Background: an optimization exercise with open tools, aiming at small area and a short achievable clock period. Do not read the settings as production practice. Where RTL was checked, it was by simulation tests only, not by an equivalence proof against the original. Not every run is shown, and edits may drop behaviour that the tests do not exercise. Function not checked in run 3: the RTL went through the layout flow alone.

==> flow/config.mk <==
export PLATFORM = sky130hd
export DESIGN_NAME = SystolicArray
export DESIGN_NICKNAME = SystolicArray
export VERILOG_FILES = /design/flow/design.v
export SDC_FILE = /design/flow/constraint.sdc
export NUM_CORES = 8
export LEC_CHECK = 0
export CAP_MARGIN = 20
export CORE_MARGIN = 2
export CORE_UTILIZATION = 40
export SLEW_MARGIN = 20
export SYNTH_HIERARCHICAL = 1
==> flow/constraint.sdc <==
create_clock -name core_clock -period 25.0 [get_ports {clk}]
set_input_delay 5.0000 -clock core_clock [delete_from_list [all_inputs] [get_ports {clk}]]
set_output_delay 5.0000 -clock core_clock [all_outputs]
set_load 0.01 [all_outputs]
==> flow/design.v <==
module PE_Mul (
    input [11:0] onen,
    input [11:0] twon,
    input [10:0] neg,
    input [22:0] xn,
    input [7:0] ea,
    input [7:0] eb,
    input sa,
    input sb,
    output [31:0] r
);
  wire n1, n2, n3, n4, n5, n6, n7, n8, n9, n10, n11, n12, n13, n14, n15, n16;
  wire n17, n18, n19, n20, n21, n22, n23, n24, n25, n26, n27, n28, n29, n30, n31, n32;
  wire n33, n34, n35, n36, n37, n38, n39, n40, n41, n42, n43, n44, n45, n46, n47, n48;
  wire n49, n50, n51, n52, n53, n54, n55, n56, n57, n58, n59, n60, n61, n62, n63, n64;
  wire n65, n66, n67, n68, n69, n70, n71, n72, n73, n74, n75, n76, n77, n78, n79, n80;
  wire n81, n82, n83, n84, n85, n86, n87, n88, n89, n90, n91, n92, n93, n94, n95, n96;
  wire n97, n98, n99, n100, n101, n102, n103, n104, n105, n106, n107, n108, n109, n110, n111, n112;
  wire n113, n114, n115, n116, n117, n118, n119, n120, n121, n122, n123, n124, n125, n126, n127, n128;
  wire n129, n130, n131, n132, n133, n134, n135, n136, n137, n138, n139, n140, n141, n142, n143, n144;
  wire n145, n146, n147, n148, n149, n150, n151, n152, n153, n154, n155, n156, n157, n158, n159, n160;
  wire n161, n162, n163, n164, n165, n166, n167, n168, n169, n170, n171, n172, n173, n174, n175, n176;
  wire n177, n178, n179, n180, n181, n182, n183, n184, n185, n186, n187, n188, n189, n190, n191, n192;
  wire n193, n194, n195, n196, n197, n198, n199, n200, n201, n202, n203, n204, n205, n206, n207, n208;
  wire n209, n210, n211, n212, n213, n214, n215, n216, n217, n218, n219, n220, n221, n222, n223, n224;
  wire n225, n226, n227, n228, n229, n230, n231, n232, n233, n234, n235, n236, n237, n238, n239, n240;
  wire n241, n242, n243, n244, n245, n246, n247, n248, n249, n250, n251, n252, n253, n254, n255, n256;
  wire n257, n258, n259, n260, n261, n262, n263, n264, n265, n266, n267, n268, n269, n270, n271, n272;
  wire n273, n274, n275, n276, n277, n278, n279, n280, n281, n282, n283, n284, n285, n286, n287, n288;
  wire n289, n290, n291, n292, n293, n294, n295, n296, n297, n298, n299, n300, n301, n302, n303, n304;
  wire n305, n306, n307, n308, n309, n310, n311, n312, n313, n314, n315, n316, n317, n318, n319, n320;
  wire n321, n322, n323, n324, n325, n326, n327, n328, n329, n330, n331, n332, n333, n334, n335, n336;
  wire n337, n338, n339, n340, n341, n342, n343, n344, n345, n346, n347, n348, n349, n350, n351, n352;
  wire n353, n354, n355, n356, n357, n358, n359, n360, n361, n362, n363, n364, n365, n366, n367, n368;
  wire n369, n370, n371, n372, n373, n374, n375, n376, n377, n378, n379, n380, n381, n382, n383, n384;
  wire n385, n386, n387, n388, n389, n390, n391, n392, n393, n394, n395, n396, n397, n398, n399, n400;
  wire n401, n402, n403, n404, n405, n406, n407, n408, n409, n410, n411, n412, n413, n414, n415, n416;
  wire n417, n418, n419, n420, n421, n422, n423, n424, n425, n426, n427, n428, n429, n430, n431, n432;
  wire n433, n434, n435, n436, n437, n438, n439, n440, n441, n442, n443, n444, n445, n446, n447, n448;
  wire n449, n450, n451, n452, n453, n454, n455, n456, n457, n458, n459, n460, n461, n462, n463, n464;
  wire n465, n466, n467, n468, n469, n470, n471, n472, n473, n474, n475, n476, n477, n478, n479, n480;
  wire n481, n482, n483, n484, n485, n486, n487, n488, n489, n490, n491, n492, n493, n494, n495, n496;
  wire n497, n498, n499, n500, n501, n502, n503, n504, n505, n506, n507, n508, n509, n510, n511, n512;
  wire n513, n514, n515, n516, n517, n518, n519, n520, n521, n522, n523, n524, n525, n526, n527, n528;
  wire n529, n530, n531, n532, n533, n534, n535, n536, n537, n538, n539, n540, n541, n542, n543, n544;
  wire n545, n546, n547, n548, n549, n550, n551, n552, n553, n554, n555, n556, n557, n558, n559, n560;
  wire n561, n562, n563, n564, n565, n566, n567, n568, n569, n570, n571, n572, n573, n574, n575, n576;
  wire n577, n578, n579, n580, n581, n582, n583, n584, n585, n586, n587, n588, n589, n590, n591, n592;
  wire n593, n594, n595, n596, n597, n598, n599, n600, n601, n602, n603, n604, n605, n606, n607, n608;
  wire n609, n610, n611, n612, n613, n614, n615, n616, n617, n618, n619, n620, n621, n622, n623, n624;
  wire n625, n626, n627, n628, n629, n630, n631, n632, n633, n634, n635, n636, n637, n638, n639, n640;
  wire n641, n642, n643, n644, n645, n646, n647, n648, n649, n650, n651, n652, n653, n654, n655, n656;
  wire n657, n658, n659, n660, n661, n662, n663, n664, n665, n666, n667, n668, n669, n670, n671, n672;
  wire n673, n674, n675, n676, n677, n678, n679, n680, n681, n682, n683, n684, n685, n686, n687, n688;
  wire n689, n690, n691, n692, n693, n694, n695, n696, n697, n698, n699, n700, n701, n702, n703, n704;
  wire n705, n706, n707, n708, n709, n710, n711, n712, n713, n714, n715, n716, n717, n718, n719, n720;
  wire n721, n722, n723, n724, n725, n726, n727, n728, n729, n730, n731, n732, n733, n734, n735, n736;
  wire n737, n738, n739, n740, n741, n742, n743, n744, n745, n746, n747, n748, n749, n750, n751, n752;
  wire n753, n754, n755, n756, n757, n758, n759, n760, n761, n762, n763, n764, n765, n766, n767, n768;
  wire n769, n770, n771, n772, n773, n774, n775, n776, n777, n778, n779, n780, n781, n782, n783, n784;
  wire n785, n786, n787, n788, n789, n790, n791, n792, n793, n794, n795, n796, n797, n798, n799, n800;
  wire n801, n802, n803, n804, n805, n806, n807, n808, n809, n810, n811, n812, n813, n814, n815, n816;
  wire n817, n818, n819, n820, n821, n822, n823, n824, n825, n826, n827, n828, n829, n830, n831, n832;
  wire n833, n834, n835, n836, n837, n838, n839, n840, n841, n842, n843, n844, n845, n846, n847, n848;
  wire n849, n850, n851, n852, n853, n854, n855, n856, n857, n858, n859, n860, n861, n862, n863, n864;
  wire n865, n866, n867, n868, n869, n870, n871, n872, n873, n874, n875, n876, n877, n878, n879, n880;
  wire n881, n882, n883, n884, n885, n886, n887, n888, n889, n890, n891, n892, n893, n894, n895, n896;
  wire n897, n898, n899, n900, n901, n902, n903, n904, n905, n906, n907, n908, n909, n910, n911, n912;
  wire n913, n914, n915, n916, n917, n918, n919, n920, n921, n922, n923, n924, n925, n926, n927, n928;
  wire n929, n930, n931, n932, n933, n934, n935, n936, n937, n938, n939, n940, n941, n942, n943, n944;
  wire n945, n946, n947, n948, n949, n950, n951, n952, n953, n954, n955, n956, n957, n958, n959, n960;
  wire n961, n962, n963, n964, n965, n966, n967, n968, n969, n970, n971, n972, n973, n974, n975, n976;
  wire n977, n978, n979, n980, n981, n982, n983, n984, n985, n986, n987, n988, n989, n990, n991, n992;
  wire n993, n994, n995, n996, n997, n998, n999, n1000, n1001, n1002, n1003, n1004, n1005, n1006, n1007, n1008;
  wire n1009, n1010, n1011, n1012, n1013, n1014, n1015, n1016, n1017, n1018, n1019, n1020, n1021, n1022, n1023, n1024;
  wire n1025, n1026, n1027, n1028, n1029, n1030, n1031, n1032, n1033, n1034, n1035, n1036, n1037, n1038, n1039, n1040;
  wire n1041, n1042, n1043, n1044, n1045, n1046, n1047, n1048, n1049, n1050, n1051, n1052, n1053, n1054, n1055, n1056;
  wire n1057, n1058, n1059, n1060, n1061, n1062, n1063, n1064, n1065, n1066, n1067, n1068, n1069, n1070, n1071, n1072;
  wire n1073, n1074, n1075, n1076, n1077, n1078, n1079, n1080, n1081, n1082, n1083, n1084, n1085, n1086, n1087, n1088;
  wire n1089, n1090, n1091, n1092, n1093, n1094, n1095, n1096, n1097, n1098, n1099, n1100, n1101, n1102, n1103, n1104;
  wire n1105, n1106, n1107, n1108, n1109, n1110, n1111, n1112, n1113, n1114, n1115, n1116, n1117, n1118, n1119, n1120;
  wire n1121, n1122, n1123, n1124, n1125, n1126, n1127, n1128, n1129, n1130, n1131, n1132, n1133, n1134, n1135, n1136;
  wire n1137, n1138, n1139, n1140, n1141, n1142, n1143, n1144, n1145, n1146, n1147, n1148, n1149, n1150, n1151, n1152;
  wire n1153, n1154, n1155, n1156, n1157, n1158, n1159, n1160, n1161, n1162, n1163, n1164, n1165, n1166, n1167, n1168;
  wire n1169, n1170, n1171, n1172, n1173, n1174, n1175, n1176, n1177, n1178, n1179, n1180, n1181, n1182, n1183, n1184;
  wire n1185, n1186, n1187, n1188, n1189, n1190, n1191, n1192, n1193, n1194, n1195, n1196, n1197, n1198, n1199, n1200;
  wire n1201, n1202, n1203, n1204, n1205, n1206, n1207, n1208, n1209, n1210, n1211, n1212, n1213, n1214, n1215, n1216;
  wire n1217, n1218, n1219, n1220, n1221, n1222, n1223, n1224, n1225, n1226, n1227, n1228, n1229, n1230, n1231, n1232;
  wire n1233, n1234, n1235, n1236, n1237, n1238, n1239, n1240, n1241, n1242, n1243, n1244, n1245, n1246, n1247, n1248;
  wire n1249, n1250, n1251, n1252, n1253, n1254, n1255, n1256, n1257, n1258, n1259, n1260, n1261, n1262, n1263, n1264;
  wire n1265, n1266, n1267, n1268, n1269, n1270, n1271, n1272, n1273, n1274, n1275, n1276, n1277, n1278, n1279, n1280;
  wire n1281, n1282, n1283, n1284, n1285, n1286, n1287, n1288, n1289, n1290, n1291, n1292, n1293, n1294, n1295, n1296;
  wire n1297, n1298, n1299, n1300, n1301, n1302, n1303, n1304, n1305, n1306, n1307, n1308, n1309, n1310, n1311, n1312;
  wire n1313, n1314, n1315, n1316, n1317, n1318, n1319, n1320, n1321, n1322, n1323, n1324, n1325, n1326, n1327, n1332;
  wire n1336, n1337, n1341, n1342, n1346, n1347, n1351, n1352, n1353, n1354, n1355, n1356, n1357, n1358, n1359, n1360;
  wire n1361, n1362, n1363, n1364, n1365, n1366, n1367, n1368, n1369, n1370, n1371, n1372, n1373, n1374, n1375, n1376;
  wire n1377, n1378, n1379, n1380, n1381, n1382, n1383, n1384, n1385, n1392, n1400, n1401, n1404, n1407, n1408, n1409;
  wire n1410, n1411, n1412, n1413, n1414, n1415, n1416, n1417, n1418, n1419, n1420, n1421, n1422, n1423, n1424, n1425;
  wire n1426, n1427, n1428, n1429, n1430, n1431, n1432, n1433, n1434, n1435, n1448, n1449, n1450, n1451, n1452, n1453;
  wire n1454, n1455, n1456, n1457, n1458, n1459, n1460, n1461, n1462, n1463, n1464, n1465, n1466, n1467, n1468, n1469;
  wire n1470, n1471, n1472, n1473, n1474, n1475, n1476, n1477, n1478, n1479, n1480, n1481, n1482, n1483, n1484, n1488;
  wire n1495, n1496, n1497, n1498, n1499, n1500, n1501, n1502, n1503, n1504, n1505, n1506, n1507, n1508, n1509, n1510;
  wire n1511, n1512, n1513, n1514, n1515, n1516, n1517, n1518, n1519, n1520, n1521, n1522, n1523, n1547, n1548, n1549;
  wire n1550, n1551, n1552, n1553, n1554, n1555, n1556, n1557, n1558, n1559, n1560, n1561, n1562, n1563, n1564, n1565;
  wire n1566, n1567, n1568, n1569, n1570, n1571, n1572, n1573, n1574, n1575, n1576, n1577, n1578, n1579, n1580, n1581;
  wire n1582, n1583, n1584, n1585, n1586, n1588, n1589, n1590, n1591, n1592, n1593, n1594, n1595, n1596, n1597, n1598;
  wire n1599, n1600, n1601, n1602, n1603, n1604, n1605, n1606, n1609, n1610, n1611, n1612, n1613, n1614, n1615, n1616;
  wire n1619, n1620, n1621, n1622, n1623, n1624, n1625, n1628, n1629, n1630, n1631, n1632, n1633, n1635, n1636, n1637;
  wire n1638, n1639, n1640, n1641, n1642, n1643, n1644, n1645, n1646, n1647, n1648, n1650, n1651, n1652, n1654, n1656;
  wire n1657, n1658, n1660, n1661, n1662, n1664, n1666, n1667, n1668, n1669, n1671, n1672, n1674, n1676, n1677, n1678;
  wire n1680, n1682, n1683, n1684, n1686, n1687, n1688, n1689, n1690, n1692, n1693, n1694, n1696, n1697;
  C_NOR2 c0 (onen[0], xn[0], n1);
  C_XOR2 c1 (n1, neg[0], n2);
  C_O22AI c2 (onen[0], xn[1], twon[0], xn[0], n3);
  C_XOR2 c3 (n3, neg[0], n4);
  C_O22AI c4 (onen[0], xn[2], twon[0], xn[1], n5);
  C_XOR2 c5 (n5, neg[0], n6);
  C_O22AI c6 (onen[0], xn[3], twon[0], xn[2], n7);
  C_XOR2 c7 (n7, neg[0], n8);
  C_O22AI c8 (onen[0], xn[4], twon[0], xn[3], n9);
  C_XOR2 c9 (n9, neg[0], n10);
  C_O22AI c10 (onen[0], xn[5], twon[0], xn[4], n11);
  C_XOR2 c11 (n11, neg[0], n12);
  C_O22AI c12 (onen[0], xn[6], twon[0], xn[5], n13);
  C_XOR2 c13 (n13, neg[0], n14);
  C_O22AI c14 (onen[0], xn[7], twon[0], xn[6], n15);
  C_XOR2 c15 (n15, neg[0], n16);
  C_O22AI c16 (onen[0], xn[8], twon[0], xn[7], n17);
  C_XOR2 c17 (n17, neg[0], n18);
  C_O22AI c18 (onen[0], xn[9], twon[0], xn[8], n19);
  C_XOR2 c19 (n19, neg[0], n20);
  C_O22AI c20 (onen[0], xn[10], twon[0], xn[9], n21);
  C_XOR2 c21 (n21, neg[0], n22);
  C_O22AI c22 (onen[0], xn[11], twon[0], xn[10], n23);
  C_XOR2 c23 (n23, neg[0], n24);
  C_O22AI c24 (onen[0], xn[12], twon[0], xn[11], n25);
  C_XOR2 c25 (n25, neg[0], n26);
  C_O22AI c26 (onen[0], xn[13], twon[0], xn[12], n27);
  C_XOR2 c27 (n27, neg[0], n28);
  C_O22AI c28 (onen[0], xn[14], twon[0], xn[13], n29);
  C_XOR2 c29 (n29, neg[0], n30);
  C_O22AI c30 (onen[0], xn[15], twon[0], xn[14], n31);
  C_XOR2 c31 (n31, neg[0], n32);
  C_O22AI c32 (onen[0], xn[16], twon[0], xn[15], n33);
  C_XOR2 c33 (n33, neg[0], n34);
  C_O22AI c34 (onen[0], xn[17], twon[0], xn[16], n35);
  C_XOR2 c35 (n35, neg[0], n36);
  C_O22AI c36 (onen[0], xn[18], twon[0], xn[17], n37);
  C_XOR2 c37 (n37, neg[0], n38);
  C_O22AI c38 (onen[0], xn[19], twon[0], xn[18], n39);
  C_XOR2 c39 (n39, neg[0], n40);
  C_O22AI c40 (onen[0], xn[20], twon[0], xn[19], n41);
  C_XOR2 c41 (n41, neg[0], n42);
  C_O22AI c42 (onen[0], xn[21], twon[0], xn[20], n43);
  C_XOR2 c43 (n43, neg[0], n44);
  C_O22AI c44 (onen[0], xn[22], twon[0], xn[21], n45);
  C_XOR2 c45 (n45, neg[0], n46);
  C_NOR2 c46 (twon[0], xn[22], n47);
  C_NAND2B c47 (n47, onen[0], n48);
  C_XOR2 c48 (n48, neg[0], n49);
  C_XOR2 c49 (twon[0], neg[0], n50);
  C_NOR2 c50 (onen[1], xn[0], n51);
  C_XOR2 c51 (n51, neg[1], n52);
  C_O22AI c52 (onen[1], xn[1], twon[1], xn[0], n53);
  C_XOR2 c53 (n53, neg[1], n54);
  C_O22AI c54 (onen[1], xn[2], twon[1], xn[1], n55);
  C_XOR2 c55 (n55, neg[1], n56);
  C_O22AI c56 (onen[1], xn[3], twon[1], xn[2], n57);
  C_XOR2 c57 (n57, neg[1], n58);
  C_O22AI c58 (onen[1], xn[4], twon[1], xn[3], n59);
  C_XOR2 c59 (n59, neg[1], n60);
  C_O22AI c60 (onen[1], xn[5], twon[1], xn[4], n61);
  C_XOR2 c61 (n61, neg[1], n62);
  C_O22AI c62 (onen[1], xn[6], twon[1], xn[5], n63);
  C_XOR2 c63 (n63, neg[1], n64);
  C_O22AI c64 (onen[1], xn[7], twon[1], xn[6], n65);
  C_XOR2 c65 (n65, neg[1], n66);
  C_O22AI c66 (onen[1], xn[8], twon[1], xn[7], n67);
  C_XOR2 c67 (n67, neg[1], n68);
  C_O22AI c68 (onen[1], xn[9], twon[1], xn[8], n69);
  C_XOR2 c69 (n69, neg[1], n70);
  C_O22AI c70 (onen[1], xn[10], twon[1], xn[9], n71);
  C_XOR2 c71 (n71, neg[1], n72);
  C_O22AI c72 (onen[1], xn[11], twon[1], xn[10], n73);
  C_XOR2 c73 (n73, neg[1], n74);
  C_O22AI c74 (onen[1], xn[12], twon[1], xn[11], n75);
  C_XOR2 c75 (n75, neg[1], n76);
  C_O22AI c76 (onen[1], xn[13], twon[1], xn[12], n77);
  C_XOR2 c77 (n77, neg[1], n78);
  C_O22AI c78 (onen[1], xn[14], twon[1], xn[13], n79);
  C_XOR2 c79 (n79, neg[1], n80);
  C_O22AI c80 (onen[1], xn[15], twon[1], xn[14], n81);
  C_XOR2 c81 (n81, neg[1], n82);
  C_O22AI c82 (onen[1], xn[16], twon[1], xn[15], n83);
  C_XOR2 c83 (n83, neg[1], n84);
  C_O22AI c84 (onen[1], xn[17], twon[1], xn[16], n85);
  C_XOR2 c85 (n85, neg[1], n86);
  C_O22AI c86 (onen[1], xn[18], twon[1], xn[17], n87);
  C_XOR2 c87 (n87, neg[1], n88);
  C_O22AI c88 (onen[1], xn[19], twon[1], xn[18], n89);
  C_XOR2 c89 (n89, neg[1], n90);
  C_O22AI c90 (onen[1], xn[20], twon[1], xn[19], n91);
  C_XOR2 c91 (n91, neg[1], n92);
  C_O22AI c92 (onen[1], xn[21], twon[1], xn[20], n93);
  C_XOR2 c93 (n93, neg[1], n94);
  C_O22AI c94 (onen[1], xn[22], twon[1], xn[21], n95);
  C_XOR2 c95 (n95, neg[1], n96);
  C_NOR2 c96 (twon[1], xn[22], n97);
  C_NAND2B c97 (n97, onen[1], n98);
  C_XOR2 c98 (n98, neg[1], n99);
  C_XOR2 c99 (twon[1], neg[1], n100);
  C_NOR2 c100 (onen[2], xn[0], n101);
  C_XOR2 c101 (n101, neg[2], n102);
  C_O22AI c102 (onen[2], xn[1], twon[2], xn[0], n103);
  C_XOR2 c103 (n103, neg[2], n104);
  C_O22AI c104 (onen[2], xn[2], twon[2], xn[1], n105);
  C_XOR2 c105 (n105, neg[2], n106);
  C_O22AI c106 (onen[2], xn[3], twon[2], xn[2], n107);
  C_XOR2 c107 (n107, neg[2], n108);
  C_O22AI c108 (onen[2], xn[4], twon[2], xn[3], n109);
  C_XOR2 c109 (n109, neg[2], n110);
  C_O22AI c110 (onen[2], xn[5], twon[2], xn[4], n111);
  C_XOR2 c111 (n111, neg[2], n112);
  C_O22AI c112 (onen[2], xn[6], twon[2], xn[5], n113);
  C_XOR2 c113 (n113, neg[2], n114);
  C_O22AI c114 (onen[2], xn[7], twon[2], xn[6], n115);
  C_XOR2 c115 (n115, neg[2], n116);
  C_O22AI c116 (onen[2], xn[8], twon[2], xn[7], n117);
  C_XOR2 c117 (n117, neg[2], n118);
  C_O22AI c118 (onen[2], xn[9], twon[2], xn[8], n119);
  C_XOR2 c119 (n119, neg[2], n120);
  C_O22AI c120 (onen[2], xn[10], twon[2], xn[9], n121);
  C_XOR2 c121 (n121, neg[2], n122);
  C_O22AI c122 (onen[2], xn[11], twon[2], xn[10], n123);
  C_XOR2 c123 (n123, neg[2], n124);
  C_O22AI c124 (onen[2], xn[12], twon[2], xn[11], n125);
  C_XOR2 c125 (n125, neg[2], n126);
  C_O22AI c126 (onen[2], xn[13], twon[2], xn[12], n127);
  C_XOR2 c127 (n127, neg[2], n128);
  C_O22AI c128 (onen[2], xn[14], twon[2], xn[13], n129);
  C_XOR2 c129 (n129, neg[2], n130);
  C_O22AI c130 (onen[2], xn[15], twon[2], xn[14], n131);
  C_XOR2 c131 (n131, neg[2], n132);
  C_O22AI c132 (onen[2], xn[16], twon[2], xn[15], n133);
  C_XOR2 c133 (n133, neg[2], n134);
  C_O22AI c134 (onen[2], xn[17], twon[2], xn[16], n135);
  C_XOR2 c135 (n135, neg[2], n136);
  C_O22AI c136 (onen[2], xn[18], twon[2], xn[17], n137);
  C_XOR2 c137 (n137, neg[2], n138);
  C_O22AI c138 (onen[2], xn[19], twon[2], xn[18], n139);
  C_XOR2 c139 (n139, neg[2], n140);
  C_O22AI c140 (onen[2], xn[20], twon[2], xn[19], n141);
  C_XOR2 c141 (n141, neg[2], n142);
  C_O22AI c142 (onen[2], xn[21], twon[2], xn[20], n143);
  C_XOR2 c143 (n143, neg[2], n144);
  C_O22AI c144 (onen[2], xn[22], twon[2], xn[21], n145);
  C_XOR2 c145 (n145, neg[2], n146);
  C_NOR2 c146 (twon[2], xn[22], n147);
  C_NAND2B c147 (n147, onen[2], n148);
  C_XOR2 c148 (n148, neg[2], n149);
  C_XOR2 c149 (twon[2], neg[2], n150);
  C_NOR2 c150 (onen[3], xn[0], n151);
  C_XOR2 c151 (n151, neg[3], n152);
  C_O22AI c152 (onen[3], xn[1], twon[3], xn[0], n153);
  C_XOR2 c153 (n153, neg[3], n154);
  C_O22AI c154 (onen[3], xn[2], twon[3], xn[1], n155);
  C_XOR2 c155 (n155, neg[3], n156);
  C_O22AI c156 (onen[3], xn[3], twon[3], xn[2], n157);
  C_XOR2 c157 (n157, neg[3], n158);
  C_O22AI c158 (onen[3], xn[4], twon[3], xn[3], n159);
  C_XOR2 c159 (n159, neg[3], n160);
  C_O22AI c160 (onen[3], xn[5], twon[3], xn[4], n161);
  C_XOR2 c161 (n161, neg[3], n162);
  C_O22AI c162 (onen[3], xn[6], twon[3], xn[5], n163);
  C_XOR2 c163 (n163, neg[3], n164);
  C_O22AI c164 (onen[3], xn[7], twon[3], xn[6], n165);
  C_XOR2 c165 (n165, neg[3], n166);
  C_O22AI c166 (onen[3], xn[8], twon[3], xn[7], n167);
  C_XOR2 c167 (n167, neg[3], n168);
  C_O22AI c168 (onen[3], xn[9], twon[3], xn[8], n169);
  C_XOR2 c169 (n169, neg[3], n170);
  C_O22AI c170 (onen[3], xn[10], twon[3], xn[9], n171);
  C_XOR2 c171 (n171, neg[3], n172);
  C_O22AI c172 (onen[3], xn[11], twon[3], xn[10], n173);
  C_XOR2 c173 (n173, neg[3], n174);
  C_O22AI c174 (onen[3], xn[12], twon[3], xn[11], n175);
  C_XOR2 c175 (n175, neg[3], n176);
  C_O22AI c176 (onen[3], xn[13], twon[3], xn[12], n177);
  C_XOR2 c177 (n177, neg[3], n178);
  C_O22AI c178 (onen[3], xn[14], twon[3], xn[13], n179);
  C_XOR2 c179 (n179, neg[3], n180);
  C_O22AI c180 (onen[3], xn[15], twon[3], xn[14], n181);
  C_XOR2 c181 (n181, neg[3], n182);
  C_O22AI c182 (onen[3], xn[16], twon[3], xn[15], n183);
  C_XOR2 c183 (n183, neg[3], n184);
  C_O22AI c184 (onen[3], xn[17], twon[3], xn[16], n185);
  C_XOR2 c185 (n185, neg[3], n186);
  C_O22AI c186 (onen[3], xn[18], twon[3], xn[17], n187);
  C_XOR2 c187 (n187, neg[3], n188);
  C_O22AI c188 (onen[3], xn[19], twon[3], xn[18], n189);
  C_XOR2 c189 (n189, neg[3], n190);
  C_O22AI c190 (onen[3], xn[20], twon[3], xn[19], n191);
  C_XOR2 c191 (n191, neg[3], n192);
  C_O22AI c192 (onen[3], xn[21], twon[3], xn[20], n193);
  C_XOR2 c193 (n193, neg[3], n194);
  C_O22AI c194 (onen[3], xn[22], twon[3], xn[21], n195);
  C_XOR2 c195 (n195, neg[3], n196);
  C_NOR2 c196 (twon[3], xn[22], n197);
  C_NAND2B c197 (n197, onen[3], n198);
  C_XOR2 c198 (n198, neg[3], n199);
  C_XOR2 c199 (twon[3], neg[3], n200);
  C_NOR2 c200 (onen[4], xn[0], n201);
  C_XOR2 c201 (n201, neg[4], n202);
  C_O22AI c202 (onen[4], xn[1], twon[4], xn[0], n203);
  C_XOR2 c203 (n203, neg[4], n204);
  C_O22AI c204 (onen[4], xn[2], twon[4], xn[1], n205);
  C_XOR2 c205 (n205, neg[4], n206);
  C_O22AI c206 (onen[4], xn[3], twon[4], xn[2], n207);
  C_XOR2 c207 (n207, neg[4], n208);
  C_O22AI c208 (onen[4], xn[4], twon[4], xn[3], n209);
  C_XOR2 c209 (n209, neg[4], n210);
  C_O22AI c210 (onen[4], xn[5], twon[4], xn[4], n211);
  C_XOR2 c211 (n211, neg[4], n212);
  C_O22AI c212 (onen[4], xn[6], twon[4], xn[5], n213);
  C_XOR2 c213 (n213, neg[4], n214);
  C_O22AI c214 (onen[4], xn[7], twon[4], xn[6], n215);
  C_XOR2 c215 (n215, neg[4], n216);
  C_O22AI c216 (onen[4], xn[8], twon[4], xn[7], n217);
  C_XOR2 c217 (n217, neg[4], n218);
  C_O22AI c218 (onen[4], xn[9], twon[4], xn[8], n219);
  C_XOR2 c219 (n219, neg[4], n220);
  C_O22AI c220 (onen[4], xn[10], twon[4], xn[9], n221);
  C_XOR2 c221 (n221, neg[4], n222);
  C_O22AI c222 (onen[4], xn[11], twon[4], xn[10], n223);
  C_XOR2 c223 (n223, neg[4], n224);
  C_O22AI c224 (onen[4], xn[12], twon[4], xn[11], n225);
  C_XOR2 c225 (n225, neg[4], n226);
  C_O22AI c226 (onen[4], xn[13], twon[4], xn[12], n227);
  C_XOR2 c227 (n227, neg[4], n228);
  C_O22AI c228 (onen[4], xn[14], twon[4], xn[13], n229);
  C_XOR2 c229 (n229, neg[4], n230);
  C_O22AI c230 (onen[4], xn[15], twon[4], xn[14], n231);
  C_XOR2 c231 (n231, neg[4], n232);
  C_O22AI c232 (onen[4], xn[16], twon[4], xn[15], n233);
  C_XOR2 c233 (n233, neg[4], n234);
  C_O22AI c234 (onen[4], xn[17], twon[4], xn[16], n235);
  C_XOR2 c235 (n235, neg[4], n236);
  C_O22AI c236 (onen[4], xn[18], twon[4], xn[17], n237);
  C_XOR2 c237 (n237, neg[4], n238);
  C_O22AI c238 (onen[4], xn[19], twon[4], xn[18], n239);
  C_XOR2 c239 (n239, neg[4], n240);
  C_O22AI c240 (onen[4], xn[20], twon[4], xn[19], n241);
  C_XOR2 c241 (n241, neg[4], n242);
  C_O22AI c242 (onen[4], xn[21], twon[4], xn[20], n243);
  C_XOR2 c243 (n243, neg[4], n244);
  C_O22AI c244 (onen[4], xn[22], twon[4], xn[21], n245);
  C_XOR2 c245 (n245, neg[4], n246);
  C_NOR2 c246 (twon[4], xn[22], n247);
  C_NAND2B c247 (n247, onen[4], n248);
  C_XOR2 c248 (n248, neg[4], n249);
  C_XOR2 c249 (twon[4], neg[4], n250);
  C_NOR2 c250 (onen[5], xn[0], n251);
  C_XOR2 c251 (n251, neg[5], n252);
  C_O22AI c252 (onen[5], xn[1], twon[5], xn[0], n253);
  C_XOR2 c253 (n253, neg[5], n254);
  C_O22AI c254 (onen[5], xn[2], twon[5], xn[1], n255);
  C_XOR2 c255 (n255, neg[5], n256);
  C_O22AI c256 (onen[5], xn[3], twon[5], xn[2], n257);
  C_XOR2 c257 (n257, neg[5], n258);
  C_O22AI c258 (onen[5], xn[4], twon[5], xn[3], n259);
  C_XOR2 c259 (n259, neg[5], n260);
  C_O22AI c260 (onen[5], xn[5], twon[5], xn[4], n261);
  C_XOR2 c261 (n261, neg[5], n262);
  C_O22AI c262 (onen[5], xn[6], twon[5], xn[5], n263);
  C_XOR2 c263 (n263, neg[5], n264);
  C_O22AI c264 (onen[5], xn[7], twon[5], xn[6], n265);
  C_XOR2 c265 (n265, neg[5], n266);
  C_O22AI c266 (onen[5], xn[8], twon[5], xn[7], n267);
  C_XOR2 c267 (n267, neg[5], n268);
  C_O22AI c268 (onen[5], xn[9], twon[5], xn[8], n269);
  C_XOR2 c269 (n269, neg[5], n270);
  C_O22AI c270 (onen[5], xn[10], twon[5], xn[9], n271);
  C_XOR2 c271 (n271, neg[5], n272);
  C_O22AI c272 (onen[5], xn[11], twon[5], xn[10], n273);
  C_XOR2 c273 (n273, neg[5], n274);
  C_O22AI c274 (onen[5], xn[12], twon[5], xn[11], n275);
  C_XOR2 c275 (n275, neg[5], n276);
  C_O22AI c276 (onen[5], xn[13], twon[5], xn[12], n277);
  C_XOR2 c277 (n277, neg[5], n278);
  C_O22AI c278 (onen[5], xn[14], twon[5], xn[13], n279);
  C_XOR2 c279 (n279, neg[5], n280);
  C_O22AI c280 (onen[5], xn[15], twon[5], xn[14], n281);
  C_XOR2 c281 (n281, neg[5], n282);
  C_O22AI c282 (onen[5], xn[16], twon[5], xn[15], n283);
  C_XOR2 c283 (n283, neg[5], n284);
  C_O22AI c284 (onen[5], xn[17], twon[5], xn[16], n285);
  C_XOR2 c285 (n285, neg[5], n286);
  C_O22AI c286 (onen[5], xn[18], twon[5], xn[17], n287);
  C_XOR2 c287 (n287, neg[5], n288);
  C_O22AI c288 (onen[5], xn[19], twon[5], xn[18], n289);
  C_XOR2 c289 (n289, neg[5], n290);
  C_O22AI c290 (onen[5], xn[20], twon[5], xn[19], n291);
  C_XOR2 c291 (n291, neg[5], n292);
  C_O22AI c292 (onen[5], xn[21], twon[5], xn[20], n293);
  C_XOR2 c293 (n293, neg[5], n294);
  C_O22AI c294 (onen[5], xn[22], twon[5], xn[21], n295);
  C_XOR2 c295 (n295, neg[5], n296);
  C_NOR2 c296 (twon[5], xn[22], n297);
  C_NAND2B c297 (n297, onen[5], n298);
  C_XOR2 c298 (n298, neg[5], n299);
  C_XOR2 c299 (twon[5], neg[5], n300);
  C_NOR2 c300 (onen[6], xn[0], n301);
  C_XOR2 c301 (n301, neg[6], n302);
  C_O22AI c302 (onen[6], xn[1], twon[6], xn[0], n303);
  C_XOR2 c303 (n303, neg[6], n304);
  C_O22AI c304 (onen[6], xn[2], twon[6], xn[1], n305);
  C_XOR2 c305 (n305, neg[6], n306);
  C_O22AI c306 (onen[6], xn[3], twon[6], xn[2], n307);
  C_XOR2 c307 (n307, neg[6], n308);
  C_O22AI c308 (onen[6], xn[4], twon[6], xn[3], n309);
  C_XOR2 c309 (n309, neg[6], n310);
  C_O22AI c310 (onen[6], xn[5], twon[6], xn[4], n311);
  C_XOR2 c311 (n311, neg[6], n312);
  C_O22AI c312 (onen[6], xn[6], twon[6], xn[5], n313);
  C_XOR2 c313 (n313, neg[6], n314);
  C_O22AI c314 (onen[6], xn[7], twon[6], xn[6], n315);
  C_XOR2 c315 (n315, neg[6], n316);
  C_O22AI c316 (onen[6], xn[8], twon[6], xn[7], n317);
  C_XOR2 c317 (n317, neg[6], n318);
  C_O22AI c318 (onen[6], xn[9], twon[6], xn[8], n319);
  C_XOR2 c319 (n319, neg[6], n320);
  C_O22AI c320 (onen[6], xn[10], twon[6], xn[9], n321);
  C_XOR2 c321 (n321, neg[6], n322);
  C_O22AI c322 (onen[6], xn[11], twon[6], xn[10], n323);
  C_XOR2 c323 (n323, neg[6], n324);
  C_O22AI c324 (onen[6], xn[12], twon[6], xn[11], n325);
  C_XOR2 c325 (n325, neg[6], n326);
  C_O22AI c326 (onen[6], xn[13], twon[6], xn[12], n327);
  C_XOR2 c327 (n327, neg[6], n328);
  C_O22AI c328 (onen[6], xn[14], twon[6], xn[13], n329);
  C_XOR2 c329 (n329, neg[6], n330);
  C_O22AI c330 (onen[6], xn[15], twon[6], xn[14], n331);
  C_XOR2 c331 (n331, neg[6], n332);
  C_O22AI c332 (onen[6], xn[16], twon[6], xn[15], n333);
  C_XOR2 c333 (n333, neg[6], n334);
  C_O22AI c334 (onen[6], xn[17], twon[6], xn[16], n335);
  C_XOR2 c335 (n335, neg[6], n336);
  C_O22AI c336 (onen[6], xn[18], twon[6], xn[17], n337);
  C_XOR2 c337 (n337, neg[6], n338);
  C_O22AI c338 (onen[6], xn[19], twon[6], xn[18], n339);
  C_XOR2 c339 (n339, neg[6], n340);
  C_O22AI c340 (onen[6], xn[20], twon[6], xn[19], n341);
  C_XOR2 c341 (n341, neg[6], n342);
  C_O22AI c342 (onen[6], xn[21], twon[6], xn[20], n343);
  C_XOR2 c343 (n343, neg[6], n344);
  C_O22AI c344 (onen[6], xn[22], twon[6], xn[21], n345);
  C_XOR2 c345 (n345, neg[6], n346);
  C_NOR2 c346 (twon[6], xn[22], n347);
  C_NAND2B c347 (n347, onen[6], n348);
  C_XOR2 c348 (n348, neg[6], n349);
  C_XOR2 c349 (twon[6], neg[6], n350);
  C_NOR2 c350 (onen[7], xn[0], n351);
  C_XOR2 c351 (n351, neg[7], n352);
  C_O22AI c352 (onen[7], xn[1], twon[7], xn[0], n353);
  C_XOR2 c353 (n353, neg[7], n354);
  C_O22AI c354 (onen[7], xn[2], twon[7], xn[1], n355);
  C_XOR2 c355 (n355, neg[7], n356);
  C_O22AI c356 (onen[7], xn[3], twon[7], xn[2], n357);
  C_XOR2 c357 (n357, neg[7], n358);
  C_O22AI c358 (onen[7], xn[4], twon[7], xn[3], n359);
  C_XOR2 c359 (n359, neg[7], n360);
  C_O22AI c360 (onen[7], xn[5], twon[7], xn[4], n361);
  C_XOR2 c361 (n361, neg[7], n362);
  C_O22AI c362 (onen[7], xn[6], twon[7], xn[5], n363);
  C_XOR2 c363 (n363, neg[7], n364);
  C_O22AI c364 (onen[7], xn[7], twon[7], xn[6], n365);
  C_XOR2 c365 (n365, neg[7], n366);
  C_O22AI c366 (onen[7], xn[8], twon[7], xn[7], n367);
  C_XOR2 c367 (n367, neg[7], n368);
  C_O22AI c368 (onen[7], xn[9], twon[7], xn[8], n369);
  C_XOR2 c369 (n369, neg[7], n370);
  C_O22AI c370 (onen[7], xn[10], twon[7], xn[9], n371);
  C_XOR2 c371 (n371, neg[7], n372);
  C_O22AI c372 (onen[7], xn[11], twon[7], xn[10], n373);
  C_XOR2 c373 (n373, neg[7], n374);
  C_O22AI c374 (onen[7], xn[12], twon[7], xn[11], n375);
  C_XOR2 c375 (n375, neg[7], n376);
  C_O22AI c376 (onen[7], xn[13], twon[7], xn[12], n377);
  C_XOR2 c377 (n377, neg[7], n378);
  C_O22AI c378 (onen[7], xn[14], twon[7], xn[13], n379);
  C_XOR2 c379 (n379, neg[7], n380);
  C_O22AI c380 (onen[7], xn[15], twon[7], xn[14], n381);
  C_XOR2 c381 (n381, neg[7], n382);
  C_O22AI c382 (onen[7], xn[16], twon[7], xn[15], n383);
  C_XOR2 c383 (n383, neg[7], n384);
  C_O22AI c384 (onen[7], xn[17], twon[7], xn[16], n385);
  C_XOR2 c385 (n385, neg[7], n386);
  C_O22AI c386 (onen[7], xn[18], twon[7], xn[17], n387);
  C_XOR2 c387 (n387, neg[7], n388);
  C_O22AI c388 (onen[7], xn[19], twon[7], xn[18], n389);
  C_XOR2 c389 (n389, neg[7], n390);
  C_O22AI c390 (onen[7], xn[20], twon[7], xn[19], n391);
  C_XOR2 c391 (n391, neg[7], n392);
  C_O22AI c392 (onen[7], xn[21], twon[7], xn[20], n393);
  C_XOR2 c393 (n393, neg[7], n394);
  C_O22AI c394 (onen[7], xn[22], twon[7], xn[21], n395);
  C_XOR2 c395 (n395, neg[7], n396);
  C_NOR2 c396 (twon[7], xn[22], n397);
  C_NAND2B c397 (n397, onen[7], n398);
  C_XOR2 c398 (n398, neg[7], n399);
  C_XOR2 c399 (twon[7], neg[7], n400);
  C_NOR2 c400 (onen[8], xn[0], n401);
  C_XOR2 c401 (n401, neg[8], n402);
  C_O22AI c402 (onen[8], xn[1], twon[8], xn[0], n403);
  C_XOR2 c403 (n403, neg[8], n404);
  C_O22AI c404 (onen[8], xn[2], twon[8], xn[1], n405);
  C_XOR2 c405 (n405, neg[8], n406);
  C_O22AI c406 (onen[8], xn[3], twon[8], xn[2], n407);
  C_XOR2 c407 (n407, neg[8], n408);
  C_O22AI c408 (onen[8], xn[4], twon[8], xn[3], n409);
  C_XOR2 c409 (n409, neg[8], n410);
  C_O22AI c410 (onen[8], xn[5], twon[8], xn[4], n411);
  C_XOR2 c411 (n411, neg[8], n412);
  C_O22AI c412 (onen[8], xn[6], twon[8], xn[5], n413);
  C_XOR2 c413 (n413, neg[8], n414);
  C_O22AI c414 (onen[8], xn[7], twon[8], xn[6], n415);
  C_XOR2 c415 (n415, neg[8], n416);
  C_O22AI c416 (onen[8], xn[8], twon[8], xn[7], n417);
  C_XOR2 c417 (n417, neg[8], n418);
  C_O22AI c418 (onen[8], xn[9], twon[8], xn[8], n419);
  C_XOR2 c419 (n419, neg[8], n420);
  C_O22AI c420 (onen[8], xn[10], twon[8], xn[9], n421);
  C_XOR2 c421 (n421, neg[8], n422);
  C_O22AI c422 (onen[8], xn[11], twon[8], xn[10], n423);
  C_XOR2 c423 (n423, neg[8], n424);
  C_O22AI c424 (onen[8], xn[12], twon[8], xn[11], n425);
  C_XOR2 c425 (n425, neg[8], n426);
  C_O22AI c426 (onen[8], xn[13], twon[8], xn[12], n427);
  C_XOR2 c427 (n427, neg[8], n428);
  C_O22AI c428 (onen[8], xn[14], twon[8], xn[13], n429);
  C_XOR2 c429 (n429, neg[8], n430);
  C_O22AI c430 (onen[8], xn[15], twon[8], xn[14], n431);
  C_XOR2 c431 (n431, neg[8], n432);
  C_O22AI c432 (onen[8], xn[16], twon[8], xn[15], n433);
  C_XOR2 c433 (n433, neg[8], n434);
  C_O22AI c434 (onen[8], xn[17], twon[8], xn[16], n435);
  C_XOR2 c435 (n435, neg[8], n436);
  C_O22AI c436 (onen[8], xn[18], twon[8], xn[17], n437);
  C_XOR2 c437 (n437, neg[8], n438);
  C_O22AI c438 (onen[8], xn[19], twon[8], xn[18], n439);
  C_XOR2 c439 (n439, neg[8], n440);
  C_O22AI c440 (onen[8], xn[20], twon[8], xn[19], n441);
  C_XOR2 c441 (n441, neg[8], n442);
  C_O22AI c442 (onen[8], xn[21], twon[8], xn[20], n443);
  C_XOR2 c443 (n443, neg[8], n444);
  C_O22AI c444 (onen[8], xn[22], twon[8], xn[21], n445);
  C_XOR2 c445 (n445, neg[8], n446);
  C_NOR2 c446 (twon[8], xn[22], n447);
  C_NAND2B c447 (n447, onen[8], n448);
  C_XOR2 c448 (n448, neg[8], n449);
  C_XOR2 c449 (twon[8], neg[8], n450);
  C_NOR2 c450 (onen[9], xn[0], n451);
  C_XOR2 c451 (n451, neg[9], n452);
  C_O22AI c452 (onen[9], xn[1], twon[9], xn[0], n453);
  C_XOR2 c453 (n453, neg[9], n454);
  C_O22AI c454 (onen[9], xn[2], twon[9], xn[1], n455);
  C_XOR2 c455 (n455, neg[9], n456);
  C_O22AI c456 (onen[9], xn[3], twon[9], xn[2], n457);
  C_XOR2 c457 (n457, neg[9], n458);
  C_O22AI c458 (onen[9], xn[4], twon[9], xn[3], n459);
  C_XOR2 c459 (n459, neg[9], n460);
  C_O22AI c460 (onen[9], xn[5], twon[9], xn[4], n461);
  C_XOR2 c461 (n461, neg[9], n462);
  C_O22AI c462 (onen[9], xn[6], twon[9], xn[5], n463);
  C_XOR2 c463 (n463, neg[9], n464);
  C_O22AI c464 (onen[9], xn[7], twon[9], xn[6], n465);
  C_XOR2 c465 (n465, neg[9], n466);
  C_O22AI c466 (onen[9], xn[8], twon[9], xn[7], n467);
  C_XOR2 c467 (n467, neg[9], n468);
  C_O22AI c468 (onen[9], xn[9], twon[9], xn[8], n469);
  C_XOR2 c469 (n469, neg[9], n470);
  C_O22AI c470 (onen[9], xn[10], twon[9], xn[9], n471);
  C_XOR2 c471 (n471, neg[9], n472);
  C_O22AI c472 (onen[9], xn[11], twon[9], xn[10], n473);
  C_XOR2 c473 (n473, neg[9], n474);
  C_O22AI c474 (onen[9], xn[12], twon[9], xn[11], n475);
  C_XOR2 c475 (n475, neg[9], n476);
  C_O22AI c476 (onen[9], xn[13], twon[9], xn[12], n477);
  C_XOR2 c477 (n477, neg[9], n478);
  C_O22AI c478 (onen[9], xn[14], twon[9], xn[13], n479);
  C_XOR2 c479 (n479, neg[9], n480);
  C_O22AI c480 (onen[9], xn[15], twon[9], xn[14], n481);
  C_XOR2 c481 (n481, neg[9], n482);
  C_O22AI c482 (onen[9], xn[16], twon[9], xn[15], n483);
  C_XOR2 c483 (n483, neg[9], n484);
  C_O22AI c484 (onen[9], xn[17], twon[9], xn[16], n485);
  C_XOR2 c485 (n485, neg[9], n486);
  C_O22AI c486 (onen[9], xn[18], twon[9], xn[17], n487);
  C_XOR2 c487 (n487, neg[9], n488);
  C_O22AI c488 (onen[9], xn[19], twon[9], xn[18], n489);
  C_XOR2 c489 (n489, neg[9], n490);
  C_O22AI c490 (onen[9], xn[20], twon[9], xn[19], n491);
  C_XOR2 c491 (n491, neg[9], n492);
  C_O22AI c492 (onen[9], xn[21], twon[9], xn[20], n493);
  C_XOR2 c493 (n493, neg[9], n494);
  C_O22AI c494 (onen[9], xn[22], twon[9], xn[21], n495);
  C_XOR2 c495 (n495, neg[9], n496);
  C_NOR2 c496 (twon[9], xn[22], n497);
  C_NAND2B c497 (n497, onen[9], n498);
  C_XOR2 c498 (n498, neg[9], n499);
  C_XOR2 c499 (twon[9], neg[9], n500);
  C_NOR2 c500 (onen[10], xn[0], n501);
  C_XOR2 c501 (n501, neg[10], n502);
  C_O22AI c502 (onen[10], xn[1], twon[10], xn[0], n503);
  C_XOR2 c503 (n503, neg[10], n504);
  C_O22AI c504 (onen[10], xn[2], twon[10], xn[1], n505);
  C_XOR2 c505 (n505, neg[10], n506);
  C_O22AI c506 (onen[10], xn[3], twon[10], xn[2], n507);
  C_XOR2 c507 (n507, neg[10], n508);
  C_O22AI c508 (onen[10], xn[4], twon[10], xn[3], n509);
  C_XOR2 c509 (n509, neg[10], n510);
  C_O22AI c510 (onen[10], xn[5], twon[10], xn[4], n511);
  C_XOR2 c511 (n511, neg[10], n512);
  C_O22AI c512 (onen[10], xn[6], twon[10], xn[5], n513);
  C_XOR2 c513 (n513, neg[10], n514);
  C_O22AI c514 (onen[10], xn[7], twon[10], xn[6], n515);
  C_XOR2 c515 (n515, neg[10], n516);
  C_O22AI c516 (onen[10], xn[8], twon[10], xn[7], n517);
  C_XOR2 c517 (n517, neg[10], n518);
  C_O22AI c518 (onen[10], xn[9], twon[10], xn[8], n519);
  C_XOR2 c519 (n519, neg[10], n520);
  C_O22AI c520 (onen[10], xn[10], twon[10], xn[9], n521);
  C_XOR2 c521 (n521, neg[10], n522);
  C_O22AI c522 (onen[10], xn[11], twon[10], xn[10], n523);
  C_XOR2 c523 (n523, neg[10], n524);
  C_O22AI c524 (onen[10], xn[12], twon[10], xn[11], n525);
  C_XOR2 c525 (n525, neg[10], n526);
  C_O22AI c526 (onen[10], xn[13], twon[10], xn[12], n527);
  C_XOR2 c527 (n527, neg[10], n528);
  C_O22AI c528 (onen[10], xn[14], twon[10], xn[13], n529);
  C_XOR2 c529 (n529, neg[10], n530);
  C_O22AI c530 (onen[10], xn[15], twon[10], xn[14], n531);
  C_XOR2 c531 (n531, neg[10], n532);
  C_O22AI c532 (onen[10], xn[16], twon[10], xn[15], n533);
  C_XOR2 c533 (n533, neg[10], n534);
  C_O22AI c534 (onen[10], xn[17], twon[10], xn[16], n535);
  C_XOR2 c535 (n535, neg[10], n536);
  C_O22AI c536 (onen[10], xn[18], twon[10], xn[17], n537);
  C_XOR2 c537 (n537, neg[10], n538);
  C_O22AI c538 (onen[10], xn[19], twon[10], xn[18], n539);
  C_XOR2 c539 (n539, neg[10], n540);
  C_O22AI c540 (onen[10], xn[20], twon[10], xn[19], n541);
  C_XOR2 c541 (n541, neg[10], n542);
  C_O22AI c542 (onen[10], xn[21], twon[10], xn[20], n543);
  C_XOR2 c543 (n543, neg[10], n544);
  C_O22AI c544 (onen[10], xn[22], twon[10], xn[21], n545);
  C_XOR2 c545 (n545, neg[10], n546);
  C_NOR2 c546 (twon[10], xn[22], n547);
  C_NAND2B c547 (n547, onen[10], n548);
  C_XOR2 c548 (n548, neg[10], n549);
  C_XOR2 c549 (twon[10], neg[10], n550);
  C_NOR2 c550 (onen[11], xn[0], n551);
  C_O22A c551 (onen[11], xn[1], twon[11], xn[0], n552);
  C_O22A c552 (onen[11], xn[2], twon[11], xn[1], n553);
  C_O22A c553 (onen[11], xn[3], twon[11], xn[2], n554);
  C_O22A c554 (onen[11], xn[4], twon[11], xn[3], n555);
  C_O22A c555 (onen[11], xn[5], twon[11], xn[4], n556);
  C_O22A c556 (onen[11], xn[6], twon[11], xn[5], n557);
  C_O22A c557 (onen[11], xn[7], twon[11], xn[6], n558);
  C_O22A c558 (onen[11], xn[8], twon[11], xn[7], n559);
  C_O22A c559 (onen[11], xn[9], twon[11], xn[8], n560);
  C_O22A c560 (onen[11], xn[10], twon[11], xn[9], n561);
  C_O22A c561 (onen[11], xn[11], twon[11], xn[10], n562);
  C_O22A c562 (onen[11], xn[12], twon[11], xn[11], n563);
  C_O22A c563 (onen[11], xn[13], twon[11], xn[12], n564);
  C_O22A c564 (onen[11], xn[14], twon[11], xn[13], n565);
  C_O22A c565 (onen[11], xn[15], twon[11], xn[14], n566);
  C_O22A c566 (onen[11], xn[16], twon[11], xn[15], n567);
  C_O22A c567 (onen[11], xn[17], twon[11], xn[16], n568);
  C_O22A c568 (onen[11], xn[18], twon[11], xn[17], n569);
  C_O22A c569 (onen[11], xn[19], twon[11], xn[18], n570);
  C_O22A c570 (onen[11], xn[20], twon[11], xn[19], n571);
  C_O22A c571 (onen[11], xn[21], twon[11], xn[20], n572);
  C_O22A c572 (onen[11], xn[22], twon[11], xn[21], n573);
  C_NOR2 c573 (twon[11], xn[22], n574);
  C_NAND2B c574 (n574, onen[11], n575);
  C_HA c575 (neg[8], n34, n576, n577);
  C_HA c576 (n36, n82, n578, n579);
  C_FA c577 (neg[9], n38, n84, n580, n581);
  C_HA c578 (n130, n176, n582, n583);
  C_FA c579 (n40, n86, n132, n584, n585);
  C_HA c580 (n178, n224, n586, n587);
  C_FA c581 (neg[10], n42, n88, n588, n589);
  C_FA c582 (n134, n180, n226, n590, n591);
  C_HA c583 (n272, n318, n592, n593);
  C_FA c584 (n44, n90, n136, n594, n595);
  C_FA c585 (n182, n228, n274, n596, n597);
  C_HA c586 (n320, n366, n598, n599);
  C_FA c587 (n92, n138, n184, n600, n601);
  C_FA c588 (n230, n276, n322, n602, n603);
  C_FA c589 (n368, n414, n460, n604, n605);
  C_FA c590 (n49, n94, n140, n606, n607);
  C_FA c591 (n186, n232, n278, n608, n609);
  C_FA c592 (n324, n370, n416, n610, n611);
  C_HA c593 (n462, n508, n612, n613);
  C_INV c594 (n96, n614);
  C_FA c595 (xn[0], n50, n614, n615, n616);
  C_FA c596 (n142, n188, n234, n617, n618);
  C_FA c597 (n280, n326, n372, n619, n620);
  C_FA c598 (n418, n464, n510, n621, n622);
  C_INV c599 (xn[1], n623);
  C_FA c600 (neg[0], n623, n99, n624, n625);
  C_FA c601 (n144, n190, n236, n626, n627);
  C_FA c602 (n282, n328, n374, n628, n629);
  C_FA c603 (n420, n466, n512, n630, n631);
  C_INV c604 (neg[0], n632);
  C_FA c605 (n632, xn[2], n100, n633, n634);
  C_FA c606 (n146, n192, n238, n635, n636);
  C_FA c607 (n284, n330, n376, n637, n638);
  C_FA c608 (n422, n468, n514, n639, n640);
  C_FA c609 (neg[0], neg[1], xn[3], n641, n642);
  C_FA c610 (n149, n194, n240, n643, n644);
  C_FA c611 (n286, n332, n378, n645, n646);
  C_FA c612 (n424, n470, n516, n647, n648);
  C_INV c613 (n150, n649);
  C_FA c614 (xn[4], n649, n196, n650, n651);
  C_FA c615 (n242, n288, n334, n652, n653);
  C_FA c616 (n380, n426, n472, n654, n655);
  C_FA c617 (neg[2], xn[5], xn[4], n656, n657);
  C_FA c618 (n199, n244, n290, n658, n659);
  C_FA c619 (n336, n382, n428, n660, n661);
  C_INV c620 (n200, n662);
  C_FA c621 (xn[6], n662, n246, n663, n664);
  C_FA c622 (n292, n338, n384, n665, n666);
  C_FA c623 (neg[3], xn[7], xn[6], n667, n668);
  C_FA c624 (n249, n294, n340, n669, n670);
  C_INV c625 (n250, n671);
  C_FA c626 (xn[8], n671, n296, n672, n673);
  C_FA c627 (neg[4], xn[9], xn[8], n674, n675);
  C_HA c628 (neg[5], n22, n676, n677);
  C_HA c629 (n24, n70, n678, n679);
  C_FA c630 (neg[6], n26, n72, n680, n681);
  C_HA c631 (n118, n164, n682, n683);
  C_FA c632 (n28, n74, n120, n684, n685);
  C_HA c633 (n166, n212, n686, n687);
  C_FA c634 (neg[7], n30, n76, n688, n689);
  C_FA c635 (n122, n168, n214, n690, n691);
  C_HA c636 (n260, n306, n692, n693);
  C_FA c637 (n32, n78, n124, n694, n695);
  C_FA c638 (n170, n216, n262, n696, n697);
  C_HA c639 (n308, n354, n698, n699);
  C_FA c640 (n80, n126, n172, n700, n701);
  C_FA c641 (n218, n264, n310, n702, n703);
  C_FA c642 (n356, n402, n576, n704, n705);
  C_FA c643 (n128, n174, n220, n706, n707);
  C_FA c644 (n266, n312, n358, n708, n709);
  C_FA c645 (n404, n577, n578, n710, n711);
  C_FA c646 (n222, n268, n314, n712, n713);
  C_FA c647 (n360, n406, n452, n714, n715);
  C_FA c648 (n579, n582, n580, n716, n717);
  C_FA c649 (n270, n316, n362, n718, n719);
  C_FA c650 (n408, n454, n583, n720, n721);
  C_FA c651 (n586, n581, n584, n722, n723);
  C_FA c652 (n364, n410, n456, n724, n725);
  C_FA c653 (n502, n587, n592, n726, n727);
  C_FA c654 (n585, n588, n590, n728, n729);
  C_FA c655 (n412, n458, n504, n730, n731);
  C_FA c656 (n593, n598, n589, n732, n733);
  C_FA c657 (n591, n594, n596, n734, n735);
  C_INV c658 (n506, n736);
  C_FA c659 (n736, n551, n46, n737, n738);
  C_FA c660 (n599, n595, n597, n739, n740);
  C_FA c661 (n600, n602, n604, n741, n742);
  C_FA c662 (n552, n46, n612, n743, n744);
  C_FA c663 (n601, n603, n605, n745, n746);
  C_FA c664 (n606, n608, n610, n747, n748);
  C_FA c665 (n553, n613, n607, n749, n750);
  C_INV c666 (n615, n751);
  C_FA c667 (n609, n611, n751, n752, n753);
  C_FA c668 (n617, n619, n621, n754, n755);
  C_INV c669 (n616, n756);
  C_FA c670 (n554, n756, n618, n757, n758);
  C_FA c671 (n620, n622, n624, n759, n760);
  C_FA c672 (n626, n628, n630, n761, n762);
  C_FA c673 (n555, n625, n627, n763, n764);
  C_INV c674 (n633, n765);
  C_FA c675 (n629, n631, n765, n766, n767);
  C_FA c676 (n635, n637, n639, n768, n769);
  C_INV c677 (n556, n770);
  C_FA c678 (n770, n641, n634, n771, n772);
  C_FA c679 (n636, n638, n640, n773, n774);
  C_FA c680 (n643, n645, n647, n775, n776);
  C_INV c681 (n642, n777);
  C_FA c682 (n777, n518, n557, n778, n779);
  C_FA c683 (n644, n646, n648, n780, n781);
  C_FA c684 (n650, n652, n654, n782, n783);
  C_FA c685 (n474, n520, n558, n784, n785);
  C_INV c686 (n656, n786);
  C_FA c687 (n786, n651, n653, n787, n788);
  C_FA c688 (n655, n658, n660, n789, n790);
  C_INV c689 (n657, n791);
  C_FA c690 (n791, n430, n476, n792, n793);
  C_FA c691 (n522, n559, n659, n794, n795);
  C_FA c692 (n661, n663, n665, n796, n797);
  C_FA c693 (n386, n432, n478, n798, n799);
  C_INV c694 (n667, n800);
  C_FA c695 (n524, n560, n800, n801, n802);
  C_FA c696 (n664, n666, n669, n803, n804);
  C_INV c697 (n668, n805);
  C_FA c698 (n805, n342, n388, n806, n807);
  C_FA c699 (n434, n480, n526, n808, n809);
  C_FA c700 (n561, n670, n672, n810, n811);
  C_FA c701 (n299, n344, n390, n812, n813);
  C_FA c702 (n436, n482, n528, n814, n815);
  C_INV c703 (n674, n816);
  C_FA c704 (n562, n816, n673, n817, n818);
  C_INV c705 (xn[10], n819);
  C_FA c706 (n819, n675, n300, n820, n821);
  C_FA c707 (n346, n392, n438, n822, n823);
  C_FA c708 (n484, n530, n563, n824, n825);
  C_FA c709 (neg[5], xn[11], xn[10], n826, n827);
  C_FA c710 (n349, n394, n440, n828, n829);
  C_FA c711 (n486, n532, n564, n830, n831);
  C_INV c712 (n350, n832);
  C_FA c713 (xn[12], n832, n396, n833, n834);
  C_FA c714 (n442, n488, n534, n835, n836);
  C_FA c715 (neg[6], xn[13], xn[12], n837, n838);
  C_FA c716 (n399, n444, n490, n839, n840);
  C_INV c717 (n400, n841);
  C_FA c718 (xn[14], n841, n446, n842, n843);
  C_FA c719 (neg[7], xn[15], xn[14], n844, n845);
  C_HA c720 (neg[3], n14, n846, n847);
  C_HA c721 (n16, n62, n848, n849);
  C_FA c722 (neg[4], n18, n64, n850, n851);
  C_HA c723 (n110, n156, n852, n853);
  C_FA c724 (n20, n66, n112, n854, n855);
  C_HA c725 (n158, n204, n856, n857);
  C_FA c726 (n68, n114, n160, n858, n859);
  C_FA c727 (n206, n252, n676, n860, n861);
  C_FA c728 (n116, n162, n208, n862, n863);
  C_FA c729 (n254, n677, n678, n864, n865);
  C_FA c730 (n210, n256, n302, n866, n867);
  C_FA c731 (n679, n682, n680, n868, n869);
  C_FA c732 (n258, n304, n683, n870, n871);
  C_FA c733 (n686, n681, n684, n872, n873);
  C_FA c734 (n352, n687, n692, n874, n875);
  C_FA c735 (n685, n688, n690, n876, n877);
  C_FA c736 (n693, n698, n689, n878, n879);
  C_FA c737 (n691, n694, n696, n880, n881);
  C_FA c738 (n699, n695, n697, n882, n883);
  C_FA c739 (n700, n702, n704, n884, n885);
  C_FA c740 (n701, n703, n706, n886, n887);
  C_FA c741 (n708, n705, n710, n888, n889);
  C_FA c742 (n707, n709, n712, n890, n891);
  C_FA c743 (n714, n711, n716, n892, n893);
  C_FA c744 (n713, n715, n718, n894, n895);
  C_FA c745 (n720, n717, n722, n896, n897);
  C_FA c746 (n719, n724, n721, n898, n899);
  C_FA c747 (n726, n723, n728, n900, n901);
  C_FA c748 (n725, n730, n727, n902, n903);
  C_FA c749 (n729, n732, n734, n904, n905);
  C_INV c750 (n737, n906);
  C_FA c751 (n731, n906, n733, n907, n908);
  C_FA c752 (n735, n739, n741, n909, n910);
  C_INV c753 (n738, n911);
  C_FA c754 (n911, n740, n743, n912, n913);
  C_FA c755 (n742, n745, n747, n914, n915);
  C_FA c756 (n744, n746, n748, n916, n917);
  C_FA c757 (n749, n752, n754, n918, n919);
  C_FA c758 (n750, n753, n755, n920, n921);
  C_FA c759 (n757, n759, n761, n922, n923);
  C_FA c760 (n758, n760, n762, n924, n925);
  C_FA c761 (n763, n766, n768, n926, n927);
  C_FA c762 (n764, n767, n769, n928, n929);
  C_INV c763 (n771, n930);
  C_FA c764 (n930, n773, n775, n931, n932);
  C_INV c765 (n772, n933);
  C_FA c766 (n778, n933, n774, n934, n935);
  C_FA c767 (n776, n780, n782, n936, n937);
  C_FA c768 (n779, n784, n781, n938, n939);
  C_FA c769 (n783, n787, n789, n940, n941);
  C_FA c770 (n785, n792, n788, n942, n943);
  C_FA c771 (n790, n794, n796, n944, n945);
  C_FA c772 (n793, n798, n801, n946, n947);
  C_FA c773 (n795, n797, n803, n948, n949);
  C_FA c774 (n799, n802, n806, n950, n951);
  C_FA c775 (n808, n804, n810, n952, n953);
  C_FA c776 (n807, n809, n812, n954, n955);
  C_FA c777 (n814, n811, n817, n956, n957);
  C_INV c778 (n820, n958);
  C_FA c779 (n813, n815, n958, n959, n960);
  C_FA c780 (n822, n824, n818, n961, n962);
  C_INV c781 (n823, n963);
  C_FA c782 (n826, n821, n963, n964, n965);
  C_FA c783 (n825, n828, n830, n966, n967);
  C_INV c784 (n827, n968);
  C_FA c785 (n968, n565, n829, n969, n970);
  C_FA c786 (n831, n833, n835, n971, n972);
  C_INV c787 (n837, n973);
  C_FA c788 (n536, n566, n973, n974, n975);
  C_FA c789 (n834, n836, n839, n976, n977);
  C_INV c790 (n838, n978);
  C_FA c791 (n978, n492, n538, n979, n980);
  C_FA c792 (n567, n840, n842, n981, n982);
  C_FA c793 (n449, n494, n540, n983, n984);
  C_INV c794 (n844, n985);
  C_FA c795 (n568, n985, n843, n986, n987);
  C_INV c796 (xn[16], n988);
  C_FA c797 (n988, n845, n450, n989, n990);
  C_FA c798 (n496, n542, n569, n991, n992);
  C_FA c799 (neg[8], xn[17], xn[16], n993, n994);
  C_FA c800 (n499, n544, n570, n995, n996);
  C_INV c801 (n500, n997);
  C_FA c802 (xn[18], n997, n546, n998, n999);
  C_FA c803 (neg[9], xn[19], xn[18], n1000, n1001);
  C_HA c804 (neg[2], n10, n1002, n1003);
  C_HA c805 (n12, n58, n1004, n1005);
  C_FA c806 (n60, n106, n152, n1006, n1007);
  C_FA c807 (n108, n154, n847, n1008, n1009);
  C_FA c808 (n202, n849, n852, n1010, n1011);
  C_FA c809 (n853, n856, n851, n1012, n1013);
  C_FA c810 (n857, n855, n858, n1014, n1015);
  C_FA c811 (n859, n862, n861, n1016, n1017);
  C_FA c812 (n863, n866, n865, n1018, n1019);
  C_FA c813 (n867, n870, n869, n1020, n1021);
  C_FA c814 (n871, n874, n873, n1022, n1023);
  C_FA c815 (n875, n877, n878, n1024, n1025);
  C_FA c816 (n879, n881, n882, n1026, n1027);
  C_FA c817 (n883, n886, n885, n1028, n1029);
  C_FA c818 (n887, n890, n889, n1030, n1031);
  C_FA c819 (n891, n894, n893, n1032, n1033);
  C_FA c820 (n895, n898, n897, n1034, n1035);
  C_FA c821 (n899, n902, n901, n1036, n1037);
  C_FA c822 (n903, n907, n905, n1038, n1039);
  C_FA c823 (n908, n912, n910, n1040, n1041);
  C_FA c824 (n913, n915, n916, n1042, n1043);
  C_FA c825 (n917, n919, n920, n1044, n1045);
  C_FA c826 (n921, n923, n924, n1046, n1047);
  C_FA c827 (n925, n927, n928, n1048, n1049);
  C_FA c828 (n934, n929, n932, n1050, n1051);
  C_FA c829 (n935, n938, n937, n1052, n1053);
  C_FA c830 (n939, n942, n941, n1054, n1055);
  C_FA c831 (n946, n943, n945, n1056, n1057);
  C_FA c832 (n947, n950, n949, n1058, n1059);
  C_FA c833 (n951, n954, n953, n1060, n1061);
  C_FA c834 (n955, n959, n961, n1062, n1063);
  C_INV c835 (n964, n1064);
  C_FA c836 (n960, n1064, n966, n1065, n1066);
  C_INV c837 (n965, n1067);
  C_FA c838 (n1067, n967, n969, n1068, n1069);
  C_FA c839 (n974, n970, n972, n1070, n1071);
  C_FA c840 (n975, n979, n977, n1072, n1073);
  C_FA c841 (n980, n983, n982, n1074, n1075);
  C_INV c842 (n989, n1076);
  C_FA c843 (n984, n1076, n991, n1077, n1078);
  C_INV c844 (n992, n1079);
  C_FA c845 (n993, n990, n1079, n1080, n1081);
  C_INV c846 (n994, n1082);
  C_FA c847 (n1082, n571, n996, n1083, n1084);
  C_INV c848 (n1000, n1085);
  C_FA c849 (n549, n572, n1085, n1086, n1087);
  C_INV c850 (xn[20], n1088);
  C_FA c851 (n1088, n1001, n550, n1089, n1090);
  C_FA c852 (neg[10], xn[21], xn[20], n1091, n1092);
  C_HA c853 (neg[1], n6, n1093, n1094);
  C_HA c854 (n8, n54, n1095, n1096);
  C_FA c855 (n56, n102, n1002, n1097, n1098);
  C_FA c856 (n104, n1003, n1004, n1099, n1100);
  C_FA c857 (n1005, n846, n1006, n1101, n1102);
  C_FA c858 (n848, n1007, n1008, n1103, n1104);
  C_FA c859 (n850, n1009, n1010, n1105, n1106);
  C_FA c860 (n854, n1011, n1012, n1107, n1108);
  C_FA c861 (n1013, n860, n1014, n1109, n1110);
  C_FA c862 (n864, n1015, n1016, n1111, n1112);
  C_FA c863 (n868, n1017, n1018, n1113, n1114);
  C_FA c864 (n872, n1019, n1020, n1115, n1116);
  C_FA c865 (n876, n1021, n1022, n1117, n1118);
  C_FA c866 (n880, n1023, n1024, n1119, n1120);
  C_FA c867 (n1025, n884, n1026, n1121, n1122);
  C_FA c868 (n1027, n888, n1028, n1123, n1124);
  C_FA c869 (n892, n1029, n1030, n1125, n1126);
  C_FA c870 (n896, n1031, n1032, n1127, n1128);
  C_FA c871 (n900, n1033, n1034, n1129, n1130);
  C_FA c872 (n904, n1035, n1036, n1131, n1132);
  C_FA c873 (n909, n1037, n1038, n1133, n1134);
  C_FA c874 (n914, n1039, n1040, n1135, n1136);
  C_FA c875 (n918, n1041, n1042, n1137, n1138);
  C_FA c876 (n922, n1043, n1044, n1139, n1140);
  C_FA c877 (n926, n1045, n1046, n1141, n1142);
  C_FA c878 (n931, n1047, n1048, n1143, n1144);
  C_FA c879 (n936, n1049, n1050, n1145, n1146);
  C_FA c880 (n940, n1051, n1052, n1147, n1148);
  C_FA c881 (n944, n1053, n1054, n1149, n1150);
  C_FA c882 (n948, n1055, n1056, n1151, n1152);
  C_FA c883 (n952, n1057, n1058, n1153, n1154);
  C_FA c884 (n956, n1059, n1060, n1155, n1156);
  C_FA c885 (n957, n1061, n1062, n1157, n1158);
  C_FA c886 (n962, n1065, n1063, n1159, n1160);
  C_FA c887 (n971, n1066, n1068, n1161, n1162);
  C_FA c888 (n976, n1069, n1070, n1163, n1164);
  C_FA c889 (n981, n1071, n1072, n1165, n1166);
  C_FA c890 (n986, n1073, n1074, n1167, n1168);
  C_FA c891 (n987, n1077, n1075, n1169, n1170);
  C_INV c892 (n1080, n1171);
  C_FA c893 (n995, n1078, n1171, n1172, n1173);
  C_INV c894 (n1081, n1174);
  C_FA c895 (n998, n1174, n1083, n1175, n1176);
  C_FA c896 (n999, n1086, n1084, n1177, n1178);
  C_INV c897 (n1089, n1179);
  C_FA c898 (n573, n1087, n1179, n1180, n1181);
  C_FA c899 (n575, n1091, n1090, n1182, n1183);
  C_INV c900 (n1092, n1184);
  C_FA c901 (xn[22], n1184, twon[11], n1185, n1186);
  C_HA c902 (neg[0], n2, n1187, n1188);
  C_HA c903 (n1093, n52, n1189, n1190);
  C_HA c904 (n1094, n1095, n1191, n1192);
  C_HA c905 (n1096, n1097, n1193, n1194);
  C_HA c906 (n1098, n1099, n1195, n1196);
  C_HA c907 (n1100, n1101, n1197, n1198);
  C_HA c908 (n1102, n1103, n1199, n1200);
  C_HA c909 (n1104, n1105, n1201, n1202);
  C_HA c910 (n1106, n1107, n1203, n1204);
  C_HA c911 (n1108, n1109, n1205, n1206);
  C_HA c912 (n1110, n1111, n1207, n1208);
  C_HA c913 (n1112, n1113, n1209, n1210);
  C_HA c914 (n1114, n1115, n1211, n1212);
  C_HA c915 (n1116, n1117, n1213, n1214);
  C_HA c916 (n1118, n1119, n1215, n1216);
  C_HA c917 (n1120, n1121, n1217, n1218);
  C_HA c918 (n1122, n1123, n1219, n1220);
  C_HA c919 (n1124, n1125, n1221, n1222);
  C_HA c920 (n1126, n1127, n1223, n1224);
  C_HA c921 (n1128, n1129, n1225, n1226);
  C_HA c922 (n1130, n1131, n1227, n1228);
  C_HA c923 (n1132, n1133, n1229, n1230);
  C_HA c924 (n1134, n1135, n1231, n1232);
  C_HA c925 (n1136, n1137, n1233, n1234);
  C_HA c926 (n1138, n1139, n1235, n1236);
  C_HA c927 (n1140, n1141, n1237, n1238);
  C_HA c928 (n1142, n1143, n1239, n1240);
  C_HA c929 (n1144, n1145, n1241, n1242);
  C_HA c930 (n1146, n1147, n1243, n1244);
  C_HA c931 (n1148, n1149, n1245, n1246);
  C_HA c932 (n1150, n1151, n1247, n1248);
  C_HA c933 (n1152, n1153, n1249, n1250);
  C_HA c934 (n1154, n1155, n1251, n1252);
  C_HA c935 (n1156, n1157, n1253, n1254);
  C_HA c936 (n1158, n1159, n1255, n1256);
  C_HA c937 (n1160, n1161, n1257, n1258);
  C_HA c938 (n1162, n1163, n1259, n1260);
  C_HA c939 (n1164, n1165, n1261, n1262);
  C_HA c940 (n1166, n1167, n1263, n1264);
  C_HA c941 (n1168, n1169, n1265, n1266);
  C_HA c942 (n1170, n1172, n1267, n1268);
  C_HA c943 (n1173, n1175, n1269, n1270);
  C_HA c944 (n1176, n1177, n1271, n1272);
  C_HA c945 (n1178, n1180, n1273, n1274);
  C_INV c946 (n1182, n1275);
  C_HA c947 (n1181, n1275, n1276, n1277);
  C_INV c948 (n1183, n1278);
  C_HA c949 (n1278, n1185, n1279, n1280);
  C_HA c950 (n1186, xn[22], n1281, n1282);
  C_NAND2 c951 (n4, n1188, n1283);
  C_AOI21 c952 (n1191, n1190, n1192, n1284);
  C_NAND2 c953 (n1191, n1189, n1285);
  C_AOI21 c954 (n1195, n1194, n1196, n1286);
  C_NAND2 c955 (n1195, n1193, n1287);
  C_AOI21 c956 (n1199, n1198, n1200, n1288);
  C_NAND2 c957 (n1199, n1197, n1289);
  C_AOI21 c958 (n1203, n1202, n1204, n1290);
  C_NAND2 c959 (n1203, n1201, n1291);
  C_AOI21 c960 (n1207, n1206, n1208, n1292);
  C_NAND2 c961 (n1207, n1205, n1293);
  C_AOI21 c962 (n1211, n1210, n1212, n1294);
  C_NAND2 c963 (n1211, n1209, n1295);
  C_AOI21 c964 (n1215, n1214, n1216, n1296);
  C_NAND2 c965 (n1215, n1213, n1297);
  C_AOI21 c966 (n1219, n1218, n1220, n1298);
  C_NAND2 c967 (n1219, n1217, n1299);
  C_AOI21 c968 (n1223, n1222, n1224, n1300);
  C_NAND2 c969 (n1223, n1221, n1301);
  C_AOI21 c970 (n1227, n1226, n1228, n1302);
  C_NAND2 c971 (n1227, n1225, n1303);
  C_AOI21 c972 (n1231, n1230, n1232, n1304);
  C_NAND2 c973 (n1231, n1229, n1305);
  C_AOI21 c974 (n1235, n1234, n1236, n1306);
  C_NAND2 c975 (n1235, n1233, n1307);
  C_AOI21 c976 (n1239, n1238, n1240, n1308);
  C_NAND2 c977 (n1239, n1237, n1309);
  C_AOI21 c978 (n1243, n1242, n1244, n1310);
  C_NAND2 c979 (n1243, n1241, n1311);
  C_AOI21 c980 (n1247, n1246, n1248, n1312);
  C_NAND2 c981 (n1247, n1245, n1313);
  C_AOI21 c982 (n1251, n1250, n1252, n1314);
  C_NAND2 c983 (n1251, n1249, n1315);
  C_AOI21 c984 (n1255, n1254, n1256, n1316);
  C_NAND2 c985 (n1255, n1253, n1317);
  C_AOI21 c986 (n1259, n1258, n1260, n1318);
  C_NAND2 c987 (n1259, n1257, n1319);
  C_AOI21 c988 (n1263, n1262, n1264, n1320);
  C_NAND2 c989 (n1263, n1261, n1321);
  C_AOI21 c990 (n1267, n1266, n1268, n1322);
  C_NAND2 c991 (n1267, n1265, n1323);
  C_AOI21 c992 (n1271, n1270, n1272, n1324);
  C_NAND2 c993 (n1271, n1269, n1325);
  C_AOI21 c994 (n1276, n1274, n1277, n1326);
  C_NAND2 c995 (n1276, n1273, n1327);
  C_O21AI c996 (n1285, n1283, n1284, n1332);
  C_O21AI c997 (n1289, n1286, n1288, n1336);
  C_NOR2 c998 (n1289, n1287, n1337);
  C_O21AI c999 (n1293, n1290, n1292, n1341);
  C_NOR2 c1000 (n1293, n1291, n1342);
  C_O21AI c1001 (n1297, n1294, n1296, n1346);
  C_NOR2 c1002 (n1297, n1295, n1347);
  C_O21AI c1003 (n1301, n1298, n1300, n1351);
  C_NOR2 c1004 (n1301, n1299, n1352);
  C_INV c1005 (n1302, n1353);
  C_AOI21 c1006 (n1229, n1353, n1230, n1354);
  C_NAND2B c1007 (n1303, n1229, n1355);
  C_O21AI c1008 (n1305, n1302, n1304, n1356);
  C_NOR2 c1009 (n1305, n1303, n1357);
  C_INV c1010 (n1306, n1358);
  C_AOI21 c1011 (n1237, n1358, n1238, n1359);
  C_NAND2B c1012 (n1307, n1237, n1360);
  C_O21AI c1013 (n1309, n1306, n1308, n1361);
  C_NOR2 c1014 (n1309, n1307, n1362);
  C_INV c1015 (n1310, n1363);
  C_AOI21 c1016 (n1245, n1363, n1246, n1364);
  C_NAND2B c1017 (n1311, n1245, n1365);
  C_O21AI c1018 (n1313, n1310, n1312, n1366);
  C_NOR2 c1019 (n1313, n1311, n1367);
  C_INV c1020 (n1314, n1368);
  C_AOI21 c1021 (n1253, n1368, n1254, n1369);
  C_NAND2B c1022 (n1315, n1253, n1370);
  C_O21AI c1023 (n1317, n1314, n1316, n1371);
  C_NOR2 c1024 (n1317, n1315, n1372);
  C_INV c1025 (n1318, n1373);
  C_AOI21 c1026 (n1261, n1373, n1262, n1374);
  C_NAND2B c1027 (n1319, n1261, n1375);
  C_O21AI c1028 (n1321, n1318, n1320, n1376);
  C_NOR2 c1029 (n1321, n1319, n1377);
  C_INV c1030 (n1322, n1378);
  C_AOI21 c1031 (n1269, n1378, n1270, n1379);
  C_NAND2B c1032 (n1323, n1269, n1380);
  C_O21AI c1033 (n1325, n1322, n1324, n1381);
  C_NOR2 c1034 (n1325, n1323, n1382);
  C_INV c1035 (n1326, n1383);
  C_AOI21 c1036 (n1279, n1383, n1280, n1384);
  C_NAND2B c1037 (n1327, n1279, n1385);
  C_AOI21 c1038 (n1337, n1332, n1336, n1392);
  C_AOI21 c1039 (n1347, n1341, n1346, n1400);
  C_NAND2 c1040 (n1347, n1342, n1401);
  C_INV c1041 (n1351, n1404);
  C_O21AI c1042 (n1355, n1404, n1354, n1407);
  C_NAND2B c1043 (n1355, n1352, n1408);
  C_AOI21 c1044 (n1357, n1351, n1356, n1409);
  C_NAND2 c1045 (n1357, n1352, n1410);
  C_AOI21 c1046 (n1241, n1361, n1242, n1411);
  C_NAND2 c1047 (n1241, n1362, n1412);
  C_INV c1048 (n1361, n1413);
  C_O21AI c1049 (n1311, n1413, n1310, n1414);
  C_NAND2B c1050 (n1311, n1362, n1415);
  C_O21AI c1051 (n1365, n1413, n1364, n1416);
  C_NAND2B c1052 (n1365, n1362, n1417);
  C_AOI21 c1053 (n1367, n1361, n1366, n1418);
  C_NAND2 c1054 (n1367, n1362, n1419);
  C_AOI21 c1055 (n1257, n1371, n1258, n1420);
  C_NAND2 c1056 (n1257, n1372, n1421);
  C_INV c1057 (n1371, n1422);
  C_O21AI c1058 (n1319, n1422, n1318, n1423);
  C_NAND2B c1059 (n1319, n1372, n1424);
  C_O21AI c1060 (n1375, n1422, n1374, n1425);
  C_NAND2B c1061 (n1375, n1372, n1426);
  C_AOI21 c1062 (n1377, n1371, n1376, n1427);
  C_NAND2 c1063 (n1377, n1372, n1428);
  C_AOI21 c1064 (n1273, n1381, n1274, n1429);
  C_NAND2 c1065 (n1273, n1382, n1430);
  C_INV c1066 (n1381, n1431);
  C_O21AI c1067 (n1327, n1431, n1326, n1432);
  C_NAND2B c1068 (n1327, n1382, n1433);
  C_O21AI c1069 (n1385, n1431, n1384, n1434);
  C_NAND2B c1070 (n1385, n1382, n1435);
  C_O21AI c1071 (n1401, n1392, n1400, n1448);
  C_INV c1072 (n1409, n1449);
  C_AOI21 c1073 (n1233, n1449, n1234, n1450);
  C_NAND2B c1074 (n1410, n1233, n1451);
  C_O21AI c1075 (n1307, n1409, n1306, n1452);
  C_NOR2 c1076 (n1307, n1410, n1453);
  C_O21AI c1077 (n1360, n1409, n1359, n1454);
  C_NOR2 c1078 (n1360, n1410, n1455);
  C_AOI21 c1079 (n1362, n1449, n1361, n1456);
  C_NAND2B c1080 (n1410, n1362, n1457);
  C_O21AI c1081 (n1412, n1409, n1411, n1458);
  C_NOR2 c1082 (n1412, n1410, n1459);
  C_INV c1083 (n1415, n1460);
  C_AOI21 c1084 (n1460, n1449, n1414, n1461);
  C_NAND2B c1085 (n1410, n1460, n1462);
  C_INV c1086 (n1417, n1463);
  C_AOI21 c1087 (n1463, n1449, n1416, n1464);
  C_NAND2B c1088 (n1410, n1463, n1465);
  C_O21AI c1089 (n1419, n1409, n1418, n1466);
  C_NOR2 c1090 (n1419, n1410, n1467);
  C_INV c1091 (n1427, n1468);
  C_AOI21 c1092 (n1265, n1468, n1266, n1469);
  C_NAND2B c1093 (n1428, n1265, n1470);
  C_O21AI c1094 (n1323, n1427, n1322, n1471);
  C_NOR2 c1095 (n1323, n1428, n1472);
  C_O21AI c1096 (n1380, n1427, n1379, n1473);
  C_NOR2 c1097 (n1380, n1428, n1474);
  C_AOI21 c1098 (n1382, n1468, n1381, n1475);
  C_NAND2B c1099 (n1428, n1382, n1476);
  C_O21AI c1100 (n1430, n1427, n1429, n1477);
  C_NOR2 c1101 (n1430, n1428, n1478);
  C_INV c1102 (n1433, n1479);
  C_AOI21 c1103 (n1479, n1468, n1432, n1480);
  C_NAND2B c1104 (n1428, n1479, n1481);
  C_INV c1105 (n1435, n1482);
  C_AOI21 c1106 (n1482, n1468, n1434, n1483);
  C_NAND2B c1107 (n1428, n1482, n1484);
  C_INV c1108 (n1448, n1488);
  C_INV c1109 (n1408, n1495);
  C_AOI21 c1110 (n1495, n1448, n1407, n1496);
  C_O21AI c1111 (n1410, n1488, n1409, n1497);
  C_O21AI c1112 (n1451, n1488, n1450, n1498);
  C_AOI21 c1113 (n1453, n1448, n1452, n1499);
  C_AOI21 c1114 (n1455, n1448, n1454, n1500);
  C_O21AI c1115 (n1457, n1488, n1456, n1501);
  C_AOI21 c1116 (n1459, n1448, n1458, n1502);
  C_O21AI c1117 (n1462, n1488, n1461, n1503);
  C_O21AI c1118 (n1465, n1488, n1464, n1504);
  C_AOI21 c1119 (n1467, n1448, n1466, n1505);
  C_INV c1120 (n1505, n1506);
  C_AOI21 c1121 (n1249, n1506, n1250, n1507);
  C_O21AI c1122 (n1315, n1505, n1314, n1508);
  C_O21AI c1123 (n1370, n1505, n1369, n1509);
  C_AOI21 c1124 (n1372, n1506, n1371, n1510);
  C_O21AI c1125 (n1421, n1505, n1420, n1511);
  C_INV c1126 (n1424, n1512);
  C_AOI21 c1127 (n1512, n1506, n1423, n1513);
  C_INV c1128 (n1426, n1514);
  C_AOI21 c1129 (n1514, n1506, n1425, n1515);
  C_O21AI c1130 (n1428, n1505, n1427, n1516);
  C_O21AI c1131 (n1470, n1505, n1469, n1517);
  C_AOI21 c1132 (n1472, n1506, n1471, n1518);
  C_AOI21 c1133 (n1474, n1506, n1473, n1519);
  C_O21AI c1134 (n1476, n1505, n1475, n1520);
  C_AOI21 c1135 (n1478, n1506, n1477, n1521);
  C_O21AI c1136 (n1481, n1505, n1480, n1522);
  C_O21AI c1137 (n1484, n1505, n1483, n1523);
  C_XOR2 c1138 (n1231, n1496, n1547);
  C_XOR2 c1139 (n1233, n1497, n1548);
  C_XOR2 c1140 (n1235, n1498, n1549);
  C_XOR2 c1141 (n1237, n1499, n1550);
  C_XOR2 c1142 (n1239, n1500, n1551);
  C_XOR2 c1143 (n1241, n1501, n1552);
  C_XOR2 c1144 (n1243, n1502, n1553);
  C_XOR2 c1145 (n1245, n1503, n1554);
  C_XOR2 c1146 (n1247, n1504, n1555);
  C_XOR2 c1147 (n1249, n1505, n1556);
  C_XOR2 c1148 (n1251, n1507, n1557);
  C_XOR2 c1149 (n1253, n1508, n1558);
  C_XOR2 c1150 (n1255, n1509, n1559);
  C_XOR2 c1151 (n1257, n1510, n1560);
  C_XOR2 c1152 (n1259, n1511, n1561);
  C_XOR2 c1153 (n1261, n1513, n1562);
  C_XOR2 c1154 (n1263, n1515, n1563);
  C_XOR2 c1155 (n1265, n1516, n1564);
  C_XOR2 c1156 (n1267, n1517, n1565);
  C_XOR2 c1157 (n1269, n1518, n1566);
  C_XOR2 c1158 (n1271, n1519, n1567);
  C_XOR2 c1159 (n1273, n1520, n1568);
  C_XOR2 c1160 (n1276, n1521, n1569);
  C_XOR2 c1161 (n1279, n1522, n1570);
  C_XOR2 c1162 (n1281, n1523, n1571);
  C_XNOR2 c1163 (ea[0], eb[0], n1572);
  C_OR2 c1164 (ea[0], eb[0], n1573);
  C_HA c1165 (ea[1], eb[1], n1574, n1575);
  C_HA c1166 (ea[2], eb[2], n1576, n1577);
  C_HA c1167 (ea[3], eb[3], n1578, n1579);
  C_HA c1168 (ea[4], eb[4], n1580, n1581);
  C_HA c1169 (ea[5], eb[5], n1582, n1583);
  C_HA c1170 (ea[6], eb[6], n1584, n1585);
  C_XNOR2 c1171 (ea[7], eb[7], n1586);
  C_HA c1172 (n1574, n1573, n1588, n1589);
  C_HA c1173 (n1576, n1575, n1590, n1591);
  C_HA c1174 (n1578, n1577, n1592, n1593);
  C_HA c1175 (n1580, n1579, n1594, n1595);
  C_HA c1176 (n1582, n1581, n1596, n1597);
  C_HA c1177 (n1584, n1583, n1598, n1599);
  C_HA c1178 (n1586, n1585, n1600, n1601);
  C_NAND2 c1179 (n1588, n1572, n1602);
  C_AOI21 c1180 (n1592, n1591, n1593, n1603);
  C_NAND2 c1181 (n1592, n1590, n1604);
  C_AOI21 c1182 (n1596, n1595, n1597, n1605);
  C_NAND2 c1183 (n1596, n1594, n1606);
  C_AOI21 c1184 (n1590, n1589, n1591, n1609);
  C_NAND2B c1185 (n1602, n1590, n1610);
  C_INV c1186 (n1589, n1611);
  C_O21AI c1187 (n1604, n1611, n1603, n1612);
  C_NOR2 c1188 (n1604, n1602, n1613);
  C_INV c1189 (n1605, n1614);
  C_AOI21 c1190 (n1598, n1614, n1599, n1615);
  C_NAND2B c1191 (n1606, n1598, n1616);
  C_AOI21 c1192 (n1594, n1612, n1595, n1619);
  C_NAND2 c1193 (n1594, n1613, n1620);
  C_INV c1194 (n1612, n1621);
  C_O21AI c1195 (n1606, n1621, n1605, n1622);
  C_NAND2B c1196 (n1606, n1613, n1623);
  C_O21AI c1197 (n1616, n1621, n1615, n1624);
  C_NAND2B c1198 (n1616, n1613, n1625);
  C_NAND2B c1199 (n1589, n1602, n1628);
  C_NAND2 c1200 (n1609, n1610, n1629);
  C_NOR2 c1201 (n1612, n1613, n1630);
  C_NAND2 c1202 (n1619, n1620, n1631);
  C_NAND2B c1203 (n1622, n1623, n1632);
  C_NAND2B c1204 (n1624, n1625, n1633);
  C_XOR2 c1205 (n1590, n1589, n1635);
  C_XOR2 c1206 (n1592, n1609, n1636);
  C_XOR2 c1207 (n1594, n1612, n1637);
  C_XOR2 c1208 (n1596, n1619, n1638);
  C_XOR2 c1209 (n1598, n1622, n1639);
  C_XOR2 c1210 (n1600, n1624, n1640);
  C_XOR2 c1211 (n1588, n1572, n1641);
  C_XOR2 c1212 (n1590, n1628, n1642);
  C_XOR2 c1213 (n1592, n1629, n1643);
  C_XOR2 c1214 (n1594, n1630, n1644);
  C_XOR2 c1215 (n1596, n1631, n1645);
  C_XOR2 c1216 (n1598, n1632, n1646);
  C_XOR2 c1217 (n1600, n1633, n1647);
  C_INV c1218 (n1548, n1648);
  C_MUX2I c1219 (n1547, n1648, n1571, r[0]);
  C_MUX2I c1220 (n1548, n1549, n1571, n1650);
  C_INV c1221 (n1550, n1651);
  C_MUX2I c1222 (n1549, n1651, n1571, n1652);
  C_MUX2I c1223 (n1550, n1551, n1571, r[3]);
  C_INV c1224 (n1552, n1654);
  C_MUX2I c1225 (n1551, n1654, n1571, r[4]);
  C_INV c1226 (n1553, n1656);
  C_MUX2I c1227 (n1552, n1656, n1571, n1657);
  C_INV c1228 (n1554, n1658);
  C_MUX2I c1229 (n1553, n1658, n1571, r[6]);
  C_MUX2I c1230 (n1554, n1555, n1571, n1660);
  C_INV c1231 (n1556, n1661);
  C_MUX2I c1232 (n1555, n1661, n1571, n1662);
  C_MUX2I c1233 (n1556, n1557, n1571, r[9]);
  C_INV c1234 (n1558, n1664);
  C_MUX2I c1235 (n1557, n1664, n1571, r[10]);
  C_MUX2I c1236 (n1558, n1559, n1571, n1666);
  C_INV c1237 (n1560, n1667);
  C_MUX2I c1238 (n1559, n1667, n1571, n1668);
  C_INV c1239 (n1561, n1669);
  C_MUX2I c1240 (n1560, n1669, n1571, r[13]);
  C_INV c1241 (n1562, n1671);
  C_MUX2I c1242 (n1561, n1671, n1571, n1672);
  C_MUX2I c1243 (n1562, n1563, n1571, r[15]);
  C_INV c1244 (n1564, n1674);
  C_MUX2I c1245 (n1563, n1674, n1571, r[16]);
  C_MUX2I c1246 (n1564, n1565, n1571, n1676);
  C_INV c1247 (n1566, n1677);
  C_MUX2I c1248 (n1565, n1677, n1571, n1678);
  C_MUX2I c1249 (n1566, n1567, n1571, r[19]);
  C_INV c1250 (n1568, n1680);
  C_MUX2I c1251 (n1567, n1680, n1571, r[20]);
  C_INV c1252 (n1569, n1682);
  C_MUX2I c1253 (n1568, n1682, n1571, n1683);
  C_INV c1254 (n1570, n1684);
  C_MUX2I c1255 (n1569, n1684, n1571, r[22]);
  C_INV c1256 (n1572, n1686);
  C_MUX2I c1257 (n1572, n1686, n1571, n1687);
  C_MUX2I c1258 (n1588, n1641, n1571, n1688);
  C_MUX2I c1259 (n1635, n1642, n1571, n1689);
  C_INV c1260 (n1643, n1690);
  C_MUX2I c1261 (n1636, n1690, n1571, r[26]);
  C_INV c1262 (n1644, n1692);
  C_MUX2I c1263 (n1637, n1692, n1571, n1693);
  C_INV c1264 (n1645, n1694);
  C_MUX2I c1265 (n1638, n1694, n1571, r[28]);
  C_MUX2I c1266 (n1639, n1646, n1571, n1696);
  C_MUX2I c1267 (n1640, n1647, n1571, n1697);
  C_XOR2 c1268 (sa, sb, r[31]);
  C_INV c1269 (n1650, r[1]);
  C_INV c1270 (n1652, r[2]);
  C_INV c1271 (n1657, r[5]);
  C_INV c1272 (n1660, r[7]);
  C_INV c1273 (n1662, r[8]);
  C_INV c1274 (n1666, r[11]);
  C_INV c1275 (n1668, r[12]);
  C_INV c1276 (n1672, r[14]);
  C_INV c1277 (n1676, r[17]);
  C_INV c1278 (n1678, r[18]);
  C_INV c1279 (n1683, r[21]);
  C_INV c1280 (n1687, r[23]);
  C_INV c1281 (n1688, r[24]);
  C_INV c1282 (n1689, r[25]);
  C_INV c1283 (n1693, r[27]);
  C_INV c1284 (n1696, r[29]);
  C_INV c1285 (n1697, r[30]);
endmodule
module PE_Acc (
    input [31:0] p,
    input pzf,
    input [31:0] s,
    input rst_n,
    output [31:0] r
);
  wire n1, n2, n3, n4, n5, n6, n7, n8, n9, n10, n11, n12, n13, n14, n15, n16;
  wire n17, n18, n19, n20, n21, n22, n23, n24, n25, n26, n27, n28, n29, n30, n31, n32;
  wire n33, n34, n35, n36, n37, n38, n39, n40, n41, n42, n43, n44, n45, n46, n47, n48;
  wire n49, n50, n51, n52, n53, n54, n55, n56, n57, n58, n59, n60, n61, n62, n63, n64;
  wire n65, n66, n67, n68, n69, n70, n71, n72, n73, n74, n75, n76, n77, n78, n79, n80;
  wire n81, n82, n83, n84, n85, n86, n87, n88, n89, n90, n91, n92, n93, n94, n95, n96;
  wire n97, n98, n99, n100, n101, n102, n103, n104, n105, n106, n107, n108, n109, n110, n111, n112;
  wire n113, n114, n115, n116, n117, n118, n119, n120, n121, n122, n123, n124, n125, n126, n127, n128;
  wire n129, n130, n131, n132, n133, n134, n135, n136, n137, n138, n139, n140, n141, n142, n143, n144;
  wire n145, n146, n147, n148, n149, n150, n153, n154, n155, n156, n157, n158, n161, n162, n163, n164;
  wire n166, n167, n168, n169, n170, n171, n172, n173, n174, n175, n176, n177, n178, n179, n180, n181;
  wire n182, n183, n184, n185, n186, n187, n188, n189, n190, n191, n192, n193, n194, n195, n196, n197;
  wire n198, n199, n200, n201, n202, n203, n204, n205, n206, n207, n208, n209, n210, n211, n212, n213;
  wire n214, n215, n216, n217, n218, n219, n220, n221, n222, n223, n224, n225, n226, n227, n228, n229;
  wire n230, n231, n232, n233, n234, n235, n236, n237, n238, n239, n240, n241, n242, n243, n244, n245;
  wire n246, n247, n248, n249, n250, n251, n252, n253, n254, n255, n256, n257, n258, n259, n260, n261;
  wire n262, n263, n264, n265, n266, n267, n268, n269, n270, n271, n272, n273, n274, n275, n276, n277;
  wire n278, n279, n280, n281, n282, n283, n284, n285, n286, n287, n288, n289, n290, n291, n292, n293;
  wire n294, n295, n296, n297, n298, n299, n300, n301, n302, n303, n304, n305, n306, n307, n308, n309;
  wire n310, n311, n312, n313, n314, n315, n316, n317, n318, n319, n320, n321, n322, n323, n324, n325;
  wire n326, n327, n328, n329, n330, n331, n332, n333, n334, n335, n336, n337, n338, n339, n340, n341;
  wire n342, n343, n344, n345, n346, n347, n348, n349, n350, n351, n352, n353, n354, n355, n356, n357;
  wire n358, n359, n360, n361, n362, n363, n364, n365, n366, n367, n368, n369, n370, n371, n372, n373;
  wire n374, n375, n376, n377, n378, n379, n380, n381, n382, n383, n384, n385, n386, n387, n388, n389;
  wire n390, n391, n392, n393, n394, n395, n396, n397, n398, n399, n400, n401, n402, n403, n404, n405;
  wire n406, n407, n408, n409, n410, n411, n412, n413, n414, n415, n416, n417, n418, n419, n420, n421;
  wire n422, n423, n424, n425, n426, n427, n428, n429, n430, n431, n432, n433, n434, n435, n436, n437;
  wire n438, n439, n440, n441, n442, n443, n444, n445, n446, n447, n448, n449, n450, n451, n452, n453;
  wire n454, n455, n456, n457, n458, n459, n460, n461, n462, n463, n464, n465, n466, n467, n468, n469;
  wire n470, n471, n472, n473, n474, n475, n476, n477, n478, n479, n480, n481, n482, n483, n484, n485;
  wire n486, n487, n488, n489, n490, n491, n492, n493, n494, n495, n496, n497, n498, n499, n500, n501;
  wire n502, n503, n504, n505, n506, n507, n508, n509, n510, n511, n512, n513, n514, n515, n516, n517;
  wire n518, n519, n520, n521, n522, n523, n524, n525, n526, n527, n528, n529, n530, n531, n532, n533;
  wire n534, n535, n536, n537, n538, n539, n540, n541, n542, n543, n544, n545, n546, n547, n548, n549;
  wire n550, n551, n552, n553, n554, n555, n556, n557, n558, n559, n560, n561, n562, n563, n564, n565;
  wire n566, n567, n568, n569, n570, n571, n572, n573, n574, n575, n576, n577, n578, n579, n580, n581;
  wire n582, n583, n584, n585, n586, n587, n588, n589, n590, n591, n592, n593, n594, n595, n596, n597;
  wire n598, n599, n600, n601, n602, n603, n604, n605, n606, n607, n608, n609, n610, n611, n612, n613;
  wire n614, n615, n616, n617, n618, n619, n620, n621, n622, n623, n624, n625, n626, n627, n628, n629;
  wire n630, n631, n632, n634, n635, n636, n638, n639, n640, n642, n643, n644, n645, n646, n647, n648;
  wire n649, n650, n651, n652, n653, n654, n655, n656, n657, n660, n661, n662, n663, n664, n665, n666;
  wire n667, n668, n672, n673, n674, n675, n676, n677, n679, n680, n681, n682, n683, n684, n685, n686;
  wire n687, n688, n689, n690, n691, n692, n693, n694, n695, n696, n697, n698, n699, n700, n701, n702;
  wire n703, n704, n705, n706, n707, n708, n709, n710, n711, n712, n713, n714, n715, n716, n717, n718;
  wire n719, n720, n721, n722, n723, n724, n725, n726, n727, n728, n729, n730, n731, n732, n733, n734;
  wire n735, n736, n737, n738, n739, n740, n741, n742, n743, n744, n745, n746, n747, n748, n749, n750;
  wire n751, n752, n753, n754, n755, n756, n757, n758, n759, n760, n761, n762, n763, n764, n765, n766;
  wire n767, n768, n769, n770, n771, n772, n773, n774, n775, n776, n777, n778, n779, n780, n781, n782;
  wire n783, n784, n785, n786, n787, n788, n789, n790, n791, n792, n793, n794, n795, n796, n797, n798;
  wire n799, n800, n801, n802, n803, n804, n805, n806, n807, n808, n809, n810, n811, n812, n813, n814;
  wire n815, n816, n817, n818, n819, n820, n821, n822, n823, n824, n825, n826, n827, n828, n829, n830;
  wire n831, n832, n833, n834, n835, n836, n837, n838, n839, n840, n841, n842, n843, n844, n845, n846;
  wire n847, n848, n849, n850, n851, n852, n853, n854, n855, n856, n857, n858, n859, n860, n861, n862;
  wire n863, n864, n865, n866, n867, n868, n869, n870, n871, n872, n873, n874, n875, n876, n877, n878;
  wire n879, n880, n881, n882, n883, n884, n885, n886, n887, n888, n889, n890, n891, n892, n893, n894;
  wire n895, n896, n897, n898, n899, n900, n901, n902, n903, n904, n905, n906, n907, n908, n909, n910;
  wire n911, n912, n913, n914, n915, n916, n917, n918, n919, n920, n921, n922, n923, n924, n925, n926;
  wire n927, n928, n929, n930, n931, n932, n933, n934, n935, n936, n937, n938, n939, n940, n941, n942;
  wire n943, n944, n945, n946, n947, n948, n949, n950, n951, n952, n953, n954, n955, n956, n957, n958;
  wire n959, n960, n961, n962, n963, n964, n965, n966, n967, n968, n969, n970, n971, n972, n973, n974;
  wire n975, n976, n977, n978, n979, n980, n981, n982, n983, n984, n985, n986, n987, n988, n989, n990;
  wire n991, n992, n993, n994, n995, n996, n997, n998, n999, n1000, n1001, n1002, n1003, n1004, n1005, n1006;
  wire n1007, n1008, n1009, n1010, n1011, n1012, n1013, n1014, n1015, n1016, n1017, n1018, n1019, n1020, n1021, n1022;
  wire n1023, n1024, n1025, n1026, n1027, n1028, n1029, n1030, n1031, n1032, n1033, n1034, n1035, n1036, n1037, n1038;
  wire n1039, n1040, n1041, n1042, n1043, n1044, n1045, n1046, n1047, n1048, n1049, n1050, n1051, n1052, n1053, n1054;
  wire n1055, n1056, n1057, n1058, n1059, n1060, n1061, n1062, n1063, n1064, n1065, n1066, n1067, n1068, n1069, n1070;
  wire n1071, n1072, n1073, n1074, n1075, n1076, n1077, n1078, n1079, n1080, n1081, n1082, n1083, n1084, n1085, n1086;
  wire n1087, n1088, n1089, n1090, n1091, n1092, n1093, n1094, n1095, n1096, n1097, n1098, n1099, n1100, n1101, n1102;
  wire n1103, n1104, n1105, n1106, n1107, n1108, n1109, n1110, n1111, n1112, n1113, n1114, n1115, n1116, n1117, n1118;
  wire n1119, n1120, n1121, n1122, n1123, n1124, n1125, n1126, n1127, n1128, n1131, n1132, n1133, n1134, n1135, n1136;
  wire n1137, n1138, n1139, n1140, n1141, n1142, n1143, n1144, n1145, n1146, n1147, n1148, n1149, n1150, n1151, n1152;
  wire n1153, n1154, n1155, n1156, n1157, n1158, n1159, n1160, n1161, n1162, n1163, n1166, n1167, n1168, n1169, n1170;
  wire n1171, n1172, n1173, n1174, n1175, n1176, n1177, n1178, n1179, n1180, n1181, n1182, n1183, n1184, n1185, n1186;
  wire n1187, n1188, n1189, n1190, n1191, n1192, n1193, n1194, n1195, n1196, n1197, n1198, n1201, n1202, n1203, n1204;
  wire n1205, n1206, n1207, n1208, n1209, n1210, n1211, n1212, n1213, n1214, n1215, n1216, n1217, n1218, n1219, n1220;
  wire n1221, n1222, n1223, n1224, n1225, n1226, n1227, n1228, n1229, n1230, n1231, n1232, n1233, n1236, n1237, n1238;
  wire n1239, n1240, n1241, n1242, n1243, n1244, n1245, n1246, n1247, n1248, n1249, n1250, n1251, n1252, n1253, n1254;
  wire n1255, n1256, n1257, n1258, n1259, n1260, n1261, n1262, n1263, n1264, n1265, n1266, n1267, n1270, n1271, n1272;
  wire n1273, n1274, n1275, n1276, n1277, n1278, n1279, n1280, n1281, n1282, n1283, n1284, n1285, n1286, n1287, n1288;
  wire n1289, n1290, n1291, n1292, n1293, n1294, n1295, n1296, n1297, n1301, n1302, n1303, n1304, n1305, n1306, n1307;
  wire n1311, n1312, n1313, n1314, n1317, n1318, n1319, n1320, n1321, n1322, n1323, n1324, n1325, n1326, n1327, n1328;
  wire n1329, n1330, n1331, n1332, n1333, n1334, n1335, n1336, n1337, n1338, n1339, n1340, n1341, n1342, n1343, n1344;
  wire n1345, n1346, n1347, n1348, n1349, n1351, n1352, n1353, n1354, n1356, n1357, n1358, n1359, n1361, n1362, n1364;
  wire n1365, n1366, n1368, n1369, n1370, n1372, n1373, n1375, n1376, n1377, n1379, n1380, n1381, n1383, n1384, n1386;
  wire n1387, n1389, n1390, n1391, n1392, n1394, n1395, n1396, n1398, n1399, n1400, n1402, n1403, n1404, n1405, n1407;
  wire n1408, n1410, n1411, n1412, n1414, n1415, n1416, n1418, n1419, n1421, n1422, n1423, n1425, n1426, n1428, n1429;
  wire n1430, n1432, n1433, n1434, n1436, n1437, n1438, n1439, n1441, n1442, n1443, n1444, n1446, n1447, n1448, n1449;
  wire n1451, n1452, n1453, n1455, n1456, n1457, n1459, n1460, n1461, n1462, n1464, n1465, n1466, n1467, n1469, n1470;
  wire n1471, n1472, n1473, n1475, n1476, n1477, n1478;
  C_XOR2 c0 (p[31], s[31], n1);
  C_NOR2 c1 (p[0], p[1], n2);
  C_NOR2 c2 (p[2], p[3], n3);
  C_NOR2 c3 (p[4], p[5], n4);
  C_NOR2 c4 (p[6], p[7], n5);
  C_NOR2 c5 (p[8], p[9], n6);
  C_NOR2 c6 (p[10], p[11], n7);
  C_NOR2 c7 (p[12], p[13], n8);
  C_NOR2 c8 (p[14], p[15], n9);
  C_NOR2 c9 (p[16], p[17], n10);
  C_NOR2 c10 (p[18], p[19], n11);
  C_NOR2 c11 (p[20], p[21], n12);
  C_NOR2 c12 (p[22], p[23], n13);
  C_NOR2 c13 (p[24], p[25], n14);
  C_NOR2 c14 (p[26], p[27], n15);
  C_NOR2 c15 (p[28], p[29], n16);
  C_NAND2 c16 (n2, n3, n17);
  C_NAND2 c17 (n4, n5, n18);
  C_NAND2 c18 (n6, n7, n19);
  C_NAND2 c19 (n8, n9, n20);
  C_NAND2 c20 (n10, n11, n21);
  C_NAND2 c21 (n12, n13, n22);
  C_NAND2 c22 (n14, n15, n23);
  C_NAND2B c23 (p[30], n16, n24);
  C_NOR2 c24 (n17, n18, n25);
  C_NOR2 c25 (n19, n20, n26);
  C_NOR2 c26 (n21, n22, n27);
  C_NOR2 c27 (n23, n24, n28);
  C_NAND2 c28 (n25, n26, n29);
  C_NAND2 c29 (n27, n28, n30);
  C_NOR2 c30 (n29, n30, n31);
  C_NOR2 c31 (s[0], s[1], n32);
  C_NOR2 c32 (s[2], s[3], n33);
  C_NOR2 c33 (s[4], s[5], n34);
  C_NOR2 c34 (s[6], s[7], n35);
  C_NOR2 c35 (s[8], s[9], n36);
  C_NOR2 c36 (s[10], s[11], n37);
  C_NOR2 c37 (s[12], s[13], n38);
  C_NOR2 c38 (s[14], s[15], n39);
  C_NOR2 c39 (s[16], s[17], n40);
  C_NOR2 c40 (s[18], s[19], n41);
  C_NOR2 c41 (s[20], s[21], n42);
  C_NOR2 c42 (s[22], s[23], n43);
  C_NOR2 c43 (s[24], s[25], n44);
  C_NOR2 c44 (s[26], s[27], n45);
  C_NOR2 c45 (s[28], s[29], n46);
  C_NAND2 c46 (n32, n33, n47);
  C_NAND2 c47 (n34, n35, n48);
  C_NAND2 c48 (n36, n37, n49);
  C_NAND2 c49 (n38, n39, n50);
  C_NAND2 c50 (n40, n41, n51);
  C_NAND2 c51 (n42, n43, n52);
  C_NAND2 c52 (n44, n45, n53);
  C_NAND2B c53 (s[30], n46, n54);
  C_NOR2 c54 (n47, n48, n55);
  C_NOR2 c55 (n49, n50, n56);
  C_NOR2 c56 (n51, n52, n57);
  C_NOR2 c57 (n53, n54, n58);
  C_NAND2 c58 (n55, n56, n59);
  C_NAND2 c59 (n57, n58, n60);
  C_NOR2 c60 (n59, n60, n61);
  C_NAND2B c61 (p[31], n31, n62);
  C_NAND2B c62 (pzf, n62, n63);
  C_NAND2B c63 (s[31], n61, n64);
  C_NAND2 c64 (p[31], n31, n65);
  C_NAND2 c65 (s[31], n61, n66);
  C_INV c66 (s[23], n67);
  C_HA c67 (p[23], n67, n68, n69);
  C_INV c68 (s[24], n70);
  C_HA c69 (p[24], n70, n71, n72);
  C_INV c70 (s[25], n73);
  C_HA c71 (p[25], n73, n74, n75);
  C_INV c72 (s[26], n76);
  C_HA c73 (p[26], n76, n77, n78);
  C_INV c74 (s[27], n79);
  C_HA c75 (p[27], n79, n80, n81);
  C_INV c76 (s[28], n82);
  C_HA c77 (p[28], n82, n83, n84);
  C_INV c78 (s[29], n85);
  C_HA c79 (p[29], n85, n86, n87);
  C_INV c80 (s[30], n88);
  C_HA c81 (p[30], n88, n89, n90);
  C_NOR2 c82 (n69, n68, n91);
  C_INV c83 (n91, n92);
  C_AOI21 c84 (n71, n92, n72, n93);
  C_AOI21 c85 (n77, n75, n78, n94);
  C_NAND2 c86 (n77, n74, n95);
  C_AOI21 c87 (n83, n81, n84, n96);
  C_NAND2 c88 (n83, n80, n97);
  C_AOI21 c89 (n89, n87, n90, n98);
  C_NAND2 c90 (n89, n86, n99);
  C_INV c91 (n93, n100);
  C_AOI21 c92 (n74, n100, n75, n101);
  C_O21AI c93 (n95, n93, n94, n102);
  C_INV c94 (n96, n103);
  C_AOI21 c95 (n86, n103, n87, n104);
  C_NAND2B c96 (n97, n86, n105);
  C_O21AI c97 (n99, n96, n98, n106);
  C_NOR2 c98 (n99, n97, n107);
  C_AOI21 c99 (n80, n102, n81, n108);
  C_INV c100 (n102, n109);
  C_O21AI c101 (n97, n109, n96, n110);
  C_O21AI c102 (n105, n109, n104, n111);
  C_AOI21 c103 (n107, n102, n106, n112);
  C_XOR2 c104 (n71, n91, n113);
  C_XOR2 c105 (n74, n93, n114);
  C_XOR2 c106 (n77, n101, n115);
  C_XOR2 c107 (n80, n102, n116);
  C_XOR2 c108 (n83, n108, n117);
  C_XOR2 c109 (n86, n110, n118);
  C_XOR2 c110 (n89, n111, n119);
  C_INV c111 (p[23], n120);
  C_HA c112 (s[23], n120, n121, n122);
  C_INV c113 (p[24], n123);
  C_HA c114 (s[24], n123, n124, n125);
  C_INV c115 (p[25], n126);
  C_HA c116 (s[25], n126, n127, n128);
  C_INV c117 (p[26], n129);
  C_HA c118 (s[26], n129, n130, n131);
  C_INV c119 (p[27], n132);
  C_HA c120 (s[27], n132, n133, n134);
  C_INV c121 (p[28], n135);
  C_HA c122 (s[28], n135, n136, n137);
  C_INV c123 (p[29], n138);
  C_HA c124 (s[29], n138, n139, n140);
  C_INV c125 (p[30], n141);
  C_HA c126 (s[30], n141, n142, n143);
  C_NOR2 c127 (n122, n121, n144);
  C_INV c128 (n144, n145);
  C_AOI21 c129 (n124, n145, n125, n146);
  C_AOI21 c130 (n130, n128, n131, n147);
  C_NAND2 c131 (n130, n127, n148);
  C_AOI21 c132 (n136, n134, n137, n149);
  C_NAND2 c133 (n136, n133, n150);
  C_INV c134 (n146, n153);
  C_AOI21 c135 (n127, n153, n128, n154);
  C_O21AI c136 (n148, n146, n147, n155);
  C_INV c137 (n149, n156);
  C_AOI21 c138 (n139, n156, n140, n157);
  C_NAND2B c139 (n150, n139, n158);
  C_AOI21 c140 (n133, n155, n134, n161);
  C_INV c141 (n155, n162);
  C_O21AI c142 (n150, n162, n149, n163);
  C_O21AI c143 (n158, n162, n157, n164);
  C_XOR2 c144 (n124, n144, n166);
  C_XOR2 c145 (n127, n146, n167);
  C_XOR2 c146 (n130, n154, n168);
  C_XOR2 c147 (n133, n155, n169);
  C_XOR2 c148 (n136, n161, n170);
  C_XOR2 c149 (n139, n163, n171);
  C_XOR2 c150 (n142, n164, n172);
  C_NOR2 c151 (n119, n118, n173);
  C_NAND2B c152 (n115, n116, n174);
  C_NAND2 c153 (n117, n174, n175);
  C_NAND2B c154 (n175, n173, n176);
  C_NOR2 c155 (n172, n171, n177);
  C_NAND2B c156 (n168, n169, n178);
  C_NAND2 c157 (n170, n178, n179);
  C_NAND2B c158 (n179, n177, n180);
  C_NAND2 c159 (n113, n114, n181);
  C_NAND2B c160 (n116, n115, n182);
  C_NAND2B c161 (n118, n117, n183);
  C_NOR2 c162 (n181, n182, n184);
  C_NOR2 c163 (n183, n119, n185);
  C_NAND2 c164 (n184, n185, n186);
  C_NAND2 c165 (n166, n167, n187);
  C_NAND2B c166 (n169, n168, n188);
  C_NAND2B c167 (n171, n170, n189);
  C_NOR2 c168 (n187, n188, n190);
  C_NOR2 c169 (n189, n172, n191);
  C_NAND2 c170 (n190, n191, n192);
  C_NOR2 c171 (n112, n186, n193);
  C_NOR2 c172 (n192, n121, n194);
  C_NAND2 c173 (n112, n194, n195);
  C_NAND2B c174 (n193, n195, n196);
  C_NAND2 c175 (n1, n196, n197);
  C_MUX2I c176 (n68, n121, n112, n198);
  C_MUX2I c177 (n113, n166, n112, n199);
  C_MUX2I c178 (n114, n167, n112, n200);
  C_MUX2I c179 (n115, n168, n112, n201);
  C_MUX2I c180 (n116, n169, n112, n202);
  C_MUX2I c181 (n176, n180, n112, n203);
  C_MUX2I c182 (p[0], s[0], n112, n204);
  C_MUX2I c183 (p[1], s[1], n112, n205);
  C_MUX2I c184 (p[2], s[2], n112, n206);
  C_MUX2I c185 (p[3], s[3], n112, n207);
  C_MUX2I c186 (p[4], s[4], n112, n208);
  C_MUX2I c187 (p[5], s[5], n112, n209);
  C_MUX2I c188 (p[6], s[6], n112, n210);
  C_MUX2I c189 (p[7], s[7], n112, n211);
  C_MUX2I c190 (p[8], s[8], n112, n212);
  C_MUX2I c191 (p[9], s[9], n112, n213);
  C_MUX2I c192 (p[10], s[10], n112, n214);
  C_MUX2I c193 (p[11], s[11], n112, n215);
  C_MUX2I c194 (p[12], s[12], n112, n216);
  C_MUX2I c195 (p[13], s[13], n112, n217);
  C_MUX2I c196 (p[14], s[14], n112, n218);
  C_MUX2I c197 (p[15], s[15], n112, n219);
  C_MUX2I c198 (p[16], s[16], n112, n220);
  C_MUX2I c199 (p[17], s[17], n112, n221);
  C_MUX2I c200 (p[18], s[18], n112, n222);
  C_MUX2I c201 (p[19], s[19], n112, n223);
  C_MUX2I c202 (p[20], s[20], n112, n224);
  C_MUX2I c203 (p[21], s[21], n112, n225);
  C_MUX2I c204 (p[22], s[22], n112, n226);
  C_MUX2I c205 (p[23], s[23], n112, n227);
  C_MUX2I c206 (p[24], s[24], n112, n228);
  C_MUX2I c207 (p[25], s[25], n112, n229);
  C_MUX2I c208 (p[26], s[26], n112, n230);
  C_MUX2I c209 (p[27], s[27], n112, n231);
  C_MUX2I c210 (p[28], s[28], n112, n232);
  C_MUX2I c211 (p[29], s[29], n112, n233);
  C_MUX2I c212 (p[30], s[30], n112, n234);
  C_MUX2I c213 (p[31], s[31], n112, n235);
  C_XOR2 c214 (p[0], n1, n236);
  C_XOR2 c215 (p[1], n1, n237);
  C_XOR2 c216 (p[2], n1, n238);
  C_XOR2 c217 (p[3], n1, n239);
  C_XOR2 c218 (p[4], n1, n240);
  C_XOR2 c219 (p[5], n1, n241);
  C_XOR2 c220 (p[6], n1, n242);
  C_XOR2 c221 (p[7], n1, n243);
  C_XOR2 c222 (p[8], n1, n244);
  C_XOR2 c223 (p[9], n1, n245);
  C_XOR2 c224 (p[10], n1, n246);
  C_XOR2 c225 (p[11], n1, n247);
  C_XOR2 c226 (p[12], n1, n248);
  C_XOR2 c227 (p[13], n1, n249);
  C_XOR2 c228 (p[14], n1, n250);
  C_XOR2 c229 (p[15], n1, n251);
  C_XOR2 c230 (p[16], n1, n252);
  C_XOR2 c231 (p[17], n1, n253);
  C_XOR2 c232 (p[18], n1, n254);
  C_XOR2 c233 (p[19], n1, n255);
  C_XOR2 c234 (p[20], n1, n256);
  C_XOR2 c235 (p[21], n1, n257);
  C_XOR2 c236 (p[22], n1, n258);
  C_XOR2 c237 (s[0], n1, n259);
  C_XOR2 c238 (s[1], n1, n260);
  C_XOR2 c239 (s[2], n1, n261);
  C_XOR2 c240 (s[3], n1, n262);
  C_XOR2 c241 (s[4], n1, n263);
  C_XOR2 c242 (s[5], n1, n264);
  C_XOR2 c243 (s[6], n1, n265);
  C_XOR2 c244 (s[7], n1, n266);
  C_XOR2 c245 (s[8], n1, n267);
  C_XOR2 c246 (s[9], n1, n268);
  C_XOR2 c247 (s[10], n1, n269);
  C_XOR2 c248 (s[11], n1, n270);
  C_XOR2 c249 (s[12], n1, n271);
  C_XOR2 c250 (s[13], n1, n272);
  C_XOR2 c251 (s[14], n1, n273);
  C_XOR2 c252 (s[15], n1, n274);
  C_XOR2 c253 (s[16], n1, n275);
  C_XOR2 c254 (s[17], n1, n276);
  C_XOR2 c255 (s[18], n1, n277);
  C_XOR2 c256 (s[19], n1, n278);
  C_XOR2 c257 (s[20], n1, n279);
  C_XOR2 c258 (s[21], n1, n280);
  C_XOR2 c259 (s[22], n1, n281);
  C_MUX2I c260 (n259, n236, n112, n282);
  C_MUX2I c261 (n260, n237, n112, n283);
  C_MUX2I c262 (n261, n238, n112, n284);
  C_MUX2I c263 (n262, n239, n112, n285);
  C_MUX2I c264 (n263, n240, n112, n286);
  C_MUX2I c265 (n264, n241, n112, n287);
  C_MUX2I c266 (n265, n242, n112, n288);
  C_MUX2I c267 (n266, n243, n112, n289);
  C_MUX2I c268 (n267, n244, n112, n290);
  C_MUX2I c269 (n268, n245, n112, n291);
  C_MUX2I c270 (n269, n246, n112, n292);
  C_MUX2I c271 (n270, n247, n112, n293);
  C_MUX2I c272 (n271, n248, n112, n294);
  C_MUX2I c273 (n272, n249, n112, n295);
  C_MUX2I c274 (n273, n250, n112, n296);
  C_MUX2I c275 (n274, n251, n112, n297);
  C_MUX2I c276 (n275, n252, n112, n298);
  C_MUX2I c277 (n276, n253, n112, n299);
  C_MUX2I c278 (n277, n254, n112, n300);
  C_MUX2I c279 (n278, n255, n112, n301);
  C_MUX2I c280 (n279, n256, n112, n302);
  C_MUX2I c281 (n280, n257, n112, n303);
  C_MUX2I c282 (n281, n258, n112, n304);
  C_MUX2I c283 (n1, n1, n112, n305);
  C_NAND2 c284 (n203, n198, n306);
  C_NAND2B c285 (n198, n203, n307);
  C_INV c286 (n282, n308);
  C_INV c287 (n283, n309);
  C_INV c288 (n284, n310);
  C_INV c289 (n285, n311);
  C_INV c290 (n286, n312);
  C_INV c291 (n287, n313);
  C_INV c292 (n288, n314);
  C_INV c293 (n289, n315);
  C_INV c294 (n290, n316);
  C_INV c295 (n291, n317);
  C_INV c296 (n292, n318);
  C_INV c297 (n293, n319);
  C_INV c298 (n294, n320);
  C_INV c299 (n295, n321);
  C_INV c300 (n296, n322);
  C_INV c301 (n297, n323);
  C_INV c302 (n298, n324);
  C_INV c303 (n299, n325);
  C_INV c304 (n300, n326);
  C_INV c305 (n301, n327);
  C_INV c306 (n302, n328);
  C_INV c307 (n303, n329);
  C_INV c308 (n304, n330);
  C_INV c309 (n203, n331);
  C_INV c310 (n306, n332);
  C_INV c311 (n307, n333);
  C_A222OI c312 (n331, n1, n332, n309, n333, n308, n334);
  C_A222OI c313 (n331, n1, n332, n310, n333, n309, n335);
  C_A222OI c314 (n331, n1, n332, n311, n333, n310, n336);
  C_A222OI c315 (n331, n1, n332, n312, n333, n311, n337);
  C_A222OI c316 (n331, n1, n332, n313, n333, n312, n338);
  C_A222OI c317 (n331, n1, n332, n314, n333, n313, n339);
  C_A222OI c318 (n331, n1, n332, n315, n333, n314, n340);
  C_A222OI c319 (n331, n1, n332, n316, n333, n315, n341);
  C_A222OI c320 (n331, n1, n332, n317, n333, n316, n342);
  C_A222OI c321 (n331, n1, n332, n318, n333, n317, n343);
  C_A222OI c322 (n331, n1, n332, n319, n333, n318, n344);
  C_A222OI c323 (n331, n1, n332, n320, n333, n319, n345);
  C_A222OI c324 (n331, n1, n332, n321, n333, n320, n346);
  C_A222OI c325 (n331, n1, n332, n322, n333, n321, n347);
  C_A222OI c326 (n331, n1, n332, n323, n333, n322, n348);
  C_A222OI c327 (n331, n1, n332, n324, n333, n323, n349);
  C_A222OI c328 (n331, n1, n332, n325, n333, n324, n350);
  C_A222OI c329 (n331, n1, n332, n326, n333, n325, n351);
  C_A222OI c330 (n331, n1, n332, n327, n333, n326, n352);
  C_A222OI c331 (n331, n1, n332, n328, n333, n327, n353);
  C_A222OI c332 (n331, n1, n332, n329, n333, n328, n354);
  C_A222OI c333 (n331, n1, n332, n330, n333, n329, n355);
  C_A222OI c334 (n331, n1, n332, n305, n333, n330, n356);
  C_A222OI c335 (n331, n1, n332, n1, n333, n305, n357);
  C_MUX2I c336 (n334, n336, n199, n358);
  C_MUX2I c337 (n335, n337, n199, n359);
  C_MUX2I c338 (n336, n338, n199, n360);
  C_MUX2I c339 (n337, n339, n199, n361);
  C_MUX2I c340 (n338, n340, n199, n362);
  C_MUX2I c341 (n339, n341, n199, n363);
  C_MUX2I c342 (n340, n342, n199, n364);
  C_MUX2I c343 (n341, n343, n199, n365);
  C_MUX2I c344 (n342, n344, n199, n366);
  C_MUX2I c345 (n343, n345, n199, n367);
  C_MUX2I c346 (n344, n346, n199, n368);
  C_MUX2I c347 (n345, n347, n199, n369);
  C_MUX2I c348 (n346, n348, n199, n370);
  C_MUX2I c349 (n347, n349, n199, n371);
  C_MUX2I c350 (n348, n350, n199, n372);
  C_MUX2I c351 (n349, n351, n199, n373);
  C_MUX2I c352 (n350, n352, n199, n374);
  C_MUX2I c353 (n351, n353, n199, n375);
  C_MUX2I c354 (n352, n354, n199, n376);
  C_MUX2I c355 (n353, n355, n199, n377);
  C_MUX2I c356 (n354, n356, n199, n378);
  C_MUX2I c357 (n355, n357, n199, n379);
  C_INV c358 (n1, n380);
  C_MUX2I c359 (n356, n380, n199, n381);
  C_MUX2I c360 (n357, n380, n199, n382);
  C_MUX2I c361 (n358, n362, n200, n383);
  C_MUX2I c362 (n359, n363, n200, n384);
  C_MUX2I c363 (n360, n364, n200, n385);
  C_MUX2I c364 (n361, n365, n200, n386);
  C_MUX2I c365 (n362, n366, n200, n387);
  C_MUX2I c366 (n363, n367, n200, n388);
  C_MUX2I c367 (n364, n368, n200, n389);
  C_MUX2I c368 (n365, n369, n200, n390);
  C_MUX2I c369 (n366, n370, n200, n391);
  C_MUX2I c370 (n367, n371, n200, n392);
  C_MUX2I c371 (n368, n372, n200, n393);
  C_MUX2I c372 (n369, n373, n200, n394);
  C_MUX2I c373 (n370, n374, n200, n395);
  C_MUX2I c374 (n371, n375, n200, n396);
  C_MUX2I c375 (n372, n376, n200, n397);
  C_MUX2I c376 (n373, n377, n200, n398);
  C_MUX2I c377 (n374, n378, n200, n399);
  C_MUX2I c378 (n375, n379, n200, n400);
  C_MUX2I c379 (n376, n381, n200, n401);
  C_MUX2I c380 (n377, n382, n200, n402);
  C_MUX2I c381 (n378, n1, n200, n403);
  C_MUX2I c382 (n379, n1, n200, n404);
  C_MUX2I c383 (n381, n1, n200, n405);
  C_MUX2I c384 (n382, n1, n200, n406);
  C_MUX2I c385 (n383, n391, n201, n407);
  C_MUX2I c386 (n384, n392, n201, n408);
  C_MUX2I c387 (n385, n393, n201, n409);
  C_MUX2I c388 (n386, n394, n201, n410);
  C_MUX2I c389 (n387, n395, n201, n411);
  C_MUX2I c390 (n388, n396, n201, n412);
  C_MUX2I c391 (n389, n397, n201, n413);
  C_MUX2I c392 (n390, n398, n201, n414);
  C_MUX2I c393 (n391, n399, n201, n415);
  C_MUX2I c394 (n392, n400, n201, n416);
  C_MUX2I c395 (n393, n401, n201, n417);
  C_MUX2I c396 (n394, n402, n201, n418);
  C_MUX2I c397 (n395, n403, n201, n419);
  C_MUX2I c398 (n396, n404, n201, n420);
  C_MUX2I c399 (n397, n405, n201, n421);
  C_MUX2I c400 (n398, n406, n201, n422);
  C_MUX2I c401 (n399, n380, n201, n423);
  C_MUX2I c402 (n400, n380, n201, n424);
  C_MUX2I c403 (n401, n380, n201, n425);
  C_MUX2I c404 (n402, n380, n201, n426);
  C_MUX2I c405 (n403, n380, n201, n427);
  C_MUX2I c406 (n404, n380, n201, n428);
  C_MUX2I c407 (n405, n380, n201, n429);
  C_MUX2I c408 (n406, n380, n201, n430);
  C_MUX2I c409 (n423, n407, n202, n431);
  C_MUX2I c410 (n424, n408, n202, n432);
  C_MUX2I c411 (n425, n409, n202, n433);
  C_MUX2I c412 (n426, n410, n202, n434);
  C_MUX2I c413 (n427, n411, n202, n435);
  C_MUX2I c414 (n428, n412, n202, n436);
  C_MUX2I c415 (n429, n413, n202, n437);
  C_MUX2I c416 (n430, n414, n202, n438);
  C_MUX2I c417 (n1, n415, n202, n439);
  C_MUX2I c418 (n1, n416, n202, n440);
  C_MUX2I c419 (n1, n417, n202, n441);
  C_MUX2I c420 (n1, n418, n202, n442);
  C_MUX2I c421 (n1, n419, n202, n443);
  C_MUX2I c422 (n1, n420, n202, n444);
  C_MUX2I c423 (n1, n421, n202, n445);
  C_MUX2I c424 (n1, n422, n202, n446);
  C_MUX2I c425 (n1, n423, n202, n447);
  C_MUX2I c426 (n1, n424, n202, n448);
  C_MUX2I c427 (n1, n425, n202, n449);
  C_MUX2I c428 (n1, n426, n202, n450);
  C_MUX2I c429 (n1, n427, n202, n451);
  C_MUX2I c430 (n1, n428, n202, n452);
  C_MUX2I c431 (n1, n429, n202, n453);
  C_MUX2I c432 (n1, n430, n202, n454);
  C_XOR2 c433 (n204, n431, n455);
  C_NOR2 c434 (n204, n431, n456);
  C_XOR2 c435 (n205, n432, n457);
  C_NOR2 c436 (n205, n432, n458);
  C_XOR2 c437 (n206, n433, n459);
  C_NOR2 c438 (n206, n433, n460);
  C_XOR2 c439 (n207, n434, n461);
  C_NOR2 c440 (n207, n434, n462);
  C_XOR2 c441 (n208, n435, n463);
  C_NOR2 c442 (n208, n435, n464);
  C_XOR2 c443 (n209, n436, n465);
  C_NOR2 c444 (n209, n436, n466);
  C_XOR2 c445 (n210, n437, n467);
  C_NOR2 c446 (n210, n437, n468);
  C_XOR2 c447 (n211, n438, n469);
  C_NOR2 c448 (n211, n438, n470);
  C_XOR2 c449 (n212, n439, n471);
  C_NOR2 c450 (n212, n439, n472);
  C_XOR2 c451 (n213, n440, n473);
  C_NOR2 c452 (n213, n440, n474);
  C_XOR2 c453 (n214, n441, n475);
  C_NOR2 c454 (n214, n441, n476);
  C_XOR2 c455 (n215, n442, n477);
  C_NOR2 c456 (n215, n442, n478);
  C_XOR2 c457 (n216, n443, n479);
  C_NOR2 c458 (n216, n443, n480);
  C_XOR2 c459 (n217, n444, n481);
  C_NOR2 c460 (n217, n444, n482);
  C_XOR2 c461 (n218, n445, n483);
  C_NOR2 c462 (n218, n445, n484);
  C_XOR2 c463 (n219, n446, n485);
  C_NOR2 c464 (n219, n446, n486);
  C_XOR2 c465 (n220, n447, n487);
  C_NOR2 c466 (n220, n447, n488);
  C_XOR2 c467 (n221, n448, n489);
  C_NOR2 c468 (n221, n448, n490);
  C_XOR2 c469 (n222, n449, n491);
  C_NOR2 c470 (n222, n449, n492);
  C_XOR2 c471 (n223, n450, n493);
  C_NOR2 c472 (n223, n450, n494);
  C_XOR2 c473 (n224, n451, n495);
  C_NOR2 c474 (n224, n451, n496);
  C_XOR2 c475 (n225, n452, n497);
  C_NOR2 c476 (n225, n452, n498);
  C_XOR2 c477 (n226, n453, n499);
  C_NOR2 c478 (n226, n453, n500);
  C_AOI21 c479 (n455, n1, n456, n501);
  C_INV c480 (n501, n502);
  C_AOI21 c481 (n457, n502, n458, n503);
  C_AOI21 c482 (n461, n460, n462, n504);
  C_NAND2 c483 (n461, n459, n505);
  C_AOI21 c484 (n465, n464, n466, n506);
  C_NAND2 c485 (n465, n463, n507);
  C_AOI21 c486 (n469, n468, n470, n508);
  C_NAND2 c487 (n469, n467, n509);
  C_AOI21 c488 (n473, n472, n474, n510);
  C_NAND2 c489 (n473, n471, n511);
  C_AOI21 c490 (n477, n476, n478, n512);
  C_NAND2 c491 (n477, n475, n513);
  C_AOI21 c492 (n481, n480, n482, n514);
  C_NAND2 c493 (n481, n479, n515);
  C_AOI21 c494 (n485, n484, n486, n516);
  C_NAND2 c495 (n485, n483, n517);
  C_AOI21 c496 (n489, n488, n490, n518);
  C_NAND2 c497 (n489, n487, n519);
  C_AOI21 c498 (n493, n492, n494, n520);
  C_NAND2 c499 (n493, n491, n521);
  C_AOI21 c500 (n497, n496, n498, n522);
  C_NAND2 c501 (n497, n495, n523);
  C_INV c502 (n500, n524);
  C_INV c503 (n454, n525);
  C_O21AI c504 (n525, n524, n454, n526);
  C_NAND2B c505 (n525, n499, n527);
  C_INV c506 (n503, n528);
  C_AOI21 c507 (n459, n528, n460, n529);
  C_O21AI c508 (n505, n503, n504, n530);
  C_INV c509 (n506, n531);
  C_AOI21 c510 (n467, n531, n468, n532);
  C_NAND2B c511 (n507, n467, n533);
  C_O21AI c512 (n509, n506, n508, n534);
  C_NOR2 c513 (n509, n507, n535);
  C_INV c514 (n510, n536);
  C_AOI21 c515 (n475, n536, n476, n537);
  C_NAND2B c516 (n511, n475, n538);
  C_O21AI c517 (n513, n510, n512, n539);
  C_NOR2 c518 (n513, n511, n540);
  C_INV c519 (n514, n541);
  C_AOI21 c520 (n483, n541, n484, n542);
  C_NAND2B c521 (n515, n483, n543);
  C_O21AI c522 (n517, n514, n516, n544);
  C_NOR2 c523 (n517, n515, n545);
  C_INV c524 (n518, n546);
  C_AOI21 c525 (n491, n546, n492, n547);
  C_NAND2B c526 (n519, n491, n548);
  C_O21AI c527 (n521, n518, n520, n549);
  C_NOR2 c528 (n521, n519, n550);
  C_INV c529 (n522, n551);
  C_AOI21 c530 (n499, n551, n500, n552);
  C_NAND2B c531 (n523, n499, n553);
  C_INV c532 (n527, n554);
  C_AOI21 c533 (n554, n551, n526, n555);
  C_NAND2B c534 (n523, n554, n556);
  C_AOI21 c535 (n463, n530, n464, n557);
  C_INV c536 (n530, n558);
  C_O21AI c537 (n507, n558, n506, n559);
  C_O21AI c538 (n533, n558, n532, n560);
  C_AOI21 c539 (n535, n530, n534, n561);
  C_AOI21 c540 (n479, n539, n480, n562);
  C_NAND2 c541 (n479, n540, n563);
  C_INV c542 (n539, n564);
  C_O21AI c543 (n515, n564, n514, n565);
  C_NAND2B c544 (n515, n540, n566);
  C_O21AI c545 (n543, n564, n542, n567);
  C_NAND2B c546 (n543, n540, n568);
  C_AOI21 c547 (n545, n539, n544, n569);
  C_NAND2 c548 (n545, n540, n570);
  C_AOI21 c549 (n495, n549, n496, n571);
  C_NAND2 c550 (n495, n550, n572);
  C_INV c551 (n549, n573);
  C_O21AI c552 (n523, n573, n522, n574);
  C_NAND2B c553 (n523, n550, n575);
  C_O21AI c554 (n553, n573, n552, n576);
  C_NAND2B c555 (n553, n550, n577);
  C_O21AI c556 (n556, n573, n555, n578);
  C_NAND2B c557 (n556, n550, n579);
  C_INV c558 (n561, n580);
  C_AOI21 c559 (n471, n580, n472, n581);
  C_O21AI c560 (n511, n561, n510, n582);
  C_O21AI c561 (n538, n561, n537, n583);
  C_AOI21 c562 (n540, n580, n539, n584);
  C_O21AI c563 (n563, n561, n562, n585);
  C_INV c564 (n566, n586);
  C_AOI21 c565 (n586, n580, n565, n587);
  C_INV c566 (n568, n588);
  C_AOI21 c567 (n588, n580, n567, n589);
  C_O21AI c568 (n570, n561, n569, n590);
  C_AOI21 c569 (n487, n590, n488, n591);
  C_INV c570 (n590, n592);
  C_O21AI c571 (n519, n592, n518, n593);
  C_O21AI c572 (n548, n592, n547, n594);
  C_AOI21 c573 (n550, n590, n549, n595);
  C_O21AI c574 (n572, n592, n571, n596);
  C_INV c575 (n575, n597);
  C_AOI21 c576 (n597, n590, n574, n598);
  C_INV c577 (n577, n599);
  C_AOI21 c578 (n599, n590, n576, n600);
  C_INV c579 (n579, n601);
  C_AOI21 c580 (n601, n590, n578, n602);
  C_XOR2 c581 (n455, n1, n603);
  C_XOR2 c582 (n457, n501, n604);
  C_XOR2 c583 (n459, n503, n605);
  C_XOR2 c584 (n461, n529, n606);
  C_XOR2 c585 (n463, n530, n607);
  C_XOR2 c586 (n465, n557, n608);
  C_XOR2 c587 (n467, n559, n609);
  C_XOR2 c588 (n469, n560, n610);
  C_XOR2 c589 (n471, n561, n611);
  C_XOR2 c590 (n473, n581, n612);
  C_XOR2 c591 (n475, n582, n613);
  C_XOR2 c592 (n477, n583, n614);
  C_XOR2 c593 (n479, n584, n615);
  C_XOR2 c594 (n481, n585, n616);
  C_XOR2 c595 (n483, n587, n617);
  C_XOR2 c596 (n485, n589, n618);
  C_XOR2 c597 (n487, n590, n619);
  C_XOR2 c598 (n489, n591, n620);
  C_XOR2 c599 (n491, n593, n621);
  C_XOR2 c600 (n493, n594, n622);
  C_XOR2 c601 (n495, n595, n623);
  C_XOR2 c602 (n497, n596, n624);
  C_XOR2 c603 (n499, n598, n625);
  C_XOR2 c604 (n454, n600, n626);
  C_NOR2 c605 (n1, n602, n627);
  C_NAND2 c606 (n1, n626, n628);
  C_NAND2B c607 (n627, n628, n629);
  C_NOR2 c608 (n228, n227, n630);
  C_NOR2 c609 (n230, n229, n631);
  C_NOR2 c610 (n232, n231, n632);
  C_NAND2B c611 (n229, n630, n634);
  C_NAND2 c612 (n631, n630, n635);
  C_NAND2B c613 (n233, n632, n636);
  C_NOR2 c614 (n231, n635, n638);
  C_NAND2B c615 (n635, n632, n639);
  C_NOR2 c616 (n636, n635, n640);
  C_XOR2 c617 (n228, n227, n642);
  C_XOR2 c618 (n229, n630, n643);
  C_XOR2 c619 (n230, n634, n644);
  C_XOR2 c620 (n231, n635, n645);
  C_XOR2 c621 (n232, n638, n646);
  C_XOR2 c622 (n233, n639, n647);
  C_XOR2 c623 (n234, n640, n648);
  C_INV c624 (n228, n649);
  C_O21AI c625 (n649, n227, n228, n650);
  C_INV c626 (n230, n651);
  C_O21AI c627 (n651, n229, n230, n652);
  C_NAND2B c628 (n651, n229, n653);
  C_INV c629 (n232, n654);
  C_O21AI c630 (n654, n231, n232, n655);
  C_NAND2B c631 (n654, n231, n656);
  C_INV c632 (n234, n657);
  C_INV c633 (n650, n660);
  C_INV c634 (n229, n661);
  C_O21AI c635 (n661, n660, n229, n662);
  C_INV c636 (n653, n663);
  C_AOI21 c637 (n663, n650, n652, n664);
  C_INV c638 (n655, n665);
  C_INV c639 (n233, n666);
  C_O21AI c640 (n666, n665, n233, n667);
  C_NOR2 c641 (n666, n656, n668);
  C_INV c642 (n231, n672);
  C_O21AI c643 (n672, n664, n231, n673);
  C_INV c644 (n664, n674);
  C_INV c645 (n656, n675);
  C_AOI21 c646 (n675, n674, n655, n676);
  C_AOI21 c647 (n668, n674, n667, n677);
  C_XOR2 c648 (n228, n227, n679);
  C_XOR2 c649 (n229, n650, n680);
  C_XOR2 c650 (n230, n662, n681);
  C_XOR2 c651 (n231, n664, n682);
  C_XOR2 c652 (n232, n673, n683);
  C_XOR2 c653 (n233, n676, n684);
  C_XOR2 c654 (n234, n677, n685);
  C_XOR2 c655 (p[23], s[23], n686);
  C_XOR2 c656 (p[24], s[24], n687);
  C_XOR2 c657 (n687, s[23], n688);
  C_NAND2B c658 (n688, n686, n689);
  C_NAND2 c659 (n686, n689, n690);
  C_MUX2I c660 (s[0], p[0], n690, n691);
  C_MUX2I c661 (s[1], p[1], n690, n692);
  C_MUX2I c662 (s[2], p[2], n690, n693);
  C_MUX2I c663 (s[3], p[3], n690, n694);
  C_MUX2I c664 (s[4], p[4], n690, n695);
  C_MUX2I c665 (s[5], p[5], n690, n696);
  C_MUX2I c666 (s[6], p[6], n690, n697);
  C_MUX2I c667 (s[7], p[7], n690, n698);
  C_MUX2I c668 (s[8], p[8], n690, n699);
  C_MUX2I c669 (s[9], p[9], n690, n700);
  C_MUX2I c670 (s[10], p[10], n690, n701);
  C_MUX2I c671 (s[11], p[11], n690, n702);
  C_MUX2I c672 (s[12], p[12], n690, n703);
  C_MUX2I c673 (s[13], p[13], n690, n704);
  C_MUX2I c674 (s[14], p[14], n690, n705);
  C_MUX2I c675 (s[15], p[15], n690, n706);
  C_MUX2I c676 (s[16], p[16], n690, n707);
  C_MUX2I c677 (s[17], p[17], n690, n708);
  C_MUX2I c678 (s[18], p[18], n690, n709);
  C_MUX2I c679 (s[19], p[19], n690, n710);
  C_MUX2I c680 (s[20], p[20], n690, n711);
  C_MUX2I c681 (s[21], p[21], n690, n712);
  C_MUX2I c682 (s[22], p[22], n690, n713);
  C_INV c683 (n686, n714);
  C_INV c684 (n689, n715);
  C_INV c685 (n690, n716);
  C_A222OI c686 (n714, s[0], n715, s[1], n716, p[1], n717);
  C_A222OI c687 (n714, s[1], n715, s[2], n716, p[2], n718);
  C_A222OI c688 (n714, s[2], n715, s[3], n716, p[3], n719);
  C_A222OI c689 (n714, s[3], n715, s[4], n716, p[4], n720);
  C_A222OI c690 (n714, s[4], n715, s[5], n716, p[5], n721);
  C_A222OI c691 (n714, s[5], n715, s[6], n716, p[6], n722);
  C_A222OI c692 (n714, s[6], n715, s[7], n716, p[7], n723);
  C_A222OI c693 (n714, s[7], n715, s[8], n716, p[8], n724);
  C_A222OI c694 (n714, s[8], n715, s[9], n716, p[9], n725);
  C_A222OI c695 (n714, s[9], n715, s[10], n716, p[10], n726);
  C_A222OI c696 (n714, s[10], n715, s[11], n716, p[11], n727);
  C_A222OI c697 (n714, s[11], n715, s[12], n716, p[12], n728);
  C_A222OI c698 (n714, s[12], n715, s[13], n716, p[13], n729);
  C_A222OI c699 (n714, s[13], n715, s[14], n716, p[14], n730);
  C_A222OI c700 (n714, s[14], n715, s[15], n716, p[15], n731);
  C_A222OI c701 (n714, s[15], n715, s[16], n716, p[16], n732);
  C_A222OI c702 (n714, s[16], n715, s[17], n716, p[17], n733);
  C_A222OI c703 (n714, s[17], n715, s[18], n716, p[18], n734);
  C_A222OI c704 (n714, s[18], n715, s[19], n716, p[19], n735);
  C_A222OI c705 (n714, s[19], n715, s[20], n716, p[20], n736);
  C_A222OI c706 (n714, s[20], n715, s[21], n716, p[21], n737);
  C_A222OI c707 (n714, s[21], n715, s[22], n716, p[22], n738);
  C_NAND2B c708 (n686, s[22], n739);
  C_NAND2 c709 (n739, n689, n740);
  C_NAND2B c710 (n740, n690, n741);
  C_INV c711 (n691, n742);
  C_HA c712 (n742, n717, n743, n744);
  C_INV c713 (n692, n745);
  C_HA c714 (n745, n718, n746, n747);
  C_INV c715 (n693, n748);
  C_HA c716 (n748, n719, n749, n750);
  C_INV c717 (n694, n751);
  C_HA c718 (n751, n720, n752, n753);
  C_INV c719 (n695, n754);
  C_HA c720 (n754, n721, n755, n756);
  C_INV c721 (n696, n757);
  C_HA c722 (n757, n722, n758, n759);
  C_INV c723 (n697, n760);
  C_HA c724 (n760, n723, n761, n762);
  C_INV c725 (n698, n763);
  C_HA c726 (n763, n724, n764, n765);
  C_INV c727 (n699, n766);
  C_HA c728 (n766, n725, n767, n768);
  C_INV c729 (n700, n769);
  C_HA c730 (n769, n726, n770, n771);
  C_INV c731 (n701, n772);
  C_HA c732 (n772, n727, n773, n774);
  C_INV c733 (n702, n775);
  C_HA c734 (n775, n728, n776, n777);
  C_INV c735 (n703, n778);
  C_HA c736 (n778, n729, n779, n780);
  C_INV c737 (n704, n781);
  C_HA c738 (n781, n730, n782, n783);
  C_INV c739 (n705, n784);
  C_HA c740 (n784, n731, n785, n786);
  C_INV c741 (n706, n787);
  C_HA c742 (n787, n732, n788, n789);
  C_INV c743 (n707, n790);
  C_HA c744 (n790, n733, n791, n792);
  C_INV c745 (n708, n793);
  C_HA c746 (n793, n734, n794, n795);
  C_INV c747 (n709, n796);
  C_HA c748 (n796, n735, n797, n798);
  C_INV c749 (n710, n799);
  C_HA c750 (n799, n736, n800, n801);
  C_INV c751 (n711, n802);
  C_HA c752 (n802, n737, n803, n804);
  C_INV c753 (n712, n805);
  C_HA c754 (n805, n738, n806, n807);
  C_XOR2 c755 (n713, n741, n808);
  C_NOR2 c756 (n713, n741, n809);
  C_AOI21 c757 (n746, n744, n747, n810);
  C_NAND2 c758 (n746, n743, n811);
  C_AOI21 c759 (n752, n750, n753, n812);
  C_NAND2 c760 (n752, n749, n813);
  C_AOI21 c761 (n758, n756, n759, n814);
  C_NAND2 c762 (n758, n755, n815);
  C_AOI21 c763 (n764, n762, n765, n816);
  C_NAND2 c764 (n764, n761, n817);
  C_AOI21 c765 (n770, n768, n771, n818);
  C_NAND2 c766 (n770, n767, n819);
  C_AOI21 c767 (n776, n774, n777, n820);
  C_NAND2 c768 (n776, n773, n821);
  C_AOI21 c769 (n782, n780, n783, n822);
  C_NAND2 c770 (n782, n779, n823);
  C_AOI21 c771 (n788, n786, n789, n824);
  C_NAND2 c772 (n788, n785, n825);
  C_AOI21 c773 (n794, n792, n795, n826);
  C_NAND2 c774 (n794, n791, n827);
  C_AOI21 c775 (n800, n798, n801, n828);
  C_NAND2 c776 (n800, n797, n829);
  C_AOI21 c777 (n806, n804, n807, n830);
  C_NAND2 c778 (n806, n803, n831);
  C_AOI21 c779 (n714, n809, n686, n832);
  C_NAND2 c780 (n714, n808, n833);
  C_INV c781 (n810, n834);
  C_AOI21 c782 (n749, n834, n750, n835);
  C_NAND2B c783 (n811, n749, n836);
  C_O21AI c784 (n813, n810, n812, n837);
  C_NOR2 c785 (n813, n811, n838);
  C_INV c786 (n814, n839);
  C_AOI21 c787 (n761, n839, n762, n840);
  C_NAND2B c788 (n815, n761, n841);
  C_O21AI c789 (n817, n814, n816, n842);
  C_NOR2 c790 (n817, n815, n843);
  C_INV c791 (n818, n844);
  C_AOI21 c792 (n773, n844, n774, n845);
  C_NAND2B c793 (n819, n773, n846);
  C_O21AI c794 (n821, n818, n820, n847);
  C_NOR2 c795 (n821, n819, n848);
  C_INV c796 (n822, n849);
  C_AOI21 c797 (n785, n849, n786, n850);
  C_NAND2B c798 (n823, n785, n851);
  C_O21AI c799 (n825, n822, n824, n852);
  C_NOR2 c800 (n825, n823, n853);
  C_INV c801 (n826, n854);
  C_AOI21 c802 (n797, n854, n798, n855);
  C_NAND2B c803 (n827, n797, n856);
  C_O21AI c804 (n829, n826, n828, n857);
  C_NOR2 c805 (n829, n827, n858);
  C_INV c806 (n830, n859);
  C_AOI21 c807 (n808, n859, n809, n860);
  C_NAND2B c808 (n831, n808, n861);
  C_O21AI c809 (n833, n830, n832, n862);
  C_NOR2 c810 (n833, n831, n863);
  C_AOI21 c811 (n755, n837, n756, n864);
  C_NAND2 c812 (n755, n838, n865);
  C_INV c813 (n837, n866);
  C_O21AI c814 (n815, n866, n814, n867);
  C_NAND2B c815 (n815, n838, n868);
  C_O21AI c816 (n841, n866, n840, n869);
  C_NAND2B c817 (n841, n838, n870);
  C_AOI21 c818 (n843, n837, n842, n871);
  C_NAND2 c819 (n843, n838, n872);
  C_AOI21 c820 (n779, n847, n780, n873);
  C_NAND2 c821 (n779, n848, n874);
  C_INV c822 (n847, n875);
  C_O21AI c823 (n823, n875, n822, n876);
  C_NAND2B c824 (n823, n848, n877);
  C_O21AI c825 (n851, n875, n850, n878);
  C_NAND2B c826 (n851, n848, n879);
  C_AOI21 c827 (n853, n847, n852, n880);
  C_NAND2 c828 (n853, n848, n881);
  C_AOI21 c829 (n803, n857, n804, n882);
  C_NAND2 c830 (n803, n858, n883);
  C_INV c831 (n857, n884);
  C_O21AI c832 (n831, n884, n830, n885);
  C_NAND2B c833 (n831, n858, n886);
  C_O21AI c834 (n861, n884, n860, n887);
  C_NAND2B c835 (n861, n858, n888);
  C_AOI21 c836 (n863, n857, n862, n889);
  C_NAND2 c837 (n863, n858, n890);
  C_INV c838 (n871, n891);
  C_AOI21 c839 (n767, n891, n768, n892);
  C_NAND2B c840 (n872, n767, n893);
  C_O21AI c841 (n819, n871, n818, n894);
  C_NOR2 c842 (n819, n872, n895);
  C_O21AI c843 (n846, n871, n845, n896);
  C_NOR2 c844 (n846, n872, n897);
  C_AOI21 c845 (n848, n891, n847, n898);
  C_NAND2B c846 (n872, n848, n899);
  C_O21AI c847 (n874, n871, n873, n900);
  C_NOR2 c848 (n874, n872, n901);
  C_INV c849 (n877, n902);
  C_AOI21 c850 (n902, n891, n876, n903);
  C_NAND2B c851 (n872, n902, n904);
  C_INV c852 (n879, n905);
  C_AOI21 c853 (n905, n891, n878, n906);
  C_NAND2B c854 (n872, n905, n907);
  C_O21AI c855 (n881, n871, n880, n908);
  C_NOR2 c856 (n881, n872, n909);
  C_AOI21 c857 (n791, n908, n792, n910);
  C_NAND2 c858 (n791, n909, n911);
  C_INV c859 (n908, n912);
  C_O21AI c860 (n827, n912, n826, n913);
  C_NAND2B c861 (n827, n909, n914);
  C_O21AI c862 (n856, n912, n855, n915);
  C_NAND2B c863 (n856, n909, n916);
  C_AOI21 c864 (n858, n908, n857, n917);
  C_NAND2 c865 (n858, n909, n918);
  C_O21AI c866 (n883, n912, n882, n919);
  C_NAND2B c867 (n883, n909, n920);
  C_INV c868 (n886, n921);
  C_AOI21 c869 (n921, n908, n885, n922);
  C_NAND2 c870 (n921, n909, n923);
  C_INV c871 (n888, n924);
  C_AOI21 c872 (n924, n908, n887, n925);
  C_NAND2 c873 (n924, n909, n926);
  C_O21AI c874 (n890, n912, n889, n927);
  C_NAND2B c875 (n890, n909, n928);
  C_NOR2 c876 (n744, n743, n929);
  C_NAND2 c877 (n810, n811, n930);
  C_NAND2 c878 (n835, n836, n931);
  C_NOR2 c879 (n837, n838, n932);
  C_NAND2 c880 (n864, n865, n933);
  C_NAND2B c881 (n867, n868, n934);
  C_NAND2B c882 (n869, n870, n935);
  C_NAND2 c883 (n871, n872, n936);
  C_NAND2 c884 (n892, n893, n937);
  C_NOR2 c885 (n894, n895, n938);
  C_NOR2 c886 (n896, n897, n939);
  C_NAND2 c887 (n898, n899, n940);
  C_NOR2 c888 (n900, n901, n941);
  C_NAND2 c889 (n903, n904, n942);
  C_NAND2 c890 (n906, n907, n943);
  C_NOR2 c891 (n908, n909, n944);
  C_NAND2 c892 (n910, n911, n945);
  C_NAND2B c893 (n913, n914, n946);
  C_NAND2B c894 (n915, n916, n947);
  C_NAND2 c895 (n917, n918, n948);
  C_NAND2B c896 (n919, n920, n949);
  C_NAND2 c897 (n922, n923, n950);
  C_NAND2 c898 (n925, n926, n951);
  C_NAND2B c899 (n927, n928, n952);
  C_XOR2 c900 (n746, n744, n953);
  C_XOR2 c901 (n749, n810, n954);
  C_XOR2 c902 (n752, n835, n955);
  C_XOR2 c903 (n755, n837, n956);
  C_XOR2 c904 (n758, n864, n957);
  C_XOR2 c905 (n761, n867, n958);
  C_XOR2 c906 (n764, n869, n959);
  C_XOR2 c907 (n767, n871, n960);
  C_XOR2 c908 (n770, n892, n961);
  C_XOR2 c909 (n773, n894, n962);
  C_XOR2 c910 (n776, n896, n963);
  C_XOR2 c911 (n779, n898, n964);
  C_XOR2 c912 (n782, n900, n965);
  C_XOR2 c913 (n785, n903, n966);
  C_XOR2 c914 (n788, n906, n967);
  C_XOR2 c915 (n791, n908, n968);
  C_XOR2 c916 (n794, n910, n969);
  C_XOR2 c917 (n797, n913, n970);
  C_XOR2 c918 (n800, n915, n971);
  C_XOR2 c919 (n803, n917, n972);
  C_XOR2 c920 (n806, n919, n973);
  C_XOR2 c921 (n808, n922, n974);
  C_XOR2 c922 (n686, n925, n975);
  C_XOR2 c923 (n746, n929, n976);
  C_XOR2 c924 (n749, n930, n977);
  C_XOR2 c925 (n752, n931, n978);
  C_XOR2 c926 (n755, n932, n979);
  C_XOR2 c927 (n758, n933, n980);
  C_XOR2 c928 (n761, n934, n981);
  C_XOR2 c929 (n764, n935, n982);
  C_XOR2 c930 (n767, n936, n983);
  C_XOR2 c931 (n770, n937, n984);
  C_XOR2 c932 (n773, n938, n985);
  C_XOR2 c933 (n776, n939, n986);
  C_XOR2 c934 (n779, n940, n987);
  C_XOR2 c935 (n782, n941, n988);
  C_XOR2 c936 (n785, n942, n989);
  C_XOR2 c937 (n788, n943, n990);
  C_XOR2 c938 (n791, n944, n991);
  C_XOR2 c939 (n794, n945, n992);
  C_XOR2 c940 (n797, n946, n993);
  C_XOR2 c941 (n800, n947, n994);
  C_XOR2 c942 (n803, n948, n995);
  C_XOR2 c943 (n806, n949, n996);
  C_XOR2 c944 (n808, n950, n997);
  C_XOR2 c945 (n686, n951, n998);
  C_NAND2 c946 (n743, n746, n999);
  C_NAND2 c947 (n749, n752, n1000);
  C_NAND2 c948 (n755, n758, n1001);
  C_NAND2 c949 (n761, n764, n1002);
  C_NAND2 c950 (n767, n770, n1003);
  C_NAND2 c951 (n773, n776, n1004);
  C_NAND2 c952 (n779, n782, n1005);
  C_NAND2 c953 (n785, n788, n1006);
  C_NAND2 c954 (n791, n794, n1007);
  C_NAND2 c955 (n797, n800, n1008);
  C_NAND2 c956 (n803, n806, n1009);
  C_NAND2B c957 (n686, n808, n1010);
  C_NOR2 c958 (n999, n1000, n1011);
  C_NOR2 c959 (n1001, n1002, n1012);
  C_NOR2 c960 (n1003, n1004, n1013);
  C_NOR2 c961 (n1005, n1006, n1014);
  C_NOR2 c962 (n1007, n1008, n1015);
  C_NOR2 c963 (n1009, n1010, n1016);
  C_NAND2 c964 (n1011, n1012, n1017);
  C_NAND2 c965 (n1013, n1014, n1018);
  C_NAND2 c966 (n1015, n1016, n1019);
  C_NOR2 c967 (n1017, n1018, n1020);
  C_NAND2B c968 (n1019, n1020, n1021);
  C_NOR2 c969 (n686, n952, n1022);
  C_MUX2I c970 (n743, n743, n1022, n1023);
  C_MUX2I c971 (n976, n953, n1022, n1024);
  C_MUX2I c972 (n977, n954, n1022, n1025);
  C_MUX2I c973 (n978, n955, n1022, n1026);
  C_MUX2I c974 (n979, n956, n1022, n1027);
  C_MUX2I c975 (n980, n957, n1022, n1028);
  C_INV c976 (n958, n1029);
  C_MUX2I c977 (n981, n1029, n1022, n1030);
  C_INV c978 (n959, n1031);
  C_MUX2I c979 (n982, n1031, n1022, n1032);
  C_MUX2I c980 (n983, n960, n1022, n1033);
  C_MUX2I c981 (n984, n961, n1022, n1034);
  C_MUX2I c982 (n985, n962, n1022, n1035);
  C_MUX2I c983 (n986, n963, n1022, n1036);
  C_MUX2I c984 (n987, n964, n1022, n1037);
  C_MUX2I c985 (n988, n965, n1022, n1038);
  C_MUX2I c986 (n989, n966, n1022, n1039);
  C_MUX2I c987 (n990, n967, n1022, n1040);
  C_MUX2I c988 (n991, n968, n1022, n1041);
  C_MUX2I c989 (n992, n969, n1022, n1042);
  C_INV c990 (n970, n1043);
  C_MUX2I c991 (n993, n1043, n1022, n1044);
  C_INV c992 (n971, n1045);
  C_MUX2I c993 (n994, n1045, n1022, n1046);
  C_MUX2I c994 (n995, n972, n1022, n1047);
  C_INV c995 (n973, n1048);
  C_MUX2I c996 (n996, n1048, n1022, n1049);
  C_MUX2I c997 (n997, n974, n1022, n1050);
  C_MUX2I c998 (n998, n975, n1022, n1051);
  C_NAND2B c999 (n1051, n1050, n1052);
  C_NAND2 c1000 (n1049, n1047, n1053);
  C_NOR2 c1001 (n1052, n1053, n1054);
  C_INV c1002 (n1051, n1055);
  C_MUX2I c1003 (n1049, n1055, n1052, n1056);
  C_NAND2 c1004 (n1046, n1044, n1057);
  C_NAND2B c1005 (n1041, n1042, n1058);
  C_NOR2 c1006 (n1057, n1058, n1059);
  C_MUX2I c1007 (n1042, n1046, n1057, n1060);
  C_NAND2 c1008 (n1054, n1059, n1061);
  C_MUX2I c1009 (n1056, n1060, n1054, n1062);
  C_MUX2I c1010 (n1052, n1057, n1054, n1063);
  C_NAND2 c1011 (n1040, n1039, n1064);
  C_NAND2B c1012 (n1038, n1037, n1065);
  C_NOR2 c1013 (n1064, n1065, n1066);
  C_INV c1014 (n1040, n1067);
  C_MUX2I c1015 (n1038, n1067, n1064, n1068);
  C_NOR2 c1016 (n1036, n1035, n1069);
  C_NAND2 c1017 (n1034, n1033, n1070);
  C_NAND2B c1018 (n1070, n1069, n1071);
  C_INV c1019 (n1034, n1072);
  C_MUX2I c1020 (n1036, n1072, n1069, n1073);
  C_NAND2B c1021 (n1071, n1066, n1074);
  C_MUX2I c1022 (n1068, n1073, n1066, n1075);
  C_INV c1023 (n1069, n1076);
  C_MUX2I c1024 (n1064, n1076, n1066, n1077);
  C_NOR2 c1025 (n1061, n1074, n1078);
  C_INV c1026 (n1062, n1079);
  C_MUX2I c1027 (n1075, n1079, n1061, n1080);
  C_MUX2I c1028 (n1077, n1063, n1061, n1081);
  C_MUX2I c1029 (n1066, n1054, n1061, n1082);
  C_NAND2 c1030 (n1032, n1030, n1083);
  C_NAND2B c1031 (n1027, n1028, n1084);
  C_NOR2 c1032 (n1083, n1084, n1085);
  C_MUX2I c1033 (n1028, n1032, n1083, n1086);
  C_NAND2 c1034 (n1026, n1025, n1087);
  C_NOR2 c1035 (n1024, n1023, n1088);
  C_NAND2B c1036 (n1087, n1088, n1089);
  C_INV c1037 (n1026, n1090);
  C_MUX2I c1038 (n1024, n1090, n1087, n1091);
  C_NAND2B c1039 (n1089, n1085, n1092);
  C_INV c1040 (n1091, n1093);
  C_MUX2I c1041 (n1086, n1093, n1085, n1094);
  C_MUX2I c1042 (n1083, n1087, n1085, n1095);
  C_NAND2 c1043 (n1092, n1094, n1096);
  C_NAND2 c1044 (n1092, n1095, n1097);
  C_NAND2 c1045 (n1092, n1085, n1098);
  C_INV c1046 (n1096, n1099);
  C_MUX2I c1047 (n1080, n1099, n1078, n1100);
  C_MUX2I c1048 (n1081, n1097, n1078, n1101);
  C_MUX2I c1049 (n1082, n1098, n1078, n1102);
  C_MUX2I c1050 (n1061, n1092, n1078, n1103);
  C_NAND2B c1051 (n1078, n1023, n1104);
  C_NAND2B c1052 (n1078, n1024, n1105);
  C_NOR2 c1053 (n1078, n1025, n1106);
  C_NOR2 c1054 (n1078, n1026, n1107);
  C_NAND2B c1055 (n1078, n1027, n1108);
  C_NOR2 c1056 (n1078, n1028, n1109);
  C_NOR2 c1057 (n1078, n1030, n1110);
  C_NOR2 c1058 (n1078, n1032, n1111);
  C_NOR2 c1059 (n1078, n1033, n1112);
  C_NOR2 c1060 (n1078, n1034, n1113);
  C_NAND2B c1061 (n1078, n1035, n1114);
  C_NAND2B c1062 (n1078, n1036, n1115);
  C_NOR2 c1063 (n1078, n1037, n1116);
  C_NAND2B c1064 (n1078, n1038, n1117);
  C_NOR2 c1065 (n1078, n1039, n1118);
  C_NOR2 c1066 (n1078, n1040, n1119);
  C_MUX2I c1067 (n1041, n1023, n1078, n1120);
  C_INV c1068 (n1024, n1121);
  C_MUX2I c1069 (n1042, n1121, n1078, n1122);
  C_MUX2I c1070 (n1044, n1025, n1078, n1123);
  C_MUX2I c1071 (n1046, n1026, n1078, n1124);
  C_INV c1072 (n1027, n1125);
  C_MUX2I c1073 (n1047, n1125, n1078, n1126);
  C_MUX2I c1074 (n1049, n1028, n1078, n1127);
  C_MUX2I c1075 (n1050, n1030, n1078, n1128);
  C_NOR2 c1076 (n1103, n1104, n1131);
  C_NOR2 c1077 (n1103, n1105, n1132);
  C_NAND2B c1078 (n1103, n1106, n1133);
  C_NAND2B c1079 (n1103, n1107, n1134);
  C_NOR2 c1080 (n1103, n1108, n1135);
  C_NAND2B c1081 (n1103, n1109, n1136);
  C_NAND2B c1082 (n1103, n1110, n1137);
  C_NAND2B c1083 (n1103, n1111, n1138);
  C_INV c1084 (n1104, n1139);
  C_MUX2I c1085 (n1112, n1139, n1103, n1140);
  C_INV c1086 (n1105, n1141);
  C_MUX2I c1087 (n1113, n1141, n1103, n1142);
  C_INV c1088 (n1106, n1143);
  C_MUX2I c1089 (n1114, n1143, n1103, n1144);
  C_INV c1090 (n1107, n1145);
  C_MUX2I c1091 (n1115, n1145, n1103, n1146);
  C_INV c1092 (n1108, n1147);
  C_MUX2I c1093 (n1116, n1147, n1103, n1148);
  C_INV c1094 (n1109, n1149);
  C_MUX2I c1095 (n1117, n1149, n1103, n1150);
  C_MUX2I c1096 (n1118, n1110, n1103, n1151);
  C_MUX2I c1097 (n1119, n1111, n1103, n1152);
  C_INV c1098 (n1112, n1153);
  C_MUX2I c1099 (n1120, n1153, n1103, n1154);
  C_MUX2I c1100 (n1122, n1113, n1103, n1155);
  C_INV c1101 (n1114, n1156);
  C_MUX2I c1102 (n1123, n1156, n1103, n1157);
  C_INV c1103 (n1115, n1158);
  C_MUX2I c1104 (n1124, n1158, n1103, n1159);
  C_MUX2I c1105 (n1126, n1116, n1103, n1160);
  C_INV c1106 (n1117, n1161);
  C_MUX2I c1107 (n1127, n1161, n1103, n1162);
  C_MUX2I c1108 (n1128, n1118, n1103, n1163);
  C_NAND2B c1109 (n1102, n1131, n1166);
  C_NAND2B c1110 (n1102, n1132, n1167);
  C_NOR2 c1111 (n1102, n1133, n1168);
  C_NOR2 c1112 (n1102, n1134, n1169);
  C_MUX2I c1113 (n1135, n1131, n1102, n1170);
  C_INV c1114 (n1132, n1171);
  C_MUX2I c1115 (n1136, n1171, n1102, n1172);
  C_MUX2I c1116 (n1137, n1133, n1102, n1173);
  C_MUX2I c1117 (n1138, n1134, n1102, n1174);
  C_INV c1118 (n1135, n1175);
  C_MUX2I c1119 (n1140, n1175, n1102, n1176);
  C_MUX2I c1120 (n1142, n1136, n1102, n1177);
  C_INV c1121 (n1137, n1178);
  C_MUX2I c1122 (n1144, n1178, n1102, n1179);
  C_INV c1123 (n1138, n1180);
  C_MUX2I c1124 (n1146, n1180, n1102, n1181);
  C_MUX2I c1125 (n1148, n1140, n1102, n1182);
  C_INV c1126 (n1142, n1183);
  C_MUX2I c1127 (n1150, n1183, n1102, n1184);
  C_INV c1128 (n1144, n1185);
  C_MUX2I c1129 (n1151, n1185, n1102, n1186);
  C_INV c1130 (n1146, n1187);
  C_MUX2I c1131 (n1152, n1187, n1102, n1188);
  C_INV c1132 (n1148, n1189);
  C_MUX2I c1133 (n1154, n1189, n1102, n1190);
  C_INV c1134 (n1150, n1191);
  C_MUX2I c1135 (n1155, n1191, n1102, n1192);
  C_MUX2I c1136 (n1157, n1151, n1102, n1193);
  C_MUX2I c1137 (n1159, n1152, n1102, n1194);
  C_INV c1138 (n1154, n1195);
  C_MUX2I c1139 (n1160, n1195, n1102, n1196);
  C_MUX2I c1140 (n1162, n1155, n1102, n1197);
  C_MUX2I c1141 (n1163, n1157, n1102, n1198);
  C_NOR2 c1142 (n1101, n1166, n1201);
  C_NOR2 c1143 (n1101, n1167, n1202);
  C_INV c1144 (n1166, n1203);
  C_MUX2I c1145 (n1168, n1203, n1101, n1204);
  C_INV c1146 (n1167, n1205);
  C_MUX2I c1147 (n1169, n1205, n1101, n1206);
  C_INV c1148 (n1168, n1207);
  C_MUX2I c1149 (n1170, n1207, n1101, n1208);
  C_MUX2I c1150 (n1172, n1169, n1101, n1209);
  C_INV c1151 (n1170, n1210);
  C_MUX2I c1152 (n1173, n1210, n1101, n1211);
  C_MUX2I c1153 (n1174, n1172, n1101, n1212);
  C_MUX2I c1154 (n1176, n1173, n1101, n1213);
  C_MUX2I c1155 (n1177, n1174, n1101, n1214);
  C_INV c1156 (n1176, n1215);
  C_MUX2I c1157 (n1179, n1215, n1101, n1216);
  C_INV c1158 (n1177, n1217);
  C_MUX2I c1159 (n1181, n1217, n1101, n1218);
  C_INV c1160 (n1179, n1219);
  C_MUX2I c1161 (n1182, n1219, n1101, n1220);
  C_MUX2I c1162 (n1184, n1181, n1101, n1221);
  C_MUX2I c1163 (n1186, n1182, n1101, n1222);
  C_INV c1164 (n1184, n1223);
  C_MUX2I c1165 (n1188, n1223, n1101, n1224);
  C_INV c1166 (n1186, n1225);
  C_MUX2I c1167 (n1190, n1225, n1101, n1226);
  C_MUX2I c1168 (n1192, n1188, n1101, n1227);
  C_INV c1169 (n1190, n1228);
  C_MUX2I c1170 (n1193, n1228, n1101, n1229);
  C_MUX2I c1171 (n1194, n1192, n1101, n1230);
  C_MUX2I c1172 (n1196, n1193, n1101, n1231);
  C_MUX2I c1173 (n1197, n1194, n1101, n1232);
  C_MUX2I c1174 (n1198, n1196, n1101, n1233);
  C_NAND2 c1175 (n1100, n1201, n1236);
  C_MUX2I c1176 (n1201, n1202, n1100, n1237);
  C_INV c1177 (n1204, n1238);
  C_MUX2I c1178 (n1202, n1238, n1100, n1239);
  C_MUX2I c1179 (n1204, n1206, n1100, n1240);
  C_INV c1180 (n1208, n1241);
  C_MUX2I c1181 (n1206, n1241, n1100, n1242);
  C_INV c1182 (n1209, n1243);
  C_MUX2I c1183 (n1208, n1243, n1100, n1244);
  C_MUX2I c1184 (n1209, n1211, n1100, n1245);
  C_MUX2I c1185 (n1211, n1212, n1100, n1246);
  C_MUX2I c1186 (n1212, n1213, n1100, n1247);
  C_MUX2I c1187 (n1213, n1214, n1100, n1248);
  C_INV c1188 (n1216, n1249);
  C_MUX2I c1189 (n1214, n1249, n1100, n1250);
  C_MUX2I c1190 (n1216, n1218, n1100, n1251);
  C_INV c1191 (n1220, n1252);
  C_MUX2I c1192 (n1218, n1252, n1100, n1253);
  C_INV c1193 (n1221, n1254);
  C_MUX2I c1194 (n1220, n1254, n1100, n1255);
  C_INV c1195 (n1222, n1256);
  C_MUX2I c1196 (n1221, n1256, n1100, n1257);
  C_MUX2I c1197 (n1222, n1224, n1100, n1258);
  C_INV c1198 (n1226, n1259);
  C_MUX2I c1199 (n1224, n1259, n1100, n1260);
  C_INV c1200 (n1227, n1261);
  C_MUX2I c1201 (n1226, n1261, n1100, n1262);
  C_MUX2I c1202 (n1227, n1229, n1100, n1263);
  C_MUX2I c1203 (n1229, n1230, n1100, n1264);
  C_MUX2I c1204 (n1230, n1231, n1100, n1265);
  C_MUX2I c1205 (n1231, n1232, n1100, n1266);
  C_MUX2I c1206 (n1232, n1233, n1100, n1267);
  C_MUX2I c1207 (s[23], p[23], n690, n1270);
  C_MUX2I c1208 (s[24], p[24], n690, n1271);
  C_MUX2I c1209 (s[25], p[25], n690, n1272);
  C_MUX2I c1210 (s[26], p[26], n690, n1273);
  C_MUX2I c1211 (s[27], p[27], n690, n1274);
  C_MUX2I c1212 (s[28], p[28], n690, n1275);
  C_MUX2I c1213 (s[29], p[29], n690, n1276);
  C_MUX2I c1214 (s[30], p[30], n690, n1277);
  C_INV c1215 (n1270, n1278);
  C_HA c1216 (n1278, n1100, n1279, n1280);
  C_XOR2 c1217 (n1271, n1101, n1281);
  C_NOR2 c1218 (n1271, n1101, n1282);
  C_XOR2 c1219 (n1272, n1102, n1283);
  C_NOR2 c1220 (n1272, n1102, n1284);
  C_XOR2 c1221 (n1273, n1103, n1285);
  C_NOR2 c1222 (n1273, n1103, n1286);
  C_XOR2 c1223 (n1274, n1078, n1287);
  C_NOR2 c1224 (n1274, n1078, n1288);
  C_NOR2 c1225 (n1280, n1279, n1289);
  C_INV c1226 (n1289, n1290);
  C_AOI21 c1227 (n1281, n1290, n1282, n1291);
  C_AOI21 c1228 (n1285, n1284, n1286, n1292);
  C_NAND2 c1229 (n1285, n1283, n1293);
  C_INV c1230 (n1288, n1294);
  C_INV c1231 (n1275, n1295);
  C_O21AI c1232 (n1295, n1294, n1275, n1296);
  C_NAND2B c1233 (n1295, n1287, n1297);
  C_INV c1234 (n1291, n1301);
  C_AOI21 c1235 (n1283, n1301, n1284, n1302);
  C_O21AI c1236 (n1293, n1291, n1292, n1303);
  C_INV c1237 (n1296, n1304);
  C_INV c1238 (n1276, n1305);
  C_O21AI c1239 (n1305, n1304, n1276, n1306);
  C_NOR2 c1240 (n1305, n1297, n1307);
  C_AOI21 c1241 (n1287, n1303, n1288, n1311);
  C_INV c1242 (n1297, n1312);
  C_AOI21 c1243 (n1312, n1303, n1296, n1313);
  C_AOI21 c1244 (n1307, n1303, n1306, n1314);
  C_XOR2 c1245 (n1281, n1289, n1317);
  C_XOR2 c1246 (n1283, n1291, n1318);
  C_XOR2 c1247 (n1285, n1302, n1319);
  C_XOR2 c1248 (n1287, n1303, n1320);
  C_XOR2 c1249 (n1275, n1311, n1321);
  C_XOR2 c1250 (n1276, n1313, n1322);
  C_XOR2 c1251 (n1277, n1314, n1323);
  C_NAND2B c1252 (n1022, n690, n1324);
  C_MUX2I c1253 (p[31], s[31], n1324, n1325);
  C_NAND2B c1254 (n63, n64, n1326);
  C_NAND2B c1255 (n1326, n197, n1327);
  C_NAND2B c1256 (n1327, rst_n, n1328);
  C_NOR2 c1257 (n686, n1021, n1329);
  C_NOR2 c1258 (n197, n1329, n1330);
  C_NAND2B c1259 (n1326, n1330, n1331);
  C_NAND2B c1260 (n1331, rst_n, n1332);
  C_NOR2 c1261 (n63, n64, n1333);
  C_NAND2 c1262 (n1333, n65, n1334);
  C_NAND2B c1263 (n1334, rst_n, n1335);
  C_NAND2 c1264 (n63, n64, n1336);
  C_NAND2B c1265 (n1336, n66, n1337);
  C_NAND2B c1266 (n1337, rst_n, n1338);
  C_NAND2B c1267 (n1328, n627, n1339);
  C_NOR2 c1268 (n1328, n629, n1340);
  C_NOR2 c1269 (n1328, n628, n1341);
  C_INV c1270 (n1339, n1342);
  C_INV c1271 (n604, n1343);
  C_A22O c1272 (n1342, n1343, n1340, n603, n1344);
  C_INV c1273 (n1332, n1345);
  C_INV c1274 (n1236, n1346);
  C_INV c1275 (n1335, n1347);
  C_INV c1276 (n1338, n1348);
  C_A222OI c1277 (n1345, n1346, n1347, p[0], n1348, s[0], n1349);
  C_NAND2B c1278 (n1344, n1349, r[0]);
  C_INV c1279 (n605, n1351);
  C_A222OI c1280 (n1342, n1351, n1340, n1343, n1341, n603, n1352);
  C_INV c1281 (n1237, n1353);
  C_A222OI c1282 (n1345, n1353, n1347, p[1], n1348, s[1], n1354);
  C_NAND2 c1283 (n1352, n1354, r[1]);
  C_INV c1284 (n606, n1356);
  C_A222OI c1285 (n1342, n1356, n1340, n1351, n1341, n1343, n1357);
  C_INV c1286 (n1239, n1358);
  C_A222OI c1287 (n1345, n1358, n1347, p[2], n1348, s[2], n1359);
  C_NAND2 c1288 (n1357, n1359, r[2]);
  C_A222OI c1289 (n1342, n607, n1340, n1356, n1341, n1351, n1361);
  C_A222OI c1290 (n1345, n1240, n1347, p[3], n1348, s[3], n1362);
  C_NAND2 c1291 (n1361, n1362, r[3]);
  C_INV c1292 (n608, n1364);
  C_A222OI c1293 (n1342, n1364, n1340, n607, n1341, n1356, n1365);
  C_A222OI c1294 (n1345, n1242, n1347, p[4], n1348, s[4], n1366);
  C_NAND2 c1295 (n1365, n1366, r[4]);
  C_A222OI c1296 (n1342, n609, n1340, n1364, n1341, n607, n1368);
  C_INV c1297 (n1244, n1369);
  C_A222OI c1298 (n1345, n1369, n1347, p[5], n1348, s[5], n1370);
  C_NAND2 c1299 (n1368, n1370, r[5]);
  C_A222OI c1300 (n1342, n610, n1340, n609, n1341, n1364, n1372);
  C_A222OI c1301 (n1345, n1245, n1347, p[6], n1348, s[6], n1373);
  C_NAND2 c1302 (n1372, n1373, r[6]);
  C_INV c1303 (n611, n1375);
  C_A222OI c1304 (n1342, n1375, n1340, n610, n1341, n609, n1376);
  C_A222OI c1305 (n1345, n1246, n1347, p[7], n1348, s[7], n1377);
  C_NAND2 c1306 (n1376, n1377, r[7]);
  C_INV c1307 (n612, n1379);
  C_A222OI c1308 (n1342, n1379, n1340, n1375, n1341, n610, n1380);
  C_A222OI c1309 (n1345, n1247, n1347, p[8], n1348, s[8], n1381);
  C_NAND2 c1310 (n1380, n1381, r[8]);
  C_A222OI c1311 (n1342, n613, n1340, n1379, n1341, n1375, n1383);
  C_A222OI c1312 (n1345, n1248, n1347, p[9], n1348, s[9], n1384);
  C_NAND2 c1313 (n1383, n1384, r[9]);
  C_A222OI c1314 (n1342, n614, n1340, n613, n1341, n1379, n1386);
  C_A222OI c1315 (n1345, n1250, n1347, p[10], n1348, s[10], n1387);
  C_NAND2 c1316 (n1386, n1387, r[10]);
  C_INV c1317 (n615, n1389);
  C_A222OI c1318 (n1342, n1389, n1340, n614, n1341, n613, n1390);
  C_INV c1319 (n1251, n1391);
  C_A222OI c1320 (n1345, n1391, n1347, p[11], n1348, s[11], n1392);
  C_NAND2 c1321 (n1390, n1392, r[11]);
  C_A222OI c1322 (n1342, n616, n1340, n1389, n1341, n614, n1394);
  C_INV c1323 (n1253, n1395);
  C_A222OI c1324 (n1345, n1395, n1347, p[12], n1348, s[12], n1396);
  C_NAND2 c1325 (n1394, n1396, r[12]);
  C_INV c1326 (n617, n1398);
  C_A222OI c1327 (n1342, n1398, n1340, n616, n1341, n1389, n1399);
  C_A222OI c1328 (n1345, n1255, n1347, p[13], n1348, s[13], n1400);
  C_NAND2 c1329 (n1399, n1400, r[13]);
  C_INV c1330 (n618, n1402);
  C_A222OI c1331 (n1342, n1402, n1340, n1398, n1341, n616, n1403);
  C_INV c1332 (n1257, n1404);
  C_A222OI c1333 (n1345, n1404, n1347, p[14], n1348, s[14], n1405);
  C_NAND2 c1334 (n1403, n1405, r[14]);
  C_A222OI c1335 (n1342, n619, n1340, n1402, n1341, n1398, n1407);
  C_A222OI c1336 (n1345, n1258, n1347, p[15], n1348, s[15], n1408);
  C_NAND2 c1337 (n1407, n1408, r[15]);
  C_INV c1338 (n620, n1410);
  C_A222OI c1339 (n1342, n1410, n1340, n619, n1341, n1402, n1411);
  C_A222OI c1340 (n1345, n1260, n1347, p[16], n1348, s[16], n1412);
  C_NAND2 c1341 (n1411, n1412, r[16]);
  C_A222OI c1342 (n1342, n621, n1340, n1410, n1341, n619, n1414);
  C_INV c1343 (n1262, n1415);
  C_A222OI c1344 (n1345, n1415, n1347, p[17], n1348, s[17], n1416);
  C_NAND2 c1345 (n1414, n1416, r[17]);
  C_A222OI c1346 (n1342, n622, n1340, n621, n1341, n1410, n1418);
  C_A222OI c1347 (n1345, n1263, n1347, p[18], n1348, s[18], n1419);
  C_NAND2 c1348 (n1418, n1419, r[18]);
  C_INV c1349 (n623, n1421);
  C_A222OI c1350 (n1342, n1421, n1340, n622, n1341, n621, n1422);
  C_A222OI c1351 (n1345, n1264, n1347, p[19], n1348, s[19], n1423);
  C_NAND2 c1352 (n1422, n1423, r[19]);
  C_A222OI c1353 (n1342, n624, n1340, n1421, n1341, n622, n1425);
  C_A222OI c1354 (n1345, n1265, n1347, p[20], n1348, s[20], n1426);
  C_NAND2 c1355 (n1425, n1426, r[20]);
  C_INV c1356 (n625, n1428);
  C_A222OI c1357 (n1342, n1428, n1340, n624, n1341, n1421, n1429);
  C_A222OI c1358 (n1345, n1266, n1347, p[21], n1348, s[21], n1430);
  C_NAND2 c1359 (n1429, n1430, r[21]);
  C_INV c1360 (n626, n1432);
  C_A222OI c1361 (n1342, n1432, n1340, n1428, n1341, n624, n1433);
  C_A222OI c1362 (n1345, n1267, n1347, p[22], n1348, s[22], n1434);
  C_NAND2 c1363 (n1433, n1434, r[22]);
  C_INV c1364 (n227, n1436);
  C_A222OI c1365 (n1342, n227, n1340, n1436, n1341, n227, n1437);
  C_INV c1366 (n1279, n1438);
  C_A222OI c1367 (n1345, n1438, n1347, p[23], n1348, s[23], n1439);
  C_NAND2 c1368 (n1437, n1439, r[23]);
  C_INV c1369 (n679, n1441);
  C_A222OI c1370 (n1342, n642, n1340, n649, n1341, n1441, n1442);
  C_INV c1371 (n1317, n1443);
  C_A222OI c1372 (n1345, n1443, n1347, p[24], n1348, s[24], n1444);
  C_NAND2 c1373 (n1442, n1444, r[24]);
  C_INV c1374 (n643, n1446);
  C_A222OI c1375 (n1342, n1446, n1340, n661, n1341, n680, n1447);
  C_INV c1376 (n1318, n1448);
  C_A222OI c1377 (n1345, n1448, n1347, p[25], n1348, s[25], n1449);
  C_NAND2 c1378 (n1447, n1449, r[25]);
  C_A222OI c1379 (n1342, n644, n1340, n651, n1341, n681, n1451);
  C_INV c1380 (n1319, n1452);
  C_A222OI c1381 (n1345, n1452, n1347, p[26], n1348, s[26], n1453);
  C_NAND2 c1382 (n1451, n1453, r[26]);
  C_INV c1383 (n682, n1455);
  C_A222OI c1384 (n1342, n645, n1340, n672, n1341, n1455, n1456);
  C_A222OI c1385 (n1345, n1320, n1347, p[27], n1348, s[27], n1457);
  C_NAND2 c1386 (n1456, n1457, r[27]);
  C_INV c1387 (n646, n1459);
  C_A222OI c1388 (n1342, n1459, n1340, n654, n1341, n683, n1460);
  C_INV c1389 (n1321, n1461);
  C_A222OI c1390 (n1345, n1461, n1347, p[28], n1348, s[28], n1462);
  C_NAND2 c1391 (n1460, n1462, r[28]);
  C_INV c1392 (n684, n1464);
  C_A222OI c1393 (n1342, n647, n1340, n666, n1341, n1464, n1465);
  C_INV c1394 (n1322, n1466);
  C_A222OI c1395 (n1345, n1466, n1347, p[29], n1348, s[29], n1467);
  C_NAND2 c1396 (n1465, n1467, r[29]);
  C_INV c1397 (n648, n1469);
  C_INV c1398 (n685, n1470);
  C_A222OI c1399 (n1342, n1469, n1340, n657, n1341, n1470, n1471);
  C_INV c1400 (n1323, n1472);
  C_A222OI c1401 (n1345, n1472, n1347, p[30], n1348, s[30], n1473);
  C_NAND2 c1402 (n1471, n1473, r[30]);
  C_INV c1403 (n235, n1475);
  C_A222OI c1404 (n1342, n1475, n1340, n1475, n1341, n1475, n1476);
  C_INV c1405 (n1325, n1477);
  C_A222OI c1406 (n1345, n1477, n1347, p[31], n1348, s[31], n1478);
  C_NAND2 c1407 (n1476, n1478, r[31]);
endmodule
module C_A222OI (input a1, input a2, input b1, input b2, input c1, input c2, output y);
  assign y = ~((a1 & a2) | (b1 & b2) | (c1 & c2));
endmodule
module C_A22O (input a1, input a2, input b1, input b2, output y);
  assign y = (a1 & a2) | (b1 & b2);
endmodule
module C_AOI21 (input a1, input a2, input b, output y);
  assign y = ~((a1 & a2) | b);
endmodule
module C_FA (input a, input b, input c, output s, output co);
  assign s = a ^ b ^ c;
  assign co = (a & b) | (a & c) | (b & c);
endmodule
module C_HA (input a, input b, output s, output co);
  assign s = a ^ b;
  assign co = a & b;
endmodule
module C_INV (input a, output y);
  assign y = ~a;
endmodule
module C_MUX2I (input a0, input a1, input s, output y);
  assign y = ~(s ? a1 : a0);
endmodule
module C_NAND2 (input a, input b, output y);
  assign y = ~(a & b);
endmodule
module C_NAND2B (input an, input b, output y);
  assign y = ~(~an & b);
endmodule
module C_NOR2 (input a, input b, output y);
  assign y = ~(a | b);
endmodule
module C_O21AI (input a1, input a2, input b, output y);
  assign y = ~((a1 | a2) & b);
endmodule
module C_O22A (input a1, input a2, input b1, input b2, output y);
  assign y = (a1 | a2) & (b1 | b2);
endmodule
module C_O22AI (input a1, input a2, input b1, input b2, output y);
  assign y = ~((a1 | a2) & (b1 | b2));
endmodule
module C_OR2 (input a, input b, output y);
  assign y = a | b;
endmodule
module C_XNOR2 (input a, input b, output y);
  assign y = ~(a ^ b);
endmodule
module C_XOR2 (input a, input b, output y);
  assign y = a ^ b;
endmodule
module SystolicArray (
    output [31:0] out0_0, output [31:0] out0_1, output [31:0] out0_2, output [31:0] out0_3,
    output [31:0] out1_0, output [31:0] out1_1, output [31:0] out1_2, output [31:0] out1_3,
    output [31:0] out2_0, output [31:0] out2_1, output [31:0] out2_2, output [31:0] out2_3,
    output [31:0] out3_0, output [31:0] out3_1, output [31:0] out3_2, output [31:0] out3_3,
    input  [31:0] W0_i, input [31:0] W1_i, input [31:0] W2_i, input [31:0] W3_i,
    input  [31:0] N0_i, input [31:0] N1_i, input [31:0] N2_i, input [31:0] N3_i,
    input clk, input reset
);
    wire [44:0] v [0:4][0:3];    
    wire [32:0] h [0:3][0:4];    
    wire [31:0] o [0:3][0:3];
    wire [31:0] N [0:3];
    wire [31:0] W [0:3];
    assign N[0] = N0_i; assign N[1] = N1_i; assign N[2] = N2_i; assign N[3] = N3_i;
    assign W[0] = W0_i; assign W[1] = W1_i; assign W[2] = W2_i; assign W[3] = W3_i;
    genvar i, j;
    generate
        for (j = 0; j < 4; j = j + 1) begin : edg
            wire [11:0] onen, twon;
            wire [10:0] neg;
            BoothEnc enc (.m(N[j][22:0]), .onen(onen), .twon(twon), .neg(neg));
            assign v[0][j] = {~|N[j], N[j][31:23], neg, twon, onen};
            assign h[j][0] = {~|W[j], W[j][31:23], ~W[j][22:0]};
        end
        for (i = 0; i < 4; i = i + 1) begin : row
            for (j = 0; j < 4; j = j + 1) begin : col
                P_Element pe (
                    .clk(clk), .reset(reset),
                    .top_i(v[i][j]), .left_i(h[i][j]),
                    .bottom_o(v[i+1][j]), .right_o(h[i][j+1]),
                    .out(o[i][j])
                );
            end
        end
    endgenerate
    assign out0_0 = o[0][0]; assign out0_1 = o[0][1]; assign out0_2 = o[0][2]; assign out0_3 = o[0][3];
    assign out1_0 = o[1][0]; assign out1_1 = o[1][1]; assign out1_2 = o[1][2]; assign out1_3 = o[1][3];
    assign out2_0 = o[2][0]; assign out2_1 = o[2][1]; assign out2_2 = o[2][2]; assign out2_3 = o[2][3];
    assign out3_0 = o[3][0]; assign out3_1 = o[3][1]; assign out3_2 = o[3][2]; assign out3_3 = o[3][3];
endmodule
module BoothEnc (
    input  [22:0] m,
    output [11:0] onen,      
    output [11:0] twon,      
    output [10:0] neg        
);
    wire [25:0] b = {2'b01, m, 1'b0};    
    genvar k;
    generate
        for (k = 0; k < 12; k = k + 1) begin : dig
            wire b2 = b[2*k+2], b1 = b[2*k+1], b0 = b[2*k];
            assign onen[k] = ~(b1 ^ b0);
            assign twon[k] = ~((b2 & ~b1 & ~b0) | (~b2 & b1 & b0));
            if (k < 11) begin : s
                assign neg[k] = b2;
            end
        end
    endgenerate
endmodule
module P_Element (
    input             clk,
    input             reset,       
    input      [44:0] top_i,
    input      [32:0] left_i,
    output     [44:0] bottom_o,
    output     [32:0] right_o,
    output reg [31:0] out
);
    reg [43:0] tr;     
    reg        tz;
    reg [31:0] lr;     
    reg        lz;
    reg [31:0] p;      
    reg        pz;
    reg [31:0] s;      
    wire [31:0] prod, sum;
    always @(posedge clk) begin
        tr <= top_i[43:0];
        tz <= ~reset | top_i[44];
        lr <= left_i[31:0];
        lz <= ~reset | left_i[32];
        p  <= prod;
        pz <= ~reset | tz | lz;
        s  <= sum;
        out <= reset ? s : 32'd0;
    end
    assign bottom_o = {tz, tr};
    assign right_o  = {lz, lr};
    PE_Mul mul (
        .onen(tr[11:0]), .twon(tr[23:12]), .neg(tr[34:24]), .xn(lr[22:0]),
        .ea(tr[42:35]), .eb(lr[30:23]), .sa(tr[43]), .sb(lr[31]), .r(prod)
    );
    PE_Acc acc (.p(p), .pzf(pz), .s(s), .rst_n(reset), .r(sum));
endmodule
==> flow/flow/run.sh <==
#!/bin/bash
# Standard ORFS layout, asking the timing repair steps (after CTS and after global routing)
# for extra setup margin, so that the achieved period is optimised and not just the 25 ns.
set -o pipefail
bash standard.sh SETUP_SLACK_MARGIN=18 finish 2>&1 | tee standard.log
==> flow/standard.sh <==
#!/bin/bash
# synth_recipe.tcl (not shown) runs the flow's synth.tcl, then flattens the netlist and writes it again
# the make line also repeats each setting of config.mk as NAME=value (left out here)
make -C /OpenROAD-flow-scripts/flow DESIGN_CONFIG=/design/flow/config.mk WORK_HOME=/design/flow/orfs CLKGATE_MAP_FILE= SYNTH_SCRIPT=/design/flow/synth_recipe.tcl "${@:-finish}"
==> notes.md, run 1 <==
- CTS sink cnt: around 2,800
- Fin. max-slew vios: 0
- RR Endpoint: row[1].col[1].pe.s[27]$_DFF_P_
- Residual DRC: 0
- Nets: around 57,000
- Nature of the critical path endpoint: output port
- Max frequency: about 0.14 GHz
- Number of DRC markers in iteration 0: 49,290
- Clock skew: about 0.15 ns
- Post-synth net total: 53,340
- Final period utilization: 0.2775
- CP Capture Point: out0_3[5]
- Layout area overhead: 16.36%
- Final Wtd Congestion: ~0.95
- Setup Viol. Count Final: 0
- H-tree depth: 5
- Setup slack, reg-to-reg: about 18 ns
- Root Buffer: clkbuf_16
- Crit path launch type: flip-flop
- Worst path bufs/invs: 1
- Core box area: 1.064 mm2
- Clock slew at reported path FFs: about 0.06 ns
- Critical Path Start: row[0].col[3].pe.out[5]$_SDFF_PN0_
- I/O pins: 770
- R2R depth: 31
- First-pass GRT wire length: 2,385,000 um
- Site Rows: 379
- Worst skew pair latency: 1.17 ns
- Syn Inst Count: 46,950
- TNS Setup: 0 ns
- Status: finished clean
- Critical path depth: 1
- RSZ-0062 raised after global routing: yes
- Crit-path cells: clkdlybuf4s50_1
- # Max-Cap Violations: 0
- Post-CTS Hold Buffers: 0
- Starting Density: 0.4009
- Worst path required time: 20.00 ns
- Largest net degree at the start of global routing: 95
- Slew margin rel.: 0.1167
- Die Height: 1036 um
- Crit Path Category: flip-flop to output port
- Hold Crit Start: row[1].col[1].pe.lr[27]$_DFF_P_
- Slowest cell delay on critical path: about 0.53 ns
- Yosys warnings: 8
- CTS tree: yes
- Vias per inst: 5.895
- Inserted Clock Buffers: 370
- Grt total ovfl: 0
- Fin crit period: 6.937 ns
- CP delay by family, top: buffers and inverters
- Final hold viol count: 0
- Worst Hold Class: flip-flop to flip-flop
- Chip width: approximately 1000 um
- Least-Margin Pin Slew: 1.323 ns
- Post-Syn Area per Cell: 9.083 um2
- Die ar.: 1.074 mm2
- Initial antenna violation count: 152
- Clk buf depth: 5
- Drt first pass iters: 20
- Largest fanout on the critical path: 1
- Slowest library cell on the worst path: clkdlybuf4s50_1
- Detail Route Antenna Nets: 0
[run 1: sequential cells by signal, indices dropped and copies added, names as in the netlist]
name and cells:
row.col.pe.tr 704, row.col.pe.lr 512, row.col.pe.out 512, row.col.pe.p 512, row.col.pe.s 512, row.col.pe.lz 16
row.col.pe.pz 16, row.col.pe.tz 16
[run 1: metrics by stage]
step / util / std cells / setup WS [ns] / hold WS (ns) / cell area, um2
6_report: 0.4665 / 64890 / 18.06 / 0.3461 / 496200
5_1_grt: 0.4664 / 64840 / 17.85 / 0.3447 / 496100
4_1_cts: 0.4562 / 64100 / 18.00 / 0.3433 / 485200
3_5_place_dp: 0.4366 / 62780 / 15.51 / 0.3430 / 464400
3_3_place_gp: 0.4365 / 62780 / 15.69 / 0.3432 / 464300
2_1_floorplan: - / 46950 / 17.03 / 0.3345 / 430200
[run 1: layout by cell type, fill, tap and decap left out, types with 1827 or more instances in the layout]
| master | instances |
|---|---|
| mux2i_1 | 5133 |
| fa_1 | 4208 |
| inv_1 | 5292 |
| nand2b_1 | 2154 |
| xor2_1 | 7776 |
| dfxtp_1 | 2484 |
| nor2_1 | 2816 |
| a21oi_2 | 2277 |
| nand2_1 | 2786 |
| o22ai_1 | 3872 |
| buf_4 | 1895 |
| ha_1 | 1827 |
[run 1: worst min path at each step]
| stage | to | slack, ns | depth (start not counted) |
|---|---|---|---|
| after global placement | row[1].col[2].pe.lr[28]$_DFF_P_ | 0.34 | 0 |
| after global routing | row[3].col[1].pe.tr[42]$_DFF_P_ | 0.34 | 0 |
| final | row[1].col[2].pe.lr[27]$_DFF_P_ | 0.35 | 0 |
| after CTS | row[3].col[1].pe.tr[42]$_DFF_P_ | 0.34 | 0 |
| after floorplan | row[0].col[1].pe.lr[24]$_DFF_P_ | 0.33 | 0 |
| after detailed placement | row[1].col[2].pe.lr[27]$_DFF_P_ | 0.34 | 0 |
[run 1: layout make-up]
cell class,instances,area (um2)
Clock inverter,202,2454
Inverter,5440,20820
Multi-Input combinational cell,38730,361100
Antenna cell,132,330.3
Tap cell,14100,17640
Fill cell,102700,567500
Sequential cell,2800,56630
Timing Repair inverter,117,860.8
Timing Repair Buffer,2908,26040
Clock buffer,465,10320
[run 1: repair_timing]
action,in CTS,in global routing
setup buffers,446,559
gates cloned,200,71
gates resized for setup,1086,1108
pin swaps,181,388
endpoints found under the hold margin,0,0
endpoints found under the setup margin,958,696
[run 1: per-layer routing]
metal,track usage,routed length (um),up-vias
li1,-,-,171200
met1,0.3749,661900,186600
met2,0.4307,693500,20910
met3,0.07357,173100,3749
met4,0.1441,93060,80
met5,0.003027,543,-
Run 1, routing view:
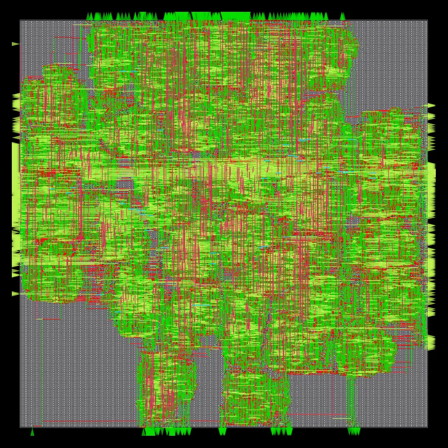
via total after detailed routing: 382,500
metal2 WL: 693,500 um

Run 1, M3 wires:
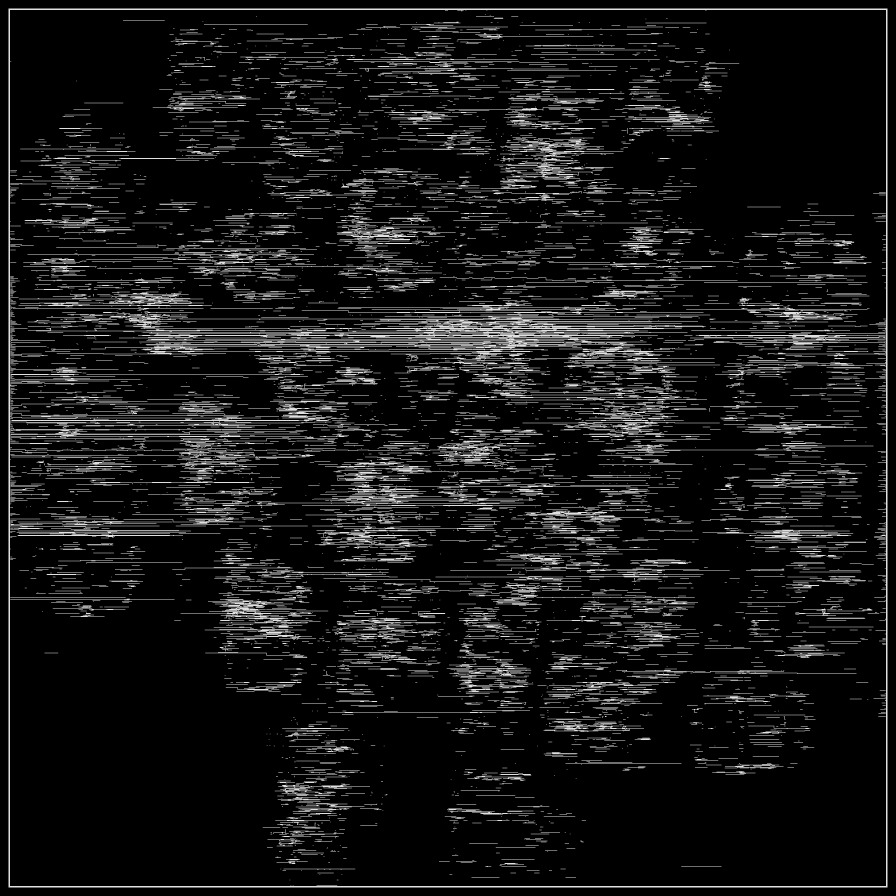
share of all routed wire: 11%
longest straight run: 494 um
nets with wire on the layer: 5,553
wire length on this layer: 173 mm
final WL: 1,622,000 um
met3 usage: 0.07357

Run 1, wiring heat map:
26 x 26 tiles, from black (low) to pale yellow (high), scaled to the fullest tile. Values are wire area over tile area, all layers added.
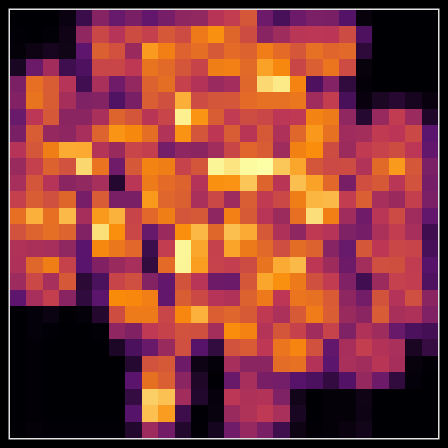
fullest tile: 0.63
mean over tiles: 0.26
nearly empty tiles: 16%
total track usage: 0.2846
WL/cell: 25.00 um

Run 1, sequential cells grouped by signal name:
Bar = 200 um. Other sequential cells in the stronger gray, the rest of the logic in the fainter gray.
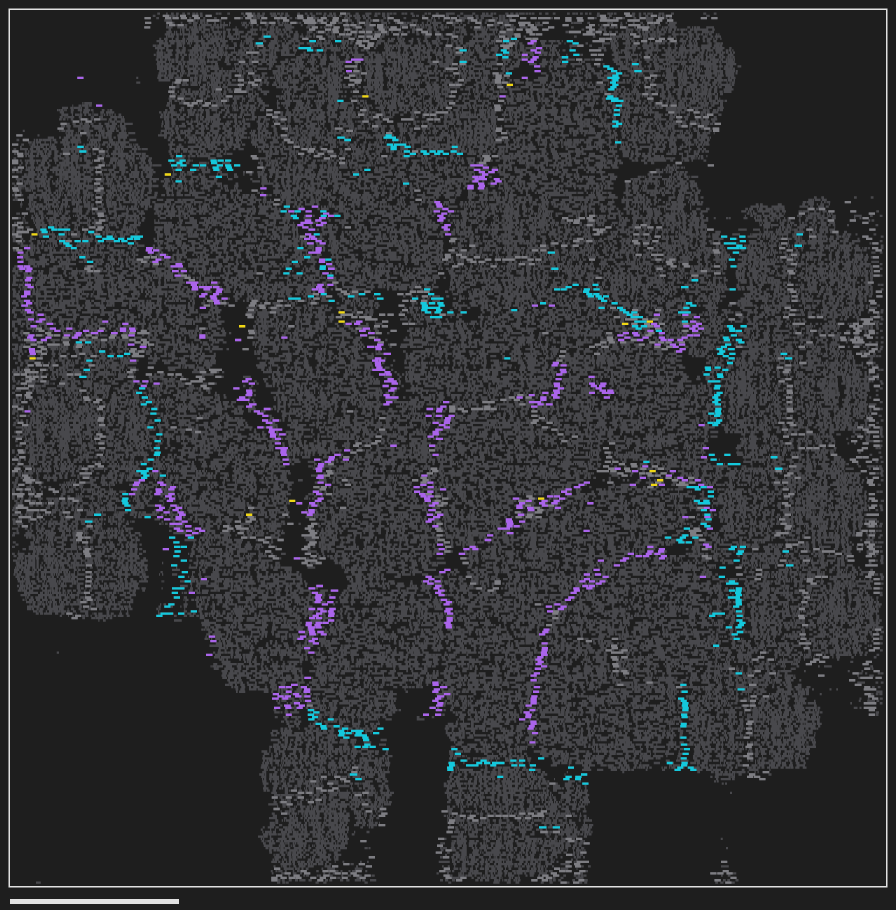

==> run 2, diff against run 1 <==
==> flow/flow/run.sh (replaced) <==
#!/bin/bash
# Standard ORFS layout, asking the timing repair steps (after CTS and after global routing)
# for extra setup margin, so that the achieved period is optimised and not just the 25 ns.
set -o pipefail
bash standard.sh SETUP_SLACK_MARGIN=18.7 finish 2>&1 | tee standard.log
Run 2, sequential cells grouped by signal name:
Bar = 200 um. Other sequential cells in the stronger gray, the rest of the logic in the fainter gray.
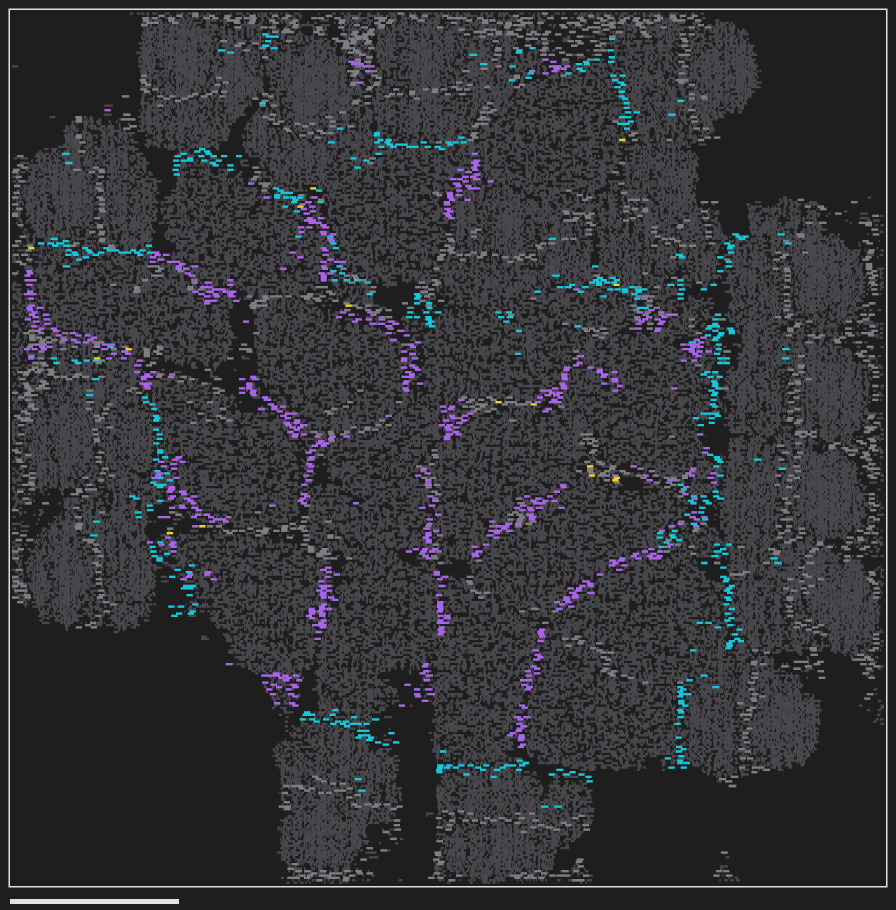
legend:
  `row.col.pe.tr`:
    color: purple
    sequential_cells: 704
  `row.col.pe.p`:
    color: cyan
    sequential_cells: 512
    where: spread over the die
  `row.col.pe.tz`:
    color: yellow
    sequential_cells: 16
not colored: 1,568
sequential cell area: 0.05751 mm2

==> run 2 against run 1 <==
  * First-iteration DRC count grew 1.7%
  * Utilization increased by 2.8 points
  * Global-route usage grew 0.12 points
  * Largest cell class unchanged
  * Synthesized cell count did not move
  * Die area is the same
  * Critical path depth unchanged
==> notes.md, run 2 <==
- Slowest library cell on the worst path: dfxtp_4
- WL met3: 173,300 um (+0.13%)
- Least-Margin Pin Slew: 1.351 ns (+0.02786 ns)
- Clock slew at reported path FFs: 0.06 ns (about the same)
- TNS Setup: 0 ns (unchanged)
- Slowest cell delay on critical path: 0.42 ns (-0.11 ns)
- Setup slack, reg-to-reg: 18.44 ns (+0.36 ns)
- Root Buffer: clkbuf_16
- Total track usage: 0.2857 (+0.001192)
- Grt total ovfl: 0 (unchanged)
- Chip width: 1036 um (unchanged)
- Worst Hold Class: flip-flop to flip-flop
- Mapped cell area: 0.4264 mm2
- Starting Density: 0.4009 (unchanged)
- Post-CTS Hold Buffers: 0 (unchanged)
- Max frequency: 0.1488 GHz (+3.2%)
- Site Rows: 379 (unchanged)
- Largest fanout on the critical path: 1 (unchanged)
- Number of DRC markers in iteration 0: 50,130 (+1.7%)
- Nets: 58,370 (+2.8%)
- Metal2 WL: 726,900 um (+4.8%)
- Detail Route Antenna Nets: 0 (unchanged)
- Syn Inst Count: 46,950 (unchanged)
- Inserted Clock Buffers: 373 (+0.81%)
- Port Buffers: 769
- Clock skew: 0.1694 ns (+0.01985 ns)
- First-pass GRT wire length: 2,403,000 um (+0.77%)
- Slew margin rel.: 0.09929 (-0.01737)
- Initial antenna violation count: 148 (-2.6%)
- Worst skew pair latency: 1.18 ns (about the same)
- Nature of the critical path endpoint: output port
- Status: finished clean
- Crit-path cells: buf_6
- Most common cell after layout, fill and taps aside: xor2_1
- Final hold viol count: 0 (unchanged)
- Die ar.: 1.074 mm2 (unchanged)
- Placed inst area: 0.4642 mm2 (about the same)
- Vias per inst: 5.914 (+0.34%)
- Residual DRC: 0 (unchanged)
- CTS sink cnt: 2,800 (unchanged)
- Setup Viol. Count Final: 0 (unchanged)
- Place WS: 15.56 ns (+0.04320 ns)
- Worst path required time: 20.00 ns (about the same)
- Core box area: 1.064 mm2 (unchanged)
- I/O pins: 770 (unchanged)
- Non-Filler Cell Area, Final: 0.5260 mm2 (+6.0%)
- Yosys warnings: 8 (unchanged)
- DP Wirelength: about 1,100,000 um
- Layout cell share with drive strength beyond 1: 0.2137
- Final Util: 0.4945 (+0.02802)
- Crit path launch type: flip-flop
- Layout area overhead: 23.35%
- Worst path bufs/invs: 1 (unchanged)
- Worst EP arrival: 1.72 ns
- Final Wtd Congestion: 0.9383 (-1.2%)
- Slack of the critical path: 18.28 ns (+0.2162 ns)
- Highest Signal Layer: met5
- Drt first pass iters: 15 (-25%)
- RSZ-0062 raised after global routing: yes
- Crit Path Category: flip-flop to output port
- Fillers: 98,260 (-4.4%)
- Largest net degree at the start of global routing: 101 (+6.3%)
- Die Height: 1036 um (unchanged)
- Post-Syn Area per Cell: 9.083 um2 (unchanged)
- Area of the multi-input gates: 0.3714 mm2 (+2.8%)
- Post-synth net total: 53,340 (unchanged)
- Max reg flops: 704 (unchanged)
- CP delay by family, top: flip-flops
- Most frequent cells in the layout: xor2_1, inv_1, mux2i_1
- M1 WL: 664,200 um (+0.34%)
- H-tree depth: 5 (unchanged)
- Clk buf depth: 5 (unchanged)
- Fin crit period: 6.720 ns (-0.2162 ns)
- Number of global-route vias before repair: 380,400
- Final period utilization: 0.2688 (-0.008648)
- Fin. max-slew vios: 0 (unchanged)
- # Max-Cap Violations: 0 (unchanged)
- WL/cell: 25.04 um (+0.15%)
- Top reg by flops: row.col.pe.tr
- CTS tree: yes
Run 2, M3 wires:
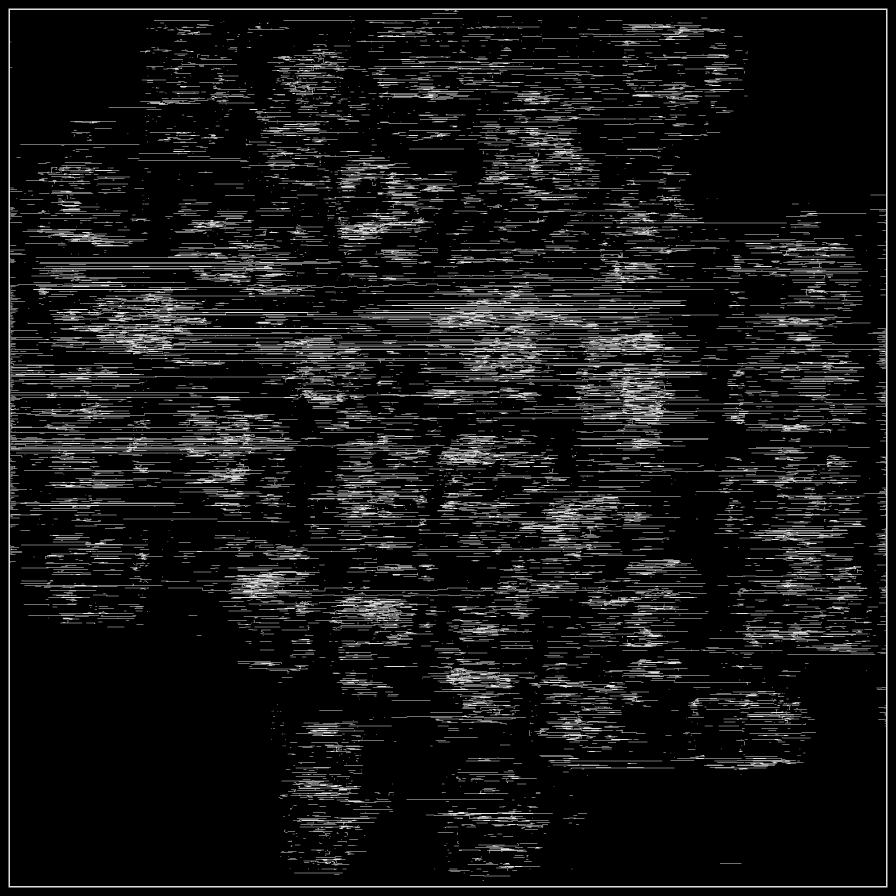
main direction: horizontal
nets with wire on the layer: 6,039
wire length on this layer: 173 mm
share of all routed wire: 10%
longest straight run: 422 um
met3 usage: 0.06870
final WL: 1,665,000 um
via total after detailed routing: 393,400

## run 2: what timing repair did
item | CTS | global route
setup buffers | 1102 | 1405
cloned | 281 | 114
gates resized for setup | 4880 | 2777
pin swaps | 641 | 1551
endpoints found under the setup margin | 1662 | 1472
## run 2: cell type report
type,instances,share of cell area
clock buffers,459,0.01930
inverters,5440,0.03983
flip-flops and latches,2800,0.1093
well taps,14100,0.03353
diodes,127,0.0006042
multi-input cells,38730,0.7060
clock inverters,224,0.005847
repair inverters,155,0.002074
repair buffers,4478,0.08343
## run 2: worst paths after layout
path                                            from  cells past startpoint                               to
setup / recovery  row[2].col[1].pe.out[3]$_SDFF_PN0_                      1                        out2_1[3]
setup reg to reg      row[2].col[1].pe.s[23]$_DFF_P_                     30   row[2].col[1].pe.s[21]$_DFF_P_
hold / removal       row[1].col[1].pe.lr[31]$_DFF_P_                      0  row[1].col[2].pe.lr[31]$_DFF_P_
hold reg to reg      row[1].col[1].pe.lr[31]$_DFF_P_                      0  row[1].col[2].pe.lr[31]$_DFF_P_
## run 2: per-layer routing
metal  global-route usage  vias up
li1                     -   174300
met1               0.3737   192800
met2               0.4401    21900
met3              0.06870     4230
met4               0.1450       98
met5                    0        -
## run 2: through the flow
| stage | cells | hold slack (ns) |
|---|---|---|
| after floorplan | 46950 | 0.3345 |
| after global placement | 62760 | 0.3498 |
| after detailed placement | 62760 | 0.3496 |
| after CTS | 64830 | 0.3062 |
| after global routing | 66480 | 0.3075 |
| final | 66510 | 0.3110 |
Run 2, routing view:
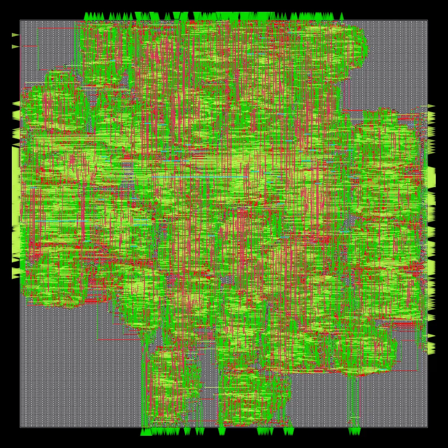

## Run 3: files that changed since run 2, shown whole
removed: flow/flow/run.sh
removed: flow/standard.sh
==> flow/design.v <==
module Adder_Subtractor8 (
    output       Cout,
    output [7:0] Sum,
    input  [7:0] A,
    input  [7:0] B,
    input        Cin
);
    wire C1, C2, C3, C4, C5, C6, C7;
    FullAdder F0 (
        C1,
        Sum[0],
        A[0],
        B[0] ^ Cin,
        Cin
    );
    FullAdder F1 (
        C2,
        Sum[1],
        A[1],
        B[1] ^ Cin,
        C1
    );
    FullAdder F2 (
        C3,
        Sum[2],
        A[2],
        B[2] ^ Cin,
        C2
    );
    FullAdder F3 (
        C4,
        Sum[3],
        A[3],
        B[3] ^ Cin,
        C3
    );
    FullAdder F4 (
        C5,
        Sum[4],
        A[4],
        B[4] ^ Cin,
        C4
    );
    FullAdder F5 (
        C6,
        Sum[5],
        A[5],
        B[5] ^ Cin,
        C5
    );
    FullAdder F6 (
        C7,
        Sum[6],
        A[6],
        B[6] ^ Cin,
        C6
    );
    FullAdder F7 (
        Cout,
        Sum[7],
        A[7],
        B[7] ^ Cin,
        C7
    );
endmodule
module Adder_Subtractor25 (
    output        Cout,
    output [24:0] Sum,
    input  [24:0] A,
    B,
    input         Cin
);
    wire C1, C2, C3, C4, C5, C6, C7, C8, C9, C10, C11, C12, C13, 
		C14, C15, C16, C17, C18, C19, C20, C21, C22, C23, C24;
    FullAdder F0 (
        C1,
        Sum[0],
        A[0],
        B[0] ^ Cin,
        Cin
    );
    FullAdder F1 (
        C2,
        Sum[1],
        A[1],
        B[1] ^ Cin,
        C1
    );
    FullAdder F2 (
        C3,
        Sum[2],
        A[2],
        B[2] ^ Cin,
        C2
    );
    FullAdder F3 (
        C4,
        Sum[3],
        A[3],
        B[3] ^ Cin,
        C3
    );
    FullAdder F4 (
        C5,
        Sum[4],
        A[4],
        B[4] ^ Cin,
        C4
    );
    FullAdder F5 (
        C6,
        Sum[5],
        A[5],
        B[5] ^ Cin,
        C5
    );
    FullAdder F6 (
        C7,
        Sum[6],
        A[6],
        B[6] ^ Cin,
        C6
    );
    FullAdder F7 (
        C8,
        Sum[7],
        A[7],
        B[7] ^ Cin,
        C7
    );
    FullAdder F8 (
        C9,
        Sum[8],
        A[8],
        B[8] ^ Cin,
        C8
    );
    FullAdder F9 (
        C10,
        Sum[9],
        A[9],
        B[9] ^ Cin,
        C9
    );
    FullAdder F10 (
        C11,
        Sum[10],
        A[10],
        B[10] ^ Cin,
        C10
    );
    FullAdder F11 (
        C12,
        Sum[11],
        A[11],
        B[11] ^ Cin,
        C11
    );
    FullAdder F12 (
        C13,
        Sum[12],
        A[12],
        B[12] ^ Cin,
        C12
    );
    FullAdder F13 (
        C14,
        Sum[13],
        A[13],
        B[13] ^ Cin,
        C13
    );
    FullAdder F14 (
        C15,
        Sum[14],
        A[14],
        B[14] ^ Cin,
        C14
    );
    FullAdder F15 (
        C16,
        Sum[15],
        A[15],
        B[15] ^ Cin,
        C15
    );
    FullAdder F16 (
        C17,
        Sum[16],
        A[16],
        B[16] ^ Cin,
        C16
    );
    FullAdder F17 (
        C18,
        Sum[17],
        A[17],
        B[17] ^ Cin,
        C17
    );
    FullAdder F18 (
        C19,
        Sum[18],
        A[18],
        B[18] ^ Cin,
        C18
    );
    FullAdder F19 (
        C20,
        Sum[19],
        A[19],
        B[19] ^ Cin,
        C19
    );
    FullAdder F20 (
        C21,
        Sum[20],
        A[20],
        B[20] ^ Cin,
        C20
    );
    FullAdder F21 (
        C22,
        Sum[21],
        A[21],
        B[21] ^ Cin,
        C21
    );
    FullAdder F22 (
        C23,
        Sum[22],
        A[22],
        B[22] ^ Cin,
        C22
    );
    FullAdder F23 (
        C24,
        Sum[23],
        A[23],
        B[23] ^ Cin,
        C23
    );
    FullAdder F24 (
        Cout,
        Sum[24],
        A[24],
        B[24] ^ Cin,
        C24
    );
endmodule
module CarryLookaheadAdder #(
    parameter WIDTH = 32
) (
    output [WIDTH-1 : 0] Sum,
    output               Cout,
    input  [WIDTH-1 : 0] A,
    B,
    input                Cin
);
    wire [WIDTH:0] C;
    assign C[0] = Cin;
    genvar i;
    generate
        for (i = 0; i < WIDTH; i = i + 1) begin
            FullAdder FA (
                C[i+1],
                Sum[i],
                A[i],
                B[i],
                C[i]
            );
        end
    endgenerate
    assign Cout = C[WIDTH];
endmodule
module FullAdder (
    output Cout,
    Sum,
    input  A,
    B,
    Cin
);
    assign Cout = (A & B) | (A & Cin) | (B & Cin);
    assign Sum  = A ^ B ^ Cin;
endmodule
module Int_Multiplier (
    input  [23:0] a,
    input  [23:0] b,
    output [47:0] product
);
    wire [47:0] s00, c00, s01, c01, s02, c02, s03, c03, s04, c04, s05, c05, s06, c06, s07, c07;
    wire [47:0] s10, c10, s11, c11, s12, c12, s13, c13, s14, c14;
    wire [47:0] s20, c20, s21, c21, s22, c22;
    wire [47:0] s30, c30, s31, c31;
    wire [47:0] s40, c40, s41, c41;
    wire [47:0] s50, c50;
    wire [47:0] s60, c60;
    wire [47:0] 
        p0, p1, p2, p3, p4, p5, p6, p7, p8, p9, 
        p10, p11, p12, p13, p14, p15, p16, p17, p18, p19, 
        p20, p21, p22, p23;
    assign p0  = a & {24{b[0]}};
    assign p1  = a & {24{b[1]}};
    assign p2  = a & {24{b[2]}};
    assign p3  = a & {24{b[3]}};
    assign p4  = a & {24{b[4]}};
    assign p5  = a & {24{b[5]}};
    assign p6  = a & {24{b[6]}};
    assign p7  = a & {24{b[7]}};
    assign p8  = a & {24{b[8]}};
    assign p9  = a & {24{b[9]}};
    assign p10 = a & {24{b[10]}};
    assign p11 = a & {24{b[11]}};
    assign p12 = a & {24{b[12]}};
    assign p13 = a & {24{b[13]}};
    assign p14 = a & {24{b[14]}};
    assign p15 = a & {24{b[15]}};
    assign p16 = a & {24{b[16]}};
    assign p17 = a & {24{b[17]}};
    assign p18 = a & {24{b[18]}};
    assign p19 = a & {24{b[19]}};
    assign p20 = a & {24{b[20]}};
    assign p21 = a & {24{b[21]}};
    assign p22 = a & {24{b[22]}};
    assign p23 = a & {24{b[23]}};
    CarrySaveAdder48 add_00 (
        p0,
        p1 << 1,
        p2 << 2,
        s00,
        c00
    );
    CarrySaveAdder48 add_01 (
        p3 << 3,
        p4 << 4,
        p5 << 5,
        s01,
        c01
    );
    CarrySaveAdder48 add_02 (
        p6 << 6,
        p7 << 7,
        p8 << 8,
        s02,
        c02
    );
    CarrySaveAdder48 add_03 (
        p9 << 9,
        p10 << 10,
        p11 << 11,
        s03,
        c03
    );
    CarrySaveAdder48 add_04 (
        p12 << 12,
        p13 << 13,
        p14 << 14,
        s04,
        c04
    );
    CarrySaveAdder48 add_05 (
        p15 << 15,
        p16 << 16,
        p17 << 17,
        s05,
        c05
    );
    CarrySaveAdder48 add_06 (
        p18 << 18,
        p19 << 19,
        p20 << 20,
        s06,
        c06
    );
    CarrySaveAdder48 add_07 (
        p21 << 21,
        p22 << 22,
        p23 << 23,
        s07,
        c07
    );
    CarrySaveAdder48 add_10 (
        s00,
        c00 << 1,
        s01,
        s10,
        c10
    );
    CarrySaveAdder48 add_11 (
        c01 << 1,
        s02,
        c02 << 1,
        s11,
        c11
    );
    CarrySaveAdder48 add_12 (
        s03,
        c03 << 1,
        s04,
        s12,
        c12
    );
    CarrySaveAdder48 add_13 (
        c04 << 1,
        s05,
        c05 << 1,
        s13,
        c13
    );
    CarrySaveAdder48 add_14 (
        s06,
        c06 << 1,
        s07,
        s14,
        c14
    );   
    CarrySaveAdder48 add_20 (
        s10,
        c10 << 1,
        s11,
        s20,
        c20
    );
    CarrySaveAdder48 add_21 (
        c11 << 1,
        s12,
        c12 << 1,
        s21,
        c21
    );
    CarrySaveAdder48 add_22 (
        s13,
        c13 << 1,
        s14,
        s22,
        c22
    );   
    CarrySaveAdder48 add_30 (
        s20,
        c20 << 1,
        s21,
        s30,
        c30
    );
    CarrySaveAdder48 add_31 (
        c21 << 1,
        s22,
        c22 << 1,
        s31,
        c31
    );
    CarrySaveAdder48 add_40 (
        s30,
        c30 << 1,
        s31,
        s40,
        c40
    );
    CarrySaveAdder48 add_41 (
        c31 << 1,
        c07 << 1,
        c14 << 1,
        s41,
        c41
    );
    CarrySaveAdder48 add_50 (
        s40,
        c40 << 1,
        s41,
        s50,
        c50
    );   
    CarrySaveAdder48 add_60 (
        s50,
        c50 << 1,
        c41 << 1,
        s60,
        c60
    );
    CarryLookaheadAdder #(48) cla (
        product
        ,,
        s60,
        c60 << 1,
        1'b0
    );
endmodule
module CarrySaveAdder48 (
    input  [47:0] a,
    input  [47:0] b,
    input  [47:0] c,
    output [47:0] Sum,
    output [47:0] Cout
);
    assign Sum  = a ^ b ^ c;
    assign Cout = a & b | b & c | a & c;
endmodule
module LZDetector48 (
    output [ 5:0] s,
    input  [47:0] q
);
    wire result32, result16_0, result16_1;
    wire m_result04, m_result08, m_result16, m_result32;
    wire [ 3:0] r04;
    wire [ 7:0] r08;
    wire [15:0] r16;
    wire [31:0] r32;
    wire [ 5:0] s_temp;
    assign result32 = ~(|q[47:16]);
    assign result16_0 = ~(|q[47:32]);
    assign result16_1 = ~(|q[15:0]);
    assign r04 = {1'b0, ~(|q[15:8]), ~(|q[31:24]), ~(|q[47:40])};
    assign r08 = {
        2'b0, ~(|q[7:4]), ~(|q[15:12]), ~(|q[23:20]), ~(|q[31:28]), ~(|q[39:36]), ~(|q[47:44])
    };
    assign r16 = {
        4'b0,
        ~(|q[3:2]),
        ~(|q[7:6]),
        ~(|q[11:10]),
        ~(|q[15:14]),
        ~(|q[19:18]),
        ~(|q[23:22]),
        ~(|q[27:26]),
        ~(|q[31:30]),
        ~(|q[35:34]),
        ~(|q[39:38]),
        ~(|q[43:42]),
        ~(|q[47:46])
    };
    assign r32 = {
        8'b0,
        ~q[1],
        ~q[3],
        ~q[5],
        ~q[7],
        ~q[9],
        ~q[11],
        ~q[13],
        ~q[15],
        ~q[17],
        ~q[19],
        ~q[21],
        ~q[23],
        ~q[25],
        ~q[27],
        ~q[29],
        ~q[31],
        ~q[33],
        ~q[35],
        ~q[37],
        ~q[39],
        ~q[41],
        ~q[43],
        ~q[45],
        ~q[47]
    };
    assign m_result04 = r04[s_temp[5:4]];
    assign m_result08 = r08[s_temp[5:3]];
    assign m_result16 = r16[s_temp[5:2]];
    assign m_result32 = r32[s_temp[5:1]];
    assign s_temp = {
        result32,
        (s_temp[5]) ? result16_1 : result16_0,
        m_result04,
        m_result08,
        m_result16,
        m_result32
    };
    assign s = s_temp + 6'b1;
endmodule
module FP_Multiplier (
    input  [31:0] A,
    input  [31:0] B,
    output [31:0] Out
);
    wire [ 7:0] Exp_temp;
    wire [ 7:0] Exp_sum;
    wire [47:0] Mts_temp;
    wire [ 5:0] Shift_amount;
    wire [47:0] Mts_shifted;
    assign Out[31] = A[31] ^ B[31];
    Adder_Subtractor8 Sub (
        ,
        Exp_temp,
        B[30:23],
        8'd125,
        1'b1
    );
    Adder_Subtractor8 Add (
        ,
        Exp_sum,
        A[30:23],
        Exp_temp,
        1'b0
    );
    Int_Multiplier W0 (
        {1'b1, A[22:0]},
        {1'b1, B[22:0]},
        Mts_temp
    );
    LZDetector48 LZD (
        Shift_amount,
        Mts_temp
    );
    Adder_Subtractor8 NORM (
        ,
        Out[30:23],
        Exp_sum,
        {2'b0, Shift_amount},
        1'b1
    );
    assign Mts_shifted = Mts_temp << Shift_amount;
    assign Out[22 : 0] = Mts_shifted[47 : 25];
endmodule
module FP_Adder_Subtractor32 #(
    parameter EXP_IEEE754 = 8,   
    parameter MTS_IEEE754 = 23   
) (
    output [                         31:0] Out,
    output                                 isZero,
    input  [EXP_IEEE754 + MTS_IEEE754 : 0] A,
    input  [EXP_IEEE754 + MTS_IEEE754 : 0] B
);
    wire                       sign_o;
    wire [EXP_IEEE754 - 1 : 0] exp_o;
    wire [MTS_IEEE754 - 1 : 0] mts_o;
    wire [EXP_IEEE754 - 1 : 0] exp_A;
    wire [EXP_IEEE754 - 1 : 0] exp_B;
    wire                       A_greater_than_B;
    assign exp_A            = A[MTS_IEEE754+EXP_IEEE754-1 : MTS_IEEE754];
    assign exp_B            = B[MTS_IEEE754+EXP_IEEE754-1 : MTS_IEEE754];
    assign A_greater_than_B = (exp_A >= exp_B);
    wire                       sign_X;
    wire                       sign_Y;
    wire [EXP_IEEE754 - 1 : 0] exp_X;
    wire [EXP_IEEE754 - 1 : 0] exp_Y;
    wire [MTS_IEEE754 + 1 : 0] mts_X;
    wire [MTS_IEEE754 + 1 : 0] mts_Y;
    assign  sign_X = 
            (A[EXP_IEEE754 + MTS_IEEE754] & A_greater_than_B) |
            (B[EXP_IEEE754 + MTS_IEEE754] & ~A_greater_than_B);
    assign  sign_Y = 
            (A[EXP_IEEE754 + MTS_IEEE754] & ~A_greater_than_B)|
            (B[EXP_IEEE754 + MTS_IEEE754] & A_greater_than_B) ;
    assign  exp_X = 
            (A[MTS_IEEE754 + EXP_IEEE754 - 1 : MTS_IEEE754] & {8{A_greater_than_B}}) |
            (B[MTS_IEEE754 + EXP_IEEE754 - 1 : MTS_IEEE754] & {8{~A_greater_than_B}});
    assign  exp_Y = 
            (A[MTS_IEEE754 + EXP_IEEE754 - 1 : MTS_IEEE754] & {8{~A_greater_than_B}})|
            (B[MTS_IEEE754 + EXP_IEEE754 - 1 : MTS_IEEE754] & {8{A_greater_than_B}}) ;
    assign  mts_X = 
            ({2'b1, A[MTS_IEEE754 - 1 : 0]} & {25{A_greater_than_B}}) |
            ({2'b1, B[MTS_IEEE754 - 1 : 0]} & {25{~A_greater_than_B}});
    assign  mts_Y = 
            ({2'b1, A[MTS_IEEE754 - 1 : 0]} & {25{~A_greater_than_B}})|
            ({2'b1, B[MTS_IEEE754 - 1 : 0]} & {25{A_greater_than_B}}) ;
    wire [EXP_IEEE754 - 1 : 0] exp_added;
    wire [MTS_IEEE754 + 1 : 0] mts_added;
    wire                       negative;
    FP_Adder32 FPADD (
        .exp_o   (exp_added),
        .mts_o   (mts_added),
        .negative(negative),
        .sign_X  (sign_X),
        .exp_X   (exp_X),
        .mts_X   (mts_X),
        .sign_Y  (sign_Y),
        .exp_Y   (exp_Y),
        .mts_Y   (mts_Y)
    );
    wire [              5 : 0] Shift_amount;
    wire [              5 : 0] Shift_real;
    wire [MTS_IEEE754 + 1 : 0] mts_shift;
    LZDetector48 LZD (
        Shift_amount,
        {23'b0, mts_added}
    );
    assign Shift_real = Shift_amount - 5'd23;
    assign mts_shift  = mts_added << Shift_real;
    assign mts_o      = mts_shift[24:2];
    assign isZero     = ~(|mts_added);
    assign exp_o      = exp_added - Shift_real + 2;
    assign sign_o     = ((sign_X ^ sign_Y) & negative) | (sign_X & sign_Y);
    assign Out        = {sign_o, exp_o, mts_o};
endmodule
module FP_Adder32 #(
    parameter EXP_IEEE754 = 8,   
    parameter MTS_IEEE754 = 23   
) (
    output                       negative,
    output [EXP_IEEE754 - 1 : 0] exp_o,
    output [  MTS_IEEE754 + 1:0] mts_o,
    input                        sign_X,
    input  [EXP_IEEE754 - 1 : 0] exp_X,
    input  [MTS_IEEE754 + 1 : 0] mts_X,
    input                        sign_Y,
    input  [EXP_IEEE754 - 1 : 0] exp_Y,
    input  [MTS_IEEE754 + 1 : 0] mts_Y
);
    wire [EXP_IEEE754 - 1 : 0] exp_diff;
    Adder_Subtractor8 ExpSubtract (
        .Sum(exp_diff),
        .A  (exp_X),
        .B  (exp_Y),
        .Cin(1'b1)
    );
    wire [MTS_IEEE754 + 1 : 0] mts_Y_new;
    assign mts_Y_new = mts_Y >> exp_diff;
    wire [MTS_IEEE754 + 1 : 0] mts_X_compl;
    Adder_Subtractor25 Complement2_X (
        .Sum(mts_X_compl),
        .A  (25'b0),
        .B  (mts_X),
        .Cin((sign_X ^ sign_Y) & sign_X)
    );
    wire [MTS_IEEE754 + 1 : 0] mts_Y_compl;
    Adder_Subtractor25 Complement2_Y (
        .Sum(mts_Y_compl),
        .A  (25'b0),
        .B  (mts_Y_new),
        .Cin((sign_X ^ sign_Y) & sign_Y)
    );
    wire [MTS_IEEE754 + 1 : 0] mts_pre_ovf;
    Adder_Subtractor25 MTSAdd (
        .Sum(mts_pre_ovf),
        .A  (mts_X_compl),
        .B  (mts_Y_compl),
        .Cin(1'b0)
    );
    assign negative = (sign_X ^ sign_Y) & mts_pre_ovf[24];
    Adder_Subtractor25 Complement2_MTS (
        .Sum(mts_o),
        .A  (25'b0),
        .B  (mts_pre_ovf),
        .Cin(negative)
    );
    assign exp_o = exp_X;
endmodule
module P_Element (
    output reg [31:0] out,
    output     [31:0] bottom_o,
    output     [31:0] right_o,
    input      [31:0] top_i,
    input      [31:0] left_i,
    input             clk,        
    input             rst_n       
);
    reg  [31:0] REG_TOP;   
    reg  [31:0] REG_LEFT;   
    reg  [31:0] REG_MUL;   
    reg  [31:0] REG_ADD;   
    reg  [31:0] PRE_ADD;   
    wire [31:0] RESULT_MUL;
    wire [31:0] RESULT_ADD;
    wire        RESULT_isZero;
    always @(posedge clk) begin
        if (rst_n == 1'b0) begin
            REG_TOP  <= 32'b0;
            REG_LEFT <= 32'b0;
        end else begin
            REG_TOP  <= top_i;
            REG_LEFT <= left_i;
        end
    end
    assign bottom_o = REG_TOP;
    assign right_o  = REG_LEFT;
    FP_Multiplier MUL (
        REG_TOP,
        REG_LEFT,
        RESULT_MUL
    );
    always @(posedge clk) begin
        if (rst_n == 1'b0) begin
            REG_MUL <= 32'b0;
        end else if (~(|REG_TOP) | ~(|REG_LEFT)) REG_MUL <= 32'b0;
        else REG_MUL <= RESULT_MUL;
    end
    FP_Adder_Subtractor32 ADD (
        .Out   (RESULT_ADD),
        .isZero(RESULT_isZero),
        .A     (REG_MUL),
        .B     (PRE_ADD)
    );
    always @(posedge clk) begin
        if (rst_n == 1'b0) begin
            REG_ADD <= 32'b0;
            PRE_ADD <= 32'b0;
        end   
        else if ((~(|PRE_ADD) & ~(|REG_MUL)) | RESULT_isZero) begin
            REG_ADD <= 32'b0;
            PRE_ADD <= 32'b0;
        end   
        else if (~|PRE_ADD) begin
            REG_ADD <= REG_MUL;
            PRE_ADD <= REG_MUL;
        end   
        else if (~|REG_MUL) begin
            REG_ADD <= PRE_ADD;
            PRE_ADD <= PRE_ADD;
        end else begin
            REG_ADD <= RESULT_ADD;
            PRE_ADD <= RESULT_ADD;
        end
    end
    always @(posedge clk) begin
        if (rst_n == 1'b0) begin
            out <= 32'b0;
        end else begin
            out <= REG_ADD;
        end
    end
endmodule
module SystolicArray (
	output [31:0] out0_0,
	output [31:0] out0_1,
	output [31:0] out0_2,
	output [31:0] out0_3,
	output [31:0] out1_0,
	output [31:0] out1_1,
	output [31:0] out1_2,
	output [31:0] out1_3,
	output [31:0] out2_0,
	output [31:0] out2_1,
	output [31:0] out2_2,
	output [31:0] out2_3,
	output [31:0] out3_0,
	output [31:0] out3_1,
	output [31:0] out3_2,
	output [31:0] out3_3,
	input [31:0]	 W0_i,
	input [31:0]	 W1_i,
	input [31:0]	 W2_i,
	input [31:0]	 W3_i,
	input [31:0]	 N0_i,
	input [31:0]	 N1_i,
	input [31:0]	 N2_i,
	input [31:0]	 N3_i,
	input clk,
	input reset
);
	wire [31:0]
		ROW00_00, ROW00_01, ROW00_02, ROW00_03,
		ROW01_00, ROW01_01, ROW01_02, ROW01_03,
		ROW02_00, ROW02_01, ROW02_02, ROW02_03,
		ROW03_00, ROW03_01, ROW03_02, ROW03_03;
	wire [31:0]
		COL00_00, COL00_01, COL00_02, COL00_03,
		COL01_00, COL01_01, COL01_02, COL01_03,
		COL02_00, COL02_01, COL02_02, COL02_03,
		COL03_00, COL03_01, COL03_02, COL03_03;
	P_Element PE_00_00 (
		.out(out0_0),	.right_o(ROW00_00),	.bottom_o(COL00_00),
		.left_i(W0_i),	.top_i(N0_i),
		.clk(clk),	.rst_n(reset)
	);
	P_Element PE_00_01 (
		.out(out0_1),	.right_o(ROW00_01),	.bottom_o(COL00_01),
		.left_i(ROW00_00),	.top_i(N1_i),
		.clk(clk),	.rst_n(reset)
	);
	P_Element PE_00_02 (
		.out(out0_2),	.right_o(ROW00_02),	.bottom_o(COL00_02),
		.left_i(ROW00_01),	.top_i(N2_i),
		.clk(clk),	.rst_n(reset)
	);
	P_Element PE_00_03 (
		.out(out0_3),	.right_o(ROW00_03),	.bottom_o(COL00_03),
		.left_i(ROW00_02),	.top_i(N3_i),
		.clk(clk),	.rst_n(reset)
	);
	P_Element PE_01_00 (
		.out(out1_0),	.right_o(ROW01_00),	.bottom_o(COL01_00),
		.left_i(W1_i),	.top_i(COL00_00),
		.clk(clk),	.rst_n(reset)
	);
	P_Element PE_01_01 (
		.out(out1_1),	.right_o(ROW01_01),	.bottom_o(COL01_01),
		.left_i(ROW01_00),	.top_i(COL00_01),
		.clk(clk),	.rst_n(reset)
	);
	P_Element PE_01_02 (
		.out(out1_2),	.right_o(ROW01_02),	.bottom_o(COL01_02),
		.left_i(ROW01_01),	.top_i(COL00_02),
		.clk(clk),	.rst_n(reset)
	);
	P_Element PE_01_03 (
		.out(out1_3),	.right_o(ROW01_03),	.bottom_o(COL01_03),
		.left_i(ROW01_02),	.top_i(COL00_03),
		.clk(clk),	.rst_n(reset)
	);
	P_Element PE_02_00 (
		.out(out2_0),	.right_o(ROW02_00),	.bottom_o(COL02_00),
		.left_i(W2_i),	.top_i(COL01_00),
		.clk(clk),	.rst_n(reset)
	);
	P_Element PE_02_01 (
		.out(out2_1),	.right_o(ROW02_01),	.bottom_o(COL02_01),
		.left_i(ROW02_00),	.top_i(COL01_01),
		.clk(clk),	.rst_n(reset)
	);
	P_Element PE_02_02 (
		.out(out2_2),	.right_o(ROW02_02),	.bottom_o(COL02_02),
		.left_i(ROW02_01),	.top_i(COL01_02),
		.clk(clk),	.rst_n(reset)
	);
	P_Element PE_02_03 (
		.out(out2_3),	.right_o(ROW02_03),	.bottom_o(COL02_03),
		.left_i(ROW02_02),	.top_i(COL01_03),
		.clk(clk),	.rst_n(reset)
	);
	P_Element PE_03_00 (
		.out(out3_0),	.right_o(ROW03_00),	.bottom_o(COL03_00),
		.left_i(W3_i),	.top_i(COL02_00),
		.clk(clk),	.rst_n(reset)
	);
	P_Element PE_03_01 (
		.out(out3_1),	.right_o(ROW03_01),	.bottom_o(COL03_01),
		.left_i(ROW03_00),	.top_i(COL02_01),
		.clk(clk),	.rst_n(reset)
	);
	P_Element PE_03_02 (
		.out(out3_2),	.right_o(ROW03_02),	.bottom_o(COL03_02),
		.left_i(ROW03_01),	.top_i(COL02_02),
		.clk(clk),	.rst_n(reset)
	);
	P_Element PE_03_03 (
		.out(out3_3),	.right_o(ROW03_03),	.bottom_o(COL03_03),
		.left_i(ROW03_02),	.top_i(COL02_03),
		.clk(clk),	.rst_n(reset)
	);
endmodule
==> flow/run.sh <==
#!/bin/bash
# synth_recipe.tcl (not shown) runs the flow's synth.tcl, then flattens the netlist and writes it again
# the make line also repeats each setting of config.mk as NAME=value (left out here)
make -C /OpenROAD-flow-scripts/flow DESIGN_CONFIG=/design/flow/config.mk WORK_HOME=/design/flow/orfs CLKGATE_MAP_FILE= SYNTH_SCRIPT=/design/flow/synth_recipe.tcl finish
==> flow/config.mk <==
export PLATFORM = sky130hd
export DESIGN_NAME = SystolicArray
export DESIGN_NICKNAME = SystolicArray
export VERILOG_FILES = /design/flow/design.v
export SDC_FILE = /design/flow/constraint.sdc
export NUM_CORES = 8
export LEC_CHECK = 0
export CAP_MARGIN = 20
export CORE_MARGIN = 2
export CORE_UTILIZATION = 40
export SLEW_MARGIN = 20
Run 3, routing view:
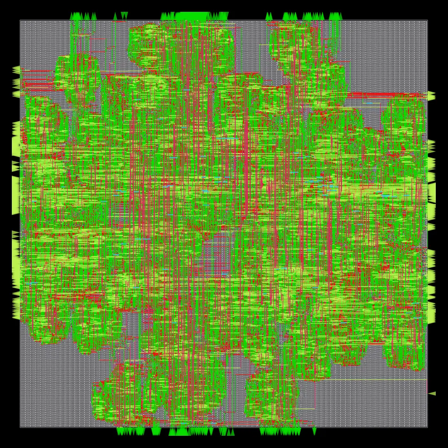
WL/cell: 24.01 um
total track usage: 0.2837
metal2 WL: 848,300 um

Run 3, layout detail:
Window x 845 to 870, y 273 to 298 um. Cells in gray, sequential cells in the stronger gray; small squares are vias.
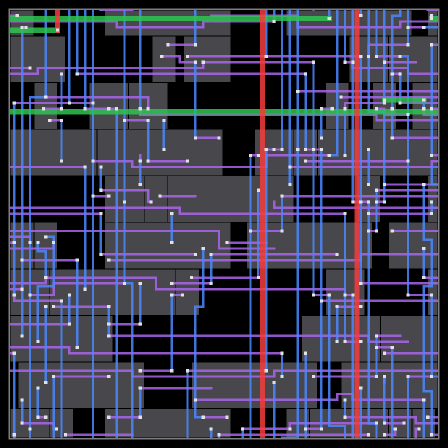
legend:
  metal 2:
    color: blue
  metal 1:
    color: purple
  metal 3:
    color: green
  metal 4:
    color: red
sequential cells in the window: 0
most frequent: fa_1 (14), and2_1 (9), inv_1 (9)
cells with their middle in the window: 41

==> run 3 against run 2 <==
  * Still clean on timing, DRC and antenna
  * Non-clock buffer count fell by 1011
  * Wire length rose by 13%
  * Global-route usage fell by 0.20 points
  * Via count rose by 8.3%
  * Sequential share of layout area fell by 2.0 points
  * Setup slack got worse by 17 ns
==> notes.md, run 3 <==
- Grt total ovfl: 0 (unchanged)
- Slowest cell delay on critical path: 0.48 ns (+0.06 ns)
- Clock slew at reported path FFs: 0.07 ns (about the same)
- Root Buffer: clkbuf_16
- Non-Filler Cell Area, Final: 0.5760 mm2 (+9.5%)
- Vias per inst: 5.435 (-8.1%)
- Syn Inst Count: 60,060 (+28%)
- Setup Viol. Count Final: 0 (unchanged)
- First-pass GRT wire length: 2,823,000 um (+17%)
- Largest net degree at the start of global routing: 128 (+27%)
- Drt first pass iters: 10 (-5)
- Worst path required time: 26.04 ns (+6.04 ns)
- Fin. max-slew vios: 0 (unchanged)
- Slack of the critical path: 0.9698 ns (-17.31 ns)
- Die Height: 1143 um (+10%)
- Post-Syn Area per Cell: 8.637 um2 (-4.9%)
- Crit Path Category: flip-flop to flip-flop
- Die ar.: 1.306 mm2 (+22%)
- CTS sink cnt: 2,560 (-8.6%)
- Place WS: -0.3414 ns (-15.90 ns)
- Post-synth net total: 72,520 (+36%)
- Layout cell share with drive strength beyond 1: 0.08732 (-0.1264)
- Slew margin rel.: 0.1746 (+0.07534)
- Most common cell after layout, fill and taps aside: inv_1
- Placed inst area: 0.5552 mm2 (+20%)
- # Max-Cap Violations: 0 (unchanged)
- Clock skew: 0.1292 ns (-0.04014 ns)
- Post-CTS Hold Buffers: 0 (unchanged)
- H-tree depth: 5 (unchanged)
- Residual DRC: 0 (unchanged)
- Most frequent cells in the layout: inv_1, fa_1, and2_1
- Number of DRC markers in iteration 0: 36,980 (-26%)
- Max frequency: 0.04161 GHz (-72%)
- Crit path launch type: flip-flop
- Layout area overhead: 11.04%
- Inserted Clock Buffers: 348 (-6.7%)
- Fillers: 128,300 (+31%)
- Final WL: 1,882,000 um (+13%)
- Worst skew pair latency: 1.18 ns (about the same)
- Yosys warnings: 1 (-7)
- Ys async rst share: 0
- Worst Hold Class: flip-flop to flip-flop
- Final Wtd Congestion: 0.9718 (+3.6%)
- Nature of the critical path endpoint: flip-flop
- Final hold viol count: 0 (unchanged)
- CTS tree: yes
- Largest fanout on the critical path: 15 (+14)
- Hold Path Cell Cnt: 1 (+1)
- DP Wirelength: 1,500,000 um (+37%)
- Chip width: 1143 um (+10%)
- Fin crit period: 24.03 ns (+17.31 ns)
- Nets: 72,960 (+25%)
- Status: finished clean
- Initial antenna violation count: 252 (+70%)
- Port Buffers: 769 (unchanged)
- Least-Margin Pin Slew: 1.236 ns (-0.1147 ns)
- Clk buf depth: 5 (unchanged)
- Final period utilization: 0.9612 (+0.6924)
- Site Rows: 418 (+10%)
- Via total after detailed routing: 426,000 (+8.3%)
- Core box area: 1.294 mm2 (+22%)
- Slowest library cell on the worst path: fa_1
- R2R depth: 95 (+220%)
- Worst EP arrival: 25.07 ns (+23.35 ns)
- Detail Route Antenna Nets: 0 (unchanged)
- Mapped cell area: 0.5187 mm2 (+22%)
- Starting Density: 0.4009 (about the same)
- Leading area contributor after synthesis: fa_1
- I/O pins: 770 (unchanged)
## run 3: cell types whose count changed in the layout (fill, tap and decap cells not counted), moves of 1708 or more
cell | before | now
fa_1 | 4208 | 8671
a222oi_1 | 1744 | 36
a21oi_2 | 2220 | 51
o22ai_1 | 3872 | 371
xor2_1 | 7529 | 513
a21oi_1 | 40 | 1749
nand2_1 | 2677 | 5231
nand2b_1 | 2052 | 249
and2_1 | 480 | 7855
inv_1 | 5162 | 10478
mux2i_1 | 4692 | 2813
## run 3: through the flow
step / util / hold WS (ns) / instances / setup TNS [ns]
global placement: 0.4291 / 0.4492 / 77080 / -0.1634
detailed placement: 0.4291 / 0.4479 / 77080 / -1.990
finish: 0.4452 / 0.4338 / 78390 / 0
floorplan: - / 0.4531 / 60060 / -0.1339
CTS: 0.4388 / 0.4354 / 77720 / -0.06095
global route: 0.4449 / 0.4500 / 78250 / -1.317
## run 3: worst max-delay path, delay by kind of cell (launching register included)
kind / cells / cell delay [ns]
multiplexers: 1 / 0.13
AO/OA/AOI/OAI: 18 / 3.49
buffers and inverters: 5 / 0.65
flip-flops: 1 / 0.41
adder cells (fa/ha/maj): 52 / 16.54
XOR/XNOR: 5 / 0.80
AND/OR/NAND/NOR: 14 / 1.79
## run 3: final cells by class
type	count	area [um2]	share of cell area
repair inverters	1	7.507	0.00001303
multi-input cells	43470	420400	0.7298
diodes	389	973.4	0.001690
clock inverters	196	2666	0.004629
repair buffers	3467	29300	0.05086
flip-flops and latches	2560	51520	0.08945
clock buffers	434	9637	0.01673
inverters	10650	39980	0.06941
well taps	17220	21550	0.03741
## run 3: layer usage
metal	routed length [um]	share of wire	track usage
met1	767100	0.41	0.3688
met2	848300	0.45	0.4468
met3	151500	0.080	0.05896
met4	114400	0.061	0.1470
met5	1012	0.00054	0.0003267
## run 3: path summary, 6_finish.rpt
path | startpoint | slack, ns | end
max | PE_01_00.REG_MUL[30]$_SDFF_PP0_ | 0.97 | PE_01_00.REG_ADD[30]$_SDFFE_PP0P_
min | PE_01_01.REG_LEFT[18]$_SDFF_PN0_ | 0.43 | PE_01_02.REG_LEFT[18]$_SDFF_PN0_
max reg2reg | PE_01_00.REG_MUL[30]$_SDFF_PP0_ | 0.97 | PE_01_00.REG_ADD[30]$_SDFFE_PP0P_
min reg2reg | PE_01_01.REG_LEFT[18]$_SDFF_PN0_ | 0.43 | PE_01_02.REG_LEFT[18]$_SDFF_PN0_
## run 3: cells by family (layout without fill, tap and decap cells)
logic type,Yosys count,in the layout,synth area share
AOI/OAI and AO/OA,6786,6789,0.08504
xor gates and xnor gates,1572,1573,0.02663
adders and majority gates,12260,12260,0.4253
buffers and inverters,14030,14750,0.1023
DFF,2560,2560,0.09880
muxes,3306,3307,0.06778
other,0,389,0
and+or+nand+nor,19550,19550,0.1942
## run 3: repair_timing
| item | 4_1_cts | 5_1_grt |
|---|---|---|
| endpoints found under the setup margin | 25 | 905 |
| gates resized for setup | 42 | 1338 |
| cloned | 0 | 29 |
| pin swaps | 8 | 311 |
| setup buffers | 6 | 251 |
Run 3, wiring heat map:
29 x 29 tiles, from black (low) to pale yellow (high), scaled to the fullest tile. Values are wire area over tile area, all layers added.
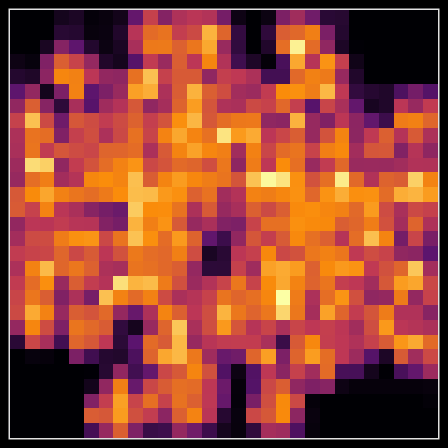

## Run 4: large edit since run 3, in outline
flow/design.v: 932 -> 2926 lines; modules unchanged: 0
  PE_Mul: new, 1328 lines
  PE_Acc: new, 1446 lines
  C_A222OI: new, 3 lines
  C_A22O: new, 3 lines
  C_AND2: new, 3 lines
  C_AOI21: new, 3 lines
  C_FA: new, 4 lines
  C_HA: new, 4 lines
  C_INV: new, 3 lines
  C_MUX2: new, 3 lines
  C_MUX2I: new, 3 lines
  C_NAND2: new, 3 lines
  C_NAND2B: new, 3 lines
  C_NOR2: new, 3 lines
  C_O21AI: new, 3 lines
  C_O22A: new, 3 lines
  C_O22AI: new, 3 lines
  C_OR2: new, 3 lines
  C_XNOR2: new, 3 lines
  C_XOR2: new, 3 lines
  SystolicArray: edited, 119 -> 41 lines
  BoothEnc: new, 19 lines
  P_Element: edited, 74 -> 36 lines
  removed: Adder_Subtractor8, Adder_Subtractor25, CarryLookaheadAdder, FullAdder, Int_Multiplier, CarrySaveAdder48, LZDetector48, FP_Multiplier, FP_Adder_Subtractor32, FP_Adder32
==> module C_FA as of run 4 <==
module C_FA (input a, input b, input c, output s, output co);
  assign s = a ^ b ^ c;
  assign co = (a & b) | (a & c) | (b & c);
endmodule
==> module C_NAND2 as of run 4 <==
module C_NAND2 (input a, input b, output y);
  assign y = ~(a & b);
endmodule
==> module C_HA as of run 4 <==
module C_HA (input a, input b, output s, output co);
  assign s = a ^ b;
  assign co = a & b;
endmodule
==> module C_NAND2B as of run 4 <==
module C_NAND2B (input an, input b, output y);
  assign y = ~(~an & b);
endmodule
==> module C_O22A as of run 4 <==
module C_O22A (input a1, input a2, input b1, input b2, output y);
  assign y = (a1 | a2) & (b1 | b2);
endmodule
==> module C_O22AI as of run 4 <==
module C_O22AI (input a1, input a2, input b1, input b2, output y);
  assign y = ~((a1 | a2) & (b1 | b2));
endmodule
==> module C_AND2 as of run 4 <==
module C_AND2 (input a, input b, output y);
  assign y = a & b;
endmodule
==> module C_A222OI as of run 4 <==
module C_A222OI (input a1, input a2, input b1, input b2, input c1, input c2, output y);
  assign y = ~((a1 & a2) | (b1 & b2) | (c1 & c2));
endmodule
==> module C_AOI21 as of run 4 <==
module C_AOI21 (input a1, input a2, input b, output y);
  assign y = ~((a1 & a2) | b);
endmodule
==> module SystolicArray as of run 4 <==
module SystolicArray (
    output [31:0] out0_0, output [31:0] out0_1, output [31:0] out0_2, output [31:0] out0_3,
    output [31:0] out1_0, output [31:0] out1_1, output [31:0] out1_2, output [31:0] out1_3,
    output [31:0] out2_0, output [31:0] out2_1, output [31:0] out2_2, output [31:0] out2_3,
    output [31:0] out3_0, output [31:0] out3_1, output [31:0] out3_2, output [31:0] out3_3,
    input  [31:0] W0_i, input [31:0] W1_i, input [31:0] W2_i, input [31:0] W3_i,
    input  [31:0] N0_i, input [31:0] N1_i, input [31:0] N2_i, input [31:0] N3_i,
    input clk, input reset
);
    wire [44:0] v [0:4][0:3];    
    wire [32:0] h [0:3][0:4];    
    wire [31:0] o [0:3][0:3];
    wire [31:0] N [0:3];
    wire [31:0] W [0:3];
    assign N[0] = N0_i; assign N[1] = N1_i; assign N[2] = N2_i; assign N[3] = N3_i;
    assign W[0] = W0_i; assign W[1] = W1_i; assign W[2] = W2_i; assign W[3] = W3_i;
    genvar i, j;
    generate
        for (j = 0; j < 4; j = j + 1) begin : edg
            wire [11:0] onen, twon;
            wire [10:0] neg;
            BoothEnc enc (.m(N[j][22:0]), .onen(onen), .twon(twon), .neg(neg));
            assign v[0][j] = {~|N[j], N[j][31:23], neg, twon, onen};
            assign h[j][0] = {~|W[j], W[j][31:23], ~W[j][22:0]};
        end
        for (i = 0; i < 4; i = i + 1) begin : row
            for (j = 0; j < 4; j = j + 1) begin : col
                P_Element pe (
                    .clk(clk), .reset(reset),
                    .top_i(v[i][j]), .left_i(h[i][j]),
                    .bottom_o(v[i+1][j]), .right_o(h[i][j+1]),
                    .out(o[i][j])
                );
            end
        end
    endgenerate
    assign out0_0 = o[0][0]; assign out0_1 = o[0][1]; assign out0_2 = o[0][2]; assign out0_3 = o[0][3];
    assign out1_0 = o[1][0]; assign out1_1 = o[1][1]; assign out1_2 = o[1][2]; assign out1_3 = o[1][3];
    assign out2_0 = o[2][0]; assign out2_1 = o[2][1]; assign out2_2 = o[2][2]; assign out2_3 = o[2][3];
    assign out3_0 = o[3][0]; assign out3_1 = o[3][1]; assign out3_2 = o[3][2]; assign out3_3 = o[3][3];
endmodule
==> module C_MUX2I as of run 4 <==
module C_MUX2I (input a0, input a1, input s, output y);
  assign y = ~(s ? a1 : a0);
endmodule
==> module BoothEnc as of run 4 <==
module BoothEnc (
    input  [22:0] m,
    output [11:0] onen,      
    output [11:0] twon,      
    output [10:0] neg        
);
    wire [25:0] b = {2'b01, m, 1'b0};    
    genvar k;
    generate
        for (k = 0; k < 12; k = k + 1) begin : dig
            wire b2 = b[2*k+2], b1 = b[2*k+1], b0 = b[2*k];
            assign onen[k] = ~(b1 ^ b0);
            assign twon[k] = ~((b2 & ~b1 & ~b0) | (~b2 & b1 & b0));
            if (k < 11) begin : s
                assign neg[k] = b2;
            end
        end
    endgenerate
endmodule
==> module C_XNOR2 as of run 4 <==
module C_XNOR2 (input a, input b, output y);
  assign y = ~(a ^ b);
endmodule
==> module C_A22O as of run 4 <==
module C_A22O (input a1, input a2, input b1, input b2, output y);
  assign y = (a1 & a2) | (b1 & b2);
endmodule
==> module C_XOR2 as of run 4 <==
module C_XOR2 (input a, input b, output y);
  assign y = a ^ b;
endmodule
==> module C_O21AI as of run 4 <==
module C_O21AI (input a1, input a2, input b, output y);
  assign y = ~((a1 | a2) & b);
endmodule
==> module P_Element as of run 4 <==
module P_Element (
    input             clk,
    input             reset,       
    input      [44:0] top_i,
    input      [32:0] left_i,
    output     [44:0] bottom_o,
    output     [32:0] right_o,
    output reg [31:0] out
);
    reg [43:0] tr;     
    reg        tz;
    reg [31:0] lr;     
    reg        lz;
    reg [33:0] p;      
    reg        pz;
    reg [31:0] s;      
    wire [33:0] prod;
    wire [31:0] sum;
    always @(posedge clk) begin
        tr <= top_i[43:0];
        tz <= ~reset | top_i[44];
        lr <= left_i[31:0];
        lz <= ~reset | left_i[32];
        p  <= prod;
        pz <= ~reset | tz | lz;
        s  <= sum;
        out <= reset ? s : 32'd0;
    end
    assign bottom_o = {tz, tr};
    assign right_o  = {lz, lr};
    PE_Mul mul (
        .onen(tr[11:0]), .twon(tr[23:12]), .neg(tr[34:24]), .xn(lr[22:0]),
        .ea(tr[42:35]), .eb(lr[30:23]), .sa(tr[43]), .sb(lr[31]), .r(prod)
    );
    PE_Acc acc (.p(p), .pzf(pz), .s(s), .rst_n(reset), .r(sum));
endmodule
==> module C_NOR2 as of run 4 <==
module C_NOR2 (input a, input b, output y);
  assign y = ~(a | b);
endmodule
==> module C_MUX2 as of run 4 <==
module C_MUX2 (input a0, input a1, input s, input sn, output y);
  assign y = (a1 & s) | (a0 & sn);
endmodule
==> module C_OR2 as of run 4 <==
module C_OR2 (input a, input b, output y);
  assign y = a | b;
endmodule
==> module C_INV as of run 4 <==
module C_INV (input a, output y);
  assign y = ~a;
endmodule
==> flow/flow/run.sh (new file) <==
#!/bin/bash
# Standard ORFS layout with two changes: the timing repair steps (after CTS and after global
# routing) are asked for extra setup margin, so that the achieved period is optimised and not
# just the 25 ns; and the port buffers are plain buffers (buf_2) instead of the delay cells that
# buffer_ports picks by default.
set -o pipefail
bash standard.sh SETUP_SLACK_MARGIN=18.6 "BUFFER_PORTS_ARGS=-buffer_cell sky130_fd_sc_hd__buf_2" finish 2>&1 | tee standard.log
==> flow/standard.sh (new file) <==
#!/bin/bash
# synth_recipe.tcl (not shown) runs the flow's synth.tcl, then flattens the netlist and writes it again
# the make line also repeats each setting of config.mk as NAME=value (left out here)
make -C /OpenROAD-flow-scripts/flow DESIGN_CONFIG=/design/flow/config.mk WORK_HOME=/design/flow/orfs CLKGATE_MAP_FILE= SYNTH_SCRIPT=/design/flow/synth_recipe.tcl "${@:-finish}"
--- a/flow/config.mk
+++ b/flow/config.mk
@@ -9,3 +9,5 @@
 export CORE_MARGIN = 2
 export CORE_UTILIZATION = 40
+export CTS_CLUSTER_SIZE = 20
 export SLEW_MARGIN = 20
+export SYNTH_HIERARCHICAL = 1
removed: flow/run.sh
Run 4, wiring heat map:
26 x 26 tiles, from black (low) to pale yellow (high), scaled to the fullest tile. Values are wire area over tile area, all layers added.
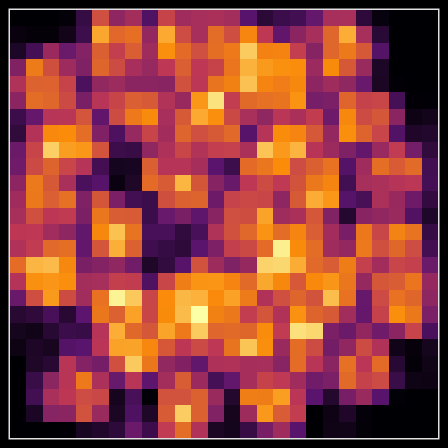
nearly empty tiles: 7.2%
fullest tile: 0.64
mean over tiles: 0.29
via total after detailed routing: 398,500
WL/cell: 26.99 um
final WL: 1,738,000 um
total track usage: 0.3059

==> run 4 against run 3 <==
  * Critical path depth is 94 lower
  * Non-clock buffer count is 791 higher
  * Fmax grew to 3.5 times the previous value
  * Wire length is 7.6% lower
  * Critical endpoint is now out1_3[20]
  * Highest routed layer unchanged
==> notes.md, run 4 <==
- Least-Margin Pin Slew: 1.364 ns (+0.1280 ns)
- Crit path launch type: flip-flop
- CTS tree: yes
- Worst EP arrival: 1.79 ns (-23.28 ns)
- Worst path bufs/invs: 1 (-4)
- Most common cell after layout, fill and taps aside: xor2_1
- I/O pins: 770 (unchanged)
- Status: finished clean
- Site Rows: 375 (-10%)
- Syn Inst Count: 45,040 (-25%)
- Most frequent cells in the layout: xor2_1, fa_1, o22ai_1
- Inserted Clock Buffers: 385 (+11%)
- Grt total ovfl: 0 (unchanged)
- Critical Path Start: row[1].col[3].pe.out[20]$_SDFF_PN0_
- Slew margin rel.: 0.08735 (-0.08727)
- Vias per inst: 6.189 (+14%)
- Fin cells: 64,400 (-18%)
- Max frequency: 0.1472 GHz (+250%)
- Fin. max-slew vios: 0 (unchanged)
- Worst skew pair latency: 1.17 ns (about the same)
- Post-Syn Area per Cell: 9.283 um2 (+7.5%)
- RR Endpoint: row[1].col[2].pe.s[12]$_DFF_P_
- R2R depth: 31 (-67%)
- Initial antenna violation count: 159 (-37%)
- Top reg by flops: row.col.pe.tr
- Reg2reg start: row[1].col[2].pe.p[26]$_DFF_P_
- CP Capture Point: out1_3[20]
- Placed instance count: 60,710 (-21%)
- Clock skew: 0.09282 ns (-0.03641 ns)
- Clock slew at reported path FFs: 0.07 ns (about the same)
- CP delay by family, top: flip-flops
- Post-CTS Hold Buffers: 0 (unchanged)
- Layout area overhead: 21.70%
- Placed inst area: 0.4509 mm2 (-19%)
- DP Wirelength: 1,152,000 um (-23%)
- Largest regs: row.col.pe.tr (704), row.col.pe.p (544)
- Yosys warnings: 8 (+7)
- Worst path required time: 20.00 ns (-6.04 ns)
- CTS sink cnt: 2,832 (+11%)
- Crit-path cells: buf_6
- Detail Route Antenna Nets: 0 (unchanged)
- Number of DRC markers in iteration 0: 53,120 (+44%)
- Residual DRC: 0 (unchanged)
- Chip width: 1026 um (-10%)
- Starting Density: 0.4011 (about the same)
- Setup slack, reg-to-reg: 18.42 ns (+17.45 ns)
- Largest net degree at the start of global routing: 101 (-21%)
- TNS Setup: 0 ns (unchanged)
- Slowest library cell on the worst path: dfxtp_4
- Port Buffers: 769 (unchanged)
- Final period utilization: 0.2717 (-0.6895)
- Die ar.: 1.054 mm2 (-19%)
- Core box area: 1.043 mm2 (-19%)
- Die Height: 1026 um (-10%)
- Layout cell share with drive strength beyond 1: 0.2107 (+0.1234)
- Max reg flops: a little over 700
- Place WS: 14.73 ns (+15.07 ns)
- Worst Hold Class: flip-flop to flip-flop
- Root Buffer: clkbuf_16
- Clk buf depth: 5 (unchanged)
- Non-Filler Cell Area, Final: 0.5089 mm2 (-12%)
- Slowest cell delay on critical path: 0.51 ns (+0.03 ns)
- # Max-Cap Violations: 0 (unchanged)
- Critical path depth: 1 (-99%)
- Final Util: 0.4881 (+0.04293)
- Mapped cell area: 0.4181 mm2 (-19%)
- Final Wtd Congestion: 0.9532 (-1.9%)
- Nets: 56,310 (-23%)
- Nature of the critical path endpoint: output port
- Largest fanout on the critical path: 1 (-14)
- Crit Path Category: flip-flop to output port
- Drt first pass iters: 22 (+12)
- H-tree depth: 5 (unchanged)
- Number of global-route vias before repair: 400,900
- Fin crit period: 6.793 ns (-17.24 ns)
- Final hold viol count: 0 (unchanged)
- Setup Viol. Count Final: 0 (unchanged)
- Slack of the critical path: 18.21 ns (+17.24 ns)
- Post-synth net total: 51,430 (-29%)
- First-pass GRT wire length: 2,511,000 um (-11%)
- RSZ-0062 raised after global routing: yes
Run 4, M3 wires:
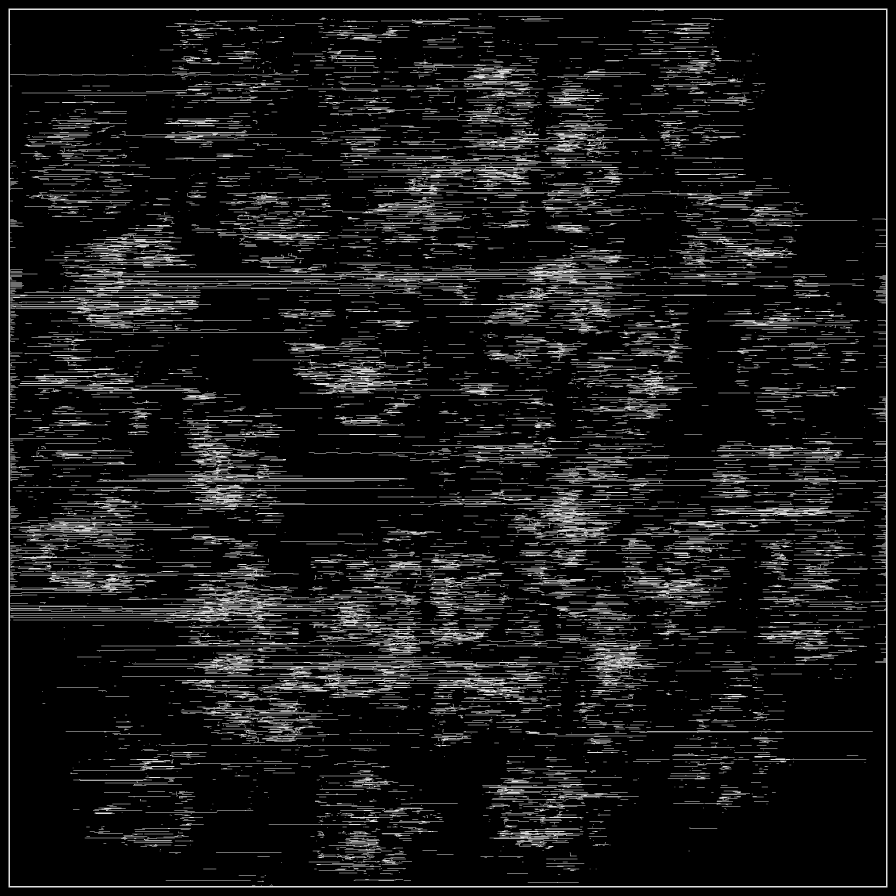
share of all routed wire: 11%
nets with wire on the layer: 6,637
met3 usage: 0.07285

## run 4: worst min path at each step
stage	startpoint	end	depth (start not counted)
final	row[2].col[2].pe.lr[16]$_DFF_P_	row[2].col[3].pe.lr[16]$_DFF_P_	0
after global routing	row[3].col[1].pe.lr[23]$_DFF_P_	row[3].col[2].pe.lr[23]$_DFF_P_	0
after CTS	row[3].col[1].pe.lr[23]$_DFF_P_	row[3].col[2].pe.lr[23]$_DFF_P_	0
after detailed placement	row[0].col[0].pe.tr[32]$_DFF_P_	row[1].col[0].pe.tr[32]$_DFF_P_	0
after global placement	row[0].col[0].pe.tr[32]$_DFF_P_	row[1].col[0].pe.tr[32]$_DFF_P_	0
after floorplan	row[0].col[0].pe.lr[24]$_DFF_P_	row[0].col[1].pe.lr[24]$_DFF_P_	0
## run 4: final cells by class
class,instances,area [um2]
sequential,2832,58110
antenna,210,525.5
fill,96630,533700
inverter,3504,13760
timing repair buffer,4258,38850
timing repair inverter,189,1384
clock inverter,240,2964
tap,13950,17450
multi-input combinational,38750,365400
clock buffer,464,10470
## run 4: worst register-to-register path, delay by kind of cell, from the launching register on
family,cells,cell delay (ns)
xor gates and xnor gates,2,0.34
buffers and inverters,8,1.24
adders and majority gates,1,0.39
AOI/OAI and AO/OA,7,1.47
and+or+nand+nor,9,1.39
muxes,4,1.23
DFF,1,0.38
## run 4: per-layer routing
| layer | part of all wire | wire length [um] | track usage | vias up |
|---|---|---|---|---|
| li1 | - | - | - | 171900 |
| met2 | 0.44 | 761300 | 0.4741 | 24640 |
| met1 | 0.39 | 677600 | 0.3899 | 196600 |
| met5 | 0.00035 | 615 | 0 | - |
| met3 | 0.11 | 183600 | 0.07285 | 5289 |
| met4 | 0.066 | 115200 | 0.1769 | 90 |
## run 4: repair_timing
item / in CTS / in global routing
endpoints found under the setup margin: 1258 / 1159
pin swaps: 528 / 932
cloned: 303 / 114
setup buffers: 1053 / 1296
endpoints found under the hold margin: 0 / 0
resized for setup: 2409 / 2157
## run 4: per-stage QoR
step | hold slack, ns
2_1_floorplan | 0.3345
3_3_place_gp | 0.3365
3_5_place_dp | 0.3361
4_1_cts | 0.3443
5_1_grt | 0.3464
6_report | 0.3495
Run 4, layout detail:
Window x 757 to 782, y 244 to 269 um. Cells in gray, sequential cells in the stronger gray; small squares are vias.
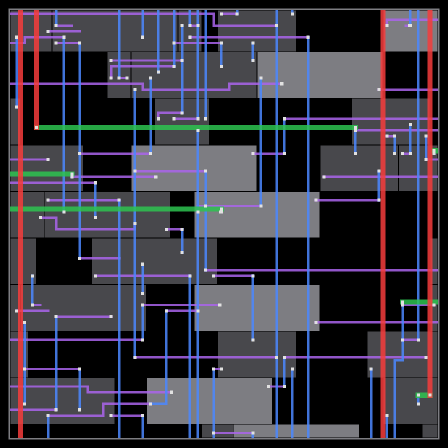

==> run 5, diff against run 4 <==
==> flow/flow/run.sh (replaced) <==
#!/bin/bash
# Standard ORFS layout with three changes:
#  - the timing repair steps are asked for extra setup margin, so that the achieved period is
#    optimised and not just the 25 ns clock;
#  - the port buffers are plain buffers (buf_2) instead of the delay cells buffer_ports picks;
#  - after placement, each output's flip-flop and port buffer are moved next to the output pin
#    (then legalised), so the register-to-output paths are short.
set -o pipefail
ARGS=(SETUP_SLACK_MARGIN=18.3 "BUFFER_PORTS_ARGS=-buffer_cell sky130_fd_sc_hd__buf_2")
bash standard.sh "${ARGS[@]}" place 2>&1 | tee standard_place.log || exit 1
RESDIR=$PWD/orfs/results/sky130hd/SystolicArray/base openroad -no_init -exit flow/move_out.tcl 2>&1 | tee move_out.log || exit 1
bash standard.sh "${ARGS[@]}" finish 2>&1 | tee standard_finish.log
==> flow/flow/move_out.tcl (new file) <==
# Move each output port's buffer, and the flip-flop that drives it, next to the port's pin.
proc move_output_flops {} {
  set block [ord::get_db_block]
  set core [$block getCoreArea]
  set cx0 [$core xMin]; set cy0 [$core yMin]; set cx1 [$core xMax]; set cy1 [$core yMax]
  set moved 0
  foreach bterm [$block getBTerms] {
    if {[$bterm getIoType] ne "OUTPUT"} continue
    set net [$bterm getNet]
    if {$net eq "NULL"} continue
    set buf ""
    foreach it [$net getITerms] { if {[$it isOutputSignal]} { set buf [$it getInst] } }
    if {$buf eq ""} continue
    set src ""
    foreach it [$buf getITerms] {
      if {[$it isInputSignal]} {
        set n2 [$it getNet]
        if {$n2 ne "NULL"} { foreach it2 [$n2 getITerms] { if {[$it2 isOutputSignal]} { set src [$it2 getInst] } } }
      }
    }
    if {$src eq ""} continue
    if {![string match "*df*" [[$src getMaster] getName]]} continue
    set bb [$bterm getBBox]
    set px [expr {([$bb xMin] + [$bb xMax]) / 2}]
    set py [expr {([$bb yMin] + [$bb yMax]) / 2}]
    set px [expr {max($cx0, min($cx1 - 20000, $px))}]
    set py [expr {max($cy0, min($cy1 - 5440, $py))}]
    $buf setLocation $px $py
    $buf setPlacementStatus PLACED
    $src setLocation $px $py
    $src setPlacementStatus PLACED
    incr moved
  }
  puts "moved $moved output flip-flops"
}

# run on the placed design, between the place and cts steps of the standard flow
set R $::env(RESDIR)
read_db $R/3_place.odb
move_output_flops
detailed_placement
check_placement
write_db $R/3_place.odb
--- a/flow/config.mk
+++ b/flow/config.mk
@@ -9,5 +9,4 @@
 export CORE_MARGIN = 2
 export CORE_UTILIZATION = 40
-export CTS_CLUSTER_SIZE = 20
 export SLEW_MARGIN = 20
 export SYNTH_HIERARCHICAL = 1
Run 5, layout detail:
Window x 757 to 782, y 244 to 269 um. Cells in gray, sequential cells in the stronger gray; small squares are vias.
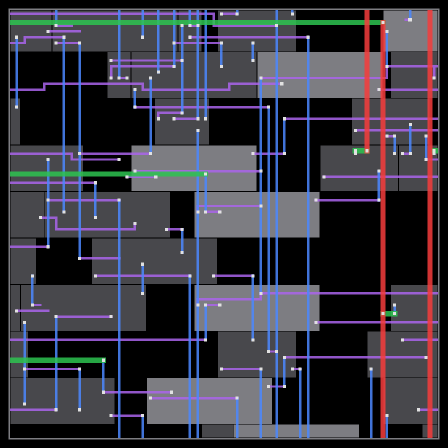
legend:
  metal 4:
    color: red
  metal 3:
    color: green
  metal 2:
    color: blue
  metal 1:
    color: purple
cells with their middle in the window: 22
netlist names of flops here include: `row.col.pe.tr` (5)
sequential cells in the window: 5
most frequent: fa_1 (7), ha_1 (6), dfxtp_1 (5)

Run 5, M3 wires:
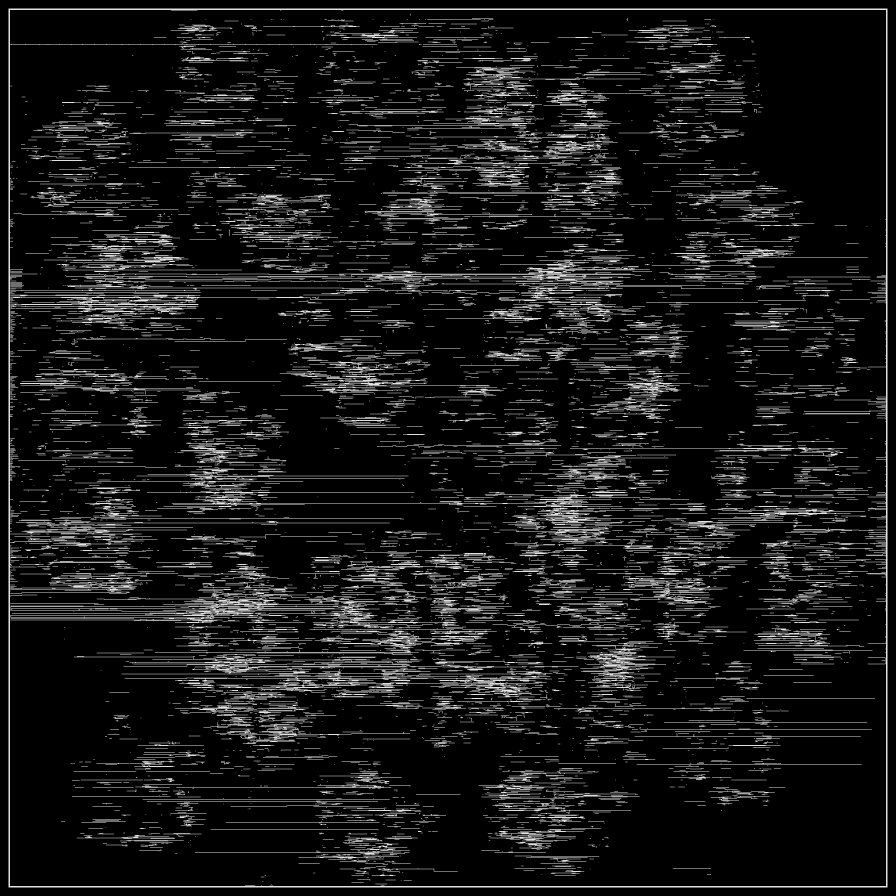
share of all routed wire: 10%
nets with wire on the layer: 6,228
longest straight run: 360 um
via total after detailed routing: 392,700
final WL: 1,709,000 um
met3 usage: 0.07352

==> run 5 against run 4 <==
  * Critical path depth is 7 higher
  * Final area is 3.5% lower
  * Count of clock-buffer cells in the layout is 11 lower
  * Via count is 1.5% lower
  * Die area stayed put
  * Register-to-register slack worse by 0.12 ns
  * Synthesized cell count stayed put
  * Wire length is 1.7% lower
  * Highest routed layer unchanged
==> notes.md, run 5 <==
- Yosys warnings: 8 (unchanged)
- Hold EP: row[1].col[0].pe.tr[32]$_DFF_P_
- Die ar.: 1.054 mm2 (unchanged)
- Metal2 WL: 749,700 um (-1.5%)
- Largest regs: row.col.pe.tr (704), row.col.pe.p (544)
- CP delay by family, top: buffers and inverters
- CTS sink cnt: 2,832 (unchanged)
- Max reg flops: 704 (unchanged)
- Reg2reg start: row[1].col[2].pe.s[24]$_DFF_P_
- Core box area: 1.043 mm2 (unchanged)
- Fillers: 98,360 (+1.8%)
- Crit Path Category: input port to flip-flop
- Most common cell after layout, fill and taps aside: xor2_1
- Nets: 55,320 (-1.8%)
- Crit-path cells: buf_12, buf_4, buf_4, nand2b_2, nand2b_1, clkinvlp_4, a222oi_1, nand2_1
- Largest net degree at the start of global routing: 101 (unchanged)
- Post-synth net total: 51,430 (unchanged)
- Number of DRC markers in iteration 0: 52,090 (-1.9%)
- M1 WL: 672,800 um (-0.71%)
- H-tree depth: 5 (unchanged)
- RSZ-0062 raised after global routing: yes
- Initial antenna violation count: 181 (+14%)
- Clk buf depth: 5 (unchanged)
- Least-Margin Pin Slew: 1.277 ns (-0.08754 ns)
- Layout area overhead: 17.50%
- Most frequent cells in the layout: xor2_1, fa_1, o22ai_1
- Port Buffers: 769 (unchanged)
- Hold Crit Start: row[0].col[0].pe.tr[32]$_DFF_P_
- Chip width: 1026 um (unchanged)
- Worst path required time: 25.95 ns (+5.95 ns)
- Mapped cell area: 0.4181 mm2 (unchanged)
- Slowest cell delay on critical path: 0.48 ns (-0.03 ns)
- Crit path launch type: input port
- Post-Syn Area per Cell: 9.283 um2 (unchanged)
- Place WS: 14.73 ns (unchanged)
- Status: finished clean
- Clock skew: 0.09836 ns (+0.005538 ns)
- Largest fanout on the critical path: 62 (+61)
- WL met3: 179,200 um (-2.4%)
- Site Rows: 375 (unchanged)
- CTS tree: yes
- Root Buffer: clkbuf_16
- First-pass GRT wire length: 2,493,000 um (-0.68%)
- Worst EP arrival: 7.69 ns (+5.90 ns)
==> run 5: layout make-up <==
class | instances | area [um2] | area share
clock buffer | 453 | 10220 | 0.02080
timing repair inverter | 147 | 1076 | 0.002190
antenna | 319 | 798.3 | 0.001625
multi-input combinational | 38750 | 360400 | 0.7336
sequential | 2832 | 57360 | 0.1168
tap | 13950 | 17450 | 0.03552
inverter | 3504 | 13700 | 0.02789
clock inverter | 235 | 3204 | 0.006522
timing repair buffer | 3318 | 27050 | 0.05506
==> run 5: repair_timing <==
item	4_1_cts	5_1_grt
pin swaps	242	600
endpoints found under the setup margin	712	582
buffers inserted	639	800
hold buffers	0	0
gates resized for setup	1135	1251
gates cloned	243	95
==> run 5: routing by layer <==
layer  global-route usage  vias to the layer above
li1                     -                   169900
met1               0.3886                   194000
met2               0.4696                    23740
met3              0.07352                     4976
met4               0.1730                      110
met5                    0                        -
==> run 5: worst max-delay path by stage <==
stage | start | to | cells after the start
final | reset | row[1].col[2].pe.s[18]$_DFF_P_ | 8
after global placement | row[3].col[3].pe.p[25]$_DFF_P_ | row[3].col[3].pe.s[28]$_DFF_P_ | 29
after global routing | row[1].col[2].pe.s[24]$_DFF_P_ | row[1].col[2].pe.s[12]$_DFF_P_ | 33
after floorplan | row[0].col[0].pe.s[23]$_DFF_P_ | row[0].col[0].pe.s[28]$_DFF_P_ | 27
after detailed placement | row[3].col[3].pe.p[25]$_DFF_P_ | row[3].col[3].pe.s[30]$_DFF_P_ | 29
after CTS | row[1].col[1].pe.s[26]$_DFF_P_ | row[1].col[1].pe.s[27]$_DFF_P_ | 27
==> run 5: per-stage QoR <==
| stage | util | std cells | hold WS (ns) | cell area, um2 |
|---|---|---|---|---|
| 2_1_floorplan | - | 45040 | 0.3345 | 421000 |
| 3_3_place_gp | 0.4322 | 60700 | 0.3365 | 450600 |
| 3_5_place_dp | 0.4325 | 60710 | 0.3361 | 450900 |
| 4_1_cts | 0.4580 | 62280 | 0.3502 | 477500 |
| 5_1_grt | 0.4711 | 63440 | 0.3541 | 491100 |
| 6_report | 0.4712 | 63500 | 0.3480 | 491300 |

## afterwards: timing with drivers on the ports
In the flow no input, the clock included, has a driving cell. The finished layouts below were timed again as built, in two steps. Step 1, drivers: a clkbuf_16 drives clk and a buf_2 each remaining input, both assumed. Step 2, shift: input delay + t, output delay - t, t = (earliest + latest rising clock arrival at the registers) / 2. This alone moves slack from input paths to output paths. Three values: no drivers, after step 1, after step 2; two values: the first two.
run | t (ns) | setup WS [ns] | latest minus earliest clock arrival (ns) | slew at the worst register clock pin (ns)
run 1 | 1.265 | 18.063 / 17.889 / 16.944 | 0.154 / 0.154 | 0.07 / 0.07
run 2 | 1.272 | 18.280 / 18.109 / 17.237 | 0.175 / 0.175 | 0.08 / 0.08
run 3 | 1.305 | 0.970 / 0.970 / 0.970 | 0.185 / 0.186 | 0.08 / 0.08
run 4 | 1.287 | 18.207 / 18.040 / 17.305 | 0.102 / 0.102 | 0.08 / 0.08
run 5 | 1.294 | 18.259 / 18.196 / 17.095 | 0.120 / 0.120 | 0.10 / 0.10
After both steps every run listed still meets setup and hold. The setup slack of run 5, which loses most, moves by -0.063 ns with the drivers and by -1.164 ns with both steps.
